This design comes from an exercise in tuning for small area on the open sky130 flow, not from production work.
RTL that was checked went through simulation tests only; none was proved equivalent to the original.
The series may have gaps, and a smaller design here may also do less where the tests do not look.
Function not checked in runs 8 and 11 to 19: the RTL went through the layout flow alone.

## flow/flow/area.abc

```
strash
dch
map -B 0.9
topo
stime -c
buffer -c
dnsize -c
```

## flow/flow/run.sh

```bash
#!/bin/bash
# Standard layout (standard.sh) with its own logic mapping:
# - synthesis skips Yosys's full-adder extraction (ADDER_MAP_FILE empty), so ABC maps the
#   carry chains itself;
# - ABC runs flow/area.abc instead of ORFS's script. Everything else in synthesis (registers,
#   flattening, renaming) is the standard synthesis script, patched only at the abc call.
# - input and output ports get the smallest buffer (buf_1).
export BUFFER_PORTS_ARGS="-buffer_cell sky130_fd_sc_hd__buf_1"
# - clock tree without dummy loads.
export CTS_ARGS="-sink_clustering_enable -repair_clock_nets -buf_list sky130_fd_sc_hd__clkbuf_8 -dont_use_dummy_load"
set -euo pipefail
here=$(pwd)
sed 's|^\(\s*\)log_cmd abc {\*}$abc_args|\1log_cmd abc {*}[lreplace $abc_args 1 1 $::env(MY_ABC_SCRIPT)]|' \
  "$FLOW_HOME/scripts/synth.tcl" > "$here/synth_abc.tcl"
grep -q 'MY_ABC_SCRIPT' "$here/synth_abc.tcl"
sed "s|\$::env(SCRIPTS_DIR)/synth.tcl|$here/synth_abc.tcl|" synth_recipe.tcl > "$here/synth_recipe_abc.tcl"
grep -q synth_abc.tcl "$here/synth_recipe_abc.tcl"
sed "s|SYNTH_SCRIPT=[^ ]*|SYNTH_SCRIPT=$here/synth_recipe_abc.tcl|" standard.sh > "$here/standard_abc.sh"
export ADDER_MAP_FILE=
export MY_ABC_SCRIPT="$here/flow/area.abc"
bash "$here/standard_abc.sh" > standard.log 2>&1
```

## flow/constraint.sdc

```tcl
create_clock -name core_clock -period 9.0 [get_ports {clk}]
set_input_delay 1.8000 -clock core_clock [delete_from_list [all_inputs] [get_ports {clk}]]
set_output_delay 1.8000 -clock core_clock [all_outputs]
set_load 0.01 [all_outputs]
```

## flow/design.v

```verilog
module sqrt_u32 (
    input  wire        clk,
    input  wire        rst_n,
    input  wire        valid_in,
    input  wire [31:0] data_i,
    output wire        valid_out,
    output wire [15:0] data_o
);
    reg [1:0] v;
    always @(posedge clk or negedge rst_n)
        if (!rst_n) v <= 2'd0;
        else v <= {v[0], valid_in};
    assign valid_out = v[1];
    wire [31:0] x0_d, x0;
    wire [1:0] r1_d, r1;
    wire [0:0] q1_d, q1;
    wire [29:0] x1_d, x1;
    wire [2:0] r2_d, r2;
    wire [1:0] q2_d, q2;
    wire [27:0] x2_d, x2;
    wire [3:0] r3_d, r3;
    wire [2:0] q3_d, q3;
    wire [25:0] x3_d, x3;
    wire [4:0] r4_d, r4;
    wire [3:0] q4_d, q4;
    wire [23:0] x4_d, x4;
    wire [5:0] r5_d, r5;
    wire [4:0] q5_d, q5;
    wire [21:0] x5_d, x5;
    wire [6:0] r6_d, r6;
    wire [5:0] q6_d, q6;
    wire [19:0] x6_d, x6;
    wire [7:0] r7_d, r7;
    wire [6:0] q7_d, q7;
    wire [17:0] x7_d, x7;
    wire [8:0] r8_d, r8;
    wire [7:0] q8_d, q8;
    wire [15:0] x8_d, x8;
    wire [9:0] r9_d, r9;
    wire [8:0] q9_d, q9;
    wire [13:0] x9_d, x9;
    wire [10:0] r10_d, r10;
    wire [9:0] q10_d, q10;
    wire [11:0] x10_d, x10;
    wire [11:0] r11_d, r11;
    wire [10:0] q11_d, q11;
    wire [9:0] x11_d, x11;
    wire [12:0] r12_d, r12;
    wire [11:0] q12_d, q12;
    wire [7:0] x12_d, x12;
    wire [13:0] r13_d, r13;
    wire [12:0] q13_d, q13;
    wire [5:0] x13_d, x13;
    wire [14:0] r14_d, r14;
    wire [13:0] q14_d, q14;
    wire [3:0] x14_d, x14;
    wire [14:0] q15_d, q15;
    wire [1:0] x15_d, x15;
    wire [15:0] q16_d, q16;
    assign x0_d = data_i;
    assign x0 = x0_d;
    assign r1 = r1_d;
    assign q1 = q1_d;
    assign x1 = x1_d;
    assign r2 = r2_d;
    assign q2 = q2_d;
    assign x2 = x2_d;
    assign r3 = r3_d;
    assign q3 = q3_d;
    assign x3 = x3_d;
    assign r4 = r4_d;
    assign q4 = q4_d;
    assign x4 = x4_d;
    assign r5 = r5_d;
    assign q5 = q5_d;
    assign x5 = x5_d;
    assign r6 = r6_d;
    assign q6 = q6_d;
    assign x6 = x6_d;
    assign r7 = r7_d;
    assign q7 = q7_d;
    assign x7 = x7_d;
    assign r8 = r8_d;
    assign q8 = q8_d;
    assign x8 = x8_d;
    reg  [9:0] r9_q;
    reg  [8:0] q9_q;
    reg  [13:0] x9_q;
    always @(posedge clk) begin
        r9_q <= r9_d;
        q9_q <= q9_d;
        x9_q <= x9_d;
    end
    assign r9 = r9_q;
    assign q9 = q9_q;
    assign x9 = x9_q;
    assign r10 = r10_d;
    assign q10 = q10_d;
    assign x10 = x10_d;
    assign r11 = r11_d;
    assign q11 = q11_d;
    assign x11 = x11_d;
    assign r12 = r12_d;
    assign q12 = q12_d;
    assign x12 = x12_d;
    reg  [13:0] r13_q;
    reg  [12:0] q13_q;
    reg  [5:0] x13_q;
    always @(posedge clk) begin
        r13_q <= r13_d;
        q13_q <= q13_d;
        x13_q <= x13_d;
    end
    assign r13 = r13_q;
    assign q13 = q13_q;
    assign x13 = x13_q;
    assign r14 = r14_d;
    assign q14 = q14_d;
    assign x14 = x14_d;
    assign q15 = q15_d;
    assign x15 = x15_d;
    assign q16 = q16_d;
    wire [1:0] t0 = x0[31:30];
    wire [2:0] d0 = {1'b0, t0} - 3'd1;
    wire ge0 = ~d0[2];
    assign r1_d = ge0 ? d0[1:0] : t0[1:0];
    assign x1_d = x0[29:0];
    assign q1_d = ge0;
    wire [3:0] t1 = {r1, x1[29:28]};
    wire [4:0] c1;
    wire [3:0] d1;
    wire [3:0] n1 = {1'b1, ~q1, 2'b10};
    assign c1[0] = 1'b1;
    assign d1[0] = t1[0] ^ n1[0] ^ c1[0];
    assign c1[1] = (t1[0] & n1[0]) | (t1[0] & c1[0]) | (n1[0] & c1[0]);
    assign d1[1] = t1[1] ^ n1[1] ^ c1[1];
    assign c1[2] = (t1[1] & n1[1]) | (t1[1] & c1[1]) | (n1[1] & c1[1]);
    assign d1[2] = t1[2] ^ n1[2] ^ c1[2];
    assign c1[3] = (t1[2] & n1[2]) | (t1[2] & c1[2]) | (n1[2] & c1[2]);
    assign d1[3] = t1[3] ^ n1[3] ^ c1[3];
    assign c1[4] = (t1[3] & n1[3]) | (t1[3] & c1[3]) | (n1[3] & c1[3]);
    wire ge1 = c1[4];
    assign r2_d = ge1 ? d1[2:0] : t1[2:0];
    assign x2_d = x1[27:0];
    assign q2_d = {q1, ge1};
    wire [4:0] t2 = {r2, x2[27:26]};
    wire [5:0] c2;
    wire [4:0] d2;
    wire [4:0] n2 = {1'b1, ~q2, 2'b10};
    assign c2[0] = 1'b1;
    assign d2[0] = t2[0] ^ n2[0] ^ c2[0];
    assign c2[1] = (t2[0] & n2[0]) | (t2[0] & c2[0]) | (n2[0] & c2[0]);
    assign d2[1] = t2[1] ^ n2[1] ^ c2[1];
    assign c2[2] = (t2[1] & n2[1]) | (t2[1] & c2[1]) | (n2[1] & c2[1]);
    assign d2[2] = t2[2] ^ n2[2] ^ c2[2];
    assign c2[3] = (t2[2] & n2[2]) | (t2[2] & c2[2]) | (n2[2] & c2[2]);
    assign d2[3] = t2[3] ^ n2[3] ^ c2[3];
    assign c2[4] = (t2[3] & n2[3]) | (t2[3] & c2[3]) | (n2[3] & c2[3]);
    assign d2[4] = t2[4] ^ n2[4] ^ c2[4];
    assign c2[5] = (t2[4] & n2[4]) | (t2[4] & c2[4]) | (n2[4] & c2[4]);
    wire ge2 = c2[5];
    assign r3_d = ge2 ? d2[3:0] : t2[3:0];
    assign x3_d = x2[25:0];
    assign q3_d = {q2, ge2};
    wire [5:0] t3 = {r3, x3[25:24]};
    wire [6:0] c3;
    wire [5:0] d3;
    wire [5:0] n3 = {1'b1, ~q3, 2'b10};
    assign c3[0] = 1'b1;
    assign d3[0] = t3[0] ^ n3[0] ^ c3[0];
    assign c3[1] = (t3[0] & n3[0]) | (t3[0] & c3[0]) | (n3[0] & c3[0]);
    assign d3[1] = t3[1] ^ n3[1] ^ c3[1];
    assign c3[2] = (t3[1] & n3[1]) | (t3[1] & c3[1]) | (n3[1] & c3[1]);
    assign d3[2] = t3[2] ^ n3[2] ^ c3[2];
    assign c3[3] = (t3[2] & n3[2]) | (t3[2] & c3[2]) | (n3[2] & c3[2]);
    assign d3[3] = t3[3] ^ n3[3] ^ c3[3];
    assign c3[4] = (t3[3] & n3[3]) | (t3[3] & c3[3]) | (n3[3] & c3[3]);
    assign d3[4] = t3[4] ^ n3[4] ^ c3[4];
    assign c3[5] = (t3[4] & n3[4]) | (t3[4] & c3[4]) | (n3[4] & c3[4]);
    assign d3[5] = t3[5] ^ n3[5] ^ c3[5];
    assign c3[6] = (t3[5] & n3[5]) | (t3[5] & c3[5]) | (n3[5] & c3[5]);
    wire ge3 = c3[6];
    assign r4_d = ge3 ? d3[4:0] : t3[4:0];
    assign x4_d = x3[23:0];
    assign q4_d = {q3, ge3};
    wire [6:0] t4 = {r4, x4[23:22]};
    wire [7:0] c4;
    wire [6:0] d4;
    wire [6:0] n4 = {1'b1, ~q4, 2'b10};
    assign c4[0] = 1'b1;
    assign d4[0] = t4[0] ^ n4[0] ^ c4[0];
    assign c4[1] = (t4[0] & n4[0]) | (t4[0] & c4[0]) | (n4[0] & c4[0]);
    assign d4[1] = t4[1] ^ n4[1] ^ c4[1];
    assign c4[2] = (t4[1] & n4[1]) | (t4[1] & c4[1]) | (n4[1] & c4[1]);
    assign d4[2] = t4[2] ^ n4[2] ^ c4[2];
    assign c4[3] = (t4[2] & n4[2]) | (t4[2] & c4[2]) | (n4[2] & c4[2]);
    assign d4[3] = t4[3] ^ n4[3] ^ c4[3];
    assign c4[4] = (t4[3] & n4[3]) | (t4[3] & c4[3]) | (n4[3] & c4[3]);
    assign d4[4] = t4[4] ^ n4[4] ^ c4[4];
    assign c4[5] = (t4[4] & n4[4]) | (t4[4] & c4[4]) | (n4[4] & c4[4]);
    assign d4[5] = t4[5] ^ n4[5] ^ c4[5];
    assign c4[6] = (t4[5] & n4[5]) | (t4[5] & c4[5]) | (n4[5] & c4[5]);
    assign d4[6] = t4[6] ^ n4[6] ^ c4[6];
    assign c4[7] = (t4[6] & n4[6]) | (t4[6] & c4[6]) | (n4[6] & c4[6]);
    wire ge4 = c4[7];
    assign r5_d = ge4 ? d4[5:0] : t4[5:0];
    assign x5_d = x4[21:0];
    assign q5_d = {q4, ge4};
    wire [7:0] t5 = {r5, x5[21:20]};
    wire [8:0] c5;
    wire [7:0] d5;
    wire [7:0] n5 = {1'b1, ~q5, 2'b10};
    assign c5[0] = 1'b1;
    assign d5[0] = t5[0] ^ n5[0] ^ c5[0];
    assign c5[1] = (t5[0] & n5[0]) | (t5[0] & c5[0]) | (n5[0] & c5[0]);
    assign d5[1] = t5[1] ^ n5[1] ^ c5[1];
    assign c5[2] = (t5[1] & n5[1]) | (t5[1] & c5[1]) | (n5[1] & c5[1]);
    assign d5[2] = t5[2] ^ n5[2] ^ c5[2];
    assign c5[3] = (t5[2] & n5[2]) | (t5[2] & c5[2]) | (n5[2] & c5[2]);
    assign d5[3] = t5[3] ^ n5[3] ^ c5[3];
    assign c5[4] = (t5[3] & n5[3]) | (t5[3] & c5[3]) | (n5[3] & c5[3]);
    assign d5[4] = t5[4] ^ n5[4] ^ c5[4];
    assign c5[5] = (t5[4] & n5[4]) | (t5[4] & c5[4]) | (n5[4] & c5[4]);
    assign d5[5] = t5[5] ^ n5[5] ^ c5[5];
    assign c5[6] = (t5[5] & n5[5]) | (t5[5] & c5[5]) | (n5[5] & c5[5]);
    assign d5[6] = t5[6] ^ n5[6] ^ c5[6];
    assign c5[7] = (t5[6] & n5[6]) | (t5[6] & c5[6]) | (n5[6] & c5[6]);
    assign d5[7] = t5[7] ^ n5[7] ^ c5[7];
    assign c5[8] = (t5[7] & n5[7]) | (t5[7] & c5[7]) | (n5[7] & c5[7]);
    wire ge5 = c5[8];
    assign r6_d = ge5 ? d5[6:0] : t5[6:0];
    assign x6_d = x5[19:0];
    assign q6_d = {q5, ge5};
    wire [8:0] t6 = {r6, x6[19:18]};
    wire [9:0] c6;
    wire [8:0] d6;
    wire [8:0] n6 = {1'b1, ~q6, 2'b10};
    assign c6[0] = 1'b1;
    assign d6[0] = t6[0] ^ n6[0] ^ c6[0];
    assign c6[1] = (t6[0] & n6[0]) | (t6[0] & c6[0]) | (n6[0] & c6[0]);
    assign d6[1] = t6[1] ^ n6[1] ^ c6[1];
    assign c6[2] = (t6[1] & n6[1]) | (t6[1] & c6[1]) | (n6[1] & c6[1]);
    assign d6[2] = t6[2] ^ n6[2] ^ c6[2];
    assign c6[3] = (t6[2] & n6[2]) | (t6[2] & c6[2]) | (n6[2] & c6[2]);
    assign d6[3] = t6[3] ^ n6[3] ^ c6[3];
    assign c6[4] = (t6[3] & n6[3]) | (t6[3] & c6[3]) | (n6[3] & c6[3]);
    assign d6[4] = t6[4] ^ n6[4] ^ c6[4];
    assign c6[5] = (t6[4] & n6[4]) | (t6[4] & c6[4]) | (n6[4] & c6[4]);
    assign d6[5] = t6[5] ^ n6[5] ^ c6[5];
    assign c6[6] = (t6[5] & n6[5]) | (t6[5] & c6[5]) | (n6[5] & c6[5]);
    assign d6[6] = t6[6] ^ n6[6] ^ c6[6];
    assign c6[7] = (t6[6] & n6[6]) | (t6[6] & c6[6]) | (n6[6] & c6[6]);
    assign d6[7] = t6[7] ^ n6[7] ^ c6[7];
    assign c6[8] = (t6[7] & n6[7]) | (t6[7] & c6[7]) | (n6[7] & c6[7]);
    assign d6[8] = t6[8] ^ n6[8] ^ c6[8];
    assign c6[9] = (t6[8] & n6[8]) | (t6[8] & c6[8]) | (n6[8] & c6[8]);
    wire ge6 = c6[9];
    assign r7_d = ge6 ? d6[7:0] : t6[7:0];
    assign x7_d = x6[17:0];
    assign q7_d = {q6, ge6};
    wire [9:0] t7 = {r7, x7[17:16]};
    wire [10:0] c7;
    wire [9:0] d7;
    wire [9:0] n7 = {1'b1, ~q7, 2'b10};
    assign c7[0] = 1'b1;
    assign d7[0] = t7[0] ^ n7[0] ^ c7[0];
    assign c7[1] = (t7[0] & n7[0]) | (t7[0] & c7[0]) | (n7[0] & c7[0]);
    assign d7[1] = t7[1] ^ n7[1] ^ c7[1];
    assign c7[2] = (t7[1] & n7[1]) | (t7[1] & c7[1]) | (n7[1] & c7[1]);
    assign d7[2] = t7[2] ^ n7[2] ^ c7[2];
    assign c7[3] = (t7[2] & n7[2]) | (t7[2] & c7[2]) | (n7[2] & c7[2]);
    assign d7[3] = t7[3] ^ n7[3] ^ c7[3];
    assign c7[4] = (t7[3] & n7[3]) | (t7[3] & c7[3]) | (n7[3] & c7[3]);
    assign d7[4] = t7[4] ^ n7[4] ^ c7[4];
    assign c7[5] = (t7[4] & n7[4]) | (t7[4] & c7[4]) | (n7[4] & c7[4]);
    assign d7[5] = t7[5] ^ n7[5] ^ c7[5];
    assign c7[6] = (t7[5] & n7[5]) | (t7[5] & c7[5]) | (n7[5] & c7[5]);
    assign d7[6] = t7[6] ^ n7[6] ^ c7[6];
    assign c7[7] = (t7[6] & n7[6]) | (t7[6] & c7[6]) | (n7[6] & c7[6]);
    assign d7[7] = t7[7] ^ n7[7] ^ c7[7];
    assign c7[8] = (t7[7] & n7[7]) | (t7[7] & c7[7]) | (n7[7] & c7[7]);
    assign d7[8] = t7[8] ^ n7[8] ^ c7[8];
    assign c7[9] = (t7[8] & n7[8]) | (t7[8] & c7[8]) | (n7[8] & c7[8]);
    assign d7[9] = t7[9] ^ n7[9] ^ c7[9];
    assign c7[10] = (t7[9] & n7[9]) | (t7[9] & c7[9]) | (n7[9] & c7[9]);
    wire ge7 = c7[10];
    assign r8_d = ge7 ? d7[8:0] : t7[8:0];
    assign x8_d = x7[15:0];
    assign q8_d = {q7, ge7};
    wire [10:0] t8 = {r8, x8[15:14]};
    wire [11:0] c8;
    wire [10:0] d8;
    wire [10:0] n8 = {1'b1, ~q8, 2'b10};
    assign c8[0] = 1'b1;
    assign d8[0] = t8[0] ^ n8[0] ^ c8[0];
    assign c8[1] = (t8[0] & n8[0]) | (t8[0] & c8[0]) | (n8[0] & c8[0]);
    assign d8[1] = t8[1] ^ n8[1] ^ c8[1];
    assign c8[2] = (t8[1] & n8[1]) | (t8[1] & c8[1]) | (n8[1] & c8[1]);
    assign d8[2] = t8[2] ^ n8[2] ^ c8[2];
    assign c8[3] = (t8[2] & n8[2]) | (t8[2] & c8[2]) | (n8[2] & c8[2]);
    assign d8[3] = t8[3] ^ n8[3] ^ c8[3];
    assign c8[4] = (t8[3] & n8[3]) | (t8[3] & c8[3]) | (n8[3] & c8[3]);
    assign d8[4] = t8[4] ^ n8[4] ^ c8[4];
    assign c8[5] = (t8[4] & n8[4]) | (t8[4] & c8[4]) | (n8[4] & c8[4]);
    assign d8[5] = t8[5] ^ n8[5] ^ c8[5];
    assign c8[6] = (t8[5] & n8[5]) | (t8[5] & c8[5]) | (n8[5] & c8[5]);
    assign d8[6] = t8[6] ^ n8[6] ^ c8[6];
    assign c8[7] = (t8[6] & n8[6]) | (t8[6] & c8[6]) | (n8[6] & c8[6]);
    assign d8[7] = t8[7] ^ n8[7] ^ c8[7];
    assign c8[8] = (t8[7] & n8[7]) | (t8[7] & c8[7]) | (n8[7] & c8[7]);
    assign d8[8] = t8[8] ^ n8[8] ^ c8[8];
    assign c8[9] = (t8[8] & n8[8]) | (t8[8] & c8[8]) | (n8[8] & c8[8]);
    assign d8[9] = t8[9] ^ n8[9] ^ c8[9];
    assign c8[10] = (t8[9] & n8[9]) | (t8[9] & c8[9]) | (n8[9] & c8[9]);
    assign d8[10] = t8[10] ^ n8[10] ^ c8[10];
    assign c8[11] = (t8[10] & n8[10]) | (t8[10] & c8[10]) | (n8[10] & c8[10]);
    wire ge8 = c8[11];
    assign r9_d = ge8 ? d8[9:0] : t8[9:0];
    assign x9_d = x8[13:0];
    assign q9_d = {q8, ge8};
    wire [11:0] t9 = {r9, x9[13:12]};
    wire [12:0] c9;
    wire [11:0] d9;
    wire [11:0] n9 = {1'b1, ~q9, 2'b10};
    assign c9[0] = 1'b1;
    assign d9[0] = t9[0] ^ n9[0] ^ c9[0];
    assign c9[1] = (t9[0] & n9[0]) | (t9[0] & c9[0]) | (n9[0] & c9[0]);
    assign d9[1] = t9[1] ^ n9[1] ^ c9[1];
    assign c9[2] = (t9[1] & n9[1]) | (t9[1] & c9[1]) | (n9[1] & c9[1]);
    assign d9[2] = t9[2] ^ n9[2] ^ c9[2];
    assign c9[3] = (t9[2] & n9[2]) | (t9[2] & c9[2]) | (n9[2] & c9[2]);
    assign d9[3] = t9[3] ^ n9[3] ^ c9[3];
    assign c9[4] = (t9[3] & n9[3]) | (t9[3] & c9[3]) | (n9[3] & c9[3]);
    assign d9[4] = t9[4] ^ n9[4] ^ c9[4];
    assign c9[5] = (t9[4] & n9[4]) | (t9[4] & c9[4]) | (n9[4] & c9[4]);
    assign d9[5] = t9[5] ^ n9[5] ^ c9[5];
    assign c9[6] = (t9[5] & n9[5]) | (t9[5] & c9[5]) | (n9[5] & c9[5]);
    assign d9[6] = t9[6] ^ n9[6] ^ c9[6];
    assign c9[7] = (t9[6] & n9[6]) | (t9[6] & c9[6]) | (n9[6] & c9[6]);
    assign d9[7] = t9[7] ^ n9[7] ^ c9[7];
    assign c9[8] = (t9[7] & n9[7]) | (t9[7] & c9[7]) | (n9[7] & c9[7]);
    assign d9[8] = t9[8] ^ n9[8] ^ c9[8];
    assign c9[9] = (t9[8] & n9[8]) | (t9[8] & c9[8]) | (n9[8] & c9[8]);
    assign d9[9] = t9[9] ^ n9[9] ^ c9[9];
    assign c9[10] = (t9[9] & n9[9]) | (t9[9] & c9[9]) | (n9[9] & c9[9]);
    assign d9[10] = t9[10] ^ n9[10] ^ c9[10];
    assign c9[11] = (t9[10] & n9[10]) | (t9[10] & c9[10]) | (n9[10] & c9[10]);
    assign d9[11] = t9[11] ^ n9[11] ^ c9[11];
    assign c9[12] = (t9[11] & n9[11]) | (t9[11] & c9[11]) | (n9[11] & c9[11]);
    wire ge9 = c9[12];
    assign r10_d = ge9 ? d9[10:0] : t9[10:0];
    assign x10_d = x9[11:0];
    assign q10_d = {q9, ge9};
    wire [12:0] t10 = {r10, x10[11:10]};
    wire [13:0] c10;
    wire [12:0] d10;
    wire [12:0] n10 = {1'b1, ~q10, 2'b10};
    assign c10[0] = 1'b1;
    assign d10[0] = t10[0] ^ n10[0] ^ c10[0];
    assign c10[1] = (t10[0] & n10[0]) | (t10[0] & c10[0]) | (n10[0] & c10[0]);
    assign d10[1] = t10[1] ^ n10[1] ^ c10[1];
    assign c10[2] = (t10[1] & n10[1]) | (t10[1] & c10[1]) | (n10[1] & c10[1]);
    assign d10[2] = t10[2] ^ n10[2] ^ c10[2];
    assign c10[3] = (t10[2] & n10[2]) | (t10[2] & c10[2]) | (n10[2] & c10[2]);
    assign d10[3] = t10[3] ^ n10[3] ^ c10[3];
    assign c10[4] = (t10[3] & n10[3]) | (t10[3] & c10[3]) | (n10[3] & c10[3]);
    assign d10[4] = t10[4] ^ n10[4] ^ c10[4];
    assign c10[5] = (t10[4] & n10[4]) | (t10[4] & c10[4]) | (n10[4] & c10[4]);
    assign d10[5] = t10[5] ^ n10[5] ^ c10[5];
    assign c10[6] = (t10[5] & n10[5]) | (t10[5] & c10[5]) | (n10[5] & c10[5]);
    assign d10[6] = t10[6] ^ n10[6] ^ c10[6];
    assign c10[7] = (t10[6] & n10[6]) | (t10[6] & c10[6]) | (n10[6] & c10[6]);
    assign d10[7] = t10[7] ^ n10[7] ^ c10[7];
    assign c10[8] = (t10[7] & n10[7]) | (t10[7] & c10[7]) | (n10[7] & c10[7]);
    assign d10[8] = t10[8] ^ n10[8] ^ c10[8];
    assign c10[9] = (t10[8] & n10[8]) | (t10[8] & c10[8]) | (n10[8] & c10[8]);
    assign d10[9] = t10[9] ^ n10[9] ^ c10[9];
    assign c10[10] = (t10[9] & n10[9]) | (t10[9] & c10[9]) | (n10[9] & c10[9]);
    assign d10[10] = t10[10] ^ n10[10] ^ c10[10];
    assign c10[11] = (t10[10] & n10[10]) | (t10[10] & c10[10]) | (n10[10] & c10[10]);
    assign d10[11] = t10[11] ^ n10[11] ^ c10[11];
    assign c10[12] = (t10[11] & n10[11]) | (t10[11] & c10[11]) | (n10[11] & c10[11]);
    assign d10[12] = t10[12] ^ n10[12] ^ c10[12];
    assign c10[13] = (t10[12] & n10[12]) | (t10[12] & c10[12]) | (n10[12] & c10[12]);
    wire ge10 = c10[13];
    assign r11_d = ge10 ? d10[11:0] : t10[11:0];
    assign x11_d = x10[9:0];
    assign q11_d = {q10, ge10};
    wire [13:0] t11 = {r11, x11[9:8]};
    wire [14:0] c11;
    wire [13:0] d11;
    wire [13:0] n11 = {1'b1, ~q11, 2'b10};
    assign c11[0] = 1'b1;
    assign d11[0] = t11[0] ^ n11[0] ^ c11[0];
    assign c11[1] = (t11[0] & n11[0]) | (t11[0] & c11[0]) | (n11[0] & c11[0]);
    assign d11[1] = t11[1] ^ n11[1] ^ c11[1];
    assign c11[2] = (t11[1] & n11[1]) | (t11[1] & c11[1]) | (n11[1] & c11[1]);
    assign d11[2] = t11[2] ^ n11[2] ^ c11[2];
    assign c11[3] = (t11[2] & n11[2]) | (t11[2] & c11[2]) | (n11[2] & c11[2]);
    assign d11[3] = t11[3] ^ n11[3] ^ c11[3];
    assign c11[4] = (t11[3] & n11[3]) | (t11[3] & c11[3]) | (n11[3] & c11[3]);
    assign d11[4] = t11[4] ^ n11[4] ^ c11[4];
    assign c11[5] = (t11[4] & n11[4]) | (t11[4] & c11[4]) | (n11[4] & c11[4]);
    assign d11[5] = t11[5] ^ n11[5] ^ c11[5];
    assign c11[6] = (t11[5] & n11[5]) | (t11[5] & c11[5]) | (n11[5] & c11[5]);
    assign d11[6] = t11[6] ^ n11[6] ^ c11[6];
    assign c11[7] = (t11[6] & n11[6]) | (t11[6] & c11[6]) | (n11[6] & c11[6]);
    assign d11[7] = t11[7] ^ n11[7] ^ c11[7];
    assign c11[8] = (t11[7] & n11[7]) | (t11[7] & c11[7]) | (n11[7] & c11[7]);
    assign d11[8] = t11[8] ^ n11[8] ^ c11[8];
    assign c11[9] = (t11[8] & n11[8]) | (t11[8] & c11[8]) | (n11[8] & c11[8]);
    assign d11[9] = t11[9] ^ n11[9] ^ c11[9];
    assign c11[10] = (t11[9] & n11[9]) | (t11[9] & c11[9]) | (n11[9] & c11[9]);
    assign d11[10] = t11[10] ^ n11[10] ^ c11[10];
    assign c11[11] = (t11[10] & n11[10]) | (t11[10] & c11[10]) | (n11[10] & c11[10]);
    assign d11[11] = t11[11] ^ n11[11] ^ c11[11];
    assign c11[12] = (t11[11] & n11[11]) | (t11[11] & c11[11]) | (n11[11] & c11[11]);
    assign d11[12] = t11[12] ^ n11[12] ^ c11[12];
    assign c11[13] = (t11[12] & n11[12]) | (t11[12] & c11[12]) | (n11[12] & c11[12]);
    assign d11[13] = t11[13] ^ n11[13] ^ c11[13];
    assign c11[14] = (t11[13] & n11[13]) | (t11[13] & c11[13]) | (n11[13] & c11[13]);
    wire ge11 = c11[14];
    assign r12_d = ge11 ? d11[12:0] : t11[12:0];
    assign x12_d = x11[7:0];
    assign q12_d = {q11, ge11};
    wire [14:0] t12 = {r12, x12[7:6]};
    wire [15:0] c12;
    wire [14:0] d12;
    wire [14:0] n12 = {1'b1, ~q12, 2'b10};
    assign c12[0] = 1'b1;
    assign d12[0] = t12[0] ^ n12[0] ^ c12[0];
    assign c12[1] = (t12[0] & n12[0]) | (t12[0] & c12[0]) | (n12[0] & c12[0]);
    assign d12[1] = t12[1] ^ n12[1] ^ c12[1];
    assign c12[2] = (t12[1] & n12[1]) | (t12[1] & c12[1]) | (n12[1] & c12[1]);
    assign d12[2] = t12[2] ^ n12[2] ^ c12[2];
    assign c12[3] = (t12[2] & n12[2]) | (t12[2] & c12[2]) | (n12[2] & c12[2]);
    assign d12[3] = t12[3] ^ n12[3] ^ c12[3];
    assign c12[4] = (t12[3] & n12[3]) | (t12[3] & c12[3]) | (n12[3] & c12[3]);
    assign d12[4] = t12[4] ^ n12[4] ^ c12[4];
    assign c12[5] = (t12[4] & n12[4]) | (t12[4] & c12[4]) | (n12[4] & c12[4]);
    assign d12[5] = t12[5] ^ n12[5] ^ c12[5];
    assign c12[6] = (t12[5] & n12[5]) | (t12[5] & c12[5]) | (n12[5] & c12[5]);
    assign d12[6] = t12[6] ^ n12[6] ^ c12[6];
    assign c12[7] = (t12[6] & n12[6]) | (t12[6] & c12[6]) | (n12[6] & c12[6]);
    assign d12[7] = t12[7] ^ n12[7] ^ c12[7];
    assign c12[8] = (t12[7] & n12[7]) | (t12[7] & c12[7]) | (n12[7] & c12[7]);
    assign d12[8] = t12[8] ^ n12[8] ^ c12[8];
    assign c12[9] = (t12[8] & n12[8]) | (t12[8] & c12[8]) | (n12[8] & c12[8]);
    assign d12[9] = t12[9] ^ n12[9] ^ c12[9];
    assign c12[10] = (t12[9] & n12[9]) | (t12[9] & c12[9]) | (n12[9] & c12[9]);
    assign d12[10] = t12[10] ^ n12[10] ^ c12[10];
    assign c12[11] = (t12[10] & n12[10]) | (t12[10] & c12[10]) | (n12[10] & c12[10]);
    assign d12[11] = t12[11] ^ n12[11] ^ c12[11];
    assign c12[12] = (t12[11] & n12[11]) | (t12[11] & c12[11]) | (n12[11] & c12[11]);
    assign d12[12] = t12[12] ^ n12[12] ^ c12[12];
    assign c12[13] = (t12[12] & n12[12]) | (t12[12] & c12[12]) | (n12[12] & c12[12]);
    assign d12[13] = t12[13] ^ n12[13] ^ c12[13];
    assign c12[14] = (t12[13] & n12[13]) | (t12[13] & c12[13]) | (n12[13] & c12[13]);
    assign d12[14] = t12[14] ^ n12[14] ^ c12[14];
    assign c12[15] = (t12[14] & n12[14]) | (t12[14] & c12[14]) | (n12[14] & c12[14]);
    wire ge12 = c12[15];
    assign r13_d = ge12 ? d12[13:0] : t12[13:0];
    assign x13_d = x12[5:0];
    assign q13_d = {q12, ge12};
    wire [15:0] t13 = {r13, x13[5:4]};
    wire [16:0] c13;
    wire [15:0] d13;
    wire [15:0] n13 = {1'b1, ~q13, 2'b10};
    assign c13[0] = 1'b1;
    assign d13[0] = t13[0] ^ n13[0] ^ c13[0];
    assign c13[1] = (t13[0] & n13[0]) | (t13[0] & c13[0]) | (n13[0] & c13[0]);
    assign d13[1] = t13[1] ^ n13[1] ^ c13[1];
    assign c13[2] = (t13[1] & n13[1]) | (t13[1] & c13[1]) | (n13[1] & c13[1]);
    assign d13[2] = t13[2] ^ n13[2] ^ c13[2];
    assign c13[3] = (t13[2] & n13[2]) | (t13[2] & c13[2]) | (n13[2] & c13[2]);
    assign d13[3] = t13[3] ^ n13[3] ^ c13[3];
    assign c13[4] = (t13[3] & n13[3]) | (t13[3] & c13[3]) | (n13[3] & c13[3]);
    assign d13[4] = t13[4] ^ n13[4] ^ c13[4];
    assign c13[5] = (t13[4] & n13[4]) | (t13[4] & c13[4]) | (n13[4] & c13[4]);
    assign d13[5] = t13[5] ^ n13[5] ^ c13[5];
    assign c13[6] = (t13[5] & n13[5]) | (t13[5] & c13[5]) | (n13[5] & c13[5]);
    assign d13[6] = t13[6] ^ n13[6] ^ c13[6];
    assign c13[7] = (t13[6] & n13[6]) | (t13[6] & c13[6]) | (n13[6] & c13[6]);
    assign d13[7] = t13[7] ^ n13[7] ^ c13[7];
    assign c13[8] = (t13[7] & n13[7]) | (t13[7] & c13[7]) | (n13[7] & c13[7]);
    assign d13[8] = t13[8] ^ n13[8] ^ c13[8];
    assign c13[9] = (t13[8] & n13[8]) | (t13[8] & c13[8]) | (n13[8] & c13[8]);
    assign d13[9] = t13[9] ^ n13[9] ^ c13[9];
    assign c13[10] = (t13[9] & n13[9]) | (t13[9] & c13[9]) | (n13[9] & c13[9]);
    assign d13[10] = t13[10] ^ n13[10] ^ c13[10];
    assign c13[11] = (t13[10] & n13[10]) | (t13[10] & c13[10]) | (n13[10] & c13[10]);
    assign d13[11] = t13[11] ^ n13[11] ^ c13[11];
    assign c13[12] = (t13[11] & n13[11]) | (t13[11] & c13[11]) | (n13[11] & c13[11]);
    assign d13[12] = t13[12] ^ n13[12] ^ c13[12];
    assign c13[13] = (t13[12] & n13[12]) | (t13[12] & c13[12]) | (n13[12] & c13[12]);
    assign d13[13] = t13[13] ^ n13[13] ^ c13[13];
    assign c13[14] = (t13[13] & n13[13]) | (t13[13] & c13[13]) | (n13[13] & c13[13]);
    assign d13[14] = t13[14] ^ n13[14] ^ c13[14];
    assign c13[15] = (t13[14] & n13[14]) | (t13[14] & c13[14]) | (n13[14] & c13[14]);
    assign d13[15] = t13[15] ^ n13[15] ^ c13[15];
    assign c13[16] = (t13[15] & n13[15]) | (t13[15] & c13[15]) | (n13[15] & c13[15]);
    wire ge13 = c13[16];
    assign r14_d = ge13 ? d13[14:0] : t13[14:0];
    assign x14_d = x13[3:0];
    assign q14_d = {q13, ge13};
    wire [16:0] t14 = {r14, x14[3:2]};
    wire [17:0] c14;
    wire [16:0] d14;
    wire [16:0] n14 = {1'b1, ~q14, 2'b10};
    assign c14[0] = 1'b1;
    assign d14[0] = t14[0] ^ n14[0] ^ c14[0];
    assign c14[1] = (t14[0] & n14[0]) | (t14[0] & c14[0]) | (n14[0] & c14[0]);
    assign d14[1] = t14[1] ^ n14[1] ^ c14[1];
    assign c14[2] = (t14[1] & n14[1]) | (t14[1] & c14[1]) | (n14[1] & c14[1]);
    assign d14[2] = t14[2] ^ n14[2] ^ c14[2];
    assign c14[3] = (t14[2] & n14[2]) | (t14[2] & c14[2]) | (n14[2] & c14[2]);
    assign d14[3] = t14[3] ^ n14[3] ^ c14[3];
    assign c14[4] = (t14[3] & n14[3]) | (t14[3] & c14[3]) | (n14[3] & c14[3]);
    assign d14[4] = t14[4] ^ n14[4] ^ c14[4];
    assign c14[5] = (t14[4] & n14[4]) | (t14[4] & c14[4]) | (n14[4] & c14[4]);
    assign d14[5] = t14[5] ^ n14[5] ^ c14[5];
    assign c14[6] = (t14[5] & n14[5]) | (t14[5] & c14[5]) | (n14[5] & c14[5]);
    assign d14[6] = t14[6] ^ n14[6] ^ c14[6];
    assign c14[7] = (t14[6] & n14[6]) | (t14[6] & c14[6]) | (n14[6] & c14[6]);
    assign d14[7] = t14[7] ^ n14[7] ^ c14[7];
    assign c14[8] = (t14[7] & n14[7]) | (t14[7] & c14[7]) | (n14[7] & c14[7]);
    assign d14[8] = t14[8] ^ n14[8] ^ c14[8];
    assign c14[9] = (t14[8] & n14[8]) | (t14[8] & c14[8]) | (n14[8] & c14[8]);
    assign d14[9] = t14[9] ^ n14[9] ^ c14[9];
    assign c14[10] = (t14[9] & n14[9]) | (t14[9] & c14[9]) | (n14[9] & c14[9]);
    assign d14[10] = t14[10] ^ n14[10] ^ c14[10];
    assign c14[11] = (t14[10] & n14[10]) | (t14[10] & c14[10]) | (n14[10] & c14[10]);
    assign d14[11] = t14[11] ^ n14[11] ^ c14[11];
    assign c14[12] = (t14[11] & n14[11]) | (t14[11] & c14[11]) | (n14[11] & c14[11]);
    assign d14[12] = t14[12] ^ n14[12] ^ c14[12];
    assign c14[13] = (t14[12] & n14[12]) | (t14[12] & c14[12]) | (n14[12] & c14[12]);
    assign d14[13] = t14[13] ^ n14[13] ^ c14[13];
    assign c14[14] = (t14[13] & n14[13]) | (t14[13] & c14[13]) | (n14[13] & c14[13]);
    assign d14[14] = t14[14] ^ n14[14] ^ c14[14];
    assign c14[15] = (t14[14] & n14[14]) | (t14[14] & c14[14]) | (n14[14] & c14[14]);
    assign d14[15] = t14[15] ^ n14[15] ^ c14[15];
    assign c14[16] = (t14[15] & n14[15]) | (t14[15] & c14[15]) | (n14[15] & c14[15]);
    assign d14[16] = t14[16] ^ n14[16] ^ c14[16];
    assign c14[17] = (t14[16] & n14[16]) | (t14[16] & c14[16]) | (n14[16] & c14[16]);
    wire ge14 = c14[17];
    assign q15_d = {q14, ge14};
    wire [17:0] a1_a = {d14[15:0], x14[1:0]};
    wire [17:0] a1_n = ~({1'b0, q14, 3'b101});
    wire [18:0] a1_c;
    assign a1_c[0] = 1'b1;
    assign a1_c[1] = (a1_a[0] & a1_n[0]) | (a1_a[0] & a1_c[0]) | (a1_n[0] & a1_c[0]);
    assign a1_c[2] = (a1_a[1] & a1_n[1]) | (a1_a[1] & a1_c[1]) | (a1_n[1] & a1_c[1]);
    assign a1_c[3] = (a1_a[2] & a1_n[2]) | (a1_a[2] & a1_c[2]) | (a1_n[2] & a1_c[2]);
    assign a1_c[4] = (a1_a[3] & a1_n[3]) | (a1_a[3] & a1_c[3]) | (a1_n[3] & a1_c[3]);
    assign a1_c[5] = (a1_a[4] & a1_n[4]) | (a1_a[4] & a1_c[4]) | (a1_n[4] & a1_c[4]);
    assign a1_c[6] = (a1_a[5] & a1_n[5]) | (a1_a[5] & a1_c[5]) | (a1_n[5] & a1_c[5]);
    assign a1_c[7] = (a1_a[6] & a1_n[6]) | (a1_a[6] & a1_c[6]) | (a1_n[6] & a1_c[6]);
    assign a1_c[8] = (a1_a[7] & a1_n[7]) | (a1_a[7] & a1_c[7]) | (a1_n[7] & a1_c[7]);
    assign a1_c[9] = (a1_a[8] & a1_n[8]) | (a1_a[8] & a1_c[8]) | (a1_n[8] & a1_c[8]);
    assign a1_c[10] = (a1_a[9] & a1_n[9]) | (a1_a[9] & a1_c[9]) | (a1_n[9] & a1_c[9]);
    assign a1_c[11] = (a1_a[10] & a1_n[10]) | (a1_a[10] & a1_c[10]) | (a1_n[10] & a1_c[10]);
    assign a1_c[12] = (a1_a[11] & a1_n[11]) | (a1_a[11] & a1_c[11]) | (a1_n[11] & a1_c[11]);
    assign a1_c[13] = (a1_a[12] & a1_n[12]) | (a1_a[12] & a1_c[12]) | (a1_n[12] & a1_c[12]);
    assign a1_c[14] = (a1_a[13] & a1_n[13]) | (a1_a[13] & a1_c[13]) | (a1_n[13] & a1_c[13]);
    assign a1_c[15] = (a1_a[14] & a1_n[14]) | (a1_a[14] & a1_c[14]) | (a1_n[14] & a1_c[14]);
    assign a1_c[16] = (a1_a[15] & a1_n[15]) | (a1_a[15] & a1_c[15]) | (a1_n[15] & a1_c[15]);
    assign a1_c[17] = (a1_a[16] & a1_n[16]) | (a1_a[16] & a1_c[16]) | (a1_n[16] & a1_c[16]);
    assign a1_c[18] = (a1_a[17] & a1_n[17]) | (a1_a[17] & a1_c[17]) | (a1_n[17] & a1_c[17]);
    wire a1 = a1_c[18];
    wire [17:0] a0_a = {t14[15:0], x14[1:0]};
    wire [17:0] a0_n = ~({1'b0, q14, 3'b001});
    wire [18:0] a0_c;
    assign a0_c[0] = 1'b1;
    assign a0_c[1] = (a0_a[0] & a0_n[0]) | (a0_a[0] & a0_c[0]) | (a0_n[0] & a0_c[0]);
    assign a0_c[2] = (a0_a[1] & a0_n[1]) | (a0_a[1] & a0_c[1]) | (a0_n[1] & a0_c[1]);
    assign a0_c[3] = (a0_a[2] & a0_n[2]) | (a0_a[2] & a0_c[2]) | (a0_n[2] & a0_c[2]);
    assign a0_c[4] = (a0_a[3] & a0_n[3]) | (a0_a[3] & a0_c[3]) | (a0_n[3] & a0_c[3]);
    assign a0_c[5] = (a0_a[4] & a0_n[4]) | (a0_a[4] & a0_c[4]) | (a0_n[4] & a0_c[4]);
    assign a0_c[6] = (a0_a[5] & a0_n[5]) | (a0_a[5] & a0_c[5]) | (a0_n[5] & a0_c[5]);
    assign a0_c[7] = (a0_a[6] & a0_n[6]) | (a0_a[6] & a0_c[6]) | (a0_n[6] & a0_c[6]);
    assign a0_c[8] = (a0_a[7] & a0_n[7]) | (a0_a[7] & a0_c[7]) | (a0_n[7] & a0_c[7]);
    assign a0_c[9] = (a0_a[8] & a0_n[8]) | (a0_a[8] & a0_c[8]) | (a0_n[8] & a0_c[8]);
    assign a0_c[10] = (a0_a[9] & a0_n[9]) | (a0_a[9] & a0_c[9]) | (a0_n[9] & a0_c[9]);
    assign a0_c[11] = (a0_a[10] & a0_n[10]) | (a0_a[10] & a0_c[10]) | (a0_n[10] & a0_c[10]);
    assign a0_c[12] = (a0_a[11] & a0_n[11]) | (a0_a[11] & a0_c[11]) | (a0_n[11] & a0_c[11]);
    assign a0_c[13] = (a0_a[12] & a0_n[12]) | (a0_a[12] & a0_c[12]) | (a0_n[12] & a0_c[12]);
    assign a0_c[14] = (a0_a[13] & a0_n[13]) | (a0_a[13] & a0_c[13]) | (a0_n[13] & a0_c[13]);
    assign a0_c[15] = (a0_a[14] & a0_n[14]) | (a0_a[14] & a0_c[14]) | (a0_n[14] & a0_c[14]);
    assign a0_c[16] = (a0_a[15] & a0_n[15]) | (a0_a[15] & a0_c[15]) | (a0_n[15] & a0_c[15]);
    assign a0_c[17] = (a0_a[16] & a0_n[16]) | (a0_a[16] & a0_c[16]) | (a0_n[16] & a0_c[16]);
    assign a0_c[18] = (a0_a[17] & a0_n[17]) | (a0_a[17] & a0_c[17]) | (a0_n[17] & a0_c[17]);
    wire a0 = a0_c[18];
    wire ge15 = ge14 ? a1 : a0;
    assign q16_d = {q15, ge15};
    assign data_o = q16;
endmodule
```

## flow/standard.sh

```bash
#!/bin/bash
# synth_recipe.tcl (not shown) runs the flow's synth.tcl, then flattens the netlist and writes it again
# the make line also repeats each setting of config.mk as NAME=value (left out here)
make -C /OpenROAD-flow-scripts/flow DESIGN_CONFIG=/design/flow/config.mk WORK_HOME=/design/flow/orfs CLKGATE_MAP_FILE= SYNTH_SCRIPT=/design/flow/synth_recipe.tcl "${@:-finish}"
```

## flow/config.mk

```make
export PLATFORM = sky130hd
export DESIGN_NAME = sqrt_u32
export DESIGN_NICKNAME = sqrt_u32
export VERILOG_FILES = /design/flow/design.v
export SDC_FILE = /design/flow/constraint.sdc
export NUM_CORES = 4
export LEC_CHECK = 0
export ABC_AREA = 1
export CAP_MARGIN = 20
export CORE_MARGIN = 2
export CORE_UTILIZATION = 55
export CTS_BUF_LIST = sky130_fd_sc_hd__clkbuf_8
export GPL_TIMING_DRIVEN = 0
export PLACE_DENSITY = 0.75
export SETUP_SLACK_MARGIN = -0.5
export SLEW_MARGIN = 20
```

Run 1, logic cells by family:
(4 px per µm)
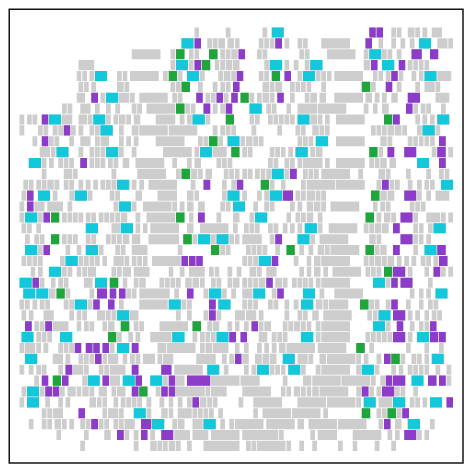
colour	family	cells	where
purple	inverting AOI/OAI gates	123	widely spread
cyan	XOR/XNOR gates	96	widely spread
green	AND and OR gates	38	widely spread
non-filler instance count after layout: 1390
most common cell after layout, fill and taps aside: nand2_1

Run 1, I/O pins on the die edge:
(4 px per µm) Pins as bars across the die edge, other pins in grey.
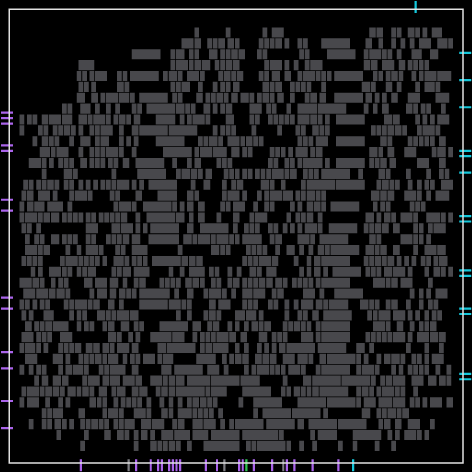
colour	port	pins	direction	edge
purple	`data_i`	32	input	19 bottom, 13 left
cyan	`data_o`	16	output	14 right, 1 top, 1 bottom
green	`rst_n`	1	input	bottom
all pins by edge	24 bottom, 14 right, 13 left, 1 top
die height: 113.1 µm
Die X-Extent: 113.1 µm

Run 1, sizing map:
(4 px per µm)
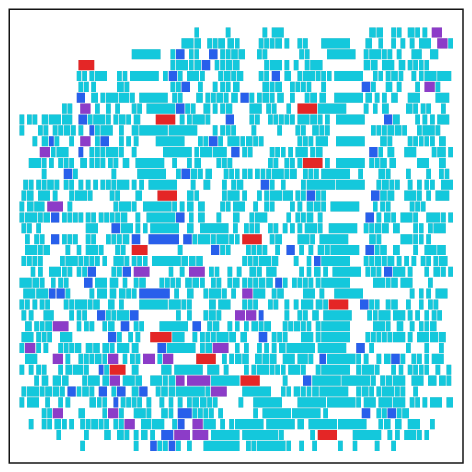
colour	size	cells	share
red	drive 6 and up	13	1.0%
blue	drive 2	71	5.7%
cyan	drive 1 or less	1134	91%
purple	drive 3 to 4	29	2.3%
layout overhead on the synthesized area: 11.30%
setup ws final: 335.4 ps
Signal buffers: 85

==> out/metrics.yaml, run 1 <==
run_status:
  status: "no timing/DRC/antenna violations"
synthesis:
  synth_top_cell_area_share_pct: 32.65
  synth_compound_area_share_pct: 10.62
  yosysTopAreaCell: "nand2_1"
  synth_area_leaders: "nand2_1, dfxtp_1, xor2_1"
  async_flop_share_pct: 2.941
  synth.area.mux_share_pct: 0.1530
  syn-cell-area_mm2: 0.006541
  synthXorXnorAreaFrac_pct: 12.85
  yosysWarnings: 1
  syn_avg_cell_area_um2: 5.558
  synth_seq_cells: 68
  synth.distinct_cells: 31
  synth-seq-area-share_pct: 20.96
  synth_fa_ha_area_share_pct: 0.6121
  netlist_instances: 1177
  synth_top_family_by_area: "simple AND/OR/NAND/NOR gates"
  synth_edf_count: 0
  synth_flop_cell: "dfxtp_1"
  yosys.area_share.simple_pct: 45.72
  synthesis.nets: 1212
place:
  gp_congestion: 0.8981
  pre_cts_slack_ps: -1278
  dpl.cell_count: 1371
  numPortBuffers: 51
  hpwl_um: 11980
worst_hold_path:
  hp-class: "reg -> reg"
  hold_depth: 0
  holdPathEnd: "x13_q[0]"
  hp-start: "x9_q[0]"
global_route:
  grt-ovfl-total: 0
  met1_usage_pct: 25.46
  met3_usage_pct: 2.892
  antenna_found_initial: 0
  grtUsageTotal_pct: 22.99
  use_met2_pct: 45.31
  grt_busiest_layer: "met2"
  grt_max_degree: 13
  grt_pass1_vias: 5880
  grt_pass1_wl_um: 24490
sta:
  finClkSkew_ps: 19.49
  holdWs_ps: 328.0
  fmax_ghz: 0.1154
  setup_violations: 0
  max_slew_margin_pct: 68.09
  fin_crit_sh_pct: 96.27
  drv_slew: 0
  worstMarginPinSlew_ps: 478.6
  hold_viol_final: 0
  min_period_ps: 8665
critical_path:
  r2r-end: "r13_q[8]"
  reg2reg_slack_ps: 700
  worstPathArrival_ps: 8900
  crit_fanout: 10
  critical_path_class: "in -> reg"
  cp.required_ps: 9230
  r2r-start: "q9_q[0]"
  start_kind: "primary input"
  rr_worst_depth: 82
  critPathCaptureType: "register"
  slowest_stage: "buf_2"
  worst_path_most_repeated_cell: "nand2_1"
  slowest_delay_ps: 250
layout:
  diodes: 0
  fin_nets: 1284
  layout_common_cells: "nand2_1, inv_1, nand3_1"
  drive_above_1_share_pct: 9.062
  fillers: 1158
route:
  wl_um: 14360
  drt_iter0_drc: 295
  antenna_left: 0
  vias: 6880
  vias_per_cell: 4.950
  drc: 0
  wl_per_cell_um: 10.33
  dr.pass1.iters: 16
clocking:
  clk_latency_ps: 350
  cts.sinks: 68
  clkTransAtPathRegs_ps: 60
  tritoncts: "done"
  cts_root_buffer: "clkbuf_8"
  cts_buffer_depth: 2
  cts_htree_levels: 3
  cts_buffers: 9
flow_run:
  drv_cap: 0
floorplan:
  dieArea_mm2: 0.01278
  row_count: 39
  core_area_mm2: 0.01152
  ios: 52
  initial_core_util_pct: 56.80
run 1: per-layer routing:
layer,wire length [µm],vias to the layer above
met3,411,17
met5,0,-
met4,231,0
li1,-,3812
met1,6281,2955
met2,7433,96
run 1: Yosys cell counts, drive strengths merged (2+ instances only):
master    n
nor2     32
nand2   570
maj3      4
a21oi    17
nor3      2
dfxtp    66
o21ai    83
or2      36
o22ai     5
dfrtp     2
xor2     55
xnor2    41
o21bai    3
o221ai   12
buf      16
nand3b    8
clkbuf    8
inv     125
nand3    84
run 1: cell families after synthesis:
logic type,Yosys count
xor gates and xnor gates,96
DFF,68
adders and majority gates,4
buffers and inverters,150
and+or+nand+nor,734
muxes,1
AOI/OAI and AO/OA,124
run 1: worst max-delay path, delay by kind of cell:
kind | cells | cell delay, ps
compound gates | 9 | 1070
buf+inv | 12 | 1510
simple gates | 55 | 4480
run 1: flip-flops by register name, indices dropped and copies added (netlist names):
register / count
q13_q: 13
q9_q: 9
r13_q: 14
r9_q: 10
v: 2
x13_q: 6
x9_q: 14
run 1: stage by stage:
stage	TNS [ps]	instance area, µm²	utilization [%]
after floorplan	0	6541	-
final	0	7281	63.22
after global routing	-12570	7281	63.22
after detailed placement	-13780	6912	60.02
after global placement	-12840	6912	60.02
after CTS	-5108	7058	61.29
run 1: timing repair:
item | 4_1_cts | 5_1_grt
hold buffers | 0 | 0
resized for setup | 8 | 69
gates cloned | 0 | 0
endpoints found under the setup margin | 11 | 26
pin swaps | 0 | 5
buffers inserted | 1 | 11
run 1: worst max-delay path by stage:
stage	slack [ps]	endpoint	from	depth (start not counted)
floorplan	550	r9_q[2]	data_i[30]	75
global placement	-1200	r9_q[4]	data_i[28]	83
detailed placement	-1280	r9_q[4]	data_i[28]	83
CTS	-490	r9_q[4]	data_i[30]	86
global route	-660	r9_q[6]	data_i[30]	87
finish	340	r9_q[4]	data_i[30]	76
run 1: cell type report:
cell class / count / area, µm² / area share [%]
clock buffers: 9 / 123.9 / 1.701
inverters: 126 / 484.2 / 6.651
repair buffers: 63 / 285.3 / 3.918
flip-flops and latches: 68 / 1374 / 18.87
well taps: 143 / 178.9 / 2.457
plain buffers: 22 / 140.1 / 1.925
multi-input cells: 959 / 4695 / 64.48
Run 1, routing congestion:
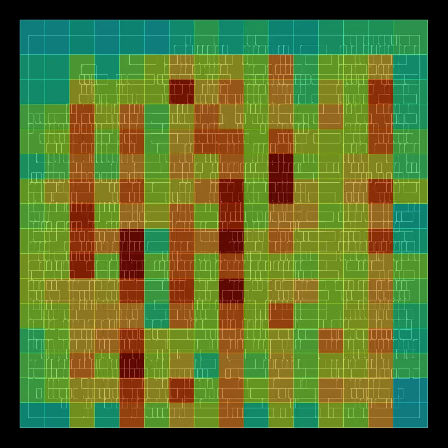

==> run 2: changes to the inputs <==
--- a/flow/config.mk
+++ b/flow/config.mk
@@ -14,3 +14,3 @@
 export PLACE_DENSITY = 0.75
-export SETUP_SLACK_MARGIN = -0.5
+export SETUP_SLACK_MARGIN = -0.65
 export SLEW_MARGIN = 20
Run 2, routing congestion:
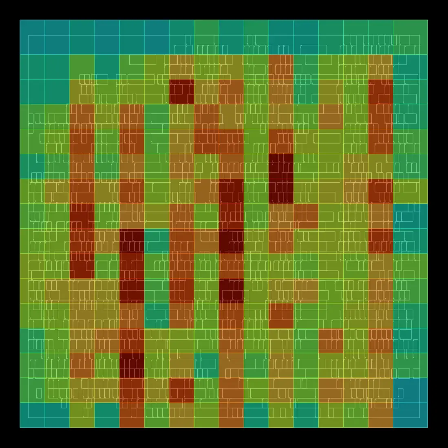
utilization after layout: 62.99%
Global Route Usage Sum: 22.93%
GR Util met3: 2.892%
global-route track usage on met2: 45.15%

Run 2, sizing map:
(4 px per µm)
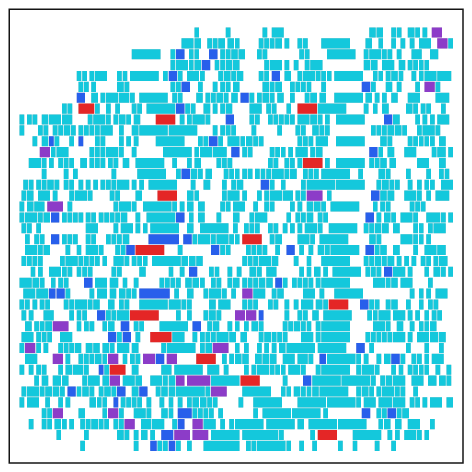
colour	size	cells	share
red	drive 6 and up	14	1.1%
purple	drive 3 to 4	26	2.1%
cyan	drive 1 or less	1142	92%
blue	drive 2	61	4.9%
setup ws final: 285.2 ps
finished layout cell area: 0.007254 mm²

==> run 2 against run 1 <==
Compared with the run above:
- clock-buffer cell count unchanged
- critical endpoint unchanged
- design area decreased by 0.36%
- hold slack about the same
- utilization decreased by 0.23 points
- wire length decreased by 0.60%
==> out/metrics.yaml, run 2 <==
route:
  wl_per_cell_um: 10.30  # was 10.33 µm
  vias_per_cell: 4.944  # was 4.950
  dr.pass1.iters: 16  # unchanged
  drt_iter0_drc: 318  # was 295
  antenna_left: 0  # unchanged
  wl_um: 14270  # was 14360 µm
  drc: 0  # unchanged
  vias: 6852  # was 6880
clocking:
  cts_buffers: 9  # unchanged
  cts_htree_levels: 3  # unchanged
  tritoncts: "done"  # unchanged
  cts_buffer_depth: 2  # unchanged
  clk_latency_ps: 340  # was 350 ps
  cts_root_buffer: "clkbuf_8"  # unchanged
  clkTransAtPathRegs_ps: 60  # about the same
  cts.sinks: 68  # unchanged
layout:
  diodes: 0  # unchanged
  mostFrequentLayoutCell: "nand2_1"  # unchanged
  layout_common_cells: "nand2_1, inv_1, nand3_1"  # unchanged
  largest_registers: "r13_q x14, x9_q x14, q13_q x13"  # unchanged
  fin_nets: 1280  # was 1284
  drive_above_1_share_pct: 8.126  # was 9.062%
  syn2layout_area_growth_pct: 10.90  # was 11.30%
place:
  pre_cts_slack_ps: -1278  # unchanged
  hpwl_um: 11980  # unchanged
  place_area_mm2: 0.006912  # unchanged
  gp_congestion: 0.8981  # unchanged
  numPortBuffers: 51  # unchanged
floorplan:
  dieArea_mm2: 0.01278  # unchanged
  row_count: 39  # unchanged
  core_area_mm2: 0.01152  # unchanged
  ios: 52  # unchanged
  initial_core_util_pct: 56.80  # unchanged
  chipWidth_um: 113.1  # unchanged
  fp.dieH_um: 113.1  # unchanged
synthesis:
  netlist_instances: 1177  # unchanged
  synthesis.nets: 1212  # unchanged
  syn-cell-area_mm2: 0.006541  # unchanged
  synth_area_leaders: "nand2_1, dfxtp_1, xor2_1"  # unchanged
  async_flop_share_pct: 2.941  # unchanged
  synth-seq-area-share_pct: 20.96  # unchanged
  synth_flop_cell: "dfxtp_1"  # unchanged
  synth_most_common_cell: "nand2_1"  # unchanged
  synth_edf_count: 0  # unchanged
  synth_seq_cells: 68  # unchanged
  synth_top_cell_area_share_pct: 32.65  # unchanged
  synth.distinct_cells: 31  # unchanged
  yosysTopAreaCell: "nand2_1"  # unchanged
  syn_avg_cell_area_um2: 5.558  # unchanged
  synth_common_cells: "nand2_1, inv_1, nand3_1"  # unchanged
  yosysWarnings: 1  # unchanged
sta:
  worstMarginPinSlew_ps: 484.1  # was 478.6 ps
  drv_slew: 0  # unchanged
  fmax_ghz: 0.1147  # was 0.1154 GHz
  max_slew_margin_pct: 67.73  # was 68.09%
  min_period_ps: 8715  # was 8665 ps
  fin_crit_sh_pct: 96.83  # was 96.27%
  hold_viol_final: 0  # unchanged
  setup_violations: 0  # unchanged
  finClkSkew_ps: 18.88  # was 19.49 ps
run_status:
  status: "no timing/DRC/antenna violations"  # unchanged
global_route:
  grt_max_degree: 13  # unchanged
  grt_pass1_wl_um: 24420  # was 24490 µm
  grt-ovfl-total: 0  # unchanged
  antenna_found_initial: 0  # unchanged
  grt_pass1_vias: 5865  # was 5880
worst_hold_path:
  hp-start: "x9_q[0]"  # unchanged
  holdPathEnd: "x13_q[0]"  # unchanged
  hp-class: "reg -> reg"  # unchanged
  hold_depth: 0  # unchanged
critical_path:
  reg2reg_slack_ps: 580  # was 700 ps
  worst_path_most_repeated_cell: "nand2_1"  # unchanged
  slowest_delay_ps: 190  # was 250 ps
  start_kind: "primary input"  # unchanged
  cp.required_ps: 9280  # was 9230 ps
  r2r-end: "r13_q[8]"  # unchanged
  critical_path_class: "in -> reg"  # unchanged
  critPathCaptureType: "register"  # unchanged
  worstPathArrival_ps: 9000  # was 8900 ps
  slowest_stage: "buf_4"  # was buf_2
  rr_worst_depth: 82  # unchanged
  r2r-start: "q9_q[0]"  # unchanged
  crit_fanout: 11  # was 10
flow_run:
  drv_cap: 0  # unchanged
==> run 2: cell counts after synthesis <==
No cell type changed its count.
==> run 2: how the worst max path moves through the flow <==
stage	slack, ps	cells after the start	startpoint	end
after floorplan	550	75	data_i[30]	r9_q[2]
after global placement	-1200	83	data_i[28]	r9_q[4]
after detailed placement	-1280	83	data_i[28]	r9_q[4]
after CTS	-640	83	data_i[30]	r9_q[4]
after global routing	-790	87	data_i[30]	r9_q[4]
final	290	82	data_i[30]	r9_q[4]
==> run 2: worst max-delay path, delay by kind of cell <==
kind	cells	cell delay, ps
simple gates	65	5230
buf+inv	10	1090
compound gates	7	840
==> run 2: layout make-up <==
class,count,area [µm²]
flip-flops and latches,68,1374
plain buffers,20,123.9
clock buffers,9,123.9
fillers,1153,4262
repair buffers,61,270.3
inverters,126,484.2
well taps,143,178.9
multi-input cells,959,4700
==> run 2: cells by family after synthesis <==
group	count (synthesis)	synth area share [%]
simple gates	734	45.72
fa+ha+maj	4	0.6121
flops	68	20.96
mux	1	0.1530
buf+inv	150	9.086
compound gates	124	10.62
xor+xnor	96	12.85
==> run 2: metal layers <==
metal | wire length [µm] | track usage (%) | vias up
li1 | - | - | 3803
met1 | 6239 | 25.43 | 2927
met2 | 7362 | 45.15 | 104
met3 | 441 | 2.892 | 18
met4 | 228 | 6.748 | 0
met5 | 0 | 0 | -
==> run 2: metrics by stage <==
stage               utilization, %  instances  TNS (ps)  hold WS (ps)
CTS                          61.25       1381     -6822         329.2
finish                       62.99       1386         0         328.1
global placement             60.02       1371    -12840         309.8
global route                 62.99       1386    -16440         335.4
detailed placement           60.02       1371    -13780         312.1
floorplan                        -       1177         0         309.6
==> run 2: timing repair <==
action / CTS / global route
endpoints found under the setup margin: 11 / 26
hold buffers: 0 / 0
pin swaps: 0 / 7
setup buffers: 1 / 9
resized for setup: 2 / 62
Run 2, register map, names as in the netlist:
(4 px per µm) Other sequential cells in the stronger grey, the rest of the logic in the fainter grey.
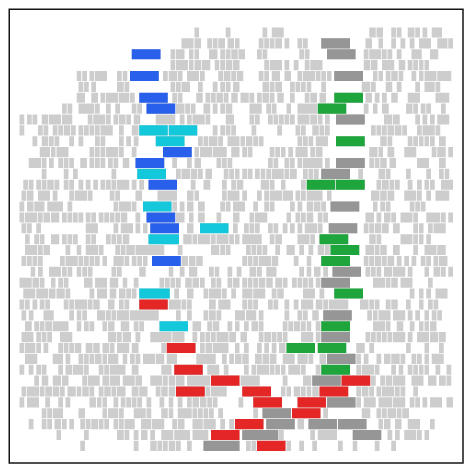

==> run 3: changes to the inputs <==
--- a/flow/config.mk
+++ b/flow/config.mk
@@ -13,3 +13,3 @@
 export GPL_TIMING_DRIVEN = 0
-export PLACE_DENSITY = 0.75
+export PLACE_DENSITY = 0.65
 export SETUP_SLACK_MARGIN = -0.65
Run 3, register map, names as in the netlist:
(4 px per µm) Other sequential cells in the stronger grey, the rest of the logic in the fainter grey.
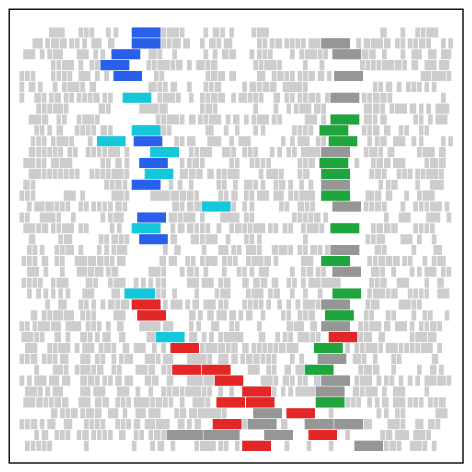
colour	signal	flops
cyan	`q9_q`	9
red	`x9_q`	14
blue	`r9_q`	10
green	`q13_q`	13
not coloured	22
FF+latch area: 0.001373 mm²
Seq area share: 18.86%
utilization after layout: 63.20%

Run 3, sizing map:
(4 px per µm)
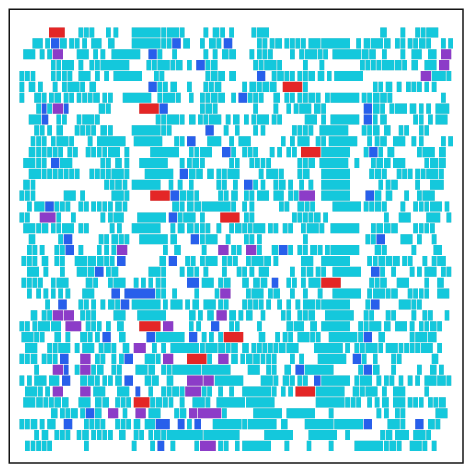
colour	size	cells	share
blue	drive 2	64	5.1%
purple	drive 3 to 4	32	2.6%
cyan	drive 1 or less	1142	91%
red	drive 6 and up	12	0.96%
layout overhead on the synthesized area: 11.27%
Signal buffers: 88

==> run 3 against run 2 <==
Compared with the run above:
- final cell count rose by 0.51%
- clock skew rose by 2.9 ps
- hold slack barely moved
- via count fell by 2.0%
- still clean
- critical path depth fell by 17
- global-route usage rose by 0.52 points
- fmax rose by 1.4%
- wire length rose by 1.2%
- first-iteration DRC count fell by 1.3%
- die area did not move
- non-clock buffer count rose by 7
==> out/metrics.yaml, run 3 <==
route:
  drc: 0  # unchanged
  wl_per_cell_um: 10.36  # was 10.30 µm
  vias: 6714  # was 6852
  vias_per_cell: 4.820  # was 4.944
  antenna_left: 0  # unchanged
  wl_um: 14440  # was 14270 µm
  drt_iter0_drc: 314  # was 318
  dr.pass1.iters: 18  # was 16
synthesis:
  syn-cell-area_mm2: 0.006541  # unchanged
  synth_edf_count: 0  # unchanged
  synth.distinct_cells: 31  # unchanged
  yosysTopAreaCell: "nand2_1"  # unchanged
  syn_avg_cell_area_um2: 5.558  # unchanged
  yosysWarnings: 1  # unchanged
  synth_top_cell_area_share_pct: 32.65  # unchanged
  synth_most_common_cell: "nand2_1"  # unchanged
  netlist_instances: 1177  # unchanged
  synth_common_cells: "nand2_1, inv_1, nand3_1"  # unchanged
  synth_seq_cells: 68  # unchanged
  synth-seq-area-share_pct: 20.96  # unchanged
  synthesis.nets: 1212  # unchanged
  synth_area_leaders: "nand2_1, dfxtp_1, xor2_1"  # unchanged
  async_flop_share_pct: 2.941  # unchanged
  synth_flop_cell: "dfxtp_1"  # unchanged
floorplan:
  fp.dieH_um: 113.1  # unchanged
  row_count: 39  # unchanged
  core_area_mm2: 0.01152  # unchanged
  dieArea_mm2: 0.01278  # unchanged
  initial_core_util_pct: 56.80  # unchanged
  chipWidth_um: 113.1  # unchanged
  ios: 52  # unchanged
sta:
  worstMarginPinSlew_ps: 461.7  # was 484.1 ps
  setup_ws_ps: 403.0  # was 285.2 ps
  setup_violations: 0  # unchanged
  max_slew_margin_pct: 68.89  # was 67.73%
  finClkSkew_ps: 21.81  # was 18.88 ps
  min_period_ps: 8597  # was 8715 ps
  fin_crit_sh_pct: 95.52  # was 96.83%
  fmax_ghz: 0.1163  # was 0.1147 GHz
  hold_viol_final: 0  # unchanged
  drv_slew: 0  # unchanged
critical_path:
  start_kind: "primary input"  # unchanged
  crit_fanout: 10  # was 11
  cp_num_buf_inv: 13  # was 10
  slowest_stage: "or2_2"  # was buf_4
  critical-path-top-delay-family: "simple AND/OR/NAND/NOR gates"  # unchanged
  worstPathArrival_ps: 8830  # was 9000 ps
  worst_path_most_repeated_cell: "nand2_1"  # unchanged
  critPathCaptureType: "register"  # unchanged
  slowest_delay_ps: 310  # was 190 ps
  critical_path_class: "in -> reg"  # unchanged
  cp.required_ps: 9240  # was 9280 ps
global_route:
  antenna_found_initial: 0  # unchanged
  grtUsageTotal_pct: 23.46  # was 22.93%
  grt_pass1_vias: 5759  # was 5865
  grt_max_degree: 12  # was 13
  grt_pass1_wl_um: 24780  # was 24420 µm
  grt-ovfl-total: 0  # unchanged
clocking:
  cts_htree_levels: 3  # unchanged
  cts_buffers: 9  # unchanged
  cts.sinks: 68  # unchanged
  cts_buffer_depth: 2  # unchanged
  cts_hold_buffers: 0  # unchanged
  cts_root_buffer: "clkbuf_8"  # unchanged
  tritoncts: "done"  # unchanged
  clkTransAtPathRegs_ps: 60  # about the same
  clk_latency_ps: 350  # was 340 ps
flow_run:
  drv_cap: 0  # unchanged
run_status:
  status: "no timing/DRC/antenna violations"  # unchanged
place:
  pre_cts_slack_ps: -1341  # was -1278 ps
  gp_congestion: 0.8484  # was 0.8981
  hpwl_um: 12170  # was 11980 µm
  numPortBuffers: 51  # unchanged
  place_area_mm2: 0.006912  # unchanged
layout:
  fin_nets: 1287  # was 1280
  final_area_mm2: 0.007278  # was 0.007254 mm²
  layout_common_cells: "nand2_1, inv_1, nand3_1"  # unchanged
  largest_registers: "r13_q x14, x9_q x14, q13_q x13"  # unchanged
  diodes: 0  # unchanged
  drive_above_1_share_pct: 8.640  # was 8.126%
  mostFrequentLayoutCell: "nand2_1"  # unchanged
worst_hold_path:
  hp-class: "reg -> reg"  # unchanged
[run 3: per-stage QoR]
stage / setup TNS, ps / utilization [%] / instances / hold slack, ps
global placement: -13920 / 60.02 / 1371 / 309.8
finish: 0 / 63.20 / 1393 / 328.1
detailed placement: -14440 / 60.02 / 1371 / 314.3
floorplan: 0 / - / 1177 / 309.6
CTS: -6870 / 61.25 / 1381 / 329.6
global route: -15310 / 63.20 / 1393 / 335.5
[run 3: area by class of cell]
type / instances / area (µm²)
multi-input cells: 959 / 4672
fillers: 1198 / 4238
flip-flops and latches: 68 / 1373
inverters: 126 / 484.2
repair buffers: 68 / 322.8
well taps: 143 / 178.9
clock buffers: 9 / 123.9
plain buffers: 20 / 123.9
[run 3: metal layers]
layer	share of wire, %	track usage, %
met2	51	45.19
met5	0	0
met4	1.8	6.341
met1	44	26.67
met3	2.7	3.589
[run 3: repair_timing]
action,in CTS,in global routing
endpoints found under the setup margin,11,26
gates resized for setup,2,64
pin swaps,1,8
buffers inserted,1,16
[run 3: worst paths after layout]
path / slack (ps) / from / cells after the start / end
min reg2reg: 330 / x9_q[4] / 0 / x13_q[4]
min in group asynchronous: 1220 / rst_n / 1 / v[0]
min: 330 / x9_q[4] / 0 / x13_q[4]
max: 400 / data_i[28] / 65 / r9_q[4]
max reg2reg: 670 / q9_q[1] / 78 / r13_q[12]
max in group asynchronous: 7660 / rst_n / 1 / v[1]
[run 3: cell families after synthesis]
logic type,Yosys count,share of synthesized area (%)
and+or+nand+nor,734,45.72
xor gates and xnor gates,96,12.85
muxes,1,0.1530
buffers and inverters,150,9.086
AOI/OAI and AO/OA,124,10.62
DFF,68,20.96
adders and majority gates,4,0.6121
Run 3, logic cells by family:
(4 px per µm)
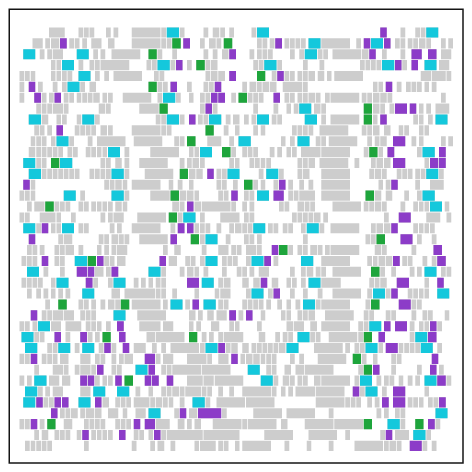

==> run 4: changes to the inputs <==
==> flow/flow/area.abc (replaced) <==
strash
dc2
dch
map -B 0.9
topo
stime -c
buffer -c
dnsize -c
Run 4, logic cells by family:
(4 px per µm)
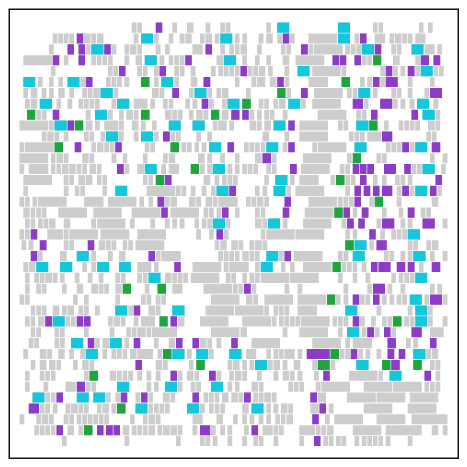
colour	family	cells	where
cyan	XOR/XNOR gates	86	widely spread
green	AND and OR gates	34	widely spread
purple	inverting AOI/OAI gates	143	widely spread
multi-input combinational area share: 64.58%
non-filler instance count after layout: 1346

==> run 4 against run 3 <==
Compared with the run above:
- utilization fell by 2.1 points
- global-route usage up 0.31 points
- register-to-register slack improved by 490 ps
- via count grew 0.82%
- wire length up 0.83%
- synthesized cell count shrank 2.8%
- final cell count is 3.4% lower
- largest cell class unchanged
- first-iteration DRC count up 1.9%
- critical path depth decreased by 15
==> out/metrics.yaml, run 4 <==
run_status:
  status: "no timing/DRC/antenna violations"  # unchanged
clocking:
  cts_setup_buffers: 0  # was 1
  cts.sinks: 68  # unchanged
  clkTransAtPathRegs_ps: 80  # was 60 ps
  cts_buffer_depth: 2  # unchanged
  cts_resized: 0  # was 2
  clk_latency_ps: 350  # about the same
  cts_htree_levels: 3  # unchanged
sta:
  hold_viol_final: 0  # unchanged
  fmax_ghz: 0.1149  # was 0.1163 GHz
  worstMarginPinSlew_ps: 484.8  # was 461.7 ps
  drv_slew: 0  # unchanged
  min_period_ps: 8706  # was 8597 ps
  max_slew_margin_pct: 67.68  # was 68.89%
  finClkSkew_ps: 15.24  # was 21.81 ps
  setup_violations: 0  # unchanged
floorplan:
  fp.dieH_um: 111.9  # was 113.1 µm
  dieArea_mm2: 0.01251  # was 0.01278 mm²
  chipWidth_um: 111.9  # was 113.1 µm
  row_count: 39  # unchanged
synthesis:
  synth_compound_area_share_pct: 12.46  # was 10.62%
  yosysTopAreaCell: "nand2_1"  # unchanged
  netlist_instances: 1144  # was 1177
  synth_most_common_cell: "nand2_1"  # unchanged
  yosysWarnings: 1  # unchanged
  synth_common_cells: "nand2_1, inv_1, nand3_1"  # unchanged
  synth_fa_ha_area_share_pct: 0.1565  # was 0.6121%
  synthesis.nets: 1179  # was 1212
  synth.distinct_cells: 33  # was 31
  synth-seq-area-share_pct: 21.44  # was 20.96%
  yosys.area_share.simple_pct: 44.42  # was 45.72%
  synth_top_family_by_area: "simple AND/OR/NAND/NOR gates"  # unchanged
flow_run:
  drv_cap: 0  # unchanged
layout:
  largest_registers: "r13_q x14, x9_q x14, q13_q x13"  # unchanged
  syn2layout_area_growth_pct: 8.547  # was 11.27%
  diodes: 0  # unchanged
  final_area_mm2: 0.006944  # was 0.007278 mm²
critical_path:
  slowest_delay_ps: 350  # was 310 ps
  critPathCaptureType: "primary output"  # was register
  r2r-end: "r13_q[13]"  # was r13_q[12]
  crit_path_start: "r13_q[0]"  # was data_i[28]
  cp-endpoint: "data_o[0]"  # was r9_q[4]
  crit_fanout: 7  # was 10
  worst_path_most_repeated_cell: "nand2_1"  # unchanged
route:
  wl_per_cell_um: 10.82  # was 10.36 µm
  wl_um: 14560  # was 14440 µm
  vias_per_cell: 5.029  # was 4.820
  dr.pass1.iters: 5  # was 18
  drc: 0  # unchanged
  antenna_left: 0  # unchanged
  vias: 6769  # was 6714
global_route:
  grt_pass1_wl_um: 24970  # was 24780 µm
  antenna_found_initial: 0  # unchanged
place:
  gp_congestion: 0.8282  # was 0.8484
  hpwl_um: 12220  # was 12170 µm
Run 4, routing congestion:
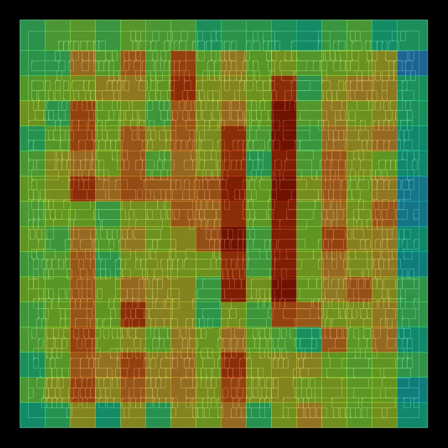
Global Route Usage Sum: 23.77%
GR Util met3: 4.028%

run 4: cell types whose count changed after synthesis, sizes merged, moves of 5 or more:
cell and delta:
xor2 -8, a31oi +5, or2 -5, a21oi +11
nand3 +28, nand3b -6, o21ai +7, inv +6
nand2 -101, buf -5, nor2 +31
run 4: logic make-up (layout without fill, tap and decap cells):
logic type                 Yosys count  after routing
and+or+nand+nor                    689            689
buffers and inverters              152            211
AOI/OAI and AO/OA                  145            145
xor gates and xnor gates            86             86
DFF                                 68             68
muxes                                3              3
adders and majority gates            1              1
run 4: area by class of cell:
class	instances	area, µm²	share of cell area (%)
Inverter	131	491.7	7.081
Tap cell	143	178.9	2.577
Buffer	20	102.6	1.477
Clock buffer	9	123.9	1.784
Timing Repair Buffer	51	191.4	2.757
Multi-Input combinational cell	924	4484	64.58
Sequential cell	68	1371	19.75
run 4: through the flow:
step           std cells  hold slack (ps)  TNS (ps)  worst slack [ps]
6_report            1346            329.7         0             294.4
4_1_cts             1347            331.7     -2288            -389.8
5_1_grt             1346            338.5     -7474            -678.1
2_1_floorplan       1144            309.6         0              1070
3_3_place_gp        1338            311.1     -5460            -660.4
3_5_place_dp        1338            312.1     -5877            -711.4
run 4: worst min path at each step:
stage / from / slack (ps) / cells after the start / end
finish: x9_q[3] / 330 / 0 / x13_q[3]
global route: x9_q[5] / 340 / 0 / x13_q[5]
CTS: x9_q[3] / 330 / 0 / x13_q[3]
detailed placement: x9_q[3] / 310 / 0 / x13_q[3]
global placement: x9_q[3] / 310 / 0 / x13_q[3]
floorplan: x9_q[0] / 310 / 0 / x13_q[0]
run 4: per-layer routing:
metal  track usage [%]  up-vias  part of all wire [%]
met5                 0        -                     0
met4             5.679        0                   1.3
met3             4.028       13                   3.2
met2             42.14       90                    47
met1             30.11     2928                    49
li1                  -     3738                     -
run 4: worst max-delay path: cells and delay by family (launching register included):
family / cells / cell delay, ps
compound gates: 14 / 2400
xor+xnor: 1 / 180
buf+inv: 5 / 510
flops: 1 / 350
simple gates: 30 / 3110
Run 4, I/O pins on the die edge:
(4 px per µm) Pins as bars across the die edge, other pins in grey.
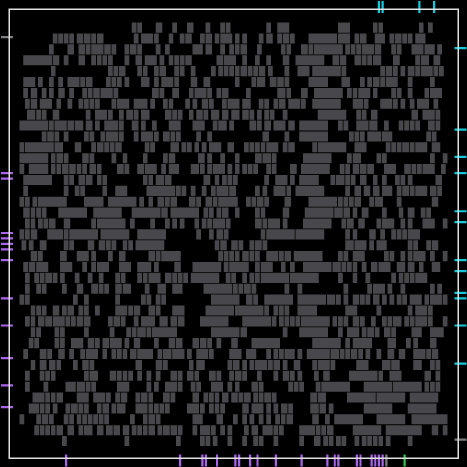

==> run 5: changes to the inputs <==
==> flow/flow/area.abc (replaced) <==
strash
dch
map -B 0.9
topo
stime -c
buffer -c
dnsize -c
--- a/flow/config.mk
+++ b/flow/config.mk
@@ -14,3 +14,3 @@
 export PLACE_DENSITY = 0.65
-export SETUP_SLACK_MARGIN = -0.65
+export SETUP_SLACK_MARGIN = -0.8
 export SLEW_MARGIN = 20
Run 5, I/O pins on the die edge:
(4 px per µm) Pins as bars across the die edge, other pins in grey.
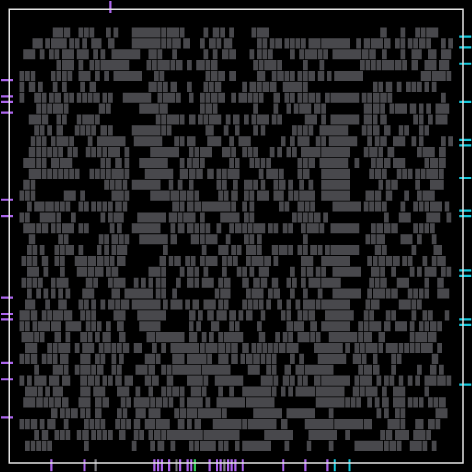
colour	port	pins	direction	edge
green	`rst_n`	1	input	bottom
cyan	`data_o`	16	output	14 right, 2 bottom
purple	`data_i`	32	input	19 bottom, 12 left, 1 top
PortBufs: 51

==> run 5 against run 4 <==
Compared with the run above:
- still clean on timing, DRC and antenna
- non-clock buffer count is 16 higher
- design area is 4.4% higher
- critical path depth is 28 higher
- sequential share of layout area is 0.84 points lower
- wire length is 0.34% lower
- final cell count is 3.5% higher
- highest routed layer unchanged
==> out/metrics.yaml, run 5 <==
run_status:
  status: "no timing/DRC/antenna violations"  # unchanged
route:
  drt_iter0_drc: 335  # was 320
  drc: 0  # unchanged
  m1WireLength_um: 6364  # was 7121 µm
  vias: 6755  # was 6769
  antenna_left: 0  # unchanged
  wl_per_cell_um: 10.41  # was 10.82 µm
  highest_layer: "met4"  # unchanged
  dr.pass1.iters: 15  # was 5
  wl_um: 14510  # was 14560 µm
  vias_per_cell: 4.849  # was 5.029
  routed-wl-met3_um: 415  # was 470 µm
  met2_length_um: 7473  # was 6770 µm
layout:
  fillers: 1204  # was 1226
  fin_nets: 1287  # was 1240
  layout_common_cells: "nand2_1, inv_1, nand3_1"  # unchanged
  diodes: 0  # unchanged
  mostFrequentLayoutCell: "nand2_1"  # unchanged
  syn2layout_area_growth_pct: 10.86  # was 8.547%
  drive_above_1_share_pct: 7.920  # was 4.821%
  final_area_mm2: 0.007252  # was 0.006944 mm²
  largest_registers: "r13_q x14, x9_q x14, q13_q x13"  # unchanged
  multiInputGateArea_mm2: 0.004667  # was 0.004484 mm²
synthesis:
  synthesis.nets: 1212  # was 1179
  synth_flop_cell: "dfxtp_1"  # unchanged
  synthXorXnorAreaFrac_pct: 12.85  # was 11.77%
  synth_top_family_by_area: "simple AND/OR/NAND/NOR gates"  # unchanged
  syn-cell-area_mm2: 0.006541  # was 0.006397 mm²
  synth_common_cells: "nand2_1, inv_1, nand3_1"  # unchanged
  synth_compound_area_share_pct: 10.62  # was 12.46%
  synth.distinct_cells: 31  # was 33
  synth.area.mux_share_pct: 0.1530  # was 0.4694%
  syn_avg_cell_area_um2: 5.558  # was 5.592 µm²
  synth_most_common_cell: "nand2_1"  # unchanged
  yosysWarnings: 1  # unchanged
  synth_fa_ha_area_share_pct: 0.6121  # was 0.1565%
  synth-seq-area-share_pct: 20.96  # was 21.44%
  netlist_instances: 1177  # was 1144
  yosys.area_share.simple_pct: 45.72  # was 44.42%
  synth_area_leaders: "nand2_1, dfxtp_1, xor2_1"  # was nand2_1, dfxtp_1, nand3_1
  async_flop_share_pct: 2.941  # unchanged
  synth_top_cell_area_share_pct: 32.65  # was 27.40%
  yosysTopAreaCell: "nand2_1"  # unchanged
  synth_seq_cells: 68  # unchanged
  synth_edf_count: 0  # unchanged
critical_path:
  critPathCaptureType: "register"  # was primary output
  start_kind: "primary input"  # was register
  critical_path_class: "in -> reg"  # was reg -> out
  cp.required_ps: 9240  # was 7200 ps
  worst_path_most_repeated_cell: "nand2_1"  # unchanged
  worstPathArrival_ps: 8990  # was 6910 ps
  slowest_delay_ps: 210  # was 350 ps
  crit_fanout: 10  # was 7
  slowest_stage: "xor2_1"  # was dfxtp_1
clocking:
  cts_htree_levels: 3  # unchanged
  tritoncts: "done"  # unchanged
  clk_latency_ps: 350  # about the same
  cts_buffers: 9  # unchanged
  cts_buffer_depth: 2  # unchanged
  cts.sinks: 68  # unchanged
  cts_hold_buffers: 0  # unchanged
  cts_root_buffer: "clkbuf_8"  # unchanged
  clkTransAtPathRegs_ps: 60  # was 80 ps
global_route:
  antenna_found_initial: 0  # unchanged
  grt_pass1_vias: 5755  # was 5803
  grt_pass1_wl_um: 24760  # was 24970 µm
  grt-ovfl-total: 0  # unchanged
  grt_max_degree: 12  # was 15
  grtUsageTotal_pct: 23.43  # was 23.77%
floorplan:
  fp.dieH_um: 113.1  # was 111.9 µm
  chipWidth_um: 113.1  # was 111.9 µm
  ios: 52  # unchanged
  dieArea_mm2: 0.01278  # was 0.01251 mm²
  core_area_mm2: 0.01152  # was 0.01137 mm²
  initial_core_util_pct: 56.80  # was 56.27%
  row_count: 39  # unchanged
sta:
  finClkSkew_ps: 21.57  # was 15.24 ps
  worstMarginPinSlew_ps: 482.7  # was 484.8 ps
  hold_viol_final: 0  # unchanged
  setup_tns_ps: 0  # unchanged
  max_slew_margin_pct: 67.82  # was 67.68%
  drv_slew: 0  # unchanged
  min_period_ps: 8756  # was 8706 ps
  setup_violations: 0  # unchanged
  holdWs_ps: 328.1  # was 329.7 ps
  setup_ws_ps: 244.3  # was 294.4 ps
  fmax_ghz: 0.1142  # was 0.1149 GHz
  fin_crit_sh_pct: 97.29  # was 96.73%
place:
  hpwl_um: 12170  # was 12220 µm
  place_area_mm2: 0.006912  # was 0.006768 mm²
  pre_cts_slack_ps: -1341  # was -711.4 ps
  gp_congestion: 0.8484  # was 0.8282
flow_run:
  drv_cap: 0  # unchanged
worst_hold_path:
  hp-class: "reg -> reg"  # unchanged
Run 5, register map, names as in the netlist:
(4 px per µm) Other sequential cells in the stronger grey, the rest of the logic in the fainter grey.
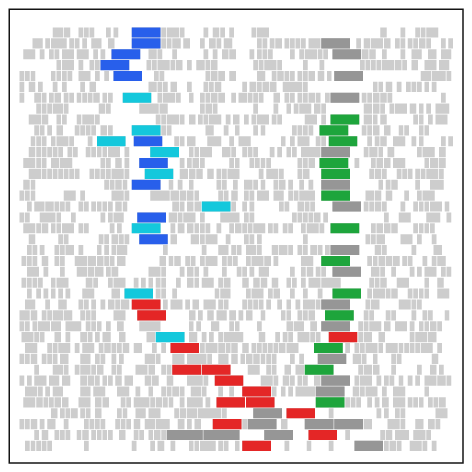
colour	signal	flops
cyan	`q9_q`	9
blue	`r9_q`	10
green	`q13_q`	13
red	`x9_q`	14
utilization after layout: 62.97%
FF+latch area: 0.001371 mm²
Seq area share: 18.91%

[run 5: cell count changes in the layout (fill, tap and decap cells not counted), sizes merged, moves of 5 or more]
cell	before	now
o21ai	90	83
inv	131	125
a31oi	6	1
or2	31	36
xor2	47	55
nand3b	2	8
nand2	469	571
a21oi	28	17
buf	59	76
nand3	112	84
nor2	63	32
[run 5: final timing paths]
check,from,slack (ps),cells after the start,end
worst min-delay path,x9_q[4],330,0,x13_q[4]
worst max-delay path,data_i[28],240,78,r9_q[4]
min in group asynchronous,rst_n,1220,1,v[0]
max in group asynchronous,rst_n,7660,1,v[1]
worst min register to register,x9_q[4],330,0,x13_q[4]
worst max register to register,q9_q[1],600,80,r13_q[12]
[run 5: layout make-up]
type	count	share of cell area, %
multi-input cells	960	64.35
clock buffers	9	1.708
well taps	143	2.467
plain buffers	19	1.501
inverters	126	6.608
flip-flops and latches	68	18.91
repair buffers	68	4.451
[run 5: cell families (layout without fill, tap and decap cells)]
group	count (synthesis)	after routing
compound gates	124	124
xor+xnor	96	96
fa+ha+maj	4	4
buf+inv	150	222
flops	68	68
mux	1	1
simple gates	734	735
[run 5: timing repair]
action,in CTS,in global routing
setup endpoints to repair,11,23
cloned,0,1
pin swaps,0,6
buffers inserted,0,17
resized for setup,1,53
[run 5: layer usage]
layer  GRT usage (%)  vias to the layer above
met4           6.341                        0
met1           26.63                     2835
met2           45.15                       89
li1                -                     3814
met3           3.589                       17
met5               0                        -
[run 5: critical path: cells and delay by family]
kind | cells | cell delay, ps
and+or+nand+nor | 58 | 4640
buffers and inverters | 12 | 1320
AOI/OAI and AO/OA | 6 | 810
xor gates and xnor gates | 2 | 390
[run 5: through the flow]
step / cells / utilization, %
6_report: 1393 / 62.97
5_1_grt: 1393 / 62.97
4_1_cts: 1380 / 61.16
3_5_place_dp: 1371 / 60.02
3_3_place_gp: 1371 / 60.02
2_1_floorplan: 1177 / -
Run 5, logic cells by family:
(4 px per µm)
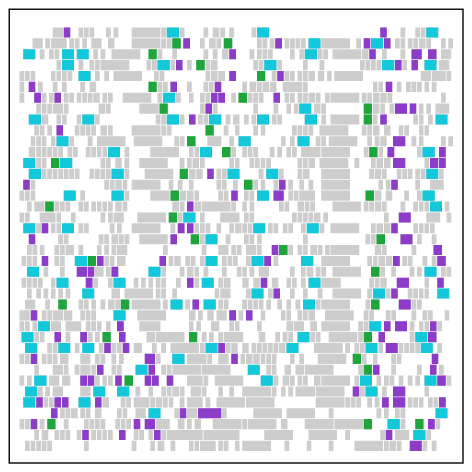

==> run 6: changes to the inputs <==
--- a/flow/flow/run.sh
+++ b/flow/flow/run.sh
@@ -10,2 +10,5 @@
 export CTS_ARGS="-sink_clustering_enable -repair_clock_nets -buf_list sky130_fd_sc_hd__clkbuf_8 -dont_use_dummy_load"
+# - no timing repair after global routing (its parasitic estimate is pessimistic); timing is
+#   repaired after clock tree synthesis only.
+export SKIP_INCREMENTAL_REPAIR=1
 set -euo pipefail
--- a/flow/config.mk
+++ b/flow/config.mk
@@ -14,3 +14,3 @@
 export PLACE_DENSITY = 0.65
-export SETUP_SLACK_MARGIN = -0.8
+export SETUP_SLACK_MARGIN = -0.5
 export SLEW_MARGIN = 20
Run 6, logic cells by family:
(4 px per µm)
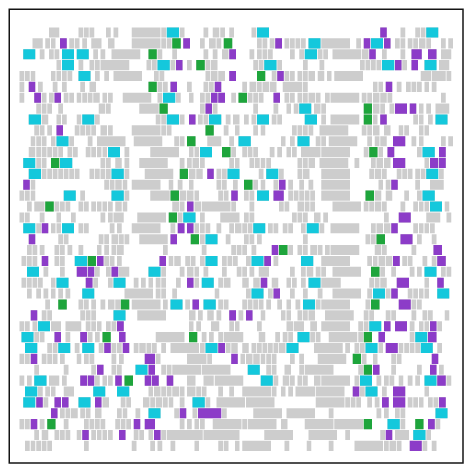
colour	family	cells	where
purple	inverting AOI/OAI gates	123	widely spread
cyan	XOR/XNOR gates	96	widely spread
green	AND and OR gates	38	widely spread
non-filler instance count after layout: 1380
multi-input combinational area share: 65.11%

==> run 6 against run 5 <==
Compared with the run above:
- final cell count fell by 0.93%
- non-clock buffer count fell by 12
- register-to-register slack got worse by 300 ps
- critical endpoint unchanged
- wire length fell by 2.2%
- clock-buffer cell count did not move
- fmax fell by 7.6%
- utilization fell by 1.7 points
- critical path type unchanged
- critical path depth rose by 3
- via count fell by 1.4%
- now fails the layout checks on negative setup slack
- first-iteration DRC count rose by 0.60%
==> out/metrics.yaml, run 6 <==
run_status:
  status: "complete, but fails checks"  # was no timing/DRC/antenna violations
  violations: "negative setup slack"
synthesis:
  synth_common_cells: "nand2_1, inv_1, nand3_1"  # unchanged
  netlist_instances: 1177  # unchanged
  synth_top_cell_area_share_pct: 32.65  # unchanged
  synth_area_leaders: "nand2_1, dfxtp_1, xor2_1"  # unchanged
  synth_flop_cell: "dfxtp_1"  # unchanged
  yosysTopAreaCell: "nand2_1"  # unchanged
  synthesis.nets: 1212  # unchanged
  synth_seq_cells: 68  # unchanged
  synth_edf_count: 0  # unchanged
  async_flop_share_pct: 2.941  # unchanged
  syn_avg_cell_area_um2: 5.558  # unchanged
  syn-cell-area_mm2: 0.006541  # unchanged
  synth_most_common_cell: "nand2_1"  # unchanged
  synth-seq-area-share_pct: 20.96  # unchanged
  yosysWarnings: 1  # unchanged
  synth.distinct_cells: 31  # unchanged
layout:
  mostFrequentLayoutCell: "nand2_1"  # unchanged
  layout_common_cells: "nand2_1, inv_1, nand3_1"  # unchanged
  largest_registers: "r13_q x14, x9_q x14, q13_q x13"  # unchanged
  fin_nets: 1274  # was 1287
  syn2layout_area_growth_pct: 7.900  # was 10.86%
  diodes: 0  # unchanged
  drive_above_1_share_pct: 5.335  # was 7.920%
  fillers: 1215  # was 1204
  final_area_mm2: 0.007058  # was 0.007252 mm²
global_route:
  grt-ovfl-total: 0  # unchanged
  grt_max_degree: 17  # was 12
  antenna_found_initial: 0  # unchanged
  grtUsageTotal_pct: 23.39  # was 23.43%
  grt_pass1_vias: 5763  # was 5755
  grt_pass1_wl_um: 24730  # was 24760 µm
critical_path:
  start_kind: "primary input"  # unchanged
  r2r-start: "q9_q[0]"  # was q9_q[1]
  crit_fanout: 16  # was 10
  cp.required_ps: 9240  # about the same
  reg2reg_slack_ps: 300  # was 600 ps
  critical_path_class: "in -> reg"  # unchanged
  worstPathArrival_ps: 9710  # was 8990 ps
  r2r-end: "r13_q[12]"  # unchanged
  worst_path_most_repeated_cell: "nand2_1"  # unchanged
  rr_worst_depth: 83  # was 80
  slowest_stage: "o21ai_0"  # was xor2_1
  slowest_delay_ps: 330  # was 210 ps
  critPathCaptureType: "register"  # unchanged
sta:
  min_period_ps: 9472  # was 8756 ps
  hold_viol_final: 0  # unchanged
  setup_tns_ps: -4975  # was 0 ps
  drv_slew: 0  # unchanged
  finClkSkew_ps: 21.88  # was 21.57 ps
  max_slew_margin_pct: 68.42  # was 67.82%
  holdWs_ps: 328.1  # about the same
  fin_crit_sh_pct: 105.2  # was 97.29%
  setup_ws_ps: -471.7  # was 244.3 ps
  setup_violations: 11  # was 0
  worstMarginPinSlew_ps: 473.7  # was 482.7 ps
  fmax_ghz: 0.1056  # was 0.1142 GHz
route:
  drt_iter0_drc: 337  # was 335
  vias: 6660  # was 6755
  dr.pass1.iters: 16  # was 15
  wl_um: 14180  # was 14510 µm
  antenna_left: 0  # unchanged
  drc: 0  # unchanged
  vias_per_cell: 4.826  # was 4.849
  wl_per_cell_um: 10.28  # was 10.41 µm
clocking:
  cts_buffer_depth: 2  # unchanged
  clk_latency_ps: 350  # about the same
  cts_resized: 11  # was 1
  clkTransAtPathRegs_ps: 60  # about the same
  cts_buffers: 9  # unchanged
  tritoncts: "done"  # unchanged
  cts.sinks: 68  # unchanged
  cts_htree_levels: 3  # unchanged
  cts_hold_buffers: 0  # unchanged
  cts_setup_buffers: 1  # was 0
  cts_root_buffer: "clkbuf_8"  # unchanged
floorplan:
  dieArea_mm2: 0.01278  # unchanged
  initial_core_util_pct: 56.80  # unchanged
  ios: 52  # unchanged
  fp.dieH_um: 113.1  # unchanged
  core_area_mm2: 0.01152  # unchanged
  chipWidth_um: 113.1  # unchanged
  row_count: 39  # unchanged
worst_hold_path:
  hp-start: "x9_q[4]"  # unchanged
  hold_depth: 0  # unchanged
  hp-class: "reg -> reg"  # unchanged
  holdPathEnd: "x13_q[4]"  # unchanged
place:
  dpl.cell_count: 1371  # unchanged
  hpwl_um: 12170  # unchanged
  gp_congestion: 0.8484  # unchanged
  place_area_mm2: 0.006912  # unchanged
  numPortBuffers: 51  # unchanged
flow_run:
  drv_cap: 0  # unchanged
Run 6, register map, names as in the netlist:
(4 px per µm) Other sequential cells in the stronger grey, the rest of the logic in the fainter grey.
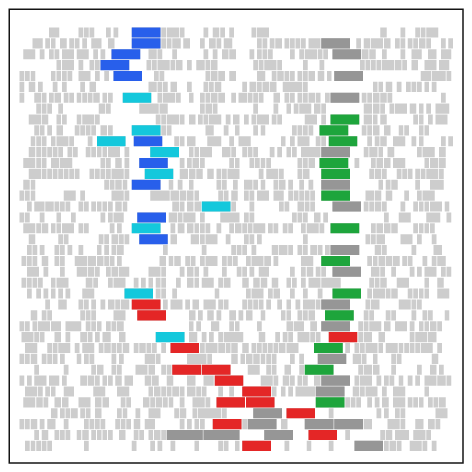
colour	signal	flops
blue	`r9_q`	10
cyan	`q9_q`	9
green	`q13_q`	13
red	`x9_q`	14
not coloured	22
utilization after layout: 61.29%
Seq area share: 19.43%

run 6: final cells by class:
class	instances	area, µm²	area share (%)
Multi-Input combinational cell	959	4596	65.11
Sequential cell	68	1371	19.43
Inverter	126	473.0	6.701
Timing Repair Buffer	52	198.9	2.819
Tap cell	143	178.9	2.535
Clock buffer	9	123.9	1.755
Buffer	23	116.4	1.649
run 6: worst max-delay path, delay by kind of cell:
family          cells  cell delay [ps]
buf+inv            13             1840
simple gates       61             4990
compound gates      7             1080
run 6: cells by family (layout without fill, tap and decap cells):
group                      count (synthesis)  count (layout)  synth area share (%)
AOI/OAI and AO/OA                        124             124                 10.62
and+or+nand+nor                          734             734                 45.72
buffers and inverters                    150             210                 9.086
xor gates and xnor gates                  96              96                 12.85
adders and majority gates                  4               4                0.6121
DFF                                       68              68                 20.96
muxes                                      1               1                0.1530
run 6: layer usage:
layer / global-route usage, % / up-vias / wire (µm)
met4: 6.341 / 0 / 261
met2: 45.15 / 95 / 7233
met3: 3.589 / 19 / 407
met5: 0 / - / 0
met1: 26.50 / 2755 / 6281
li1: - / 3791 / -
run 6: worst max path at each step:
stage,start,to,cells after the start
3_3_place_gp,data_i[28],r9_q[2],74
4_1_cts,data_i[30],r9_q[4],83
6_report,data_i[30],r9_q[4],81
2_1_floorplan,data_i[30],r9_q[2],75
5_1_grt,data_i[30],r9_q[9],82
3_5_place_dp,data_i[28],r9_q[4],71
run 6: per-stage QoR:
step                      setup slack (ps)  util (%)
final                               -471.7     61.29
after detailed placement             -1341     60.02
after global routing                 -1834     61.29
after global placement               -1297     60.02
after CTS                           -486.1     61.29
after floorplan                      554.8         -
Run 6, sizing map:
(4 px per µm)
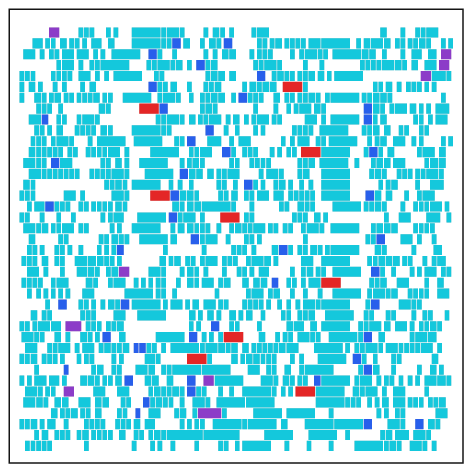

==> run 7: changes to the inputs <==
--- a/flow/config.mk
+++ b/flow/config.mk
@@ -14,3 +14,3 @@
 export PLACE_DENSITY = 0.65
-export SETUP_SLACK_MARGIN = -0.5
+export SETUP_SLACK_MARGIN = -0.2
 export SLEW_MARGIN = 20
Run 7, sizing map:
(4 px per µm)
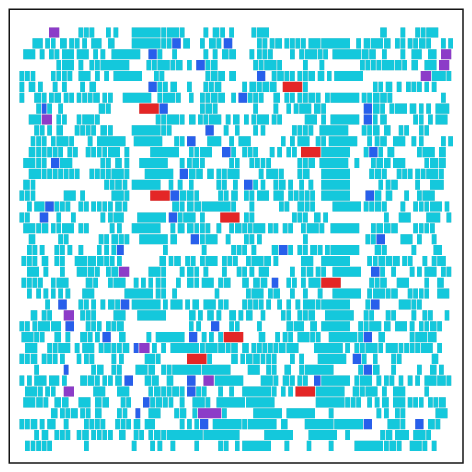
colour	size	cells	share
purple	drive 3 to 4	11	0.89%
cyan	drive 1 or less	1168	94%
blue	drive 2	50	4.0%
red	drive 6 and up	9	0.73%
finished layout cell area: 0.007071 mm²
Signal buffers: 76
setup ws final: -169.8 ps
layout overhead on the synthesized area: 8.091%

Run 7, logic cells by family:
(4 px per µm)
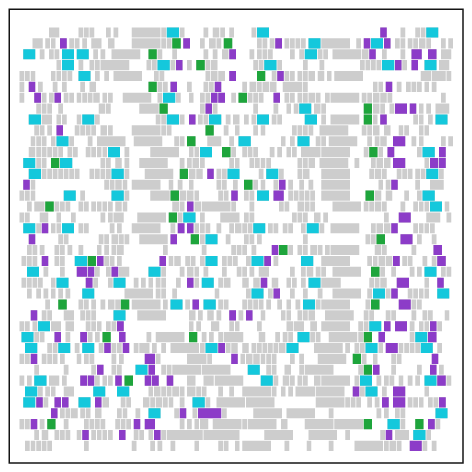
colour	family	cells	where
green	AND and OR gates	38	widely spread
purple	inverting AOI/OAI gates	123	widely spread
cyan	XOR/XNOR gates	96	widely spread
non-filler instance count after layout: 1381
multi-input combinational area share: 65.00%

==> run 7 against run 6 <==
Compared with the run above:
- still fails the layout checks on negative setup slack
- hold slack about the same
- design area increased by 0.18%
- utilization increased by 0.11 points
- setup slack improved by 300 ps
- sequential share of layout area about the same
- clock-buffer cell count unchanged
- synthesized cell count unchanged
- clock skew about the same
- final cell count about the same
- critical path depth increased by 1
- largest cell class unchanged
==> out/metrics.yaml, run 7 <==
run_status:
  status: "complete, but fails checks"  # unchanged
  violations: "negative setup slack"  # unchanged
place:
  place_area_mm2: 0.006912  # unchanged
  hpwl_um: 12170  # unchanged
  gp_congestion: 0.8484  # unchanged
  numPortBuffers: 51  # unchanged
  pre_cts_slack_ps: -1341  # unchanged
critical_path:
  worst_path_most_repeated_cell: "nand2_1"  # unchanged
  critical-path-top-delay-family: "simple AND/OR/NAND/NOR gates"  # unchanged
  critical_path_class: "in -> reg"  # unchanged
  worstPathArrival_ps: 9410  # was 9710 ps
  slowest_delay_ps: 320  # was 330 ps
  crit_fanout: 10  # was 16
  cp.required_ps: 9240  # about the same
  slowest_stage: "o21ai_0"  # unchanged
  cp.depth: 82  # was 81
  cp_num_buf_inv: 13  # unchanged
  start_kind: "primary input"  # unchanged
  r2r-end: "r13_q[12]"  # unchanged
  r2r-start: "q9_q[0]"  # unchanged
  critPathCaptureType: "register"  # unchanged
  reg2reg_slack_ps: 290  # was 300 ps
  rr_worst_depth: 83  # unchanged
layout:
  fin_nets: 1275  # was 1274
  drive_above_1_share_pct: 5.654  # was 5.335%
  mostFrequentLayoutCell: "nand2_1"  # unchanged
  largest_registers: "r13_q x14, x9_q x14, q13_q x13"  # unchanged
  diodes: 0  # unchanged
  layout_common_cells: "nand2_1, inv_1, nand3_1"  # unchanged
synthesis:
  synth_most_common_cell: "nand2_1"  # unchanged
  synth.distinct_cells: 31  # unchanged
  synth_common_cells: "nand2_1, inv_1, nand3_1"  # unchanged
  yosysWarnings: 1  # unchanged
  synthesis.nets: 1212  # unchanged
  netlist_instances: 1177  # unchanged
  syn-cell-area_mm2: 0.006541  # unchanged
  syn_avg_cell_area_um2: 5.558  # unchanged
  synth_top_cell_area_share_pct: 32.65  # unchanged
  async_flop_share_pct: 2.941  # unchanged
  synth_edf_count: 0  # unchanged
  yosysTopAreaCell: "nand2_1"  # unchanged
  synth_seq_cells: 68  # unchanged
  synth-seq-area-share_pct: 20.96  # unchanged
  synth_flop_cell: "dfxtp_1"  # unchanged
  synth_area_leaders: "nand2_1, dfxtp_1, xor2_1"  # unchanged
sta:
  drv_slew: 0  # unchanged
  worstMarginPinSlew_ps: 480.5  # was 473.7 ps
  finClkSkew_ps: 22.12  # was 21.88 ps
  fin_crit_sh_pct: 101.9  # was 105.2%
  hold_viol_final: 0  # unchanged
  fmax_ghz: 0.1091  # was 0.1056 GHz
  setup_tns_ps: -1658  # was -4975 ps
  max_slew_margin_pct: 67.97  # was 68.42%
  setup_ws_ps: -169.8  # was -471.7 ps
  min_period_ps: 9170  # was 9472 ps
  setup_violations: 11  # unchanged
clocking:
  clkTransAtPathRegs_ps: 60  # about the same
  cts_resized: 17  # was 11
  cts_setup_buffers: 1  # unchanged
  tritoncts: "done"  # unchanged
  cts_root_buffer: "clkbuf_8"  # unchanged
  cts_buffers: 9  # unchanged
  cts_htree_levels: 3  # unchanged
  clk_latency_ps: 360  # was 350 ps
  cts_hold_buffers: 0  # unchanged
  cts_buffer_depth: 2  # unchanged
  cts.sinks: 68  # unchanged
global_route:
  grt_pass1_vias: 5769  # was 5763
  grtUsageTotal_pct: 23.43  # was 23.39%
  grt_pass1_wl_um: 24760  # was 24730 µm
  antenna_found_initial: 0  # unchanged
  grt_max_degree: 12  # was 17
  grt-ovfl-total: 0  # unchanged
worst_hold_path:
  hp-class: "reg -> reg"  # unchanged
  hold_depth: 0  # unchanged
  holdPathEnd: "x13_q[4]"  # unchanged
  hp-start: "x9_q[4]"  # unchanged
route:
  vias: 6665  # was 6660
  antenna_left: 0  # unchanged
  dr.pass1.iters: 16  # unchanged
  wl_per_cell_um: 10.31  # was 10.28 µm
  drt_iter0_drc: 326  # was 337
  vias_per_cell: 4.826  # about the same
  drc: 0  # unchanged
  wl_um: 14240  # was 14180 µm
floorplan:
  fp.dieH_um: 113.1  # unchanged
  initial_core_util_pct: 56.80  # unchanged
  ios: 52  # unchanged
  chipWidth_um: 113.1  # unchanged
  row_count: 39  # unchanged
  dieArea_mm2: 0.01278  # unchanged
  core_area_mm2: 0.01152  # unchanged
flow_run:
  drv_cap: 0  # unchanged
run 7: layout make-up:
| cell class | count | area (µm²) |
|---|---|---|
| plain buffers | 24 | 128.9 |
| multi-input cells | 959 | 4596 |
| inverters | 126 | 473.0 |
| well taps | 143 | 178.9 |
| flip-flops and latches | 68 | 1371 |
| clock buffers | 9 | 123.9 |
| repair buffers | 52 | 198.9 |
| fillers | 1218 | 4446 |
run 7: worst max path at each step:
stage | start | endpoint
2_1_floorplan | data_i[30] | r9_q[2]
3_3_place_gp | data_i[28] | r9_q[2]
4_1_cts | data_i[30] | r9_q[4]
6_report | data_i[30] | r9_q[4]
5_1_grt | data_i[28] | r9_q[9]
3_5_place_dp | data_i[28] | r9_q[4]
run 7: kinds of logic after synthesis:
| logic type | Yosys count | synth area share [%] |
|---|---|---|
| AO/OA/AOI/OAI | 124 | 10.62 |
| XOR/XNOR | 96 | 12.85 |
| adder cells (fa/ha/maj) | 4 | 0.6121 |
| flip-flops | 68 | 20.96 |
| buffers and inverters | 150 | 9.086 |
| AND/OR/NAND/NOR | 734 | 45.72 |
| multiplexers | 1 | 0.1530 |
run 7: metrics by stage:
stage | utilization [%] | hold slack, ps | cells
2_1_floorplan | - | 309.6 | 1177
3_3_place_gp | 60.02 | 309.8 | 1371
3_5_place_dp | 60.02 | 314.3 | 1371
4_1_cts | 61.40 | 329.6 | 1381
5_1_grt | 61.40 | 335.5 | 1381
6_report | 61.40 | 328.1 | 1381
run 7: routing by layer:
layer | vias up | share of wire (%) | track usage [%]
met5 | - | 0 | 0
met3 | 13 | 3.0 | 3.589
met4 | 0 | 1.3 | 6.341
met2 | 87 | 52 | 45.23
met1 | 2770 | 44 | 26.57
li1 | 3795 | - | -
Run 7, I/O pins on the die edge:
(4 px per µm) Pins as bars across the die edge, other pins in grey.
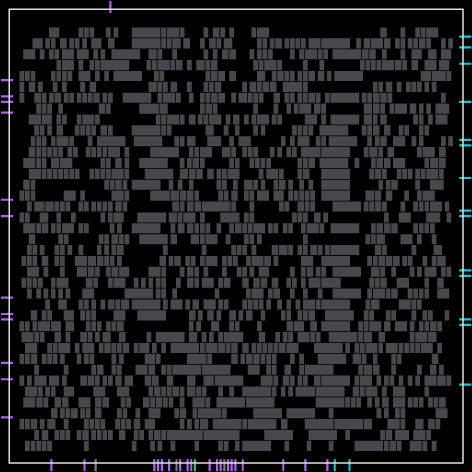

==> run 8: changes to the inputs <==
--- a/flow/design.v
+++ b/flow/design.v
@@ -82,16 +82,16 @@
     assign x7 = x7_d;
-    assign r8 = r8_d;
-    assign q8 = q8_d;
-    assign x8 = x8_d;
-    reg  [9:0] r9_q;
-    reg  [8:0] q9_q;
-    reg  [13:0] x9_q;
+    reg  [8:0] r8_q;
+    reg  [7:0] q8_q;
+    reg  [15:0] x8_q;
     always @(posedge clk) begin
-        r9_q <= r9_d;
-        q9_q <= q9_d;
-        x9_q <= x9_d;
+        r8_q <= r8_d;
+        q8_q <= q8_d;
+        x8_q <= x8_d;
     end
-    assign r9 = r9_q;
-    assign q9 = q9_q;
-    assign x9 = x9_q;
+    assign r8 = r8_q;
+    assign q8 = q8_q;
+    assign x8 = x8_q;
+    assign r9 = r9_d;
+    assign q9 = q9_d;
+    assign x9 = x9_d;
     assign r10 = r10_d;
--- a/flow/flow/run.sh
+++ b/flow/flow/run.sh
@@ -10,5 +10,2 @@
 export CTS_ARGS="-sink_clustering_enable -repair_clock_nets -buf_list sky130_fd_sc_hd__clkbuf_8 -dont_use_dummy_load"
-# - no timing repair after global routing (its parasitic estimate is pessimistic); timing is
-#   repaired after clock tree synthesis only.
-export SKIP_INCREMENTAL_REPAIR=1
 set -euo pipefail
==> flow/flow/area.abc (replaced) <==
strash
balance
dc2
dch
map -B 0.9
topo
stime -c
buffer -c
dnsize -c
--- a/flow/config.mk
+++ b/flow/config.mk
@@ -14,3 +14,3 @@
 export PLACE_DENSITY = 0.65
-export SETUP_SLACK_MARGIN = -0.2
+export SETUP_SLACK_MARGIN = -0.5
 export SLEW_MARGIN = 20
Run 8, I/O pins on the die edge:
(4 px per µm) Pins as bars across the die edge, other pins in grey.
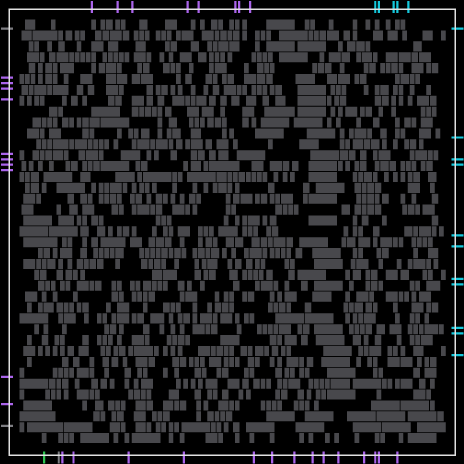
colour	port	pins	direction	edge
purple	`data_i`	32	input	14 bottom, 10 left, 8 top
cyan	`data_o`	16	output	11 right, 5 top
green	`rst_n`	1	input	bottom
die height: 111.1 µm
Die X-Extent: 111.1 µm

==> run 8 against run 7 <==
Compared with the run above:
- fmax rose by 7.2%
- setup slack better by 620 ps
- first-iteration DRC count is 30% higher
- synthesized area decreased by 3.6%
- sequential share of layout area is 0.24 points higher
- wire length increased by 3.6%
- highest routed layer unchanged
- non-clock buffer count is 6 higher
- the run now finishes clean
- critical path depth decreased by 17
- global-route usage rose by 1.4 points
==> out/metrics.yaml, run 8 <==
sta:
  finClkSkew_ps: 13.07  # was 22.12 ps
  setup_tns_ps: 0  # was -1658 ps
  drv_slew: 0  # unchanged
  worstMarginPinSlew_ps: 592.3  # was 480.5 ps
  fmax_ghz: 0.1169  # was 0.1091 GHz
  holdWs_ps: 324.5  # was 328.1 ps
  max_slew_margin_pct: 60.10  # was 67.97%
  setup_ws_ps: 447.6  # was -169.8 ps
  min_period_ps: 8552  # was 9170 ps
  hold_viol_final: 0  # unchanged
  setup_violations: 0  # was 11
  fin_crit_sh_pct: 95.03  # was 101.9%
  rsz0062_at_grt: "true"
floorplan:
  dieArea_mm2: 0.01234  # was 0.01278 mm²
  core_area_mm2: 0.01132  # was 0.01152 mm²
  initial_core_util_pct: 55.73  # was 56.80%
  row_count: 39  # unchanged
  ios: 52  # unchanged
clocking:
  cts_root_buffer: "clkbuf_8"  # unchanged
  clk_latency_ps: 350  # was 360 ps
  cts_buffers: 9  # unchanged
  cts_buffer_depth: 2  # unchanged
  cts.sinks: 68  # unchanged
  tritoncts: "done"  # unchanged
  cts_htree_levels: 3  # unchanged
  cts_hold_buffers: 0  # unchanged
  clkTransAtPathRegs_ps: 70  # was 60 ps
critical_path:
  crit_fanout: 10  # unchanged
  crit_path_start: "data_i[31]"  # was data_i[30]
  r2r-start: "q8_q[0]"  # was q9_q[0]
  slowest_stage: "or2_2"  # was o21ai_0
  critPathCaptureType: "register"  # unchanged
  worst_path_most_repeated_cell: "nand2_1"  # unchanged
  start_kind: "primary input"  # unchanged
  critical_path_class: "in -> reg"  # unchanged
  worstPathArrival_ps: 8780  # was 9410 ps
  reg2reg_slack_ps: 620  # was 290 ps
  cp.required_ps: 9220  # was 9240 ps
  slowest_delay_ps: 310  # was 320 ps
layout:
  fillers: 1178  # was 1218
  multiInputGateArea_mm2: 0.004359  # was 0.004596 mm²
  diodes: 0  # unchanged
  layout_common_cells: "nand2_1, inv_1, o21ai_0"  # was nand2_1, inv_1, nand3_1
  largest_registers: "x8_q x16, r13_q x14, q13_q x13"  # was r13_q x14, x9_q x14, q13_q x13
  final_area_mm2: 0.007015  # was 0.007071 mm²
  largest_register: "x8_q"
  drive_above_1_share_pct: 7.718  # was 5.654%
  largest_register_ffs: 16
  fin_nets: 1229  # was 1275
  final_util_pct: 61.97  # was 61.40%
  mostFrequentLayoutCell: "nand2_1"  # unchanged
  syn2layout_area_growth_pct: 11.21  # was 8.091%
  seq_area_mm2: 0.001378  # was 0.001371 mm²
synthesis:
  synth_most_common_cell: "nand2_1"  # unchanged
  synth-seq-area-share_pct: 21.74  # was 20.96%
  synth_seq_cells: 68  # unchanged
  yosysWarnings: 1  # unchanged
  synth_flop_cell: "dfxtp_1"  # unchanged
  syn-cell-area_mm2: 0.006309  # was 0.006541 mm²
  synthesis.nets: 1152  # was 1212
  synth_top_cell_area_share_pct: 25.17  # was 32.65%
  yosysTopAreaCell: "nand2_1"  # unchanged
  async_flop_share_pct: 2.941  # unchanged
  synth_edf_count: 0  # unchanged
  syn_avg_cell_area_um2: 5.648  # was 5.558 µm²
  synth_common_cells: "nand2_1, inv_1, o21ai_0"  # was nand2_1, inv_1, nand3_1
  synth.distinct_cells: 36  # was 31
  netlist_instances: 1117  # was 1177
  synth_area_leaders: "nand2_1, dfxtp_1, inv_1"  # was nand2_1, dfxtp_1, xor2_1
global_route:
  grt_pass1_wl_um: 25420  # was 24760 µm
  grt_max_degree: 14  # was 12
  antenna_found_initial: 0  # unchanged
  grt_pass1_vias: 5712  # was 5769
  grt-ovfl-total: 0  # unchanged
  grtUsageTotal_pct: 24.80  # was 23.43%
route:
  drc: 0  # unchanged
  vias_per_cell: 4.959  # was 4.826
  wl_um: 14760  # was 14240 µm
  vias: 6620  # was 6665
  drt_iter0_drc: 425  # was 326
  wl_per_cell_um: 11.05  # was 10.31 µm
  antenna_left: 0  # unchanged
  dr.pass1.iters: 6  # was 16
place:
  place_area_mm2: 0.006679  # was 0.006912 mm²
  hpwl_um: 12020  # was 12170 µm
  gp_congestion: 0.8565  # was 0.8484
  pre_cts_slack_ps: -1293  # was -1341 ps
  numPortBuffers: 51  # unchanged
  dpl.cell_count: 1311  # was 1371
flow_run:
  drv_cap: 0  # unchanged
run_status:
  status: "no timing/DRC/antenna violations"  # was complete, but fails checks
worst_hold_path:
  hp-class: "reg -> reg"  # unchanged
  hp-start: "x8_q[4]"  # was x9_q[4]
Run 8, logic cells by family:
(4 px per µm)
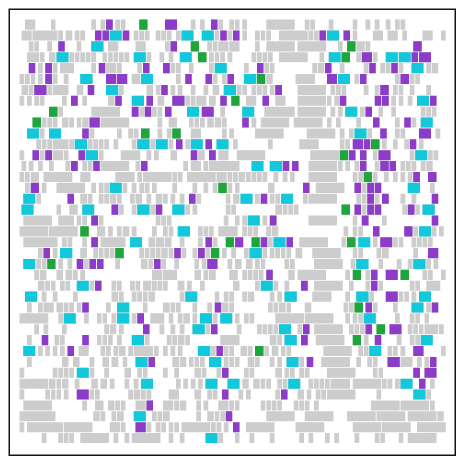
colour	family	cells
purple	inverting AOI/OAI gates	161
cyan	XOR/XNOR gates	92
green	AND and OR gates	29
multi-input combinational area share: 62.14%
non-filler instance count after layout: 1335

==> run 8: cell count changes after synthesis, sizes merged, moves of 5 or more <==
| cell | delta |
|---|---|
| or2 | -9 |
| nor2 | +44 |
| o21ai | +23 |
| nand3b | -5 |
| nand2 | -146 |
| a21oi | +11 |
| xnor2 | -5 |
| inv | +24 |
| nand4 | +5 |
| buf | -5 |
==> run 8: kinds of logic (layout without fill, tap and decap cells) <==
group / count (synthesis) / count (layout) / synth area share [%]
buf+inv: 167 / 242 / 10.25
flops: 68 / 68 / 21.74
xor+xnor: 92 / 92 / 12.77
fa+ha+maj: 2 / 2 / 0.3173
simple gates: 623 / 623 / 40.50
mux: 1 / 1 / 0.1587
compound gates: 164 / 164 / 14.26
==> run 8: timing repair <==
item / in CTS / in global routing
gates resized for setup: 5 / 44
pin swaps: 1 / 9
cloned: 0 / 0
buffers inserted: 0 / 16
endpoints found under the setup margin: 6 / 25
==> run 8: area by class of cell <==
type                    count  share of cell area [%]
plain buffers              15                   1.213
inverters                 151                   8.240
repair buffers             67                   4.459
flip-flops and latches     68                   19.64
well taps                 143                   2.550
multi-input cells         882                   62.14
clock buffers               9                   1.766
==> run 8: per-layer routing <==
layer	GRT usage, %	wire length (µm)	vias to the layer above
met4	6.008	196	0
met1	33.07	7360	2839
met3	4.319	474	14
met2	41.92	6724	88
met5	0	0	-
li1	-	-	3679
==> run 8: worst max-delay path, delay by kind of cell <==
family | cells | cell delay, ps
simple gates | 37 | 3520
buf+inv | 12 | 1280
compound gates | 13 | 1650
xor+xnor | 3 | 510
==> run 8: worst paths after layout <==
path	to	cells after the start
min	x13_q[4]	0
max	r8_q[2]	65
max in group asynchronous	v[1]	1
max reg2reg	r13_q[11]	64
min reg2reg	x13_q[4]	0
min in group asynchronous	v[0]	1
Run 8, register map, names as in the netlist:
(4 px per µm) Other sequential cells in the stronger grey, the rest of the logic in the fainter grey.
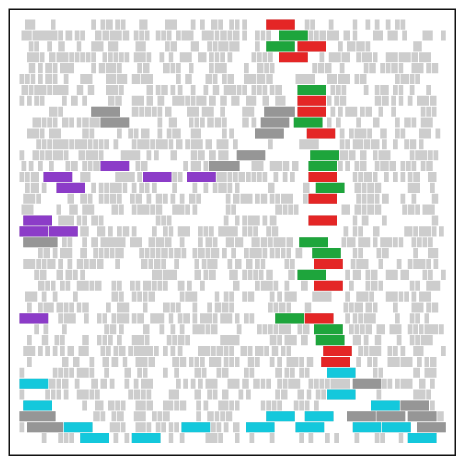

==> run 9: changes to the inputs <==
--- a/flow/design.v
+++ b/flow/design.v
@@ -102,16 +102,16 @@
     assign x11 = x11_d;
-    assign r12 = r12_d;
-    assign q12 = q12_d;
-    assign x12 = x12_d;
-    reg  [13:0] r13_q;
-    reg  [12:0] q13_q;
-    reg  [5:0] x13_q;
+    reg  [12:0] r12_q;
+    reg  [11:0] q12_q;
+    reg  [7:0] x12_q;
     always @(posedge clk) begin
-        r13_q <= r13_d;
-        q13_q <= q13_d;
-        x13_q <= x13_d;
+        r12_q <= r12_d;
+        q12_q <= q12_d;
+        x12_q <= x12_d;
     end
-    assign r13 = r13_q;
-    assign q13 = q13_q;
-    assign x13 = x13_q;
+    assign r12 = r12_q;
+    assign q12 = q12_q;
+    assign x12 = x12_q;
+    assign r13 = r13_d;
+    assign q13 = q13_d;
+    assign x13 = x13_d;
     assign r14 = r14_d;
==> flow/flow/run.sh (replaced) <==
#!/bin/bash
# Standard layout (standard.sh), except that synthesis skips Yosys's full-adder extraction
# (ADDER_MAP_FILE empty), so ABC maps the carry chains itself.
# - input and output ports get the smallest buffer (buf_1).
export BUFFER_PORTS_ARGS="-buffer_cell sky130_fd_sc_hd__buf_1"
# - clock tree without dummy loads.
export CTS_ARGS="-sink_clustering_enable -repair_clock_nets -buf_list sky130_fd_sc_hd__clkbuf_8 -dont_use_dummy_load"
set -euo pipefail
export ADDER_MAP_FILE=
bash standard.sh > standard.log 2>&1
--- a/flow/config.mk
+++ b/flow/config.mk
@@ -14,3 +14,3 @@
 export PLACE_DENSITY = 0.65
-export SETUP_SLACK_MARGIN = -0.5
+export SETUP_SLACK_MARGIN = -0.4
 export SLEW_MARGIN = 20
removed: flow/flow/area.abc
Run 9, register map, names as in the netlist:
(4 px per µm) Other sequential cells in the stronger grey, the rest of the logic in the fainter grey.
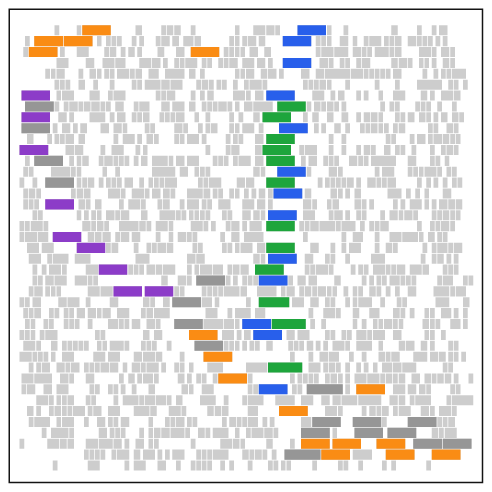
colour	signal	flops
orange	`x8_q`	16
green	`q12_q`	12
purple	`r8_q`	9
blue	`r12_q`	13
not coloured	18
utilization after layout: 61.77%
FF+latch area: 0.001380 mm²
Seq area share: 17.63%

==> run 9 against run 8 <==
Compared with the run above:
- still clean on timing, DRC and antenna
- utilization fell by 0.20 points
- clock-buffer cell count did not move
- setup slack got worse by 66 ps
- via count is 8.3% higher
- non-clock buffer count shrank 6
- wire length rose by 8.1%
==> out/metrics.yaml, run 9 <==
synthesis:
  synth_flop_cell: "dfxtp_1"  # unchanged
  synth_seq_cells: 68  # unchanged
  syn_avg_cell_area_um2: 5.816  # was 5.648 µm²
  netlist_instances: 1228  # was 1117
  synth_area_leaders: "nand2_1, dfxtp_1, nand2_2"  # was nand2_1, dfxtp_1, inv_1
  synth_top_cell_area_share_pct: 28.38  # was 25.17%
  yosysTopAreaCell: "nand2_1"  # unchanged
  syn-cell-area_mm2: 0.007142  # was 0.006309 mm²
  synth_edf_count: 0  # unchanged
  yosysWarnings: 1  # unchanged
  synth_most_common_cell: "nand2_1"  # unchanged
  synth-seq-area-share_pct: 19.20  # was 21.74%
  synthesis.nets: 1263  # was 1152
  synth.distinct_cells: 38  # was 36
  async_flop_share_pct: 2.941  # unchanged
  synth_common_cells: "nand2_1, inv_1, nand3_1"  # was nand2_1, inv_1, o21ai_0
layout:
  mostFrequentLayoutCell: "nand2_1"  # unchanged
  largest_register: "x8_q"  # unchanged
  multiInputGateArea_mm2: 0.005214  # was 0.004359 mm²
  fin_cells: 1463  # was 1335
  largest_registers: "x8_q x16, r12_q x13, q12_q x12"  # was x8_q x16, r13_q x14, q13_q x13
  syn2layout_area_growth_pct: 9.583  # was 11.21%
  layout_common_cells: "nand2_1, inv_1, nand2_2"  # was nand2_1, inv_1, o21ai_0
  largest_register_ffs: 16  # unchanged
  fin_nets: 1328  # was 1229
  fillers: 1335  # was 1178
  final_area_mm2: 0.007826  # was 0.007015 mm²
  diodes: 0  # unchanged
  drive_above_1_share_pct: 17.51  # was 7.718%
floorplan:
  dieArea_mm2: 0.01391  # was 0.01234 mm²
  ios: 52  # unchanged
  core_area_mm2: 0.01267  # was 0.01132 mm²
  row_count: 41  # was 39
  initial_core_util_pct: 56.36  # was 55.73%
clocking:
  cts_root_buffer: "clkbuf_8"  # unchanged
  cts_htree_levels: 3  # unchanged
  tritoncts: "done"  # unchanged
  cts_buffers: 9  # unchanged
  clkTransAtPathRegs_ps: 60  # was 70 ps
  cts.sinks: 68  # unchanged
  cts_buffer_depth: 2  # unchanged
  clk_latency_ps: 350  # about the same
  cts_hold_buffers: 0  # unchanged
sta:
  max_slew_margin_pct: 43.25  # was 60.10%
  fin_crit_sh_pct: 95.76  # was 95.03%
  drv_slew: 0  # unchanged
  hold_viol_final: 0  # unchanged
  min_period_ps: 8619  # was 8552 ps
  setup_violations: 0  # unchanged
  fmax_ghz: 0.1160  # was 0.1169 GHz
  finClkSkew_ps: 15.31  # was 13.07 ps
  setup_tns_ps: 0  # unchanged
  worstMarginPinSlew_ps: 851.3  # was 592.3 ps
route:
  vias: 7169  # was 6620
  antenna_left: 0  # unchanged
  wl_per_cell_um: 10.90  # was 11.05 µm
  wl_um: 15950  # was 14760 µm
  drc: 0  # unchanged
  dr.pass1.iters: 5  # was 6
  vias_per_cell: 4.900  # was 4.959
  drt_iter0_drc: 292  # was 425
critical_path:
  critPathCaptureType: "primary output"  # was register
  critical_path_class: "reg -> out"  # was in -> reg
  start_kind: "register"  # was primary input
  cp.required_ps: 7200  # was 9220 ps
  worst_path_most_repeated_cell: "nand2_1"  # unchanged
  slowest_delay_ps: 380  # was 310 ps
  crit_fanout: 10  # unchanged
  worstPathArrival_ps: 6820  # was 8780 ps
  slowest_stage: "dfxtp_4"  # was or2_2
global_route:
  met1_usage_pct: 28.24  # was 33.07%
  use_met2_pct: 43.68  # was 41.92%
  grt_pass1_vias: 6274  # was 5712
  antenna_found_initial: 0  # unchanged
  grt_max_degree: 13  # was 14
  grtUsageTotal_pct: 23.56  # was 24.80%
  met3_usage_pct: 3.585  # was 4.319%
  grt_pass1_wl_um: 27350  # was 25420 µm
  grt-ovfl-total: 0  # unchanged
  grt_busiest_layer: "met2"  # unchanged
place:
  numPortBuffers: 51  # unchanged
  hpwl_um: 13170  # was 12020 µm
  dpl.cell_count: 1451  # was 1311
  gp_congestion: 0.8262  # was 0.8565
  place_area_mm2: 0.007548  # was 0.006679 mm²
worst_hold_path:
  hp-class: "reg -> reg"  # unchanged
flow_run:
  drv_cap: 0  # unchanged
run_status:
  status: "no timing/DRC/antenna violations"  # unchanged
Run 9, I/O pins on the die edge:
(4 px per µm) Pins as bars across the die edge, other pins in grey.
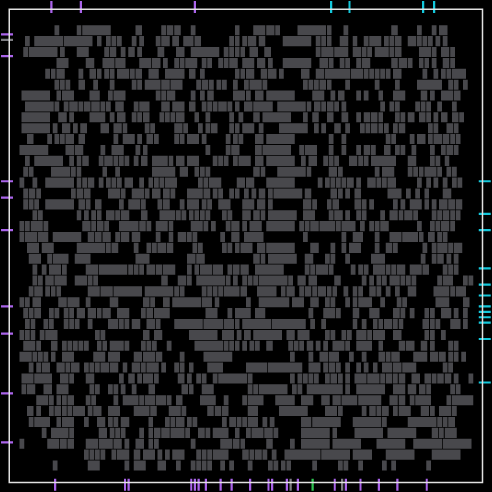
colour	port	pins	direction	edge
purple	`data_i`	32	input	20 bottom, 9 left, 3 top
green	`rst_n`	1	input	bottom
cyan	`data_o`	16	output	12 right, 4 top
Die X-Extent: 118.0 µm
die height: 118.0 µm

==> run 9: what timing repair did <==
item / 4_1_cts / 5_1_grt
buffers inserted: 0 / 3
resized for setup: 0 / 39
setup endpoints to repair: 0 / 2
==> run 9: layout make-up <==
cell class              instances  share of cell area, %
clock buffers                   9                  1.583
inverters                     127                  6.091
repair buffers                 54                  2.750
flip-flops and latches         68                  17.63
well taps                     172                  2.750
plain buffers                  22                  2.574
multi-input cells            1011                  66.62
==> run 9: critical path: cells and delay by family (launching register included) <==
| kind | cells | cell delay, ps |
|---|---|---|
| compound gates | 1 | 60 |
| buf+inv | 7 | 700 |
| flops | 1 | 380 |
| simple gates | 65 | 5290 |
==> run 9: logic make-up (layout without fill, tap and decap cells) <==
| logic type | count (synthesis) | in the layout | synth area share [%] |
|---|---|---|---|
| and+or+nand+nor | 814 | 814 | 50.91 |
| muxes | 5 | 5 | 0.7008 |
| AOI/OAI and AO/OA | 106 | 106 | 9.198 |
| DFF | 68 | 68 | 19.20 |
| xor gates and xnor gates | 86 | 86 | 10.55 |
| buffers and inverters | 149 | 212 | 9.443 |
==> run 9: routing by layer <==
metal / wire, µm / part of all wire [%]
met1: 7361 / 46
met2: 8064 / 51
met3: 376 / 2.4
met4: 147 / 0.92
met5: 0 / 0
==> run 9: path summary, 6_finish.rpt <==
path / from / to / slack [ps] / cells past startpoint
min in group asynchronous: rst_n / v[0] / 1230 / 1
hold reg to reg: x8_q[7] / x12_q[7] / 330 / 0
max in group asynchronous: rst_n / v[1] / 7640 / 1
setup / recovery: q12_q[1] / data_o[0] / 380 / 73
setup reg to reg: q8_q[0] / r12_q[7] / 2300 / 76
hold / removal: x8_q[7] / x12_q[7] / 330 / 0
==> run 9: through the flow <==
stage,hold slack [ps],worst slack [ps]
floorplan,309.6,1351
global placement,310.0,193.2
detailed placement,314.3,114.6
CTS,331.5,-282.4
global route,338.3,-434.5
finish,328.3,381.3
Run 9, routing congestion:
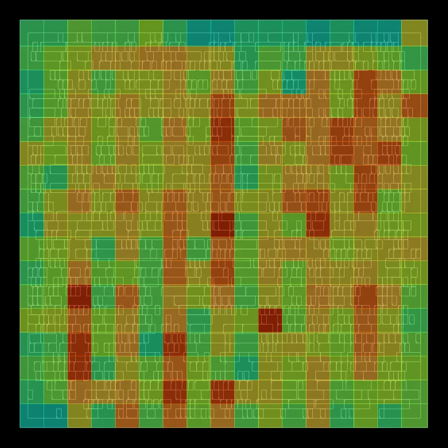

==> run 10: changes to the inputs <==
==> flow/flow/run.sh (replaced) <==
#!/bin/bash
# Standard layout (standard.sh), except that synthesis skips Yosys's full-adder extraction
# (ADDER_MAP_FILE empty), so ABC maps the carry chains itself.
export BUFFER_PORTS_ARGS="-buffer_cell sky130_fd_sc_hd__buf_1"
set -euo pipefail
export ADDER_MAP_FILE=
bash standard.sh > standard.log 2>&1
--- a/flow/config.mk
+++ b/flow/config.mk
@@ -14,3 +14,2 @@
 export PLACE_DENSITY = 0.65
-export SETUP_SLACK_MARGIN = -0.4
 export SLEW_MARGIN = 20
Run 10, routing congestion:
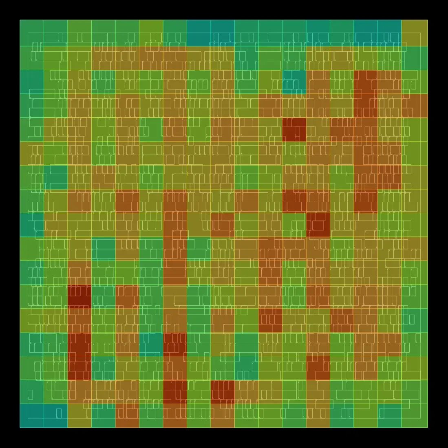
Wirelength per Cell: 10.95 µm
GR Util met3: 3.585%

Run 10, sizing map:
(4 px per µm)
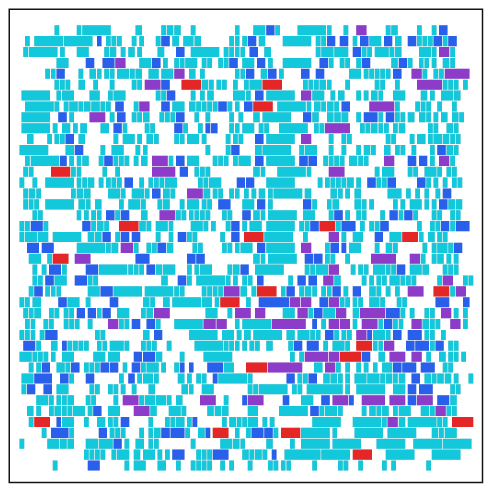
colour	size	cells	share
cyan	drive 1 or less	1032	78%
red	drive 6 and up	20	1.5%
purple	drive 3 to 4	70	5.3%
blue	drive 2	198	15%
finished layout cell area: 0.008208 mm²
Signal buffers: 98
setup ws final: 507.1 ps
layout overhead on the synthesized area: 14.93%

==> run 10 against run 9 <==
Compared with the run above:
- global-route usage up 0.15 points
- sequential share of layout area is 0.82 points lower
- hold slack better by 1.2 ps
- wire length up 2.4%
- critical path type unchanged
- final cell count is 2.0% higher
- die area is the same
- setup slack better by 130 ps
- still clean on timing, DRC and antenna
==> out/metrics.yaml, run 10 <==
route:
  drt_iter0_drc: 363  # was 292
  drc: 0  # unchanged
  vias_per_cell: 4.897  # was 4.900
  antenna_left: 0  # unchanged
  vias: 7307  # was 7169
clocking:
  clkTransAtPathRegs_ps: 70  # was 60 ps
  clk_latency_ps: 370  # was 350 ps
  tritoncts: "done"  # unchanged
  cts_htree_levels: 3  # unchanged
  cts_root_buffer: "clkbuf_8"  # unchanged
critical_path:
  critical_path_class: "reg -> out"  # unchanged
  worst_path_most_repeated_cell: "nand2_2"  # was nand2_1
  critPathCaptureType: "primary output"  # unchanged
  crit_path_start: "q12_q[2]"  # was q12_q[1]
  worstPathArrival_ps: 6690  # was 6820 ps
  r2r-start: "q8_q[0]"  # unchanged
  critical-path-top-delay-family: "simple AND/OR/NAND/NOR gates"  # unchanged
sta:
  fmax_ghz: 0.1177  # was 0.1160 GHz
  fin_crit_sh_pct: 94.37  # was 95.76%
  min_period_ps: 8493  # was 8619 ps
  hold_viol_final: 0  # unchanged
  drv_slew: 0  # unchanged
  max_slew_margin_pct: 42.67  # was 43.25%
place:
  gp_congestion: 0.8262  # unchanged
  numPortBuffers: 51  # unchanged
  hpwl_um: 13170  # unchanged
  pre_cts_slack_ps: 114.6  # unchanged
layout:
  seq_area_mm2: 0.001380  # unchanged
  multiInputGateArea_mm2: 0.005365  # was 0.005214 mm²
  drive_above_1_share_pct: 21.82  # was 17.51%
  largest_registers: "x8_q x16, r12_q x13, q12_q x12"  # unchanged
  largest_register_ffs: 16  # unchanged
  fin_nets: 1350  # was 1328
  diodes: 0  # unchanged
synthesis:
  synth_common_cells: "nand2_1, inv_1, nand3_1"  # unchanged
  netlist_instances: 1228  # unchanged
  async_flop_share_pct: 2.941  # unchanged
  synth_area_leaders: "nand2_1, dfxtp_1, nand2_2"  # unchanged
  synthesis.nets: 1263  # unchanged
  syn_avg_cell_area_um2: 5.816  # unchanged
  synth-seq-area-share_pct: 19.20  # unchanged
  synth_edf_count: 0  # unchanged
floorplan:
  core_area_mm2: 0.01267  # unchanged
  initial_core_util_pct: 56.36  # unchanged
  ios: 52  # unchanged
run_status:
  status: "no timing/DRC/antenna violations"  # unchanged
global_route:
  grt_pass1_wl_um: 27520  # was 27350 µm
  grt-ovfl-total: 0  # unchanged
  use_met2_pct: 43.68  # unchanged
  antenna_found_initial: 0  # unchanged
  met1_usage_pct: 28.39  # was 28.24%
  grt_pass1_vias: 6338  # was 6274
  grt_max_degree: 13  # unchanged
worst_hold_path:
  hp-start: "x8_q[4]"  # was x8_q[7]
flow_run:
  drv_cap: 0  # unchanged
## run 10: cell counts after synthesis
Identical to the previous run, type by type.
## run 10: logic make-up (layout without fill, tap and decap cells)
kind of cell / count (synthesis) / in the layout / synth area share [%]
AND/OR/NAND/NOR: 814 / 814 / 50.91
buffers and inverters: 149 / 241 / 9.443
AO/OA/AOI/OAI: 106 / 106 / 9.198
XOR/XNOR: 86 / 86 / 10.55
flip-flops: 68 / 68 / 19.20
multiplexers: 5 / 5 / 0.7008
## run 10: metrics by stage
step	cell area, µm²	TNS (ps)	cells	hold WS (ps)
global route	8208	-119.2	1492	338.3
detailed placement	7548	0	1451	314.3
finish	8208	0	1492	329.6
CTS	7752	0	1467	331.5
global placement	7548	0	1451	310.0
floorplan	7142	0	1228	309.6
## run 10: repair_timing
action	CTS	global route
pin swaps	0	35
gates resized for setup	8	78
endpoints found under the setup margin	2	2
buffers inserted	0	25
## run 10: per-layer routing
| metal | share of wire, % | vias up |
|---|---|---|
| met1 | 46 | 3243 |
| met3 | 2.5 | 11 |
| met4 | 1.1 | 0 |
| li1 | - | 3988 |
| met2 | 50 | 65 |
| met5 | 0 | - |
## run 10: final cells by class
type,count,area share (%)
well taps,172,2.622
inverters,127,5.899
multi-input cells,1011,65.37
flip-flops and latches,68,16.81
plain buffers,22,2.500
clock inverters,6,0.4878
repair buffers,76,4.634
clock buffers,10,1.677
## run 10: worst paths after layout
check	end	slack (ps)	cells past startpoint
max in group asynchronous	v[0]	7650	1
min in group asynchronous	v[1]	1220	1
hold reg to reg	x12_q[4]	330	0
hold / removal	x12_q[4]	330	0
setup / recovery	data_o[0]	510	71
setup reg to reg	r12_q[4]	2290	76
Run 10, logic cells by family:
(4 px per µm)
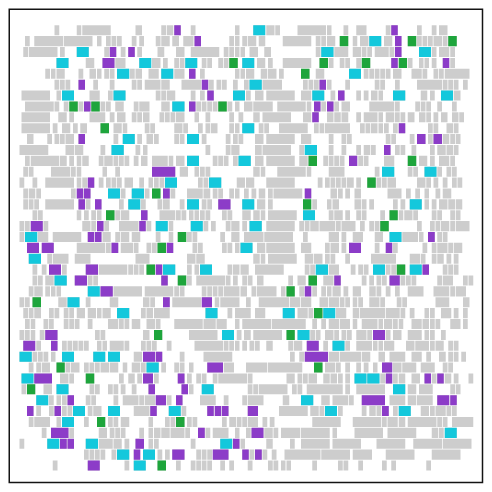

==> run 11: changes to the inputs <==
--- a/flow/design.v
+++ b/flow/design.v
@@ -79,16 +79,16 @@
     assign x6 = x6_d;
-    assign r7 = r7_d;
-    assign q7 = q7_d;
-    assign x7 = x7_d;
-    reg  [8:0] r8_q;
-    reg  [7:0] q8_q;
-    reg  [15:0] x8_q;
+    reg  [7:0] r7_q;
+    reg  [6:0] q7_q;
+    reg  [17:0] x7_q;
     always @(posedge clk) begin
-        r8_q <= r8_d;
-        q8_q <= q8_d;
-        x8_q <= x8_d;
+        r7_q <= r7_d;
+        q7_q <= q7_d;
+        x7_q <= x7_d;
     end
-    assign r8 = r8_q;
-    assign q8 = q8_q;
-    assign x8 = x8_q;
+    assign r7 = r7_q;
+    assign q7 = q7_q;
+    assign x7 = x7_q;
+    assign r8 = r8_d;
+    assign q8 = q8_d;
+    assign x8 = x8_d;
     assign r9 = r9_d;
==> flow/flow/run.sh (replaced) <==
#!/bin/bash
# Standard layout (standard.sh), with these changes:
# - synthesis skips Yosys's full-adder extraction (ADDER_MAP_FILE empty), so ABC maps the
#   carry chains itself; the registers are the standard synthesis's.
# - input and output ports get the smallest buffer (buf_1) instead of ORFS's default pick.
export BUFFER_PORTS_ARGS="-buffer_cell sky130_fd_sc_hd__buf_1"
set -euo pipefail
export ADDER_MAP_FILE=
bash standard.sh > standard.log 2>&1
--- a/flow/config.mk
+++ b/flow/config.mk
@@ -10,6 +10,4 @@
 export CORE_MARGIN = 2
-export CORE_UTILIZATION = 55
-export CTS_BUF_LIST = sky130_fd_sc_hd__clkbuf_8
-export GPL_TIMING_DRIVEN = 0
-export PLACE_DENSITY = 0.65
+export CORE_UTILIZATION = 65
+export PLACE_DENSITY = 0.75
 export SLEW_MARGIN = 20
Run 11, logic cells by family:
(4 px per µm)
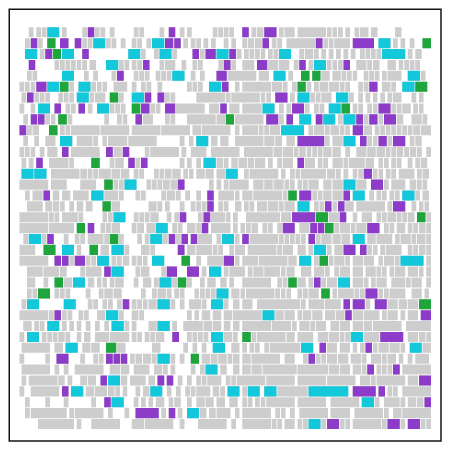
colour	family	cells
green	AND and OR gates	36
purple	inverting AOI/OAI gates	132
cyan	XOR/XNOR gates	94
multi-input combinational area share: 62.02%
non-filler instance count after layout: 1462

Run 11, register map, names as in the netlist:
(4 px per µm) Other sequential cells in the stronger grey, the rest of the logic in the fainter grey.
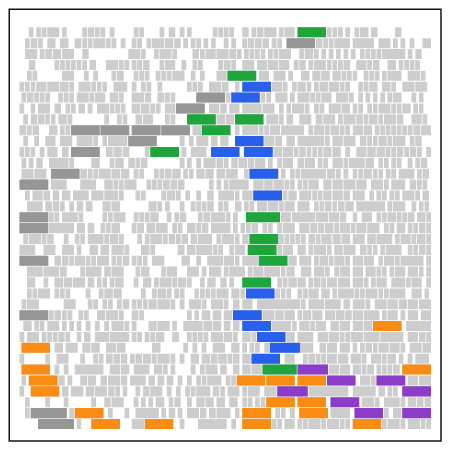
colour	signal	flops
green	`q12_q`	12
purple	`x12_q`	8
orange	`x7_q`	18
blue	`r12_q`	13
Seq area share: 16.21%
utilization after layout: 82.23%

==> run 11 against run 10 <==
Compared with the run above:
- clock skew up 1.9 ps
- non-clock buffer count increased by 51
- hold slack gained 7.1 ps
- now fails the layout checks on negative setup slack
- flip-flop and latch count is the same
- design area increased by 3.9%
- fmax fell by 18%
- global-route usage grew 7.1 points
==> out/metrics.yaml, run 11 <==
run_status:
  status: "complete, but fails checks"  # was no timing/DRC/antenna violations
  violations: "negative setup slack"
route:
  dr.pass1.iters: 7  # was 5
  wl_per_cell_um: 15.48  # was 10.95 µm
  drc: 0  # unchanged
  vias_per_cell: 5.592  # was 4.897
  wl_um: 22640  # was 16330 µm
  drt_iter0_drc: 842  # was 363
  antenna_left: 0  # unchanged
  vias: 8175  # was 7307
synthesis:
  synth_most_common_cell: "nand2_1"  # unchanged
  synth_common_cells: "nand2_1, inv_1, nand3_1, o21ai_0, dfxtp_1"  # was nand2_1, inv_1, nand3_1
  synth_area_leaders: "nand2_1, dfxtp_1, xor2_1"  # was nand2_1, dfxtp_1, nand2_2
  synth_edf_count: 0  # unchanged
  yosys.area_share.simple_pct: 47.41  # was 50.91%
  yosysWarnings: 1  # unchanged
  synth-seq-area-share_pct: 19.67  # was 19.20%
  netlist_instances: 1181  # was 1228
  syn-cell-area_mm2: 0.006973  # was 0.007142 mm²
  synth.area.mux_share_pct: 0.2871  # was 0.7008%
  synth_top_cell_area_share_pct: 25.73  # was 28.38%
  async_flop_share_pct: 2.941  # unchanged
  synth_fa_ha_area_share_pct: 0.2871  # was 0%
  synthXorXnorAreaFrac_pct: 11.81  # was 10.55%
  synthesis.nets: 1216  # was 1263
  synth_top_family_by_area: "simple AND/OR/NAND/NOR gates"  # unchanged
  synth_flop_cell: "dfxtp_1"  # unchanged
  yosysTopAreaCell: "nand2_1"  # unchanged
  synth.distinct_cells: 48  # was 38
  synth_compound_area_share_pct: 11.02  # was 9.198%
  syn_avg_cell_area_um2: 5.904  # was 5.816 µm²
  synth_seq_cells: 68  # unchanged
critical_path:
  cp_num_buf_inv: 8  # was 7
  crit_fanout: 7  # was 8
  critPathCaptureType: "primary output"  # unchanged
  start_kind: "register"  # unchanged
  worst_path_most_repeated_cell: "nand2_2"  # unchanged
  r2r-start: "q7_q[0]"  # was q8_q[0]
  slowest_stage: "o221ai_1"  # was dfxtp_2
  slowest_delay_ps: 400  # was 410 ps
  cp.required_ps: 7200  # about the same
  worstPathArrival_ps: 8610  # was 6690 ps
  critical-path-top-delay-family: "simple AND/OR/NAND/NOR gates"  # unchanged
  critical_path_class: "reg -> out"  # unchanged
sta:
  hold_viol_final: 0  # unchanged
  drv_slew: 0  # unchanged
  fmax_ghz: 0.09604  # was 0.1177 GHz
  setup_violations: 2  # was 0
  setup_ws_ps: -1412  # was 507.1 ps
  rsz0062_at_grt: "true"
  holdWs_ps: 336.6  # was 329.6 ps
  finClkSkew_ps: 15.95  # was 14.06 ps
  worstMarginPinSlew_ps: 808.1  # was 860.0 ps
  min_period_ps: 10410  # was 8493 ps
  fin_crit_sh_pct: 115.7  # was 94.37%
  setup_tns_ps: -2410  # was 0 ps
clocking:
  cts.sinks: 68  # unchanged
  tritoncts: "done"  # unchanged
  cts_htree_levels: 3  # unchanged
  clk_latency_ps: 370  # about the same
  cts_buffers: 9  # unchanged
  cts_buffer_depth: 2  # unchanged
  clkTransAtPathRegs_ps: 90  # was 70 ps
  cts_hold_buffers: 0  # unchanged
place:
  pre_cts_slack_ps: -151.3  # was 114.6 ps
  gp_congestion: 0.8547  # was 0.8262
  dpl.cell_count: 1361  # was 1451
  place_area_mm2: 0.007296  # was 0.007548 mm²
  hpwl_um: 12260  # was 13170 µm
  numPortBuffers: 51  # unchanged
floorplan:
  core_area_mm2: 0.01037  # was 0.01267 mm²
  row_count: 37  # was 41
  dieArea_mm2: 0.01157  # was 0.01391 mm²
  ios: 52  # unchanged
  chipWidth_um: 107.6  # was 118.0 µm
  initial_core_util_pct: 67.24  # was 56.36%
  fp.dieH_um: 107.6  # was 118.0 µm
global_route:
  grt-ovfl-total: 0  # unchanged
  grt_pass1_wl_um: 29030  # was 27520 µm
  grtUsageTotal_pct: 30.84  # was 23.71%
  grt_max_degree: 21  # was 13
  antenna_found_initial: 1  # was 0
  grt_pass1_vias: 6822  # was 6338
worst_hold_path:
  hp-class: "reg -> reg"  # unchanged
  hp-start: "x7_q[6]"  # was x8_q[4]
layout:
  fin_nets: 1355  # was 1350
  largest_register: "x7_q"  # was x8_q
  syn2layout_area_growth_pct: 22.29  # was 14.93%
  drive_above_1_share_pct: 25.96  # was 21.82%
  final_area_mm2: 0.008527  # was 0.008208 mm²
  largest_register_ffs: 18  # was 16
  largest_registers: "x7_q x18, r12_q x13, q12_q x12"  # was x8_q x16, r12_q x13, q12_q x12
-- run 11: path summary, 6_finish.rpt --
check,slack [ps],depth (start not counted),to
worst max-delay path,-1410,66,data_o[0]
worst min-delay path,340,0,x12_q[6]
worst max register to register,860,82,r12_q[12]
worst min register to register,340,0,x12_q[6]
max in group asynchronous,7680,1,v[1]
min in group asynchronous,1200,1,v[0]
-- run 11: cells by family (layout without fill, tap and decap cells) --
group / Yosys count / in the layout
DFF: 68 / 68
and+or+nand+nor: 725 / 725
adders and majority gates: 2 / 2
muxes: 2 / 2
other: 0 / 1
buffers and inverters: 157 / 301
AOI/OAI and AO/OA: 133 / 133
xor gates and xnor gates: 94 / 94
-- run 11: layout make-up --
type	count	area [µm²]
Antenna cell	1	2.502
Clock buffer	9	123.9
Timing Repair Buffer	149	953.4
Sequential cell	68	1383
Inverter	136	523.0
Tap cell	136	170.2
Multi-Input combinational cell	956	5289
Clock inverter	7	82.58
Fill cell	736	1843
-- run 11: repair_timing --
item / 4_1_cts / 5_1_grt
gates cloned: 0 / 0
pin swaps: 33 / 75
gates resized for setup: 28 / 106
endpoints found under the setup margin: 2 / 10
setup buffers: 61 / 27
-- run 11: per-layer routing --
layer  vias to the layer above  wire (µm)  GRT usage [%]
met3                       165       2389          5.024
met2                       445      10280          56.65
met5                         -          0              0
met4                         0       1592          12.64
li1                       3960          -              -
met1                      3605       8372          35.15
Run 11, sizing map:
(4 px per µm)
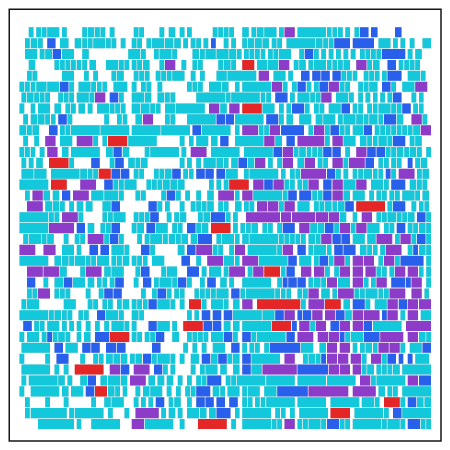

==> run 12: changes to the inputs <==
--- a/flow/design.v
+++ b/flow/design.v
@@ -56,2 +56,3 @@
     wire [3:0] x14_d, x14;
+    wire [15:0] r15_d, r15;
     wire [14:0] q15_d, q15;
@@ -119,2 +120,3 @@
     assign x14 = x14_d;
+    assign r15 = r15_d;
     assign q15 = q15_d;
@@ -545,50 +547,47 @@
     wire ge14 = c14[17];
+    assign r15_d = ge14 ? d14[15:0] : t14[15:0];
+    assign x15_d = x14[1:0];
     assign q15_d = {q14, ge14};
-    wire [17:0] a1_a = {d14[15:0], x14[1:0]};
-    wire [17:0] a1_n = ~({1'b0, q14, 3'b101});
-    wire [18:0] a1_c;
-    assign a1_c[0] = 1'b1;
-    assign a1_c[1] = (a1_a[0] & a1_n[0]) | (a1_a[0] & a1_c[0]) | (a1_n[0] & a1_c[0]);
-    assign a1_c[2] = (a1_a[1] & a1_n[1]) | (a1_a[1] & a1_c[1]) | (a1_n[1] & a1_c[1]);
-    assign a1_c[3] = (a1_a[2] & a1_n[2]) | (a1_a[2] & a1_c[2]) | (a1_n[2] & a1_c[2]);
-    assign a1_c[4] = (a1_a[3] & a1_n[3]) | (a1_a[3] & a1_c[3]) | (a1_n[3] & a1_c[3]);
-    assign a1_c[5] = (a1_a[4] & a1_n[4]) | (a1_a[4] & a1_c[4]) | (a1_n[4] & a1_c[4]);
-    assign a1_c[6] = (a1_a[5] & a1_n[5]) | (a1_a[5] & a1_c[5]) | (a1_n[5] & a1_c[5]);
-    assign a1_c[7] = (a1_a[6] & a1_n[6]) | (a1_a[6] & a1_c[6]) | (a1_n[6] & a1_c[6]);
-    assign a1_c[8] = (a1_a[7] & a1_n[7]) | (a1_a[7] & a1_c[7]) | (a1_n[7] & a1_c[7]);
-    assign a1_c[9] = (a1_a[8] & a1_n[8]) | (a1_a[8] & a1_c[8]) | (a1_n[8] & a1_c[8]);
-    assign a1_c[10] = (a1_a[9] & a1_n[9]) | (a1_a[9] & a1_c[9]) | (a1_n[9] & a1_c[9]);
-    assign a1_c[11] = (a1_a[10] & a1_n[10]) | (a1_a[10] & a1_c[10]) | (a1_n[10] & a1_c[10]);
-    assign a1_c[12] = (a1_a[11] & a1_n[11]) | (a1_a[11] & a1_c[11]) | (a1_n[11] & a1_c[11]);
-    assign a1_c[13] = (a1_a[12] & a1_n[12]) | (a1_a[12] & a1_c[12]) | (a1_n[12] & a1_c[12]);
-    assign a1_c[14] = (a1_a[13] & a1_n[13]) | (a1_a[13] & a1_c[13]) | (a1_n[13] & a1_c[13]);
-    assign a1_c[15] = (a1_a[14] & a1_n[14]) | (a1_a[14] & a1_c[14]) | (a1_n[14] & a1_c[14]);
-    assign a1_c[16] = (a1_a[15] & a1_n[15]) | (a1_a[15] & a1_c[15]) | (a1_n[15] & a1_c[15]);
-    assign a1_c[17] = (a1_a[16] & a1_n[16]) | (a1_a[16] & a1_c[16]) | (a1_n[16] & a1_c[16]);
-    assign a1_c[18] = (a1_a[17] & a1_n[17]) | (a1_a[17] & a1_c[17]) | (a1_n[17] & a1_c[17]);
-    wire a1 = a1_c[18];
-    wire [17:0] a0_a = {t14[15:0], x14[1:0]};
-    wire [17:0] a0_n = ~({1'b0, q14, 3'b001});
-    wire [18:0] a0_c;
-    assign a0_c[0] = 1'b1;
-    assign a0_c[1] = (a0_a[0] & a0_n[0]) | (a0_a[0] & a0_c[0]) | (a0_n[0] & a0_c[0]);
-    assign a0_c[2] = (a0_a[1] & a0_n[1]) | (a0_a[1] & a0_c[1]) | (a0_n[1] & a0_c[1]);
-    assign a0_c[3] = (a0_a[2] & a0_n[2]) | (a0_a[2] & a0_c[2]) | (a0_n[2] & a0_c[2]);
-    assign a0_c[4] = (a0_a[3] & a0_n[3]) | (a0_a[3] & a0_c[3]) | (a0_n[3] & a0_c[3]);
-    assign a0_c[5] = (a0_a[4] & a0_n[4]) | (a0_a[4] & a0_c[4]) | (a0_n[4] & a0_c[4]);
-    assign a0_c[6] = (a0_a[5] & a0_n[5]) | (a0_a[5] & a0_c[5]) | (a0_n[5] & a0_c[5]);
-    assign a0_c[7] = (a0_a[6] & a0_n[6]) | (a0_a[6] & a0_c[6]) | (a0_n[6] & a0_c[6]);
-    assign a0_c[8] = (a0_a[7] & a0_n[7]) | (a0_a[7] & a0_c[7]) | (a0_n[7] & a0_c[7]);
-    assign a0_c[9] = (a0_a[8] & a0_n[8]) | (a0_a[8] & a0_c[8]) | (a0_n[8] & a0_c[8]);
-    assign a0_c[10] = (a0_a[9] & a0_n[9]) | (a0_a[9] & a0_c[9]) | (a0_n[9] & a0_c[9]);
-    assign a0_c[11] = (a0_a[10] & a0_n[10]) | (a0_a[10] & a0_c[10]) | (a0_n[10] & a0_c[10]);
-    assign a0_c[12] = (a0_a[11] & a0_n[11]) | (a0_a[11] & a0_c[11]) | (a0_n[11] & a0_c[11]);
-    assign a0_c[13] = (a0_a[12] & a0_n[12]) | (a0_a[12] & a0_c[12]) | (a0_n[12] & a0_c[12]);
-    assign a0_c[14] = (a0_a[13] & a0_n[13]) | (a0_a[13] & a0_c[13]) | (a0_n[13] & a0_c[13]);
-    assign a0_c[15] = (a0_a[14] & a0_n[14]) | (a0_a[14] & a0_c[14]) | (a0_n[14] & a0_c[14]);
-    assign a0_c[16] = (a0_a[15] & a0_n[15]) | (a0_a[15] & a0_c[15]) | (a0_n[15] & a0_c[15]);
-    assign a0_c[17] = (a0_a[16] & a0_n[16]) | (a0_a[16] & a0_c[16]) | (a0_n[16] & a0_c[16]);
-    assign a0_c[18] = (a0_a[17] & a0_n[17]) | (a0_a[17] & a0_c[17]) | (a0_n[17] & a0_c[17]);
-    wire a0 = a0_c[18];
-    wire ge15 = ge14 ? a1 : a0;
+    wire [17:0] t15 = {r15, x15[1:0]};
+    wire [18:0] c15;
+    wire [17:0] d15;
+    wire [17:0] n15 = {1'b1, ~q15, 2'b10};
+    assign c15[0] = 1'b1;
+    assign d15[0] = t15[0] ^ n15[0] ^ c15[0];
+    assign c15[1] = (t15[0] & n15[0]) | (t15[0] & c15[0]) | (n15[0] & c15[0]);
+    assign d15[1] = t15[1] ^ n15[1] ^ c15[1];
+    assign c15[2] = (t15[1] & n15[1]) | (t15[1] & c15[1]) | (n15[1] & c15[1]);
+    assign d15[2] = t15[2] ^ n15[2] ^ c15[2];
+    assign c15[3] = (t15[2] & n15[2]) | (t15[2] & c15[2]) | (n15[2] & c15[2]);
+    assign d15[3] = t15[3] ^ n15[3] ^ c15[3];
+    assign c15[4] = (t15[3] & n15[3]) | (t15[3] & c15[3]) | (n15[3] & c15[3]);
+    assign d15[4] = t15[4] ^ n15[4] ^ c15[4];
+    assign c15[5] = (t15[4] & n15[4]) | (t15[4] & c15[4]) | (n15[4] & c15[4]);
+    assign d15[5] = t15[5] ^ n15[5] ^ c15[5];
+    assign c15[6] = (t15[5] & n15[5]) | (t15[5] & c15[5]) | (n15[5] & c15[5]);
+    assign d15[6] = t15[6] ^ n15[6] ^ c15[6];
+    assign c15[7] = (t15[6] & n15[6]) | (t15[6] & c15[6]) | (n15[6] & c15[6]);
+    assign d15[7] = t15[7] ^ n15[7] ^ c15[7];
+    assign c15[8] = (t15[7] & n15[7]) | (t15[7] & c15[7]) | (n15[7] & c15[7]);
+    assign d15[8] = t15[8] ^ n15[8] ^ c15[8];
+    assign c15[9] = (t15[8] & n15[8]) | (t15[8] & c15[8]) | (n15[8] & c15[8]);
+    assign d15[9] = t15[9] ^ n15[9] ^ c15[9];
+    assign c15[10] = (t15[9] & n15[9]) | (t15[9] & c15[9]) | (n15[9] & c15[9]);
+    assign d15[10] = t15[10] ^ n15[10] ^ c15[10];
+    assign c15[11] = (t15[10] & n15[10]) | (t15[10] & c15[10]) | (n15[10] & c15[10]);
+    assign d15[11] = t15[11] ^ n15[11] ^ c15[11];
+    assign c15[12] = (t15[11] & n15[11]) | (t15[11] & c15[11]) | (n15[11] & c15[11]);
+    assign d15[12] = t15[12] ^ n15[12] ^ c15[12];
+    assign c15[13] = (t15[12] & n15[12]) | (t15[12] & c15[12]) | (n15[12] & c15[12]);
+    assign d15[13] = t15[13] ^ n15[13] ^ c15[13];
+    assign c15[14] = (t15[13] & n15[13]) | (t15[13] & c15[13]) | (n15[13] & c15[13]);
+    assign d15[14] = t15[14] ^ n15[14] ^ c15[14];
+    assign c15[15] = (t15[14] & n15[14]) | (t15[14] & c15[14]) | (n15[14] & c15[14]);
+    assign d15[15] = t15[15] ^ n15[15] ^ c15[15];
+    assign c15[16] = (t15[15] & n15[15]) | (t15[15] & c15[15]) | (n15[15] & c15[15]);
+    assign d15[16] = t15[16] ^ n15[16] ^ c15[16];
+    assign c15[17] = (t15[16] & n15[16]) | (t15[16] & c15[16]) | (n15[16] & c15[16]);
+    assign d15[17] = t15[17] ^ n15[17] ^ c15[17];
+    assign c15[18] = (t15[17] & n15[17]) | (t15[17] & c15[17]) | (n15[17] & c15[17]);
+    wire ge15 = c15[18];
     assign q16_d = {q15, ge15};
==> flow/flow/run.sh (replaced) <==
#!/bin/bash
# Standard layout, but synthesis skips Yosys's full-adder extraction (ADDER_MAP_FILE empty),
# so ABC maps the carry chains itself; registers and everything else are as standard.
set -euo pipefail
export ADDER_MAP_FILE=
bash standard.sh > standard.log 2>&1
--- a/flow/config.mk
+++ b/flow/config.mk
@@ -10,4 +10,3 @@
 export CORE_MARGIN = 2
-export CORE_UTILIZATION = 65
-export PLACE_DENSITY = 0.75
+export CORE_UTILIZATION = 40
 export SLEW_MARGIN = 20
Run 12, sizing map:
(3 px per µm)
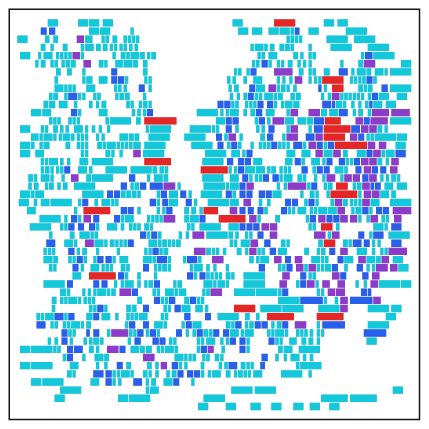
colour	size	cells	share
cyan	drive 1 or less	944	73%
blue	drive 2	219	17%
purple	drive 3 to 4	101	7.9%
red	drive 6 and up	21	1.6%
finished layout cell area: 0.008810 mm²
layout overhead on the synthesized area: 25.96%
setup ws final: -29.25 ps
Signal buffers: 126

==> run 12 against run 11 <==
Compared with the run above:
- the layout still fails its checks (negative setup slack)
- first-iteration DRC count down 59%
- fmax up 15%
- global-route usage is 11 points lower
- register-to-register slack improved by 20 ps
- flip-flop and latch count unchanged
==> out/metrics.yaml, run 12 <==
synthesis:
  synth.distinct_cells: 44  # was 48
  synth_seq_cells: 68  # unchanged
  async_flop_share_pct: 2.941  # unchanged
  synth_common_cells: "nand2_1, inv_1, nand2_2"  # was nand2_1, inv_1, nand3_1, o21ai_0, dfxtp_1
  syn-cell-area_mm2: 0.006994  # was 0.006973 mm²
  synth-seq-area-share_pct: 19.61  # was 19.67%
  yosysTopAreaCell: "nand2_1"  # unchanged
  synth_edf_count: 0  # unchanged
  syn_avg_cell_area_um2: 6.014  # was 5.904 µm²
  synth_flop_cell: "dfxtp_1"  # unchanged
  synth_top_cell_area_share_pct: 25.22  # was 25.73%
  synth_most_common_cell: "nand2_1"  # unchanged
  synth_area_leaders: "nand2_1, dfxtp_1, nand2_2"  # was nand2_1, dfxtp_1, xor2_1
  yosysWarnings: 1  # unchanged
  synthesis.nets: 1198  # was 1216
  netlist_instances: 1163  # was 1181
critical_path:
  critical_path_class: "reg -> out"  # unchanged
  critPathCaptureType: "primary output"  # unchanged
  crit_fanout: 7  # unchanged
  slowest_stage: "dfxtp_2"  # was o221ai_1
  cp.depth: 84  # was 66
  worstPathArrival_ps: 7230  # was 8610 ps
  cp.required_ps: 7200  # about the same
  critical-path-top-delay-family: "simple AND/OR/NAND/NOR gates"  # unchanged
  start_kind: "register"  # unchanged
  worst_path_most_repeated_cell: "nand2_2"  # unchanged
  slowest_delay_ps: 330  # was 400 ps
  cp_num_buf_inv: 18  # was 8
  rr_worst_depth: 87  # was 82
global_route:
  grt_pass1_vias: 6445  # was 6822
  grtUsageTotal_pct: 19.52  # was 30.84%
  grt_max_degree: 19  # was 21
  grt_pass1_wl_um: 29070  # was 29030 µm
  antenna_found_initial: 0  # was 1
  grt-ovfl-total: 0  # unchanged
place:
  numPortBuffers: 51  # unchanged
  gp_congestion: 0.8326  # was 0.8547
  hpwl_um: 13540  # was 12260 µm
sta:
  setup_violations: 1  # was 2
  finClkSkew_ps: 19.08  # was 15.95 ps
  hold_viol_final: 0  # unchanged
  holdWs_ps: 309.3  # was 336.6 ps
  setup_ws_ps: -29.25  # was -1412 ps
  max_slew_margin_pct: 44.67  # was 46.13%
  fmax_ghz: 0.1108  # was 0.09604 GHz
  min_period_ps: 9029  # was 10410 ps
  rsz0062_at_grt: "true"  # unchanged
  fin_crit_sh_pct: 100.3  # was 115.7%
  worstMarginPinSlew_ps: 829.9  # was 808.1 ps
  drv_slew: 0  # unchanged
layout:
  largest_register_ffs: 18  # unchanged
  largest_registers: "x7_q x18, r12_q x13, q12_q x12"  # unchanged
  layout_common_cells: "nand2_1, nand2_2, inv_1"  # was nand2_1, inv_1, nand2_2
  multiInputGateArea_mm2: 0.005276  # was 0.005289 mm²
  mostFrequentLayoutCell: "nand2_1"  # unchanged
  fin_nets: 1315  # was 1355
  diodes: 0  # was 1
  fillers: 1719  # was 736
  largest_register: "x7_q"  # unchanged
  drive_above_1_share_pct: 26.54  # was 25.96%
clocking:
  cts_buffers: 9  # unchanged
  cts_root_buffer: "clkbuf_16"  # was clkbuf_8
  cts_buffer_depth: 2  # unchanged
  cts_htree_levels: 3  # unchanged
  cts_hold_buffers: 0  # unchanged
  tritoncts: "done"  # unchanged
  clkTransAtPathRegs_ps: 70  # was 90 ps
  clk_latency_ps: 350  # was 370 ps
  cts.sinks: 68  # unchanged
route:
  wl_per_cell_um: 11.71  # was 15.48 µm
  dr.pass1.iters: 5  # was 7
  drc: 0  # unchanged
  antenna_left: 0  # unchanged
  vias: 7108  # was 8175
  vias_per_cell: 4.707  # was 5.592
  wl_um: 17680  # was 22640 µm
  drt_iter0_drc: 348  # was 842
floorplan:
  fp.dieH_um: 136.2  # was 107.6 µm
  ios: 52  # unchanged
  dieArea_mm2: 0.01856  # was 0.01157 mm²
  core_area_mm2: 0.01718  # was 0.01037 mm²
  row_count: 48  # was 37
  chipWidth_um: 136.2  # was 107.6 µm
  initial_core_util_pct: 40.72  # was 67.24%
worst_hold_path:
  hold_depth: 0  # unchanged
  hp-class: "reg -> reg"  # unchanged
flow_run:
  drv_cap: 0  # unchanged
run_status:
  status: "complete, but fails checks"  # unchanged
  violations: "negative setup slack"  # unchanged
Run 12, register map, names as in the netlist:
(3 px per µm) Other sequential cells in the stronger grey, the rest of the logic in the fainter grey.
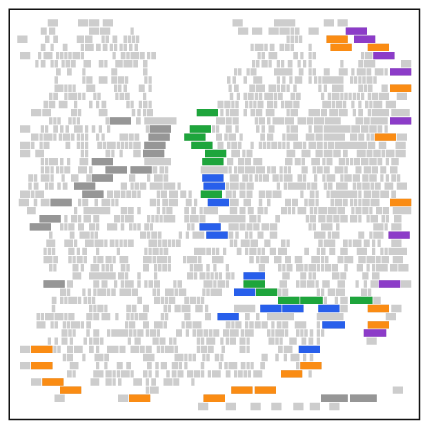
colour	signal	flops
purple	`x12_q`	8
orange	`x7_q`	18
blue	`r12_q`	13
green	`q12_q`	12
FF+latch area: 0.001376 mm²
Seq area share: 15.62%
utilization after layout: 51.29%

-- run 12: changes by cell type after synthesis, sizes merged, moves of 3 or more --
cell,delta
a21oi,-14
o221ai,-5
xor2,+12
or2,+5
nand3,-12
nor2,-15
inv,-17
nand2,+28
a22o,+3
-- run 12: stage by stage --
stage | instances | worst slack, ps | TNS (ps) | cell area, µm² | util [%]
2_1_floorplan | 1163 | 514.9 | 0 | 6994 | -
5_1_grt | 1510 | -703.4 | -703.4 | 8810 | 51.29
6_report | 1510 | -29.25 | -29.25 | 8810 | 51.29
4_1_cts | 1499 | 10.49 | 0 | 8506 | 49.52
3_3_place_gp | 1465 | 43.99 | 0 | 7966 | 46.38
3_5_place_dp | 1465 | -134.6 | -134.6 | 7966 | 46.38
-- run 12: cell type report --
type / instances / area share (%)
clock buffer: 11 / 2.755
clock inverter: 5 / 0.9658
inverter: 119 / 5.227
multi-input combinational: 956 / 59.89
sequential: 68 / 15.62
tap: 225 / 3.196
timing repair buffer: 126 / 12.34
-- run 12: kinds of logic after synthesis --
kind of cell           after synthesis  share of synthesized area [%]
buffers and inverters              140                          8.944
AO/OA/AOI/OAI                      115                          9.803
AND/OR/NAND/NOR                    732                          48.05
flip-flops                          68                          19.61
XOR/XNOR                           104                          13.02
multiplexers                         4                         0.5725
-- run 12: routing by layer --
metal	track usage, %	part of all wire (%)	vias up
li1	-	-	3842
met1	22.78	44	3125
met2	35.46	50	104
met3	3.318	2.9	37
met4	7.350	2.8	0
met5	0	0	-
-- run 12: worst paths after layout --
check | from | endpoint | slack [ps]
max reg2reg | q7_q[0] | r12_q[8] | 880
max in group asynchronous | rst_n | v[0] | 7270
min | x7_q[0] | x12_q[0] | 310
min in group asynchronous | rst_n | v[1] | 1620
min reg2reg | x7_q[0] | x12_q[0] | 310
max | q12_q[1] | data_o[0] | -30
-- run 12: what timing repair did --
| action | in CTS | in global routing |
|---|---|---|
| setup endpoints to repair | 1 | 10 |
| hold endpoints to repair | 0 | 0 |
| cloned | 1 | 0 |
| pin swaps | 8 | 42 |
| gates resized for setup | 28 | 72 |
| setup buffers | 17 | 11 |
Run 12, logic cells by family:
(3 px per µm)
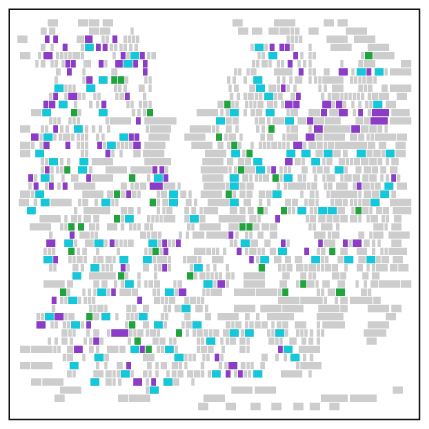

==> run 13: changes to the inputs <==
--- a/flow/design.v
+++ b/flow/design.v
@@ -77,16 +77,16 @@
     assign x5 = x5_d;
-    assign r6 = r6_d;
-    assign q6 = q6_d;
-    assign x6 = x6_d;
-    reg  [7:0] r7_q;
-    reg  [6:0] q7_q;
-    reg  [17:0] x7_q;
+    reg  [6:0] r6_q;
+    reg  [5:0] q6_q;
+    reg  [19:0] x6_q;
     always @(posedge clk) begin
-        r7_q <= r7_d;
-        q7_q <= q7_d;
-        x7_q <= x7_d;
+        r6_q <= r6_d;
+        q6_q <= q6_d;
+        x6_q <= x6_d;
     end
-    assign r7 = r7_q;
-    assign q7 = q7_q;
-    assign x7 = x7_q;
+    assign r6 = r6_q;
+    assign q6 = q6_q;
+    assign x6 = x6_q;
+    assign r7 = r7_d;
+    assign q7 = q7_d;
+    assign x7 = x7_d;
     assign r8 = r8_d;
Run 13, logic cells by family:
(3 px per µm)
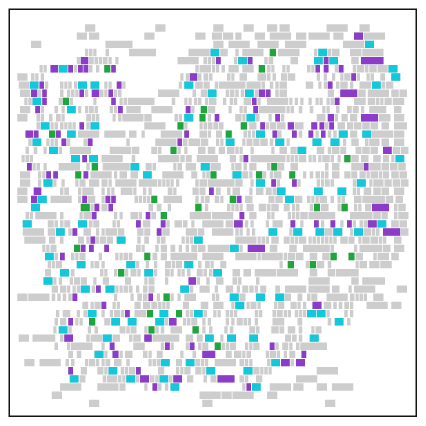
colour	family	cells
green	AND and OR gates	39
purple	inverting AOI/OAI gates	123
cyan	XOR/XNOR gates	103
multi-input combinational area share: 56.31%
non-filler instance count after layout: 1565

==> run 13 against run 12 <==
Compared with the run above:
- the layout still fails its checks (negative setup slack)
- wire length rose by 2.9%
- clock-buffer cell count did not move
- global-route usage rose by 0.27 points
- fmax fell by 5.6%
- setup slack got worse by 540 ps
- final cell count rose by 3.6%
==> out/metrics.yaml, run 13 <==
sta:
  setup_violations: 1  # unchanged
  fin_crit_sh_pct: 106.3  # was 100.3%
  fmax_ghz: 0.1045  # was 0.1108 GHz
  hold_viol_final: 0  # unchanged
  rsz0062_at_grt: "true"  # unchanged
  max_slew_margin_pct: 63.24  # was 44.67%
  worstMarginPinSlew_ps: 551.5  # was 829.9 ps
  setup_tns_ps: -566.7  # was -29.25 ps
  setup_ws_ps: -566.7  # was -29.25 ps
synthesis:
  synth_area_leaders: "nand2_1, dfxtp_1, xor2_1"  # was nand2_1, dfxtp_1, nand2_2
  synth_flop_cell: "dfxtp_1"  # unchanged
  syn-cell-area_mm2: 0.006885  # was 0.006994 mm²
  synth_common_cells: "nand2_1, inv_1, nand2_2"  # unchanged
  synth-seq-area-share_pct: 19.92  # was 19.61%
  synth_seq_cells: 68  # unchanged
  async_flop_share_pct: 2.941  # unchanged
  netlist_instances: 1160  # was 1163
  synth_edf_count: 0  # unchanged
  synth_most_common_cell: "nand2_1"  # unchanged
  synthesis.nets: 1195  # was 1198
  yosysTopAreaCell: "nand2_1"  # unchanged
floorplan:
  ios: 52  # unchanged
  core_area_mm2: 0.01670  # was 0.01718 mm²
  dieArea_mm2: 0.01828  # was 0.01856 mm²
  initial_core_util_pct: 41.23  # was 40.72%
  chipWidth_um: 135.2  # was 136.2 µm
  row_count: 47  # was 48
route:
  vias: 7369  # was 7108
  vias_per_cell: 4.709  # was 4.707
  antenna_left: 0  # unchanged
  wl_per_cell_um: 11.63  # was 11.71 µm
  wl_um: 18200  # was 17680 µm
global_route:
  grt-ovfl-total: 0  # unchanged
  grtUsageTotal_pct: 19.79  # was 19.52%
  grt_max_degree: 18  # was 19
  antenna_found_initial: 0  # unchanged
critical_path:
  slowest_stage: "dfxtp_2"  # unchanged
  start_kind: "register"  # unchanged
  cp.required_ps: 7200  # about the same
  critical_path_class: "reg -> out"  # unchanged
  crit_fanout: 8  # was 7
run_status:
  status: "complete, but fails checks"  # unchanged
  violations: "negative setup slack"  # unchanged
layout:
  diodes: 0  # unchanged
  mostFrequentLayoutCell: "nand2_1"  # unchanged
  largest_register: "x6_q"  # was x7_q
  layout_common_cells: "nand2_1, buf_4, nand2_2"  # was nand2_1, nand2_2, inv_1
  fillers: 1643  # was 1719
  fin_nets: 1376  # was 1315
  largest_registers: "x6_q x20, r12_q x13, q12_q x12"  # was x7_q x18, r12_q x13, q12_q x12
clocking:
  cts.sinks: 68  # unchanged
  cts_root_buffer: "clkbuf_16"  # unchanged
  clkTransAtPathRegs_ps: 60  # was 70 ps
  cts_htree_levels: 3  # unchanged
  clk_latency_ps: 350  # about the same
  cts_buffer_depth: 2  # unchanged
  cts_hold_buffers: 0  # unchanged
  cts_buffers: 9  # unchanged
place:
  pre_cts_slack_ps: -685.4  # was -134.6 ps
  numPortBuffers: 51  # unchanged
Run 13, sizing map:
(3 px per µm)
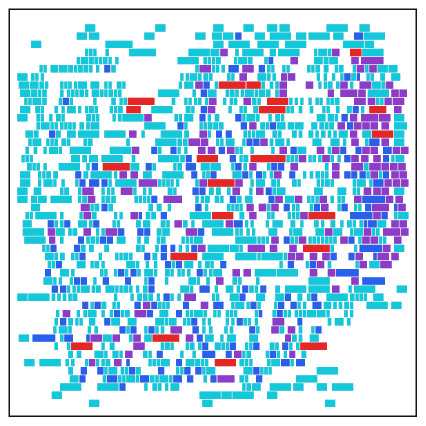
colour	size	cells	share
red	drive 6 and up	21	1.6%
cyan	drive 1 or less	962	72%
purple	drive 3 to 4	176	13%
blue	drive 2	186	14%
Signal buffers: 193
layout overhead on the synthesized area: 34.42%
finished layout cell area: 0.009255 mm²
setup ws final: -566.7 ps

-- run 13: cell types whose count changed after synthesis, moves of 4 or more --
cell | before | now
nand2_2 | 105 | 82
o21ai_0 | 63 | 77
nand2_1 | 470 | 478
nor2_1 | 30 | 37
o21ai_2 | 11 | 4
inv_1 | 110 | 104
buf_2 | 2 | 6
inv_2 | 4 | 8
nand2_4 | 14 | 10
o21ai_1 | 6 | 10
-- run 13: metrics by stage --
step / cells / cell area (µm²)
floorplan: 1160 / 6885
global placement: 1502 / 8239
detailed placement: 1502 / 8239
CTS: 1541 / 8778
global route: 1565 / 9255
finish: 1565 / 9255
-- run 13: area by class of cell --
cell class	count	area [µm²]	share of cell area (%)
clock buffers	11	252.7	2.731
clock inverters	4	25.02	0.2704
multi-input cells	952	5211	56.31
repair buffers	193	1645	17.78
well taps	220	275.3	2.974
flip-flops and latches	68	1379	14.90
inverters	117	466.7	5.043
-- run 13: metal layers --
layer / track usage [%] / wire, µm / vias up / part of all wire (%)
met3: 2.993 / 539 / 45 / 3.0
met1: 23.42 / 8150 / 3254 / 45
met5: 0 / 0 / - / 0
li1: - / - / 3968 / -
met4: 7.465 / 484 / 0 / 2.7
met2: 35.98 / 9021 / 102 / 50
-- run 13: path summary, 6_finish.rpt --
| kind | slack, ps | cells past startpoint | startpoint | endpoint |
|---|---|---|---|---|
| min in group asynchronous | 1620 | 1 | rst_n | v[1] |
| max in group asynchronous | 7260 | 1 | rst_n | v[0] |
| worst min-delay path | 320 | 0 | x6_q[2] | x12_q[2] |
| worst min register to register | 320 | 0 | x6_q[2] | x12_q[2] |
| worst max-delay path | -570 | 86 | x12_q[6] | data_o[0] |
| worst max register to register | 970 | 102 | q6_q[0] | r12_q[12] |
-- run 13: cells by family (layout without fill, tap and decap cells) --
family	count (synthesis)	count (layout)	share of synthesized area, %
and+or+nand+nor	720	720	47.43
buffers and inverters	140	325	8.886
xor gates and xnor gates	103	103	13.10
DFF	68	68	19.92
muxes	2	2	0.2908
AOI/OAI and AO/OA	127	127	10.38
-- run 13: what timing repair did --
action / in CTS / in global routing
buffers inserted: 23 / 24
endpoints found under the setup margin: 2 / 16
resized for setup: 30 / 87
cloned: 1 / 1
pin swaps: 10 / 63
-- run 13: worst max-delay path, delay by kind of cell, from the launching register on --
family | cells | cell delay, ps
AO/OA/AOI/OAI | 6 | 630
buffers and inverters | 24 | 2820
flip-flops | 1 | 320
AND/OR/NAND/NOR | 56 | 3660
Run 13, register map, names as in the netlist:
(3 px per µm) Other sequential cells in the stronger grey, the rest of the logic in the fainter grey.
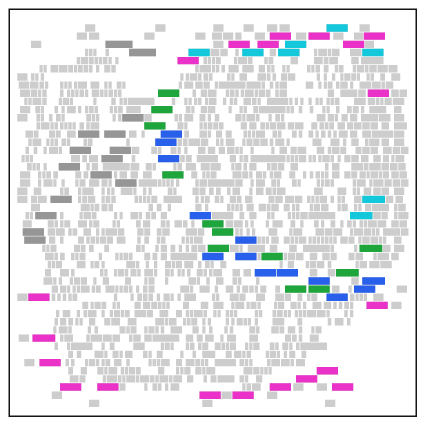

==> run 14: changes to the inputs <==
--- a/flow/design.v
+++ b/flow/design.v
@@ -77,13 +77,5 @@
     assign x5 = x5_d;
-    reg  [6:0] r6_q;
-    reg  [5:0] q6_q;
-    reg  [19:0] x6_q;
-    always @(posedge clk) begin
-        r6_q <= r6_d;
-        q6_q <= q6_d;
-        x6_q <= x6_d;
-    end
-    assign r6 = r6_q;
-    assign q6 = q6_q;
-    assign x6 = x6_q;
+    assign r6 = r6_d;
+    assign q6 = q6_d;
+    assign x6 = x6_d;
     assign r7 = r7_d;
@@ -97,5 +89,13 @@
     assign x9 = x9_d;
-    assign r10 = r10_d;
-    assign q10 = q10_d;
-    assign x10 = x10_d;
+    reg  [10:0] r10_q;
+    reg  [9:0] q10_q;
+    reg  [11:0] x10_q;
+    always @(posedge clk) begin
+        r10_q <= r10_d;
+        q10_q <= q10_d;
+        x10_q <= x10_d;
+    end
+    assign r10 = r10_q;
+    assign q10 = q10_q;
+    assign x10 = x10_q;
     assign r11 = r11_d;
@@ -103,13 +103,5 @@
     assign x11 = x11_d;
-    reg  [12:0] r12_q;
-    reg  [11:0] q12_q;
-    reg  [7:0] x12_q;
-    always @(posedge clk) begin
-        r12_q <= r12_d;
-        q12_q <= q12_d;
-        x12_q <= x12_d;
-    end
-    assign r12 = r12_q;
-    assign q12 = q12_q;
-    assign x12 = x12_q;
+    assign r12 = r12_d;
+    assign q12 = q12_d;
+    assign x12 = x12_d;
     assign r13 = r13_d;
@@ -123,3 +115,7 @@
     assign x15 = x15_d;
-    assign q16 = q16_d;
+    reg  [15:0] q16_q;
+    always @(posedge clk) begin
+        q16_q <= q16_d;
+    end
+    assign q16 = q16_q;
     wire [1:0] t0 = x0[31:30];
Run 14, register map, names as in the netlist:
(4 px per µm) Other sequential cells in the stronger grey, the rest of the logic in the fainter grey.
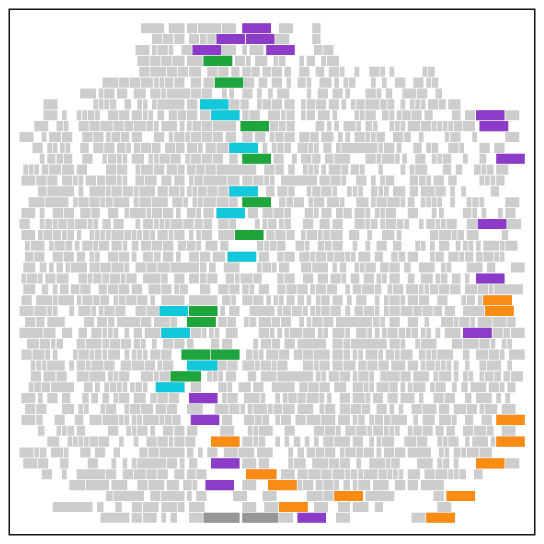
colour	signal	flops
orange	`x10_q`	12
purple	`q16_q`	16
green	`r10_q`	11
cyan	`q10_q`	10
utilization after layout: 69.89%
Seq area share: 9.354%
FF+latch area: 0.001035 mm²

==> run 14 against run 13 <==
Compared with the run above:
- register-to-register slack got worse by 1900 ps
- critical path depth grew 3
- sequential share of layout area decreased by 5.5 points
- setup slack lost 2000 ps
- clock-buffer cell count decreased by 6
- the layout still fails its checks (negative setup slack)
==> out/metrics.yaml, run 14 <==
run_status:
  status: "complete, but fails checks"  # unchanged
  violations: "negative setup slack"  # unchanged
critical_path:
  crit_fanout: 6  # was 8
  critPathCaptureType: "register"  # was primary output
  critical-path-top-delay-family: "simple AND/OR/NAND/NOR gates"  # unchanged
  slowest_delay_ps: 270  # was 320 ps
  worst_path_most_repeated_cell: "buf_4"  # was nand2_1
  cp.required_ps: 9190  # was 7200 ps
  critical_path_class: "in -> reg"  # was reg -> out
  slowest_stage: "or2_4"  # was dfxtp_2
  cp_num_buf_inv: 27  # was 24
  start_kind: "primary input"  # was register
  worstPathArrival_ps: 11730  # was 7770 ps
synthesis:
  netlist_instances: 1107  # was 1160
  synth_edf_count: 0  # unchanged
  synth_seq_cells: 51  # was 68
  syn_avg_cell_area_um2: 5.831  # was 5.936 µm²
  yosysWarnings: 1  # unchanged
  synth-seq-area-share_pct: 15.97  # was 19.92%
  syn-cell-area_mm2: 0.006455  # was 0.006885 mm²
  async_flop_share_pct: 3.922  # was 2.941%
  synth_area_leaders: "nand2_1, dfxtp_1, xor2_1"  # unchanged
  synth_top_cell_area_share_pct: 26.81  # was 26.06%
  yosysTopAreaCell: "nand2_1"  # unchanged
  synth.distinct_cells: 48  # was 41
  synth_common_cells: "nand2_1, inv_1, o21ai_0"  # was nand2_1, inv_1, nand2_2
  synth_flop_cell: "dfxtp_1"  # unchanged
  synthesis.nets: 1142  # was 1195
  synth_most_common_cell: "nand2_1"  # unchanged
sta:
  finClkSkew_ps: 12.97  # was 5.433 ps
  setup_ws_ps: -2546  # was -566.7 ps
  min_period_ps: 11550  # was 9567 ps
  drv_slew: 0  # unchanged
  setup_violations: 15  # was 1
  max_slew_margin_pct: 69.20  # was 63.24%
  fin_crit_sh_pct: 128.3  # was 106.3%
  holdWs_ps: 352.5  # was 320.3 ps
  hold_viol_final: 0  # unchanged
  rsz0062_at_grt: "true"  # unchanged
  worstMarginPinSlew_ps: 457.2  # was 551.5 ps
  fmax_ghz: 0.08661  # was 0.1045 GHz
floorplan:
  ios: 52  # unchanged
  core_area_mm2: 0.01583  # was 0.01670 mm²
  initial_core_util_pct: 40.78  # was 41.23%
  chipWidth_um: 131.0  # was 135.2 µm
  row_count: 46  # was 47
  fp.dieH_um: 131.0  # was 135.2 µm
  dieArea_mm2: 0.01717  # was 0.01828 mm²
global_route:
  grtUsageTotal_pct: 22.64  # was 19.79%
  grt_pass1_wl_um: 31820  # was 29300 µm
  grt_pass1_vias: 7656  # was 6633
  grt-ovfl-total: 0  # unchanged
  antenna_found_initial: 0  # unchanged
  grt_max_degree: 19  # was 18
clocking:
  cts_root_buffer: "clkbuf_16"  # unchanged
  cts_buffers: 5  # was 9
  clk_latency_ps: 310  # was 350 ps
  cts_buffer_depth: 2  # unchanged
  cts_htree_levels: 2  # was 3
  clkTransAtPathRegs_ps: 80  # was 60 ps
  cts_hold_buffers: 0  # unchanged
  tritoncts: "done"  # unchanged
  cts.sinks: 51  # was 68
layout:
  layout_common_cells: "buf_4, nand2_1, nand2_2"  # was nand2_1, buf_4, nand2_2
  fin_nets: 1585  # was 1376
  largest_registers: "q16_q x16, x10_q x12, r10_q x11"  # was x6_q x20, r12_q x13, q12_q x12
  drive_above_1_share_pct: 45.71  # was 28.48%
  mostFrequentLayoutCell: "buf_4"  # was nand2_1
  largest_register: "q16_q"  # was x6_q
  diodes: 0  # unchanged
  largest_register_ffs: 16  # was 20
route:
  wl_um: 21190  # was 18200 µm
  vias_per_cell: 4.666  # was 4.709
  drc: 0  # unchanged
  dr.pass1.iters: 5  # unchanged
  wl_per_cell_um: 11.99  # was 11.63 µm
  antenna_left: 0  # unchanged
  vias: 8244  # was 7369
  drt_iter0_drc: 316  # was 285
place:
  gp_congestion: 0.8436  # was 0.8693
  hpwl_um: 14070  # was 13600 µm
  numPortBuffers: 51  # unchanged
  place_area_mm2: 0.009065  # was 0.008239 mm²
flow_run:
  drv_cap: 0  # unchanged
worst_hold_path:
  hp-class: "reg -> reg"  # unchanged
Run 14, sizing map:
(4 px per µm)
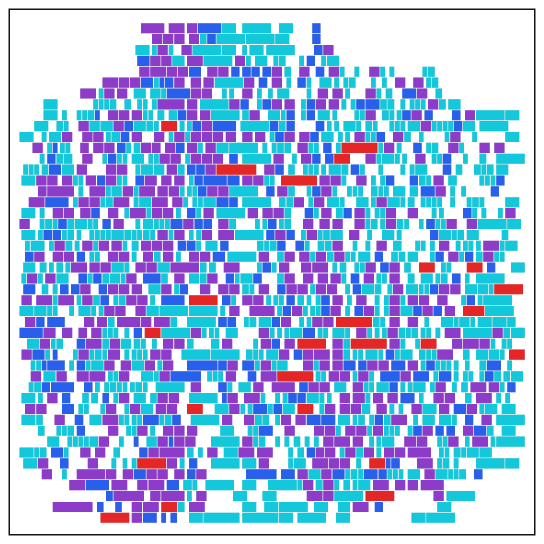
colour	size	cells	share
purple	drive 3 to 4	465	30%
blue	drive 2	220	14%
cyan	drive 1 or less	842	54%
red	drive 6 and up	24	1.5%
finished layout cell area: 0.01106 mm²
Signal buffers: 457
layout overhead on the synthesized area: 71.37%
setup ws final: -2546 ps

[run 14: cells by family after synthesis]
| group | after synthesis | share of synthesized area, % |
|---|---|---|
| flops | 51 | 15.97 |
| buf+inv | 141 | 11.05 |
| mux | 3 | 0.4846 |
| xor+xnor | 99 | 13.43 |
| compound gates | 142 | 12.79 |
| simple gates | 671 | 46.27 |
[run 14: metal layers]
metal | vias to the layer above | share of wire (%) | GRT usage, %
met3 | 67 | 2.4 | 2.199
met1 | 3711 | 40 | 22.92
met4 | 0 | 4.5 | 9.762
met2 | 140 | 53 | 46.21
met5 | - | 0 | 0
li1 | 4326 | - | -
[run 14: repair_timing]
action	in CTS	in global routing
buffers inserted	109	36
resized for setup	74	163
pin swaps	49	117
setup endpoints to repair	15	15
gates cloned	3	1
[run 14: cell type report]
class                           count  area, µm²
Tap cell                          216      270.3
Timing Repair Buffer              457       3623
Clock buffer                        5      125.1
Fill cell                        1296       4766
Sequential cell                    51       1035
Clock inverter                      3      27.53
Multi-Input combinational cell    918       5512
Inverter                          117      469.2
[run 14: metrics by stage]
stage	TNS, ps	worst slack (ps)	util, %	std cells
finish	-31570	-2546	69.89	1767
global route	-43590	-3325	69.89	1767
CTS	-26690	-2155	64.92	1734
detailed placement	-36090	-2830	57.27	1614
global placement	-32020	-2504	57.27	1614
floorplan	-21470	-1838	-	1107
[run 14: worst paths after layout]
path / startpoint / end / slack, ps / cells past startpoint
worst max-delay path: data_i[30] / r10_q[1] / -2550 / 89
worst min-delay path: v[0] / v[1] / 350 / 0
worst max register to register: q10_q[1] / q16_q[0] / -890 / 112
worst min register to register: v[0] / v[1] / 350 / 0
max in group asynchronous: rst_n / v[0] / 7230 / 1
min in group asynchronous: rst_n / v[1] / 1650 / 1
Run 14, routing congestion:
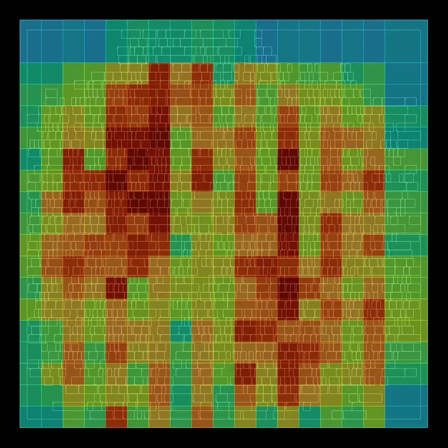

==> run 15: changes to the inputs <==
--- a/flow/design.v
+++ b/flow/design.v
@@ -80,5 +80,13 @@
     assign x6 = x6_d;
-    assign r7 = r7_d;
-    assign q7 = q7_d;
-    assign x7 = x7_d;
+    reg  [7:0] r7_q;
+    reg  [6:0] q7_q;
+    reg  [17:0] x7_q;
+    always @(posedge clk) begin
+        r7_q <= r7_d;
+        q7_q <= q7_d;
+        x7_q <= x7_d;
+    end
+    assign r7 = r7_q;
+    assign q7 = q7_q;
+    assign x7 = x7_q;
     assign r8 = r8_d;
@@ -89,13 +97,5 @@
     assign x9 = x9_d;
-    reg  [10:0] r10_q;
-    reg  [9:0] q10_q;
-    reg  [11:0] x10_q;
-    always @(posedge clk) begin
-        r10_q <= r10_d;
-        q10_q <= q10_d;
-        x10_q <= x10_d;
-    end
-    assign r10 = r10_q;
-    assign q10 = q10_q;
-    assign x10 = x10_q;
+    assign r10 = r10_d;
+    assign q10 = q10_d;
+    assign x10 = x10_d;
     assign r11 = r11_d;
@@ -103,5 +103,13 @@
     assign x11 = x11_d;
-    assign r12 = r12_d;
-    assign q12 = q12_d;
-    assign x12 = x12_d;
+    reg  [12:0] r12_q;
+    reg  [11:0] q12_q;
+    reg  [7:0] x12_q;
+    always @(posedge clk) begin
+        r12_q <= r12_d;
+        q12_q <= q12_d;
+        x12_q <= x12_d;
+    end
+    assign r12 = r12_q;
+    assign q12 = q12_q;
+    assign x12 = x12_q;
     assign r13 = r13_d;
@@ -115,7 +123,3 @@
     assign x15 = x15_d;
-    reg  [15:0] q16_q;
-    always @(posedge clk) begin
-        q16_q <= q16_d;
-    end
-    assign q16 = q16_q;
+    assign q16 = q16_d;
     wire [1:0] t0 = x0[31:30];
==> flow/flow/run.sh (replaced) <==
#!/bin/bash
# Standard layout (standard.sh), with these changes:
# - synthesis skips Yosys's full-adder extraction (ADDER_MAP_FILE empty), so ABC maps the
#   carry chains itself; the registers are the standard synthesis's.
# - input and output ports get the smallest buffer (buf_1) instead of ORFS's default pick.
export BUFFER_PORTS_ARGS="-buffer_cell sky130_fd_sc_hd__buf_1"
set -euo pipefail
export ADDER_MAP_FILE=
bash standard.sh > standard.log 2>&1
--- a/flow/config.mk
+++ b/flow/config.mk
@@ -10,3 +10,4 @@
 export CORE_MARGIN = 2
-export CORE_UTILIZATION = 40
+export CORE_UTILIZATION = 65
+export PLACE_DENSITY = 0.75
 export SLEW_MARGIN = 20
Run 15, routing congestion:
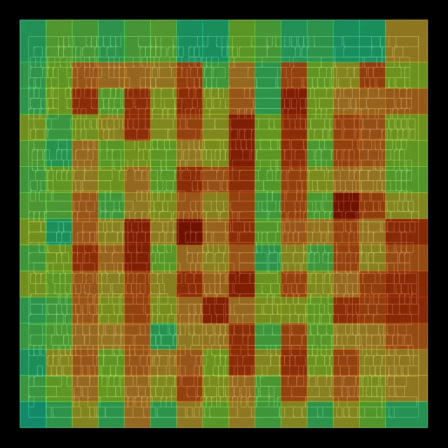
utilization after layout: 77.12%
Global Route Usage Sum: 27.12%
global-route track usage on met2: 50.76%
GR Util met3: 3.632%

==> run 15 against run 14 <==
Compared with the run above:
- still fails the layout checks on negative setup slack
- die area is 32% lower
- register-to-register slack better by 1900 ps
- clock-buffer cell count is 4 higher
- flip-flop and latch count is 17 higher
- final cell count is 22% lower
- via count is 14% lower
- highest routed layer unchanged
==> out/metrics.yaml, run 15 <==
synthesis:
  netlist_instances: 1163  # was 1107
  syn-cell-area_mm2: 0.006994  # was 0.006455 mm²
  synth_top_cell_area_share_pct: 25.22  # was 26.81%
  syn_avg_cell_area_um2: 6.014  # was 5.831 µm²
  synth.distinct_cells: 44  # was 48
  synth-seq-area-share_pct: 19.61  # was 15.97%
  synth_flop_cell: "dfxtp_1"  # unchanged
  yosysWarnings: 1  # unchanged
  synth_most_common_cell: "nand2_1"  # unchanged
  synth_seq_cells: 68  # was 51
  synth_common_cells: "nand2_1, inv_1, nand2_2"  # was nand2_1, inv_1, o21ai_0
  async_flop_share_pct: 2.941  # was 3.922%
  synthesis.nets: 1198  # was 1142
  synth_area_leaders: "nand2_1, dfxtp_1, nand2_2"  # was nand2_1, dfxtp_1, xor2_1
  yosysTopAreaCell: "nand2_1"  # unchanged
  synth_edf_count: 0  # unchanged
place:
  numPortBuffers: 51  # unchanged
  gp_congestion: 0.8929  # was 0.8436
  pre_cts_slack_ps: -90.28  # was -2830 ps
  dpl.cell_count: 1344  # was 1614
  hpwl_um: 12300  # was 14070 µm
floorplan:
  initial_core_util_pct: 67.45  # was 40.78%
  row_count: 37  # was 46
  dieArea_mm2: 0.01161  # was 0.01717 mm²
  ios: 52  # unchanged
  core_area_mm2: 0.01037  # was 0.01583 mm²
  fp.dieH_um: 107.7  # was 131.0 µm
  chipWidth_um: 107.7  # was 131.0 µm
route:
  dr.pass1.iters: 5  # unchanged
  drc: 0  # unchanged
  wl_per_cell_um: 11.65  # was 11.99 µm
  drt_iter0_drc: 353  # was 316
  antenna_left: 0  # unchanged
  vias_per_cell: 5.112  # was 4.666
  wl_um: 16160  # was 21190 µm
  vias: 7091  # was 8244
critical_path:
  crit_path_start: "x12_q[7]"  # was data_i[30]
  critPathCaptureType: "primary output"  # was register
  worst_path_most_repeated_cell: "nand2_2"  # was buf_4
  critical_path_class: "reg -> out"  # was in -> reg
  cp_num_buf_inv: 5  # was 27
  cp.required_ps: 7200  # was 9190 ps
  crit_fanout: 8  # was 6
  slowest_delay_ps: 370  # was 270 ps
  worstPathArrival_ps: 7340  # was 11730 ps
  critical-path-top-delay-family: "simple AND/OR/NAND/NOR gates"  # unchanged
  start_kind: "register"  # was primary input
  slowest_stage: "dfxtp_4"  # was or2_4
  r2r-start: "q7_q[2]"  # was q10_q[1]
layout:
  fillers: 877  # was 1296
  drive_above_1_share_pct: 24.14  # was 45.71%
  layout_common_cells: "nand2_1, nand2_2, inv_1"  # was buf_4, nand2_1, nand2_2
  diodes: 0  # unchanged
  fin_nets: 1281  # was 1585
  largest_register_ffs: 18  # was 16
  mostFrequentLayoutCell: "nand2_1"  # was buf_4
  largest_register: "x7_q"  # was q16_q
  seq_area_mm2: 0.001380  # was 0.001035 mm²
  syn2layout_area_growth_pct: 14.35  # was 71.37%
  largest_registers: "x7_q x18, r12_q x13, q12_q x12"  # was q16_q x16, x10_q x12, r10_q x11
  multiInputGateArea_mm2: 0.005236  # was 0.005512 mm²
sta:
  worstMarginPinSlew_ps: 705.2  # was 457.2 ps
  setup_ws_ps: -143.0  # was -2546 ps
  fin_crit_sh_pct: 101.6  # was 128.3%
  fmax_ghz: 0.1094  # was 0.08661 GHz
  rsz0062_at_grt: "true"  # unchanged
  hold_viol_final: 0  # unchanged
  drv_slew: 0  # unchanged
  min_period_ps: 9143  # was 11550 ps
  setup_violations: 1  # was 15
  finClkSkew_ps: 14.95  # was 12.97 ps
  max_slew_margin_pct: 52.99  # was 69.20%
  setup_tns_ps: -143.0  # was -31570 ps
run_status:
  status: "complete, but fails checks"  # unchanged
  violations: "negative setup slack"  # unchanged
global_route:
  grt-ovfl-total: 0  # unchanged
  grt_pass1_vias: 6235  # was 7656
  grt_pass1_wl_um: 25720  # was 31820 µm
  grt_max_degree: 19  # unchanged
  antenna_found_initial: 0  # unchanged
clocking:
  clk_latency_ps: 360  # was 310 ps
  clkTransAtPathRegs_ps: 80  # about the same
  cts.sinks: 68  # was 51
  cts_htree_levels: 3  # was 2
  cts_buffer_depth: 2  # unchanged
  tritoncts: "done"  # unchanged
  cts_buffers: 9  # was 5
  cts_root_buffer: "clkbuf_8"  # was clkbuf_16
worst_hold_path:
  hp-start: "x7_q[6]"  # was v[0]
  hp-class: "reg -> reg"  # unchanged
flow_run:
  drv_cap: 0  # unchanged
Run 15, logic cells by family:
(4 px per µm)
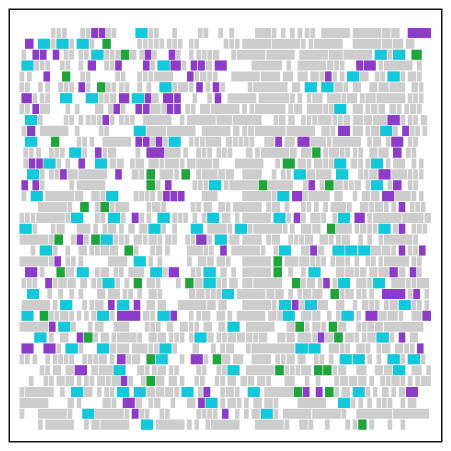
colour	family	cells	where
purple	inverting AOI/OAI gates	112	widely spread
cyan	XOR/XNOR gates	104	widely spread
green	AND and OR gates	40	widely spread
non-filler instance count after layout: 1387
multi-input combinational area share: 65.47%

run 15: changes by cell type in the layout (fill, tap and decap cells not counted), moves of 12 or more:
cell	before	now
buf_1	0	50
clkdlybuf4s50_1	45	0
nand2_2	120	142
nand2_4	34	16
nand2_1	372	429
xor2_1	54	72
buf_4	394	36
o21ai_1	18	6
dfxtp_1	46	61
run 15: final timing paths:
kind / to / slack [ps] / cells past startpoint
max in group asynchronous: v[0] / 7670 / 1
setup reg to reg: r12_q[2] / 1050 / 88
hold reg to reg: x12_q[6] / 320 / 0
setup / recovery: data_o[0] / -140 / 86
hold / removal: x12_q[6] / 320 / 0
min in group asynchronous: v[1] / 1210 / 1
run 15: timing repair:
item | CTS | global route
gates resized for setup | 35 | 53
cloned | 2 | 0
setup endpoints to repair | 1 | 3
pin swaps | 8 | 33
setup buffers | 10 | 15
hold buffers | 0 | 0
run 15: worst register-to-register path: cells and delay by family, from the launching register on:
family                 cells  cell delay (ps)
AOI/OAI and AO/OA          2              140
DFF                        1              560
and+or+nand+nor           81             6430
buffers and inverters      5              750
run 15: metal layers:
layer	vias up	share of wire [%]	track usage, %
met1	3168	44	30.59
met5	-	0	0
met4	0	2.2	11.08
met2	109	51	50.76
met3	32	2.7	3.632
li1	3782	-	-
run 15: area by class of cell:
class,instances,share of cell area (%)
clock buffer,9,1.549
clock inverter,7,0.9387
inverter,119,5.757
multi-input combinational,956,65.47
sequential,68,17.26
tap,136,2.128
timing repair buffer,92,6.899
run 15: cells by family (layout without fill, tap and decap cells):
kind of cell	count (synthesis)	count (layout)	synth area share [%]
and+or+nand+nor	732	733	48.05
buffers and inverters	140	227	8.944
AOI/OAI and AO/OA	115	115	9.803
xor gates and xnor gates	104	104	13.02
DFF	68	68	19.61
muxes	4	4	0.5725
run 15: stage by stage:
stage                     hold slack (ps)  utilization (%)  cell area [µm²]
final                               324.8            77.12             7998
after global routing                336.7            77.12             7998
after CTS                           329.1            74.40             7715
after detailed placement            313.2            70.35             7296
after global placement              310.6            70.35             7296
after floorplan                     309.6                -             6994
Run 15, register map, names as in the netlist:
(4 px per µm) Other sequential cells in the stronger grey, the rest of the logic in the fainter grey.
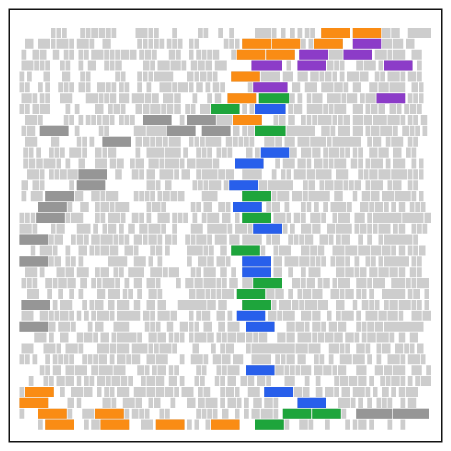

==> run 16: changes to the inputs <==
--- a/flow/design.v
+++ b/flow/design.v
@@ -8,7 +8,7 @@
 );
-    reg [1:0] v;
+    reg [2:0] v;
     always @(posedge clk or negedge rst_n)
-        if (!rst_n) v <= 2'd0;
-        else v <= {v[0], valid_in};
-    assign valid_out = v[1];
+        if (!rst_n) v <= 3'd0;
+        else v <= {v[1:0], valid_in};
+    assign valid_out = v[2];
     wire [31:0] x0_d, x0;
@@ -100,16 +100,16 @@
     assign x10 = x10_d;
-    assign r11 = r11_d;
-    assign q11 = q11_d;
-    assign x11 = x11_d;
-    reg  [12:0] r12_q;
-    reg  [11:0] q12_q;
-    reg  [7:0] x12_q;
+    reg  [11:0] r11_q;
+    reg  [10:0] q11_q;
+    reg  [9:0] x11_q;
     always @(posedge clk) begin
-        r12_q <= r12_d;
-        q12_q <= q12_d;
-        x12_q <= x12_d;
+        r11_q <= r11_d;
+        q11_q <= q11_d;
+        x11_q <= x11_d;
     end
-    assign r12 = r12_q;
-    assign q12 = q12_q;
-    assign x12 = x12_q;
+    assign r11 = r11_q;
+    assign q11 = q11_q;
+    assign x11 = x11_q;
+    assign r12 = r12_d;
+    assign q12 = q12_d;
+    assign x12 = x12_d;
     assign r13 = r13_d;
@@ -123,3 +123,7 @@
     assign x15 = x15_d;
-    assign q16 = q16_d;
+    reg  [15:0] q16_q;
+    always @(posedge clk) begin
+        q16_q <= q16_d;
+    end
+    assign q16 = q16_q;
     wire [1:0] t0 = x0[31:30];
==> flow/flow/run.sh (replaced) <==
#!/bin/bash
# Standard layout (standard.sh), except that synthesis skips Yosys's full-adder extraction
# (ADDER_MAP_FILE empty), so ABC maps the carry chains itself.
export BUFFER_PORTS_ARGS="-buffer_cell sky130_fd_sc_hd__buf_1"
set -euo pipefail
export ADDER_MAP_FILE=
bash standard.sh > standard.log 2>&1
--- a/flow/config.mk
+++ b/flow/config.mk
@@ -10,4 +10,6 @@
 export CORE_MARGIN = 2
-export CORE_UTILIZATION = 65
-export PLACE_DENSITY = 0.75
+export CORE_UTILIZATION = 55
+export CTS_BUF_LIST = sky130_fd_sc_hd__clkbuf_8
+export GPL_TIMING_DRIVEN = 0
+export PLACE_DENSITY = 0.65
 export SLEW_MARGIN = 20
Run 16, register map, names as in the netlist:
(4 px per µm) Other sequential cells in the stronger grey, the rest of the logic in the fainter grey.
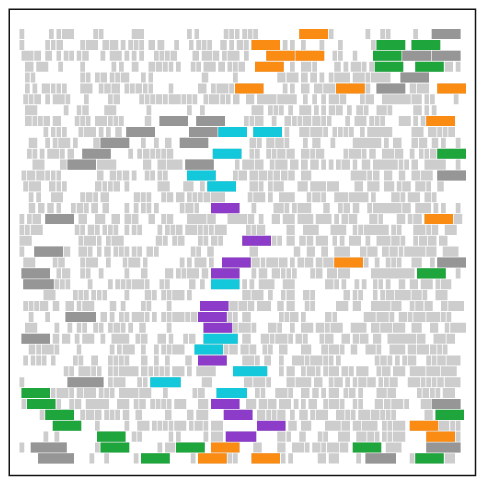
colour	signal	flops
cyan	`q11_q`	11
green	`x7_q`	18
purple	`r11_q`	12
orange	`q16_q`	16
Seq area share: 21.57%
utilization after layout: 66.14%
FF+latch area: 0.001735 mm²

==> run 16 against run 15 <==
Compared with the run above:
- the run now finishes clean
- first-iteration DRC count decreased by 12%
- flip-flop and latch count increased by 17
- largest cell class unchanged
==> out/metrics.yaml, run 16 <==
critical_path:
  reg2reg_slack_ps: 380  # was 1050 ps
  worstPathArrival_ps: 8890  # was 7340 ps
  crit_fanout: 7  # was 8
  r2r-end: "q16_q[0]"  # was r12_q[2]
  slowest_delay_ps: 400  # was 370 ps
  critPathCaptureType: "register"  # was primary output
  critical_path_class: "reg -> reg"  # was reg -> out
  slowest_stage: "dfxtp_2"  # was dfxtp_4
  rr_worst_depth: 112  # was 88
  r2r-start: "q11_q[2]"  # was q7_q[2]
  worst_path_most_repeated_cell: "nand2_2"  # unchanged
  start_kind: "register"  # unchanged
  cp.required_ps: 9270  # was 7200 ps
floorplan:
  row_count: 40  # was 37
  fp.dieH_um: 116.2  # was 107.7 µm
  ios: 52  # unchanged
  core_area_mm2: 0.01216  # was 0.01037 mm²
  initial_core_util_pct: 56.90  # was 67.45%
  dieArea_mm2: 0.01350  # was 0.01161 mm²
  chipWidth_um: 116.2  # was 107.7 µm
clocking:
  cts.sinks: 85  # was 68
  cts_root_buffer: "clkbuf_8"  # unchanged
  clk_latency_ps: 380  # was 360 ps
  clkTransAtPathRegs_ps: 90  # was 80 ps
  cts_buffers: 9  # unchanged
  cts_buffer_depth: 2  # unchanged
  cts_htree_levels: 3  # unchanged
  cts_hold_buffers: 0  # unchanged
  tritoncts: "done"  # unchanged
place:
  hpwl_um: 11940  # was 12300 µm
  gp_congestion: 0.8669  # was 0.8929
  place_area_mm2: 0.007322  # was 0.007296 mm²
  pre_cts_slack_ps: -11.28  # was -90.28 ps
  numPortBuffers: 51  # unchanged
synthesis:
  netlist_instances: 1125  # was 1163
  synth_area_leaders: "nand2_1, dfxtp_1, xor2_1"  # was nand2_1, dfxtp_1, nand2_2
  syn_avg_cell_area_um2: 6.151  # was 6.014 µm²
  yosysTopAreaCell: "nand2_1"  # unchanged
  synth_edf_count: 0  # unchanged
  synth_top_cell_area_share_pct: 25.71  # was 25.22%
  synthesis.nets: 1160  # was 1198
  yosysWarnings: 1  # unchanged
  synth_seq_cells: 85  # was 68
  synth_most_common_cell: "nand2_1"  # unchanged
  async_flop_share_pct: 3.529  # was 2.941%
  synth-seq-area-share_pct: 24.81  # was 19.61%
  synth_flop_cell: "dfxtp_1"  # unchanged
  synth.distinct_cells: 41  # was 44
  synth_common_cells: "nand2_1, inv_1, dfxtp_1"  # was nand2_1, inv_1, nand2_2
  syn-cell-area_mm2: 0.006920  # was 0.006994 mm²
global_route:
  met3_usage_pct: 3.684  # was 3.632%
  antenna_found_initial: 0  # unchanged
  grt_pass1_vias: 5732  # was 6235
  use_met2_pct: 42.92  # was 50.76%
  met1_usage_pct: 26.95  # was 30.59%
  grt_busiest_layer: "met2"  # unchanged
  grt-ovfl-total: 0  # unchanged
  grt_pass1_wl_um: 24940  # was 25720 µm
  grtUsageTotal_pct: 23.07  # was 27.12%
  grt_max_degree: 15  # was 19
layout:
  largest_register: "x7_q"  # unchanged
  syn2layout_area_growth_pct: 16.24  # was 14.35%
  drive_above_1_share_pct: 19.90  # was 24.14%
  final_area_mm2: 0.008044  # was 0.007998 mm²
  largest_registers: "x7_q x18, q16_q x16, r11_q x12"  # was x7_q x18, r12_q x13, q12_q x12
  diodes: 0  # unchanged
  largest_register_ffs: 18  # unchanged
  fin_nets: 1251  # was 1281
  layout_common_cells: "nand2_1, inv_1, nand2_2"  # was nand2_1, nand2_2, inv_1
  mostFrequentLayoutCell: "nand2_1"  # unchanged
sta:
  fmax_ghz: 0.1160  # was 0.1094 GHz
  max_slew_margin_pct: 61.65  # was 52.99%
  fin_crit_sh_pct: 95.78  # was 101.6%
  setup_violations: 0  # was 1
  drv_slew: 0  # unchanged
  hold_viol_final: 0  # unchanged
  setup_ws_ps: 379.5  # was -143.0 ps
  finClkSkew_ps: 9.900  # was 14.95 ps
  rsz0062_at_grt: "true"  # unchanged
  min_period_ps: 8621  # was 9143 ps
  worstMarginPinSlew_ps: 575.3  # was 705.2 ps
route:
  vias_per_cell: 4.935  # was 5.112
  wl_per_cell_um: 11.35  # was 11.65 µm
  dr.pass1.iters: 5  # unchanged
  drt_iter0_drc: 312  # was 353
  drc: 0  # unchanged
  vias: 6855  # was 7091
  wl_um: 15760  # was 16160 µm
  antenna_left: 0  # unchanged
flow_run:
  drv_cap: 0  # unchanged
run_status:
  status: "no timing/DRC/antenna violations"  # was complete, but fails checks
worst_hold_path:
  hp-class: "reg -> reg"  # unchanged
  hp-start: "x7_q[8]"  # was x7_q[6]
  hold_depth: 0  # unchanged
  holdPathEnd: "x11_q[8]"  # was x12_q[6]
Run 16, logic cells by family:
(4 px per µm)
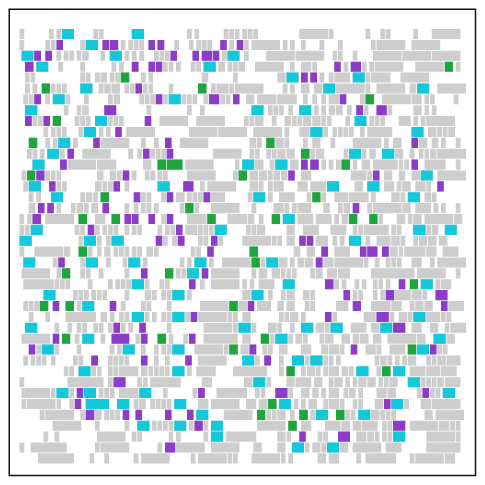
colour	family	cells	where
green	AND and OR gates	44	widely spread
purple	inverting AOI/OAI gates	126	widely spread
cyan	XOR/XNOR gates	103	widely spread
non-filler instance count after layout: 1389
multi-input combinational area share: 61.41%

run 16: how the worst max path moves through the flow:
stage,endpoint,depth (start not counted),slack [ps],startpoint
after floorplan,q16_q[0],113,1350,q11_q[0]
after global placement,q16_q[0],120,120,q11_q[0]
after detailed placement,q16_q[0],117,-10,q11_q[0]
after CTS,q16_q[0],117,110,q11_q[0]
after global routing,q16_q[0],116,-460,q11_q[1]
final,q16_q[0],112,380,q11_q[2]
run 16: timing repair:
action,in CTS,in global routing
endpoints found under the hold margin,0,0
resized for setup,2,100
cloned,0,2
setup endpoints to repair,1,24
buffers inserted,0,29
pin swaps,0,42
run 16: worst max-delay path: cells and delay by family (launching register included):
kind                   cells  cell delay (ps)
AOI/OAI and AO/OA          1               60
buffers and inverters      5              500
DFF                        1              400
and+or+nand+nor          106             7440
run 16: logic make-up (layout without fill, tap and decap cells):
kind of cell / Yosys count / after routing / share of synthesized area (%)
AOI/OAI and AO/OA: 130 / 130 / 10.34
xor gates and xnor gates: 103 / 103 / 13.04
buffers and inverters: 121 / 215 / 7.557
DFF: 85 / 85 / 24.81
muxes: 3 / 3 / 0.4339
and+or+nand+nor: 683 / 685 / 43.83
run 16: metrics by stage:
| step | cells | TNS [ps] | util, % | hold slack [ps] |
|---|---|---|---|---|
| final | 1389 | 0 | 66.14 | 330.5 |
| after global routing | 1389 | -456.0 | 66.14 | 334.5 |
| after CTS | 1360 | 0 | 61.95 | 333.6 |
| after detailed placement | 1344 | -11.28 | 60.21 | 314.4 |
| after global placement | 1344 | 0 | 60.21 | 310.6 |
| after floorplan | 1125 | 0 | - | 309.6 |
run 16: area by class of cell:
| cell class | instances | area (µm²) |
|---|---|---|
| repair buffers | 80 | 409.1 |
| well taps | 168 | 210.2 |
| flip-flops and latches | 85 | 1735 |
| plain buffers | 15 | 131.4 |
| multi-input cells | 921 | 4940 |
| fillers | 1195 | 4118 |
| clock inverters | 5 | 58.81 |
| inverters | 104 | 407.9 |
| clock buffers | 11 | 151.4 |
run 16: routing by layer:
metal  part of all wire [%]  wire length [µm]
met1                     45              7054
met2                     51              8019
met3                    2.6               408
met4                    1.8               281
met5                      0                 0
Run 16, sizing map:
(4 px per µm)
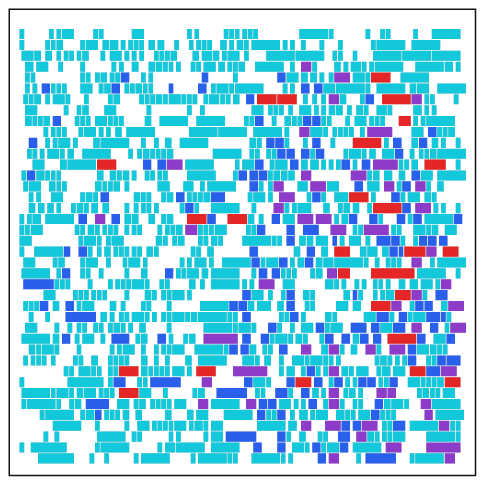

--- run 17: outline of the changes from run 16 ---
flow/design.v: 599 -> 533 lines; modules unchanged: 0
  sqrt_u32: edited, 599 -> 39 lines
  sqrt_seg0: new, 174 lines
  sqrt_seg1: new, 145 lines
  sqrt_seg2: new, 175 lines
==> module sqrt_u32 as of run 17 <==
module sqrt_u32 (
    input  wire        clk,
    input  wire        rst_n,
    input  wire        valid_in,
    input  wire [31:0] data_i,
    output wire        valid_out,
    output wire [15:0] data_o
);
    reg [1:0] v;
    always @(posedge clk or negedge rst_n)
        if (!rst_n) v <= 2'd0;
        else v <= {v[0], valid_in};
    assign valid_out = v[1];
    wire [8:0] r8_d;
    reg  [8:0] r8_q;
    wire [7:0] q8_d;
    reg  [7:0] q8_q;
    wire [15:0] x8_d;
    reg  [15:0] x8_q;
    always @(posedge clk) begin
        r8_q <= r8_d;
        q8_q <= q8_d;
        x8_q <= x8_d;
    end
    wire [12:0] r12_d;
    reg  [12:0] r12_q;
    wire [11:0] q12_d;
    reg  [11:0] q12_q;
    wire [7:0] x12_d;
    reg  [7:0] x12_q;
    always @(posedge clk) begin
        r12_q <= r12_d;
        q12_q <= q12_d;
        x12_q <= x12_d;
    end
    sqrt_seg0 u_seg0 (.x0(data_i), .r8(r8_d), .q8(q8_d), .x8(x8_d));
    sqrt_seg1 u_seg1 (.r8(r8_q), .q8(q8_q), .x8(x8_q), .r12(r12_d), .q12(q12_d), .x12(x12_d));
    sqrt_seg2 u_seg2 (.r12(r12_q), .q12(q12_q), .x12(x12_q), .q16(data_o));
endmodule
==> flow/flow/run.sh (replaced) <==
#!/bin/bash
# Standard layout (standard.sh) with its own logic mapping:
# - synthesis skips Yosys's full-adder extraction (ADDER_MAP_FILE empty), so ABC maps the
#   carry chains itself;
# - ABC runs flow/area.abc instead of ORFS's script. Everything else in synthesis (registers,
#   flattening, renaming) is the standard synthesis script, patched only at the abc call.
# - input and output ports get the smallest buffer (buf_1).
export BUFFER_PORTS_ARGS="-buffer_cell sky130_fd_sc_hd__buf_1"
# - clock tree without dummy loads.
export CTS_ARGS="-sink_clustering_enable -repair_clock_nets -buf_list sky130_fd_sc_hd__clkbuf_8 -dont_use_dummy_load"
set -euo pipefail
here=$(pwd)
sed 's|^\(\s*\)log_cmd abc {\*}$abc_args|\1log_cmd abc {*}[lreplace $abc_args 1 1 $::env(MY_ABC_SCRIPT)]|' \
  "$FLOW_HOME/scripts/synth.tcl" > "$here/synth_abc.tcl"
grep -q 'MY_ABC_SCRIPT' "$here/synth_abc.tcl"
sed "s|\$::env(SCRIPTS_DIR)/synth.tcl|$here/synth_abc.tcl|" synth_recipe.tcl > "$here/synth_recipe_abc.tcl"
grep -q synth_abc.tcl "$here/synth_recipe_abc.tcl"
sed "s|SYNTH_SCRIPT=[^ ]*|SYNTH_SCRIPT=$here/synth_recipe_abc.tcl|" standard.sh > "$here/standard_abc.sh"
export ADDER_MAP_FILE=
export MY_ABC_SCRIPT="$here/flow/area.abc"
bash "$here/standard_abc.sh" > standard.log 2>&1
==> flow/flow/area.abc (new file) <==
strash
dch
map -B 0.9
topo
stime -c
buffer -c
dnsize -c
--- a/flow/config.mk
+++ b/flow/config.mk
@@ -13,3 +13,4 @@
 export GPL_TIMING_DRIVEN = 0
 export PLACE_DENSITY = 0.65
+export SETUP_SLACK_MARGIN = -0.5
 export SLEW_MARGIN = 20
Run 17, sizing map:
(4 px per µm)
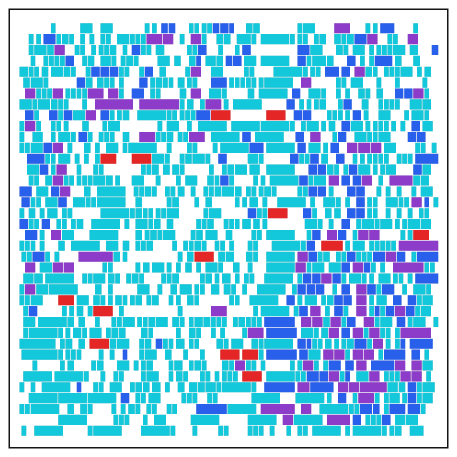
colour	size	cells	share
blue	drive 2	156	13%
red	drive 6 and up	14	1.2%
purple	drive 3 to 4	89	7.5%
cyan	drive 1 or less	927	78%
Signal buffers: 134
setup ws final: -220.7 ps
layout overhead on the synthesized area: 25.41%
finished layout cell area: 0.007645 mm²

Run 17, I/O pins on the die edge:
(4 px per µm) Pins as bars across the die edge, other pins in grey.
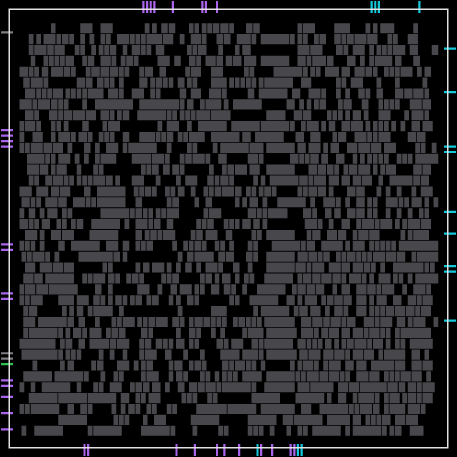
colour	port	pins	direction	edge
green	`rst_n`	1	input	left
cyan	`data_o`	16	output	9 right, 4 top, 3 bottom
purple	`data_i`	32	input	13 left, 11 bottom, 8 top
all pins by edge	17 left, 14 bottom, 12 top, 9 right
die height: 109.3 µm
Die X-Extent: 109.3 µm

==> run 17 against run 16 <==
Compared with the run above:
- now fails the layout checks on negative setup slack
- global-route usage increased by 1.9 points
- clock-buffer cell count decreased by 2
- critical path depth decreased by 43
- flip-flop and latch count decreased by 17
- highest routed layer unchanged
==> out/metrics.yaml, run 17 <==
run_status:
  status: "complete, but fails checks"  # was no timing/DRC/antenna violations
  violations: "negative setup slack"
floorplan:
  core_area_mm2: 0.01084  # was 0.01216 mm²
  initial_core_util_pct: 56.23  # was 56.90%
  dieArea_mm2: 0.01194  # was 0.01350 mm²
  row_count: 38  # was 40
clocking:
  cts_buffers: 9  # unchanged
  cts_root_buffer: "clkbuf_8"  # unchanged
  clkTransAtPathRegs_ps: 70  # was 90 ps
  cts_buffer_depth: 2  # unchanged
  cts.sinks: 68  # was 85
  cts_htree_levels: 3  # unchanged
  tritoncts: "done"  # unchanged
layout:
  largest_registers: "x8_q x16, r12_q x13, q12_q x12"  # was x7_q x18, q16_q x16, r11_q x12
  fin_nets: 1223  # was 1251
  diodes: 0  # unchanged
  largest_register: "x8_q"  # was x7_q
  mostFrequentLayoutCell: "nand2_1"  # unchanged
  fillers: 1012  # was 1195
  layout_common_cells: "nand2_1, inv_1, nand3_1"  # was nand2_1, inv_1, nand2_2
  drive_above_1_share_pct: 21.84  # was 19.90%
  seq_area_mm2: 0.001385  # was 0.001735 mm²
  final_util_pct: 70.52  # was 66.14%
route:
  wl_per_cell_um: 11.69  # was 11.35 µm
  drt_iter0_drc: 289  # was 312
  vias: 6709  # was 6855
  antenna_left: 0  # unchanged
  wl_um: 15510  # was 15760 µm
  dr.pass1.iters: 6  # was 5
  vias_per_cell: 5.060  # was 4.935
  drc: 0  # unchanged
synthesis:
  synth_flop_cell: "dfxtp_1"  # unchanged
  synth_seq_cells: 68  # was 85
  yosysTopAreaCell: "nand2_1"  # unchanged
  synth-seq-area-share_pct: 22.50  # was 24.81%
  async_flop_share_pct: 2.941  # was 3.529%
  netlist_instances: 1063  # was 1125
  synth_top_cell_area_share_pct: 29.25  # was 25.71%
  synth.distinct_cells: 37  # was 41
  synth_edf_count: 0  # unchanged
worst_hold_path:
  hp-start: "x8_q[7]"  # was x7_q[8]
  hold_depth: 0  # unchanged
global_route:
  grt_max_degree: 15  # unchanged
  grt-ovfl-total: 0  # unchanged
  grt_pass1_vias: 5796  # was 5732
  antenna_found_initial: 0  # unchanged
sta:
  fin_crit_sh_pct: 102.5  # was 95.78%
  setup_violations: 2  # was 0
  hold_viol_final: 0  # unchanged
  max_slew_margin_pct: 45.29  # was 61.65%
  setup_ws_ps: -220.7  # was 379.5 ps
critical_path:
  worstPathArrival_ps: 7420  # was 8890 ps
  critPathCaptureType: "primary output"  # was register
  critical_path_class: "reg -> out"  # was reg -> reg
  crit_fanout: 3  # was 7
  slowest_delay_ps: 350  # was 400 ps
  reg2reg_slack_ps: 1040  # was 380 ps
  r2r-start: "q8_q[0]"  # was q11_q[2]
  worst_path_most_repeated_cell: "nand2_2"  # unchanged
  r2r-end: "r12_q[6]"  # was q16_q[0]
  cp.required_ps: 7200  # was 9270 ps
  rr_worst_depth: 78  # was 112
flow_run:
  drv_cap: 0  # unchanged
place:
  hpwl_um: 10980  # was 11940 µm
  gp_congestion: 0.8376  # was 0.8669
  numPortBuffers: 51  # unchanged
run 17: cell count changes after synthesis, moves of 10 or more:
cell,change
or2_2,-11
nor2_1,+10
xnor2_1,-13
o21ai_0,-14
and2_1,+10
dfxtp_1,-16
o21ai_1,-12
nand2_2,-59
nand3_1,+31
inv_1,+25
run 17: logic make-up (layout without fill, tap and decap cells):
group | after synthesis | after routing | synth area share, %
buffers and inverters | 143 | 265 | 9.154
flip-flops | 68 | 68 | 22.50
adder cells (fa/ha/maj) | 1 | 1 | 0.1642
AND/OR/NAND/NOR | 641 | 642 | 42.92
XOR/XNOR | 97 | 97 | 13.94
AO/OA/AOI/OAI | 111 | 111 | 10.98
multiplexers | 2 | 2 | 0.3489
run 17: worst max path at each step:
| stage | from | to | slack (ps) | cells past startpoint |
|---|---|---|---|---|
| floorplan | x12_q[7] | data_o[0] | 140 | 74 |
| global placement | data_i[30] | r8_q[2] | -1290 | 69 |
| detailed placement | x12_q[6] | data_o[0] | -1300 | 75 |
| CTS | x12_q[6] | data_o[0] | -550 | 79 |
| global route | x12_q[6] | data_o[0] | -830 | 73 |
| finish | x12_q[6] | data_o[0] | -220 | 69 |
run 17: repair_timing:
action	CTS	global route
buffers inserted	36	37
gates resized for setup	46	158
cloned	0	2
setup endpoints to repair	12	26
pin swaps	16	73
run 17: cell type report:
cell class,count,area share (%)
repair buffers,116,9.051
plain buffers,18,1.489
clock buffers,9,1.620
multi-input cells,853,61.33
flip-flops and latches,68,18.12
inverters,122,6.105
well taps,140,2.291
run 17: per-layer routing:
layer / global-route usage, % / up-vias / part of all wire, %
met2: 46.10 / 113 / 49
met3: 3.467 / 30 / 2.8
li1: - / 3584 / -
met5: 0 / - / 0
met1: 29.62 / 2982 / 45
met4: 8.137 / 0 / 3.1
run 17: stage by stage:
stage	setup WS [ps]	hold WS, ps	cells
2_1_floorplan	139.1	309.6	1063
5_1_grt	-831.8	325.8	1326
3_5_place_dp	-1300	312.1	1254
4_1_cts	-553.2	322.2	1296
3_3_place_gp	-1285	310.1	1254
6_report	-220.7	316.5	1326
run 17: critical path: cells and delay by family (launching register included):
kind	cells	cell delay (ps)
AND/OR/NAND/NOR	37	2900
buffers and inverters	20	2370
AO/OA/AOI/OAI	10	1150
flip-flops	1	350
XOR/XNOR	2	250
Run 17, logic cells by family:
(4 px per µm)
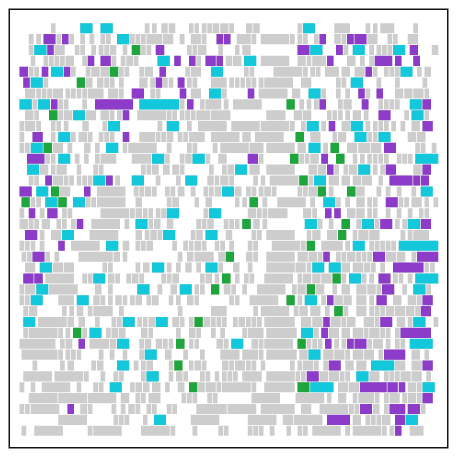

==> run 18: changes to the inputs <==
--- a/flow/design.v
+++ b/flow/design.v
@@ -24,16 +24,16 @@
     end
-    wire [12:0] r12_d;
-    reg  [12:0] r12_q;
-    wire [11:0] q12_d;
-    reg  [11:0] q12_q;
-    wire [7:0] x12_d;
-    reg  [7:0] x12_q;
+    wire [13:0] r13_d;
+    reg  [13:0] r13_q;
+    wire [12:0] q13_d;
+    reg  [12:0] q13_q;
+    wire [5:0] x13_d;
+    reg  [5:0] x13_q;
     always @(posedge clk) begin
-        r12_q <= r12_d;
-        q12_q <= q12_d;
-        x12_q <= x12_d;
+        r13_q <= r13_d;
+        q13_q <= q13_d;
+        x13_q <= x13_d;
     end
     sqrt_seg0 u_seg0 (.x0(data_i), .r8(r8_d), .q8(q8_d), .x8(x8_d));
-    sqrt_seg1 u_seg1 (.r8(r8_q), .q8(q8_q), .x8(x8_q), .r12(r12_d), .q12(q12_d), .x12(x12_d));
-    sqrt_seg2 u_seg2 (.r12(r12_q), .q12(q12_q), .x12(x12_q), .q16(data_o));
+    sqrt_seg1 u_seg1 (.r8(r8_q), .q8(q8_q), .x8(x8_q), .r13(r13_d), .q13(q13_d), .x13(x13_d));
+    sqrt_seg2 u_seg2 (.r13(r13_q), .q13(q13_q), .x13(x13_q), .q16(data_o));
 endmodule
@@ -153,3 +153,3 @@
     wire ge5 = c5[8];
-    wire [6:0] r6 = ge5 ? d5[6:0] : t5[6:0];
+    wire [6:0] r6 = t5[6:0] ^ ({7{ge5}} & (n5[6:0] ^ c5[6:0]));
     wire [19:0] x6 = x5[19:0];
@@ -180,3 +180,3 @@
     wire ge6 = c6[9];
-    wire [7:0] r7 = ge6 ? d6[7:0] : t6[7:0];
+    wire [7:0] r7 = t6[7:0] ^ ({8{ge6}} & (n6[7:0] ^ c6[7:0]));
     wire [17:0] x7 = x6[17:0];
@@ -209,3 +209,3 @@
     wire ge7 = c7[10];
-    assign r8 = ge7 ? d7[8:0] : t7[8:0];
+    assign r8 = t7[8:0] ^ ({9{ge7}} & (n7[8:0] ^ c7[8:0]));
     assign x8 = x7[15:0];
@@ -217,5 +217,5 @@
     input  wire [15:0] x8,
-    output wire [12:0] r12,
-    output wire [11:0] q12,
-    output wire [7:0] x12
+    output wire [13:0] r13,
+    output wire [12:0] q13,
+    output wire [5:0] x13
 );
@@ -249,3 +249,3 @@
     wire ge8 = c8[11];
-    wire [9:0] r9 = t8[9:0] ^ ({10{ge8}} & (n8[9:0] ^ c8[9:0]));
+    wire [9:0] r9 = ge8 ? d8[9:0] : t8[9:0];
     wire [13:0] x9 = x8[13:0];
@@ -282,3 +282,3 @@
     wire ge9 = c9[12];
-    wire [10:0] r10 = t9[10:0] ^ ({11{ge9}} & (n9[10:0] ^ c9[10:0]));
+    wire [10:0] r10 = ge9 ? d9[10:0] : t9[10:0];
     wire [11:0] x10 = x9[11:0];
@@ -317,3 +317,3 @@
     wire ge10 = c10[13];
-    wire [11:0] r11 = t10[11:0] ^ ({12{ge10}} & (n10[11:0] ^ c10[11:0]));
+    wire [11:0] r11 = ge10 ? d10[11:0] : t10[11:0];
     wire [9:0] x11 = x10[9:0];
@@ -354,12 +354,5 @@
     wire ge11 = c11[14];
-    assign r12 = t11[12:0] ^ ({13{ge11}} & (n11[12:0] ^ c11[12:0]));
-    assign x12 = x11[7:0];
-    assign q12 = {q11, ge11};
-endmodule
-module sqrt_seg2 (
-    input  wire [12:0] r12,
-    input  wire [11:0] q12,
-    input  wire [7:0] x12,
-    output wire [15:0] q16
-);
+    wire [12:0] r12 = ge11 ? d11[12:0] : t11[12:0];
+    wire [7:0] x12 = x11[7:0];
+    wire [11:0] q12 = {q11, ge11};
     wire [14:0] t12 = {r12, x12[7:6]};
@@ -400,5 +393,12 @@
     wire ge12 = c12[15];
-    wire [13:0] r13 = ge12 ? d12[13:0] : t12[13:0];
-    wire [5:0] x13 = x12[5:0];
-    wire [12:0] q13 = {q12, ge12};
+    assign r13 = ge12 ? d12[13:0] : t12[13:0];
+    assign x13 = x12[5:0];
+    assign q13 = {q12, ge12};
+endmodule
+module sqrt_seg2 (
+    input  wire [13:0] r13,
+    input  wire [12:0] q13,
+    input  wire [5:0] x13,
+    output wire [15:0] q16
+);
     wire [15:0] t13 = {r13, x13[5:4]};
==> flow/flow/area.abc (replaced) <==
strash
dc2
dch
map -B 0.9
topo
stime -c
buffer -c
dnsize -c
Run 18, logic cells by family:
(4 px per µm)
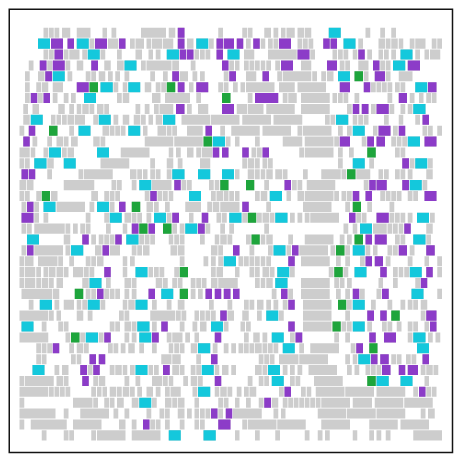
colour	family	cells
green	AND and OR gates	29
cyan	XOR/XNOR gates	92
purple	inverting AOI/OAI gates	148
non-filler instance count after layout: 1303
multi-input combinational area share: 62.72%

Run 18, I/O pins on the die edge:
(4 px per µm) Pins as bars across the die edge, other pins in grey.
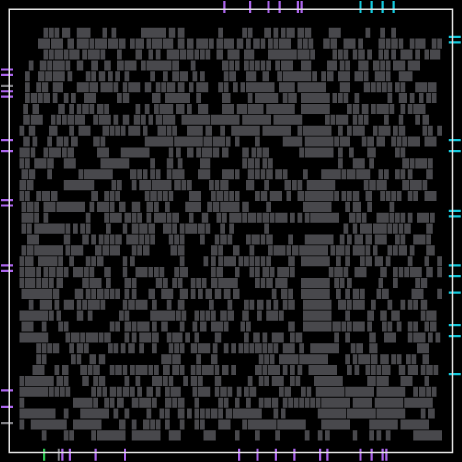
colour	port	pins	direction	edge
cyan	`data_o`	16	output	12 right, 4 top
purple	`data_i`	32	input	14 bottom, 12 left, 6 top
green	`rst_n`	1	input	bottom
all pins by edge	16 bottom, 14 left, 12 right, 10 top
Die X-Extent: 110.4 µm
die height: 110.4 µm

==> run 18 against run 17 <==
Compared with the run above:
- the run now finishes clean
- largest cell class unchanged
- synthesized area increased by 2.2%
- fmax increased by 5.4%
- highest routed layer unchanged
==> out/metrics.yaml, run 18 <==
global_route:
  grt-ovfl-total: 0  # unchanged
  antenna_found_initial: 0  # unchanged
  grt_pass1_vias: 5645  # was 5796
  grtUsageTotal_pct: 23.10  # was 24.99%
  grt_pass1_wl_um: 23710  # was 23900 µm
  grt_max_degree: 14  # was 15
floorplan:
  row_count: 38  # unchanged
  ios: 52  # unchanged
  initial_core_util_pct: 56.96  # was 56.23%
  dieArea_mm2: 0.01219  # was 0.01194 mm²
  core_area_mm2: 0.01094  # was 0.01084 mm²
route:
  dr.pass1.iters: 5  # was 6
  drc: 0  # unchanged
  wl_per_cell_um: 10.80  # was 11.69 µm
  vias: 6505  # was 6709
  wl_um: 14080  # was 15510 µm
  vias_per_cell: 4.992  # was 5.060
  drt_iter0_drc: 339  # was 289
  antenna_left: 0  # unchanged
synthesis:
  synth_flop_cell: "dfxtp_1"  # unchanged
  synth.distinct_cells: 35  # was 37
  synth_seq_cells: 68  # unchanged
  synth_most_common_cell: "nand2_1"  # unchanged
  synthesis.nets: 1125  # was 1098
  yosysTopAreaCell: "nand2_1"  # unchanged
  synth_top_cell_area_share_pct: 24.65  # was 29.25%
  synth_area_leaders: "nand2_1, dfxtp_1, inv_1"  # was nand2_1, dfxtp_1, xor2_1
  yosysWarnings: 1  # unchanged
  netlist_instances: 1090  # was 1063
  synth_edf_count: 0  # unchanged
  synth_common_cells: "nand2_1, inv_1, nand3_1"  # unchanged
  syn_avg_cell_area_um2: 5.714  # was 5.735 µm²
  syn-cell-area_mm2: 0.006228  # was 0.006096 mm²
  async_flop_share_pct: 2.941  # unchanged
  synth-seq-area-share_pct: 22.02  # was 22.50%
clocking:
  cts.sinks: 68  # unchanged
  clkTransAtPathRegs_ps: 70  # about the same
  tritoncts: "done"  # unchanged
  cts_buffers: 9  # unchanged
  cts_root_buffer: "clkbuf_8"  # unchanged
  cts_hold_buffers: 0  # unchanged
  cts_buffer_depth: 2  # unchanged
  cts_htree_levels: 3  # unchanged
  clk_latency_ps: 360  # was 350 ps
sta:
  fin_crit_sh_pct: 97.16  # was 102.5%
  min_period_ps: 8744  # was 9221 ps
  max_slew_margin_pct: 64.80  # was 45.29%
  fmax_ghz: 0.1144  # was 0.1085 GHz
  drv_slew: 0  # unchanged
  setup_violations: 0  # was 2
  worstMarginPinSlew_ps: 522.5  # was 820.6 ps
  finClkSkew_ps: 20.45  # was 21.62 ps
  setup_tns_ps: 0  # was -285.0 ps
  hold_viol_final: 0  # unchanged
layout:
  syn2layout_area_growth_pct: 11.71  # was 25.41%
  largest_register_ffs: 16  # unchanged
  mostFrequentLayoutCell: "nand2_1"  # unchanged
  fin_nets: 1200  # was 1223
  fillers: 1122  # was 1012
  diodes: 0  # unchanged
  drive_above_1_share_pct: 8.856  # was 21.84%
  largest_registers: "x8_q x16, r13_q x14, q13_q x13"  # was x8_q x16, r12_q x13, q12_q x12
  largest_register: "x8_q"  # unchanged
  layout_common_cells: "nand2_1, inv_1, nand3_1"  # unchanged
critical_path:
  cp.required_ps: 9230  # was 7200 ps
  slowest_stage: "o21ai_0"  # was dfxtp_4
  crit_fanout: 10  # was 3
  critical-path-top-delay-family: "simple AND/OR/NAND/NOR gates"  # unchanged
  critPathCaptureType: "register"  # was primary output
  critical_path_class: "in -> reg"  # was reg -> out
  start_kind: "primary input"  # was register
  slowest_delay_ps: 430  # was 350 ps
  cp_num_buf_inv: 7  # was 20
  worstPathArrival_ps: 8970  # was 7420 ps
  worst_path_most_repeated_cell: "nand2_1"  # was nand2_2
flow_run:
  drv_cap: 0  # unchanged
place:
  gp_congestion: 0.8361  # was 0.8376
  hpwl_um: 11360  # was 10980 µm
  dpl.cell_count: 1281  # was 1254
  numPortBuffers: 51  # unchanged
run_status:
  status: "no timing/DRC/antenna violations"  # was complete, but fails checks
worst_hold_path:
  hp-class: "reg -> reg"  # unchanged
==> run 18: final cells by class <==
| class | instances | area, µm² | share of cell area (%) |
|---|---|---|---|
| Timing Repair Buffer | 65 | 300.3 | 4.316 |
| Inverter | 146 | 548.0 | 7.876 |
| Buffer | 14 | 71.32 | 1.025 |
| Tap cell | 140 | 175.2 | 2.518 |
| Sequential cell | 68 | 1375 | 19.76 |
| Multi-Input combinational cell | 861 | 4364 | 62.72 |
| Clock buffer | 9 | 123.9 | 1.780 |
==> run 18: cell families after synthesis <==
kind of cell | synth area share, %
simple gates | 40.96
buf+inv | 9.924
compound gates | 13.50
xor+xnor | 12.94
flops | 22.02
mux | 0.5022
fa+ha+maj | 0.1607
==> run 18: path summary, 6_finish.rpt <==
kind / startpoint / to / slack, ps / cells after the start
worst min register to register: x8_q[2] / x13_q[2] / 330 / 0
worst max-delay path: data_i[31] / r8_q[2] / 260 / 60
min in group asynchronous: rst_n / v[0] / 1220 / 1
worst max register to register: q8_q[0] / r13_q[7] / 790 / 71
max in group asynchronous: rst_n / v[1] / 7660 / 1
worst min-delay path: x8_q[2] / x13_q[2] / 330 / 0
==> run 18: metal layers <==
layer / track usage [%] / up-vias / routed length (µm)
li1: - / 3594 / -
met1: 28.36 / 2806 / 6765
met2: 40.00 / 84 / 6500
met3: 4.665 / 21 / 528
met4: 8.333 / 0 / 281
met5: 0 / - / 0
==> run 18: through the flow <==
| stage | util, % | hold WS, ps | setup WS (ps) | instance area (µm²) |
|---|---|---|---|---|
| finish | 63.63 | 328.1 | 255.7 | 6958 |
| global route | 63.63 | 338.9 | -618.2 | 6958 |
| CTS | 61.83 | 329.5 | -497.0 | 6761 |
| detailed placement | 60.31 | 312.1 | -1357 | 6595 |
| global placement | 60.31 | 310.3 | -1235 | 6595 |
| floorplan | - | 309.6 | 459.8 | 6228 |
==> run 18: worst register-to-register path, delay by kind of cell, from the launching register on <==
family	cells	cell delay, ps
and+or+nand+nor	62	6270
buffers and inverters	7	1110
DFF	1	380
AOI/OAI and AO/OA	2	360
==> run 18: repair_timing <==
action	CTS	global route
pin swaps	2	9
endpoints found under the setup margin	10	25
buffers inserted	4	10
resized for setup	4	60
Run 18, register map, names as in the netlist:
(4 px per µm) Other sequential cells in the stronger grey, the rest of the logic in the fainter grey.
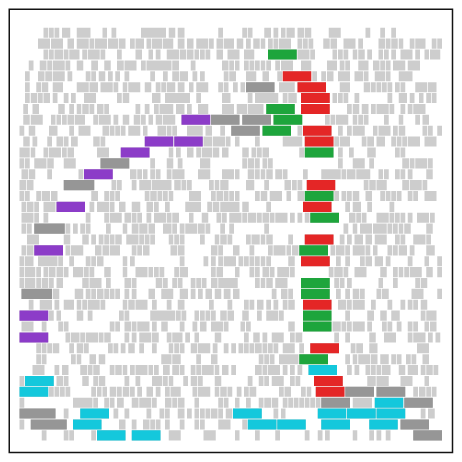

==> run 19: changes to the inputs <==
--- a/flow/design.v
+++ b/flow/design.v
@@ -13,12 +13,12 @@
     assign valid_out = v[1];
-    wire [8:0] r8_d;
-    reg  [8:0] r8_q;
-    wire [7:0] q8_d;
-    reg  [7:0] q8_q;
-    wire [15:0] x8_d;
-    reg  [15:0] x8_q;
+    wire [9:0] r9_d;
+    reg  [9:0] r9_q;
+    wire [8:0] q9_d;
+    reg  [8:0] q9_q;
+    wire [13:0] x9_d;
+    reg  [13:0] x9_q;
     always @(posedge clk) begin
-        r8_q <= r8_d;
-        q8_q <= q8_d;
-        x8_q <= x8_d;
+        r9_q <= r9_d;
+        q9_q <= q9_d;
+        x9_q <= x9_d;
     end
@@ -35,4 +35,4 @@
     end
-    sqrt_seg0 u_seg0 (.x0(data_i), .r8(r8_d), .q8(q8_d), .x8(x8_d));
-    sqrt_seg1 u_seg1 (.r8(r8_q), .q8(q8_q), .x8(x8_q), .r13(r13_d), .q13(q13_d), .x13(x13_d));
+    sqrt_seg0 u_seg0 (.x0(data_i), .r9(r9_d), .q9(q9_d), .x9(x9_d));
+    sqrt_seg1 u_seg1 (.r9(r9_q), .q9(q9_q), .x9(x9_q), .r13(r13_d), .q13(q13_d), .x13(x13_d));
     sqrt_seg2 u_seg2 (.r13(r13_q), .q13(q13_q), .x13(x13_q), .q16(data_o));
@@ -41,5 +41,5 @@
     input  wire [31:0] x0,
-    output wire [8:0] r8,
-    output wire [7:0] q8,
-    output wire [15:0] x8
+    output wire [9:0] r9,
+    output wire [8:0] q9,
+    output wire [13:0] x9
 );
@@ -153,3 +153,3 @@
     wire ge5 = c5[8];
-    wire [6:0] r6 = t5[6:0] ^ ({7{ge5}} & (n5[6:0] ^ c5[6:0]));
+    wire [6:0] r6 = ge5 ? d5[6:0] : t5[6:0];
     wire [19:0] x6 = x5[19:0];
@@ -209,14 +209,5 @@
     wire ge7 = c7[10];
-    assign r8 = t7[8:0] ^ ({9{ge7}} & (n7[8:0] ^ c7[8:0]));
-    assign x8 = x7[15:0];
-    assign q8 = {q7, ge7};
-endmodule
-module sqrt_seg1 (
-    input  wire [8:0] r8,
-    input  wire [7:0] q8,
-    input  wire [15:0] x8,
-    output wire [13:0] r13,
-    output wire [12:0] q13,
-    output wire [5:0] x13
-);
+    wire [8:0] r8 = t7[8:0] ^ ({9{ge7}} & (n7[8:0] ^ c7[8:0]));
+    wire [15:0] x8 = x7[15:0];
+    wire [7:0] q8 = {q7, ge7};
     wire [10:0] t8 = {r8, x8[15:14]};
@@ -249,5 +240,14 @@
     wire ge8 = c8[11];
-    wire [9:0] r9 = ge8 ? d8[9:0] : t8[9:0];
-    wire [13:0] x9 = x8[13:0];
-    wire [8:0] q9 = {q8, ge8};
+    assign r9 = t8[9:0] ^ ({10{ge8}} & (n8[9:0] ^ c8[9:0]));
+    assign x9 = x8[13:0];
+    assign q9 = {q8, ge8};
+endmodule
+module sqrt_seg1 (
+    input  wire [9:0] r9,
+    input  wire [8:0] q9,
+    input  wire [13:0] x9,
+    output wire [13:0] r13,
+    output wire [12:0] q13,
+    output wire [5:0] x13
+);
     wire [11:0] t9 = {r9, x9[13:12]};
==> flow/flow/area.abc (replaced) <==
strash
dch
map -B 0.9
topo
stime -c
buffer -c
dnsize -c
Run 19, register map, names as in the netlist:
(4 px per µm) Other sequential cells in the stronger grey, the rest of the logic in the fainter grey.
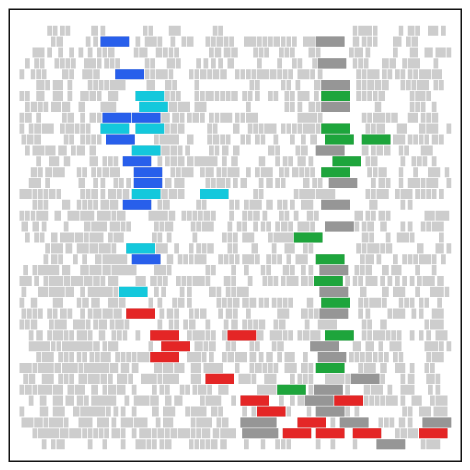
colour	signal	flops
cyan	`q9_q`	9
red	`x9_q`	14
green	`q13_q`	13
blue	`r9_q`	10
Seq area share: 18.28%
utilization after layout: 65.43%

==> run 19 against run 18 <==
Compared with the run above:
- synthesized area increased by 4.2%
- wire length increased by 7.0%
- non-clock buffer count increased by 13
- global-route usage increased by 0.81 points
- die area increased by 4.0%
- flip-flop and latch count unchanged
- first-iteration DRC count decreased by 4.7%
- final cell count increased by 7.0%
- hold slack got worse by 13 ps
- via count increased by 6.4%
==> out/metrics.yaml, run 19 <==
synthesis:
  synth_flop_cell: "dfxtp_1"  # unchanged
  netlist_instances: 1170  # was 1090
  synth-seq-area-share_pct: 21.13  # was 22.02%
  synth_common_cells: "nand2_1, inv_1, nand3_1"  # unchanged
  syn-cell-area_mm2: 0.006490  # was 0.006228 mm²
  synth_top_family_by_area: "simple AND/OR/NAND/NOR gates"  # unchanged
  synth_top_cell_area_share_pct: 31.98  # was 24.65%
  syn_avg_cell_area_um2: 5.547  # was 5.714 µm²
  synthesis.nets: 1205  # was 1125
  synth.distinct_cells: 36  # was 35
  synth_fa_ha_area_share_pct: 1.080  # was 0.1607%
  synth_most_common_cell: "nand2_1"  # unchanged
  synth_area_leaders: "nand2_1, dfxtp_1, nand3_1"  # was nand2_1, dfxtp_1, inv_1
  synth_seq_cells: 68  # unchanged
  async_flop_share_pct: 2.941  # unchanged
  synth.area.mux_share_pct: 0.1542  # was 0.5022%
  synthXorXnorAreaFrac_pct: 11.74  # was 12.94%
  synth_edf_count: 0  # unchanged
  yosys.area_share.simple_pct: 46.69  # was 40.96%
  yosysWarnings: 1  # unchanged
  synth_compound_area_share_pct: 9.601  # was 13.50%
  yosysTopAreaCell: "nand2_1"  # unchanged
layout:
  diodes: 0  # unchanged
  final_area_mm2: 0.007503  # was 0.006958 mm²
  layout_common_cells: "nand2_1, inv_1, nand3_1"  # unchanged
  largest_registers: "r13_q x14, x9_q x14, q13_q x13"  # was x8_q x16, r13_q x14, q13_q x13
  drive_above_1_share_pct: 11.11  # was 8.856%
  syn2layout_area_growth_pct: 15.62  # was 11.71%
  mostFrequentLayoutCell: "nand2_1"  # unchanged
  fin_nets: 1288  # was 1200
  seq_area_mm2: 0.001371  # was 0.001375 mm²
  multiInputGateArea_mm2: 0.004820  # was 0.004364 mm²
  fillers: 1121  # was 1122
critical_path:
  rr_worst_depth: 85  # was 71
  critical_path_class: "in -> reg"  # unchanged
  worstPathArrival_ps: 9000  # was 8970 ps
  slowest_stage: "buf_2"  # was o21ai_0
  critPathCaptureType: "register"  # unchanged
  cp.required_ps: 9230  # about the same
  slowest_delay_ps: 150  # was 430 ps
  crit_fanout: 10  # unchanged
  start_kind: "primary input"  # unchanged
  worst_path_most_repeated_cell: "nand2_1"  # unchanged
route:
  wl_per_cell_um: 10.81  # was 10.80 µm
  vias: 6919  # was 6505
  vias_per_cell: 4.963  # was 4.992
  drc: 0  # unchanged
  wl_um: 15070  # was 14080 µm
  drt_iter0_drc: 323  # was 339
  dr.pass1.iters: 7  # was 5
  antenna_left: 0  # unchanged
sta:
  hold_viol_final: 0  # unchanged
  drv_slew: 0  # unchanged
  max_slew_margin_pct: 56.14  # was 64.80%
  setup_ws_ps: 229.7  # was 255.7 ps
  worstMarginPinSlew_ps: 651.0  # was 522.5 ps
  fin_crit_sh_pct: 97.45  # was 97.16%
  setup_violations: 0  # unchanged
  fmax_ghz: 0.1140  # was 0.1144 GHz
  min_period_ps: 8770  # was 8744 ps
  finClkSkew_ps: 16.62  # was 20.45 ps
place:
  numPortBuffers: 51  # unchanged
  place_area_mm2: 0.006860  # was 0.006595 mm²
  pre_cts_slack_ps: -1449  # was -1357 ps
  gp_congestion: 0.8302  # was 0.8361
  hpwl_um: 12180  # was 11360 µm
worst_hold_path:
  hp-class: "reg -> reg"  # unchanged
  hold_depth: 0  # unchanged
clocking:
  cts_root_buffer: "clkbuf_8"  # unchanged
  cts_htree_levels: 3  # unchanged
  tritoncts: "done"  # unchanged
  cts_buffers: 9  # unchanged
  cts_hold_buffers: 0  # unchanged
  cts.sinks: 68  # unchanged
  clkTransAtPathRegs_ps: 70  # about the same
  clk_latency_ps: 330  # was 360 ps
  cts_buffer_depth: 2  # unchanged
floorplan:
  initial_core_util_pct: 56.60  # was 56.96%
  ios: 52  # unchanged
  row_count: 39  # was 38
  core_area_mm2: 0.01147  # was 0.01094 mm²
  dieArea_mm2: 0.01268  # was 0.01219 mm²
run_status:
  status: "no timing/DRC/antenna violations"  # unchanged
global_route:
  antenna_found_initial: 0  # unchanged
  grt_pass1_vias: 6101  # was 5645
  grtUsageTotal_pct: 23.91  # was 23.10%
  grt_pass1_wl_um: 25610  # was 23710 µm
  grt-ovfl-total: 0  # unchanged
  grt_max_degree: 14  # unchanged
flow_run:
  drv_cap: 0  # unchanged
Run 19, I/O pins on the die edge:
(4 px per µm) Pins as bars across the die edge, other pins in grey.
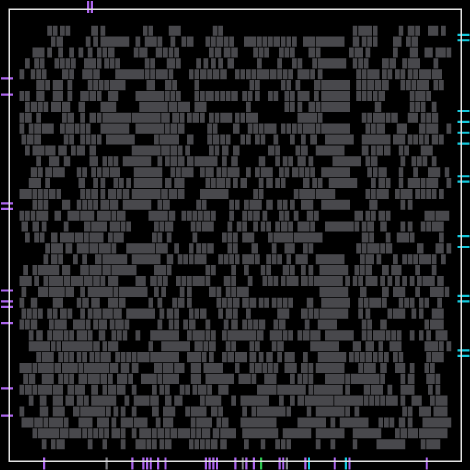
colour	port	pins	direction	edge
purple	`data_i`	32	input	20 bottom, 10 left, 2 top
green	`rst_n`	1	input	bottom
cyan	`data_o`	16	output	14 right, 2 bottom
all pins by edge	26 bottom, 14 right, 10 left, 2 top
die height: 112.6 µm
Die X-Extent: 112.6 µm

## run 19: timing repair
action                     in CTS  in global routing
gates resized for setup        15                 96
pin swaps                       1                 18
gates cloned                    0                  1
setup buffers                   1                 20
setup endpoints to repair      11                 27
hold endpoints to repair        0                  0
## run 19: through the flow
step	instances	TNS, ps	hold slack, ps
finish	1394	0	315.5
global route	1394	-12010	330.7
CTS	1373	-3772	316.4
detailed placement	1364	-14690	313.5
global placement	1364	-14690	310.0
floorplan	1170	0	309.6
## run 19: per-layer routing
| metal | up-vias | global-route usage [%] | part of all wire (%) |
|---|---|---|---|
| met5 | - | 0 | 0 |
| met4 | 0 | 7.642 | 1.7 |
| met3 | 17 | 2.916 | 1.9 |
| met2 | 81 | 45.51 | 52 |
| met1 | 2987 | 27.54 | 45 |
| li1 | 3834 | - | - |
## run 19: kinds of logic after synthesis
group	count (synthesis)
muxes	1
buffers and inverters	153
DFF	68
xor gates and xnor gates	87
and+or+nand+nor	745
adders and majority gates	7
AOI/OAI and AO/OA	109
## run 19: area by class of cell
cell class	count	share of cell area [%]
clock buffer	9	1.651
inverter	132	6.803
multi-input combinational	950	64.23
timing repair buffer	72	4.702
buffer	20	1.951
sequential	68	18.28
tap	143	2.385
## run 19: final timing paths
kind | startpoint | end | slack [ps]
min in group asynchronous | rst_n | v[0] | 1240
max reg2reg | q9_q[1] | r13_q[12] | 820
max | data_i[28] | r9_q[8] | 230
min reg2reg | x9_q[5] | x13_q[5] | 320
min | x9_q[5] | x13_q[5] | 320
max in group asynchronous | rst_n | v[1] | 7630
## run 19: critical path: cells and delay by family
kind,cells,cell delay (ps)
and+or+nand+nor,67,5910
buffers and inverters,10,1160
AOI/OAI and AO/OA,1,80

==> notes/layouts.md <==
Pictures saved along the way, in no particular order.

I/O pins on the die edge.
Plate I
(4 px per µm) Pins as bars across the die edge, other pins in grey.
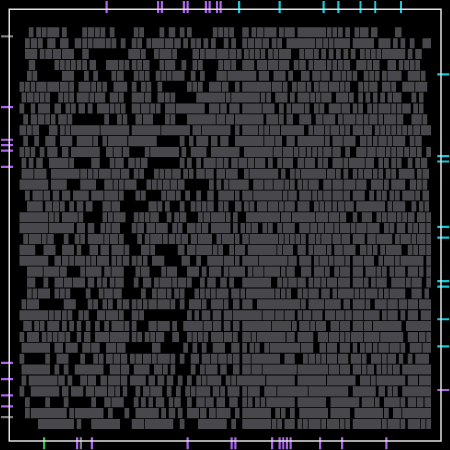
Plate II
(4 px per µm) Pins as bars across the die edge, other pins in grey.
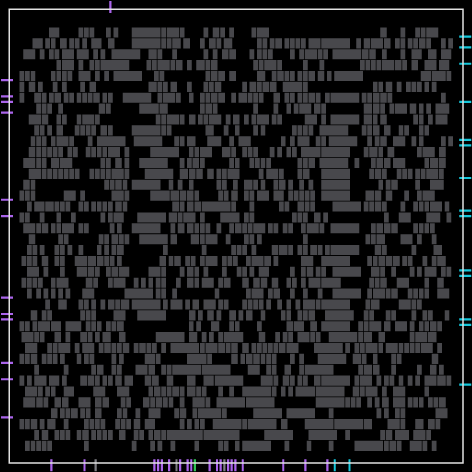
Plate III
(4 px per µm) Pins as bars across the die edge, other pins in grey.
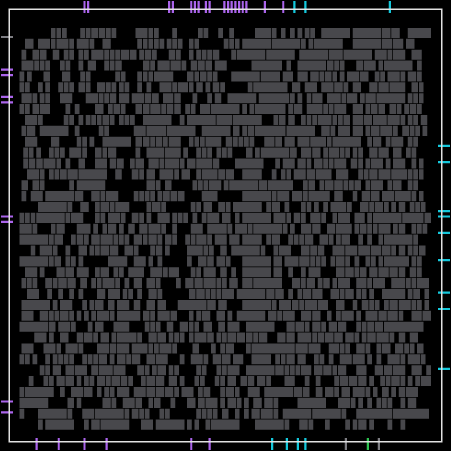
Plate IV
(3 px per µm) Pins as bars across the die edge, other pins in grey.
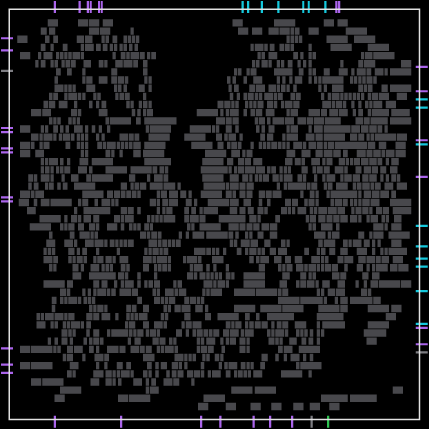
Plate V
(4 px per µm) Pins as bars across the die edge, other pins in grey.
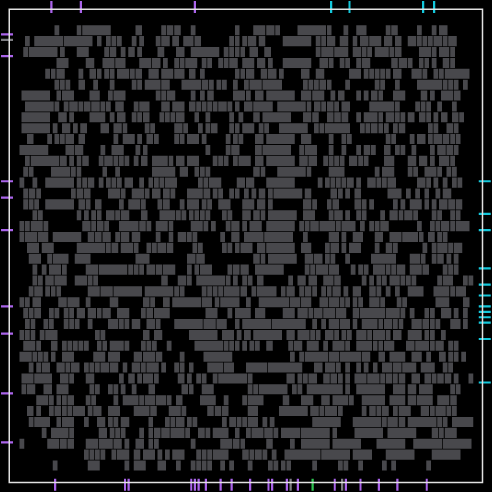
Plate VI
(4 px per µm) Pins as bars across the die edge, other pins in grey.
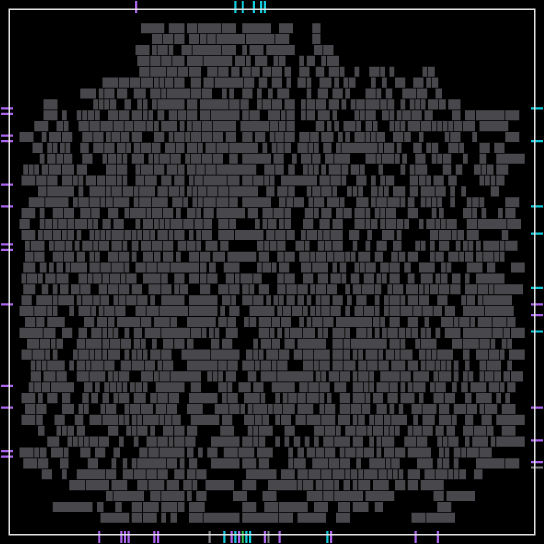
Plate I is run 11.
Plate V is run 10.
Plate IV is run 12.
Plate VI is run 14.
Plate III is run 15.
Plate II is run 6.

Key to Plate VI:
colour	port	pins	direction	edge
purple	`data_i`	32	input	13 bottom, 13 left, 5 right, 1 top
cyan	`data_o`	16	output	6 right, 5 top, 5 bottom
green	`rst_n`	1	input	bottom


==> layout pictures side by side <==
Logic cells by family.
(4 px per µm)
picture 1
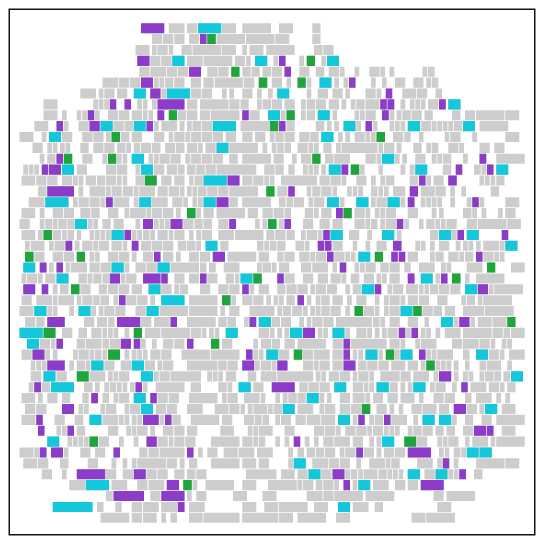
picture 2
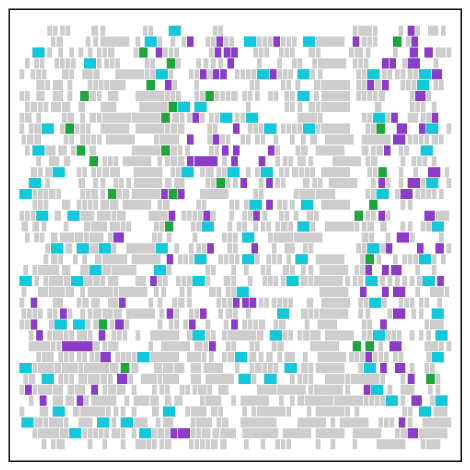
picture 3
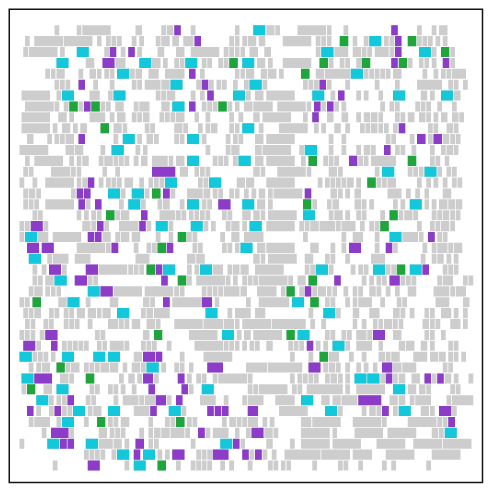
picture 4
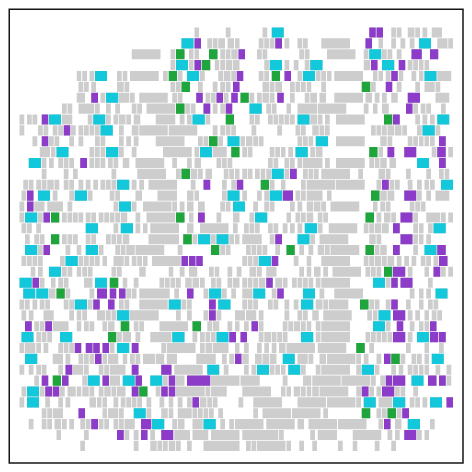
Run 9 is picture 3.
Run 14 is picture 1.
Run 2 is picture 4.
Run 19 is picture 2.
- largest die: picture 1
- most cells: picture 1

Key to picture 2:
colour	family	cells	where
green	AND and OR gates	26	widely spread
cyan	XOR/XNOR gates	87	widely spread
purple	inverting AOI/OAI gates	107	widely spread

==> re-timing with driven ports <==
How much do the figures lean on ideal ports? The routed layouts below were timed once more, with nothing changed but the port constraints.
Step 1 assumes that a clkbuf_16 drives the clock port and a buf_2 every other input.
Step 2 times the ports against the registers' clock, not the clock port: input delays grow and output delays shrink by t, the midpoint of the rising clock arrivals with the driver on.
a / b / c = no drivers / after step 1 / after step 2; a / b = the first two.
run	shift t [ns]	slack for setup (ns)	worst setup path after step 2
run 1	0.372	0.335 / 0.349 / -0.024	input to register
run 2	0.373	0.285 / 0.297 / -0.076	input to register
run 3	0.370	0.403 / 0.414 / 0.044	input to register
run 4	0.379	0.294 / 0.260 / -0.043	input to register
run 5	0.371	0.244 / 0.254 / -0.117	input to register
run 6	0.371	-0.472 / -0.464 / -0.835	input to register
run 7	0.376	-0.170 / -0.165 / -0.541	input to register
run 8	0.381	0.448 / 0.464 / 0.084	input to register
run 9	0.384	0.381 / 0.344 / 0.728	register to output
run 10	0.399	0.507 / 0.470 / 0.762	input to register
run 11	0.401	-1.412 / -1.449 / -1.048	register to output
run 12	0.385	-0.029 / -0.070 / 0.315	register to output
run 13	0.382	-0.567 / -0.607 / -0.225	register to output
run 14	0.341	-2.546 / -2.556 / -2.896	input to register
run 15	0.385	-0.143 / -0.179 / 0.206	register to output
run 16	0.414	0.379 / 0.379 / 0.379	register to register
run 17	0.370	-0.221 / -0.256 / -0.298	input to register
run 18	0.388	0.256 / 0.271 / -0.117	input to register
run 19	0.366	0.230 / 0.248 / -0.118	input to register
Met with ideal ports but missed after step 2: setup timing in 6 of these runs. The setup slack of run 18, which loses most, moves by +0.015 ns with the drivers and by -0.373 ns with both steps.
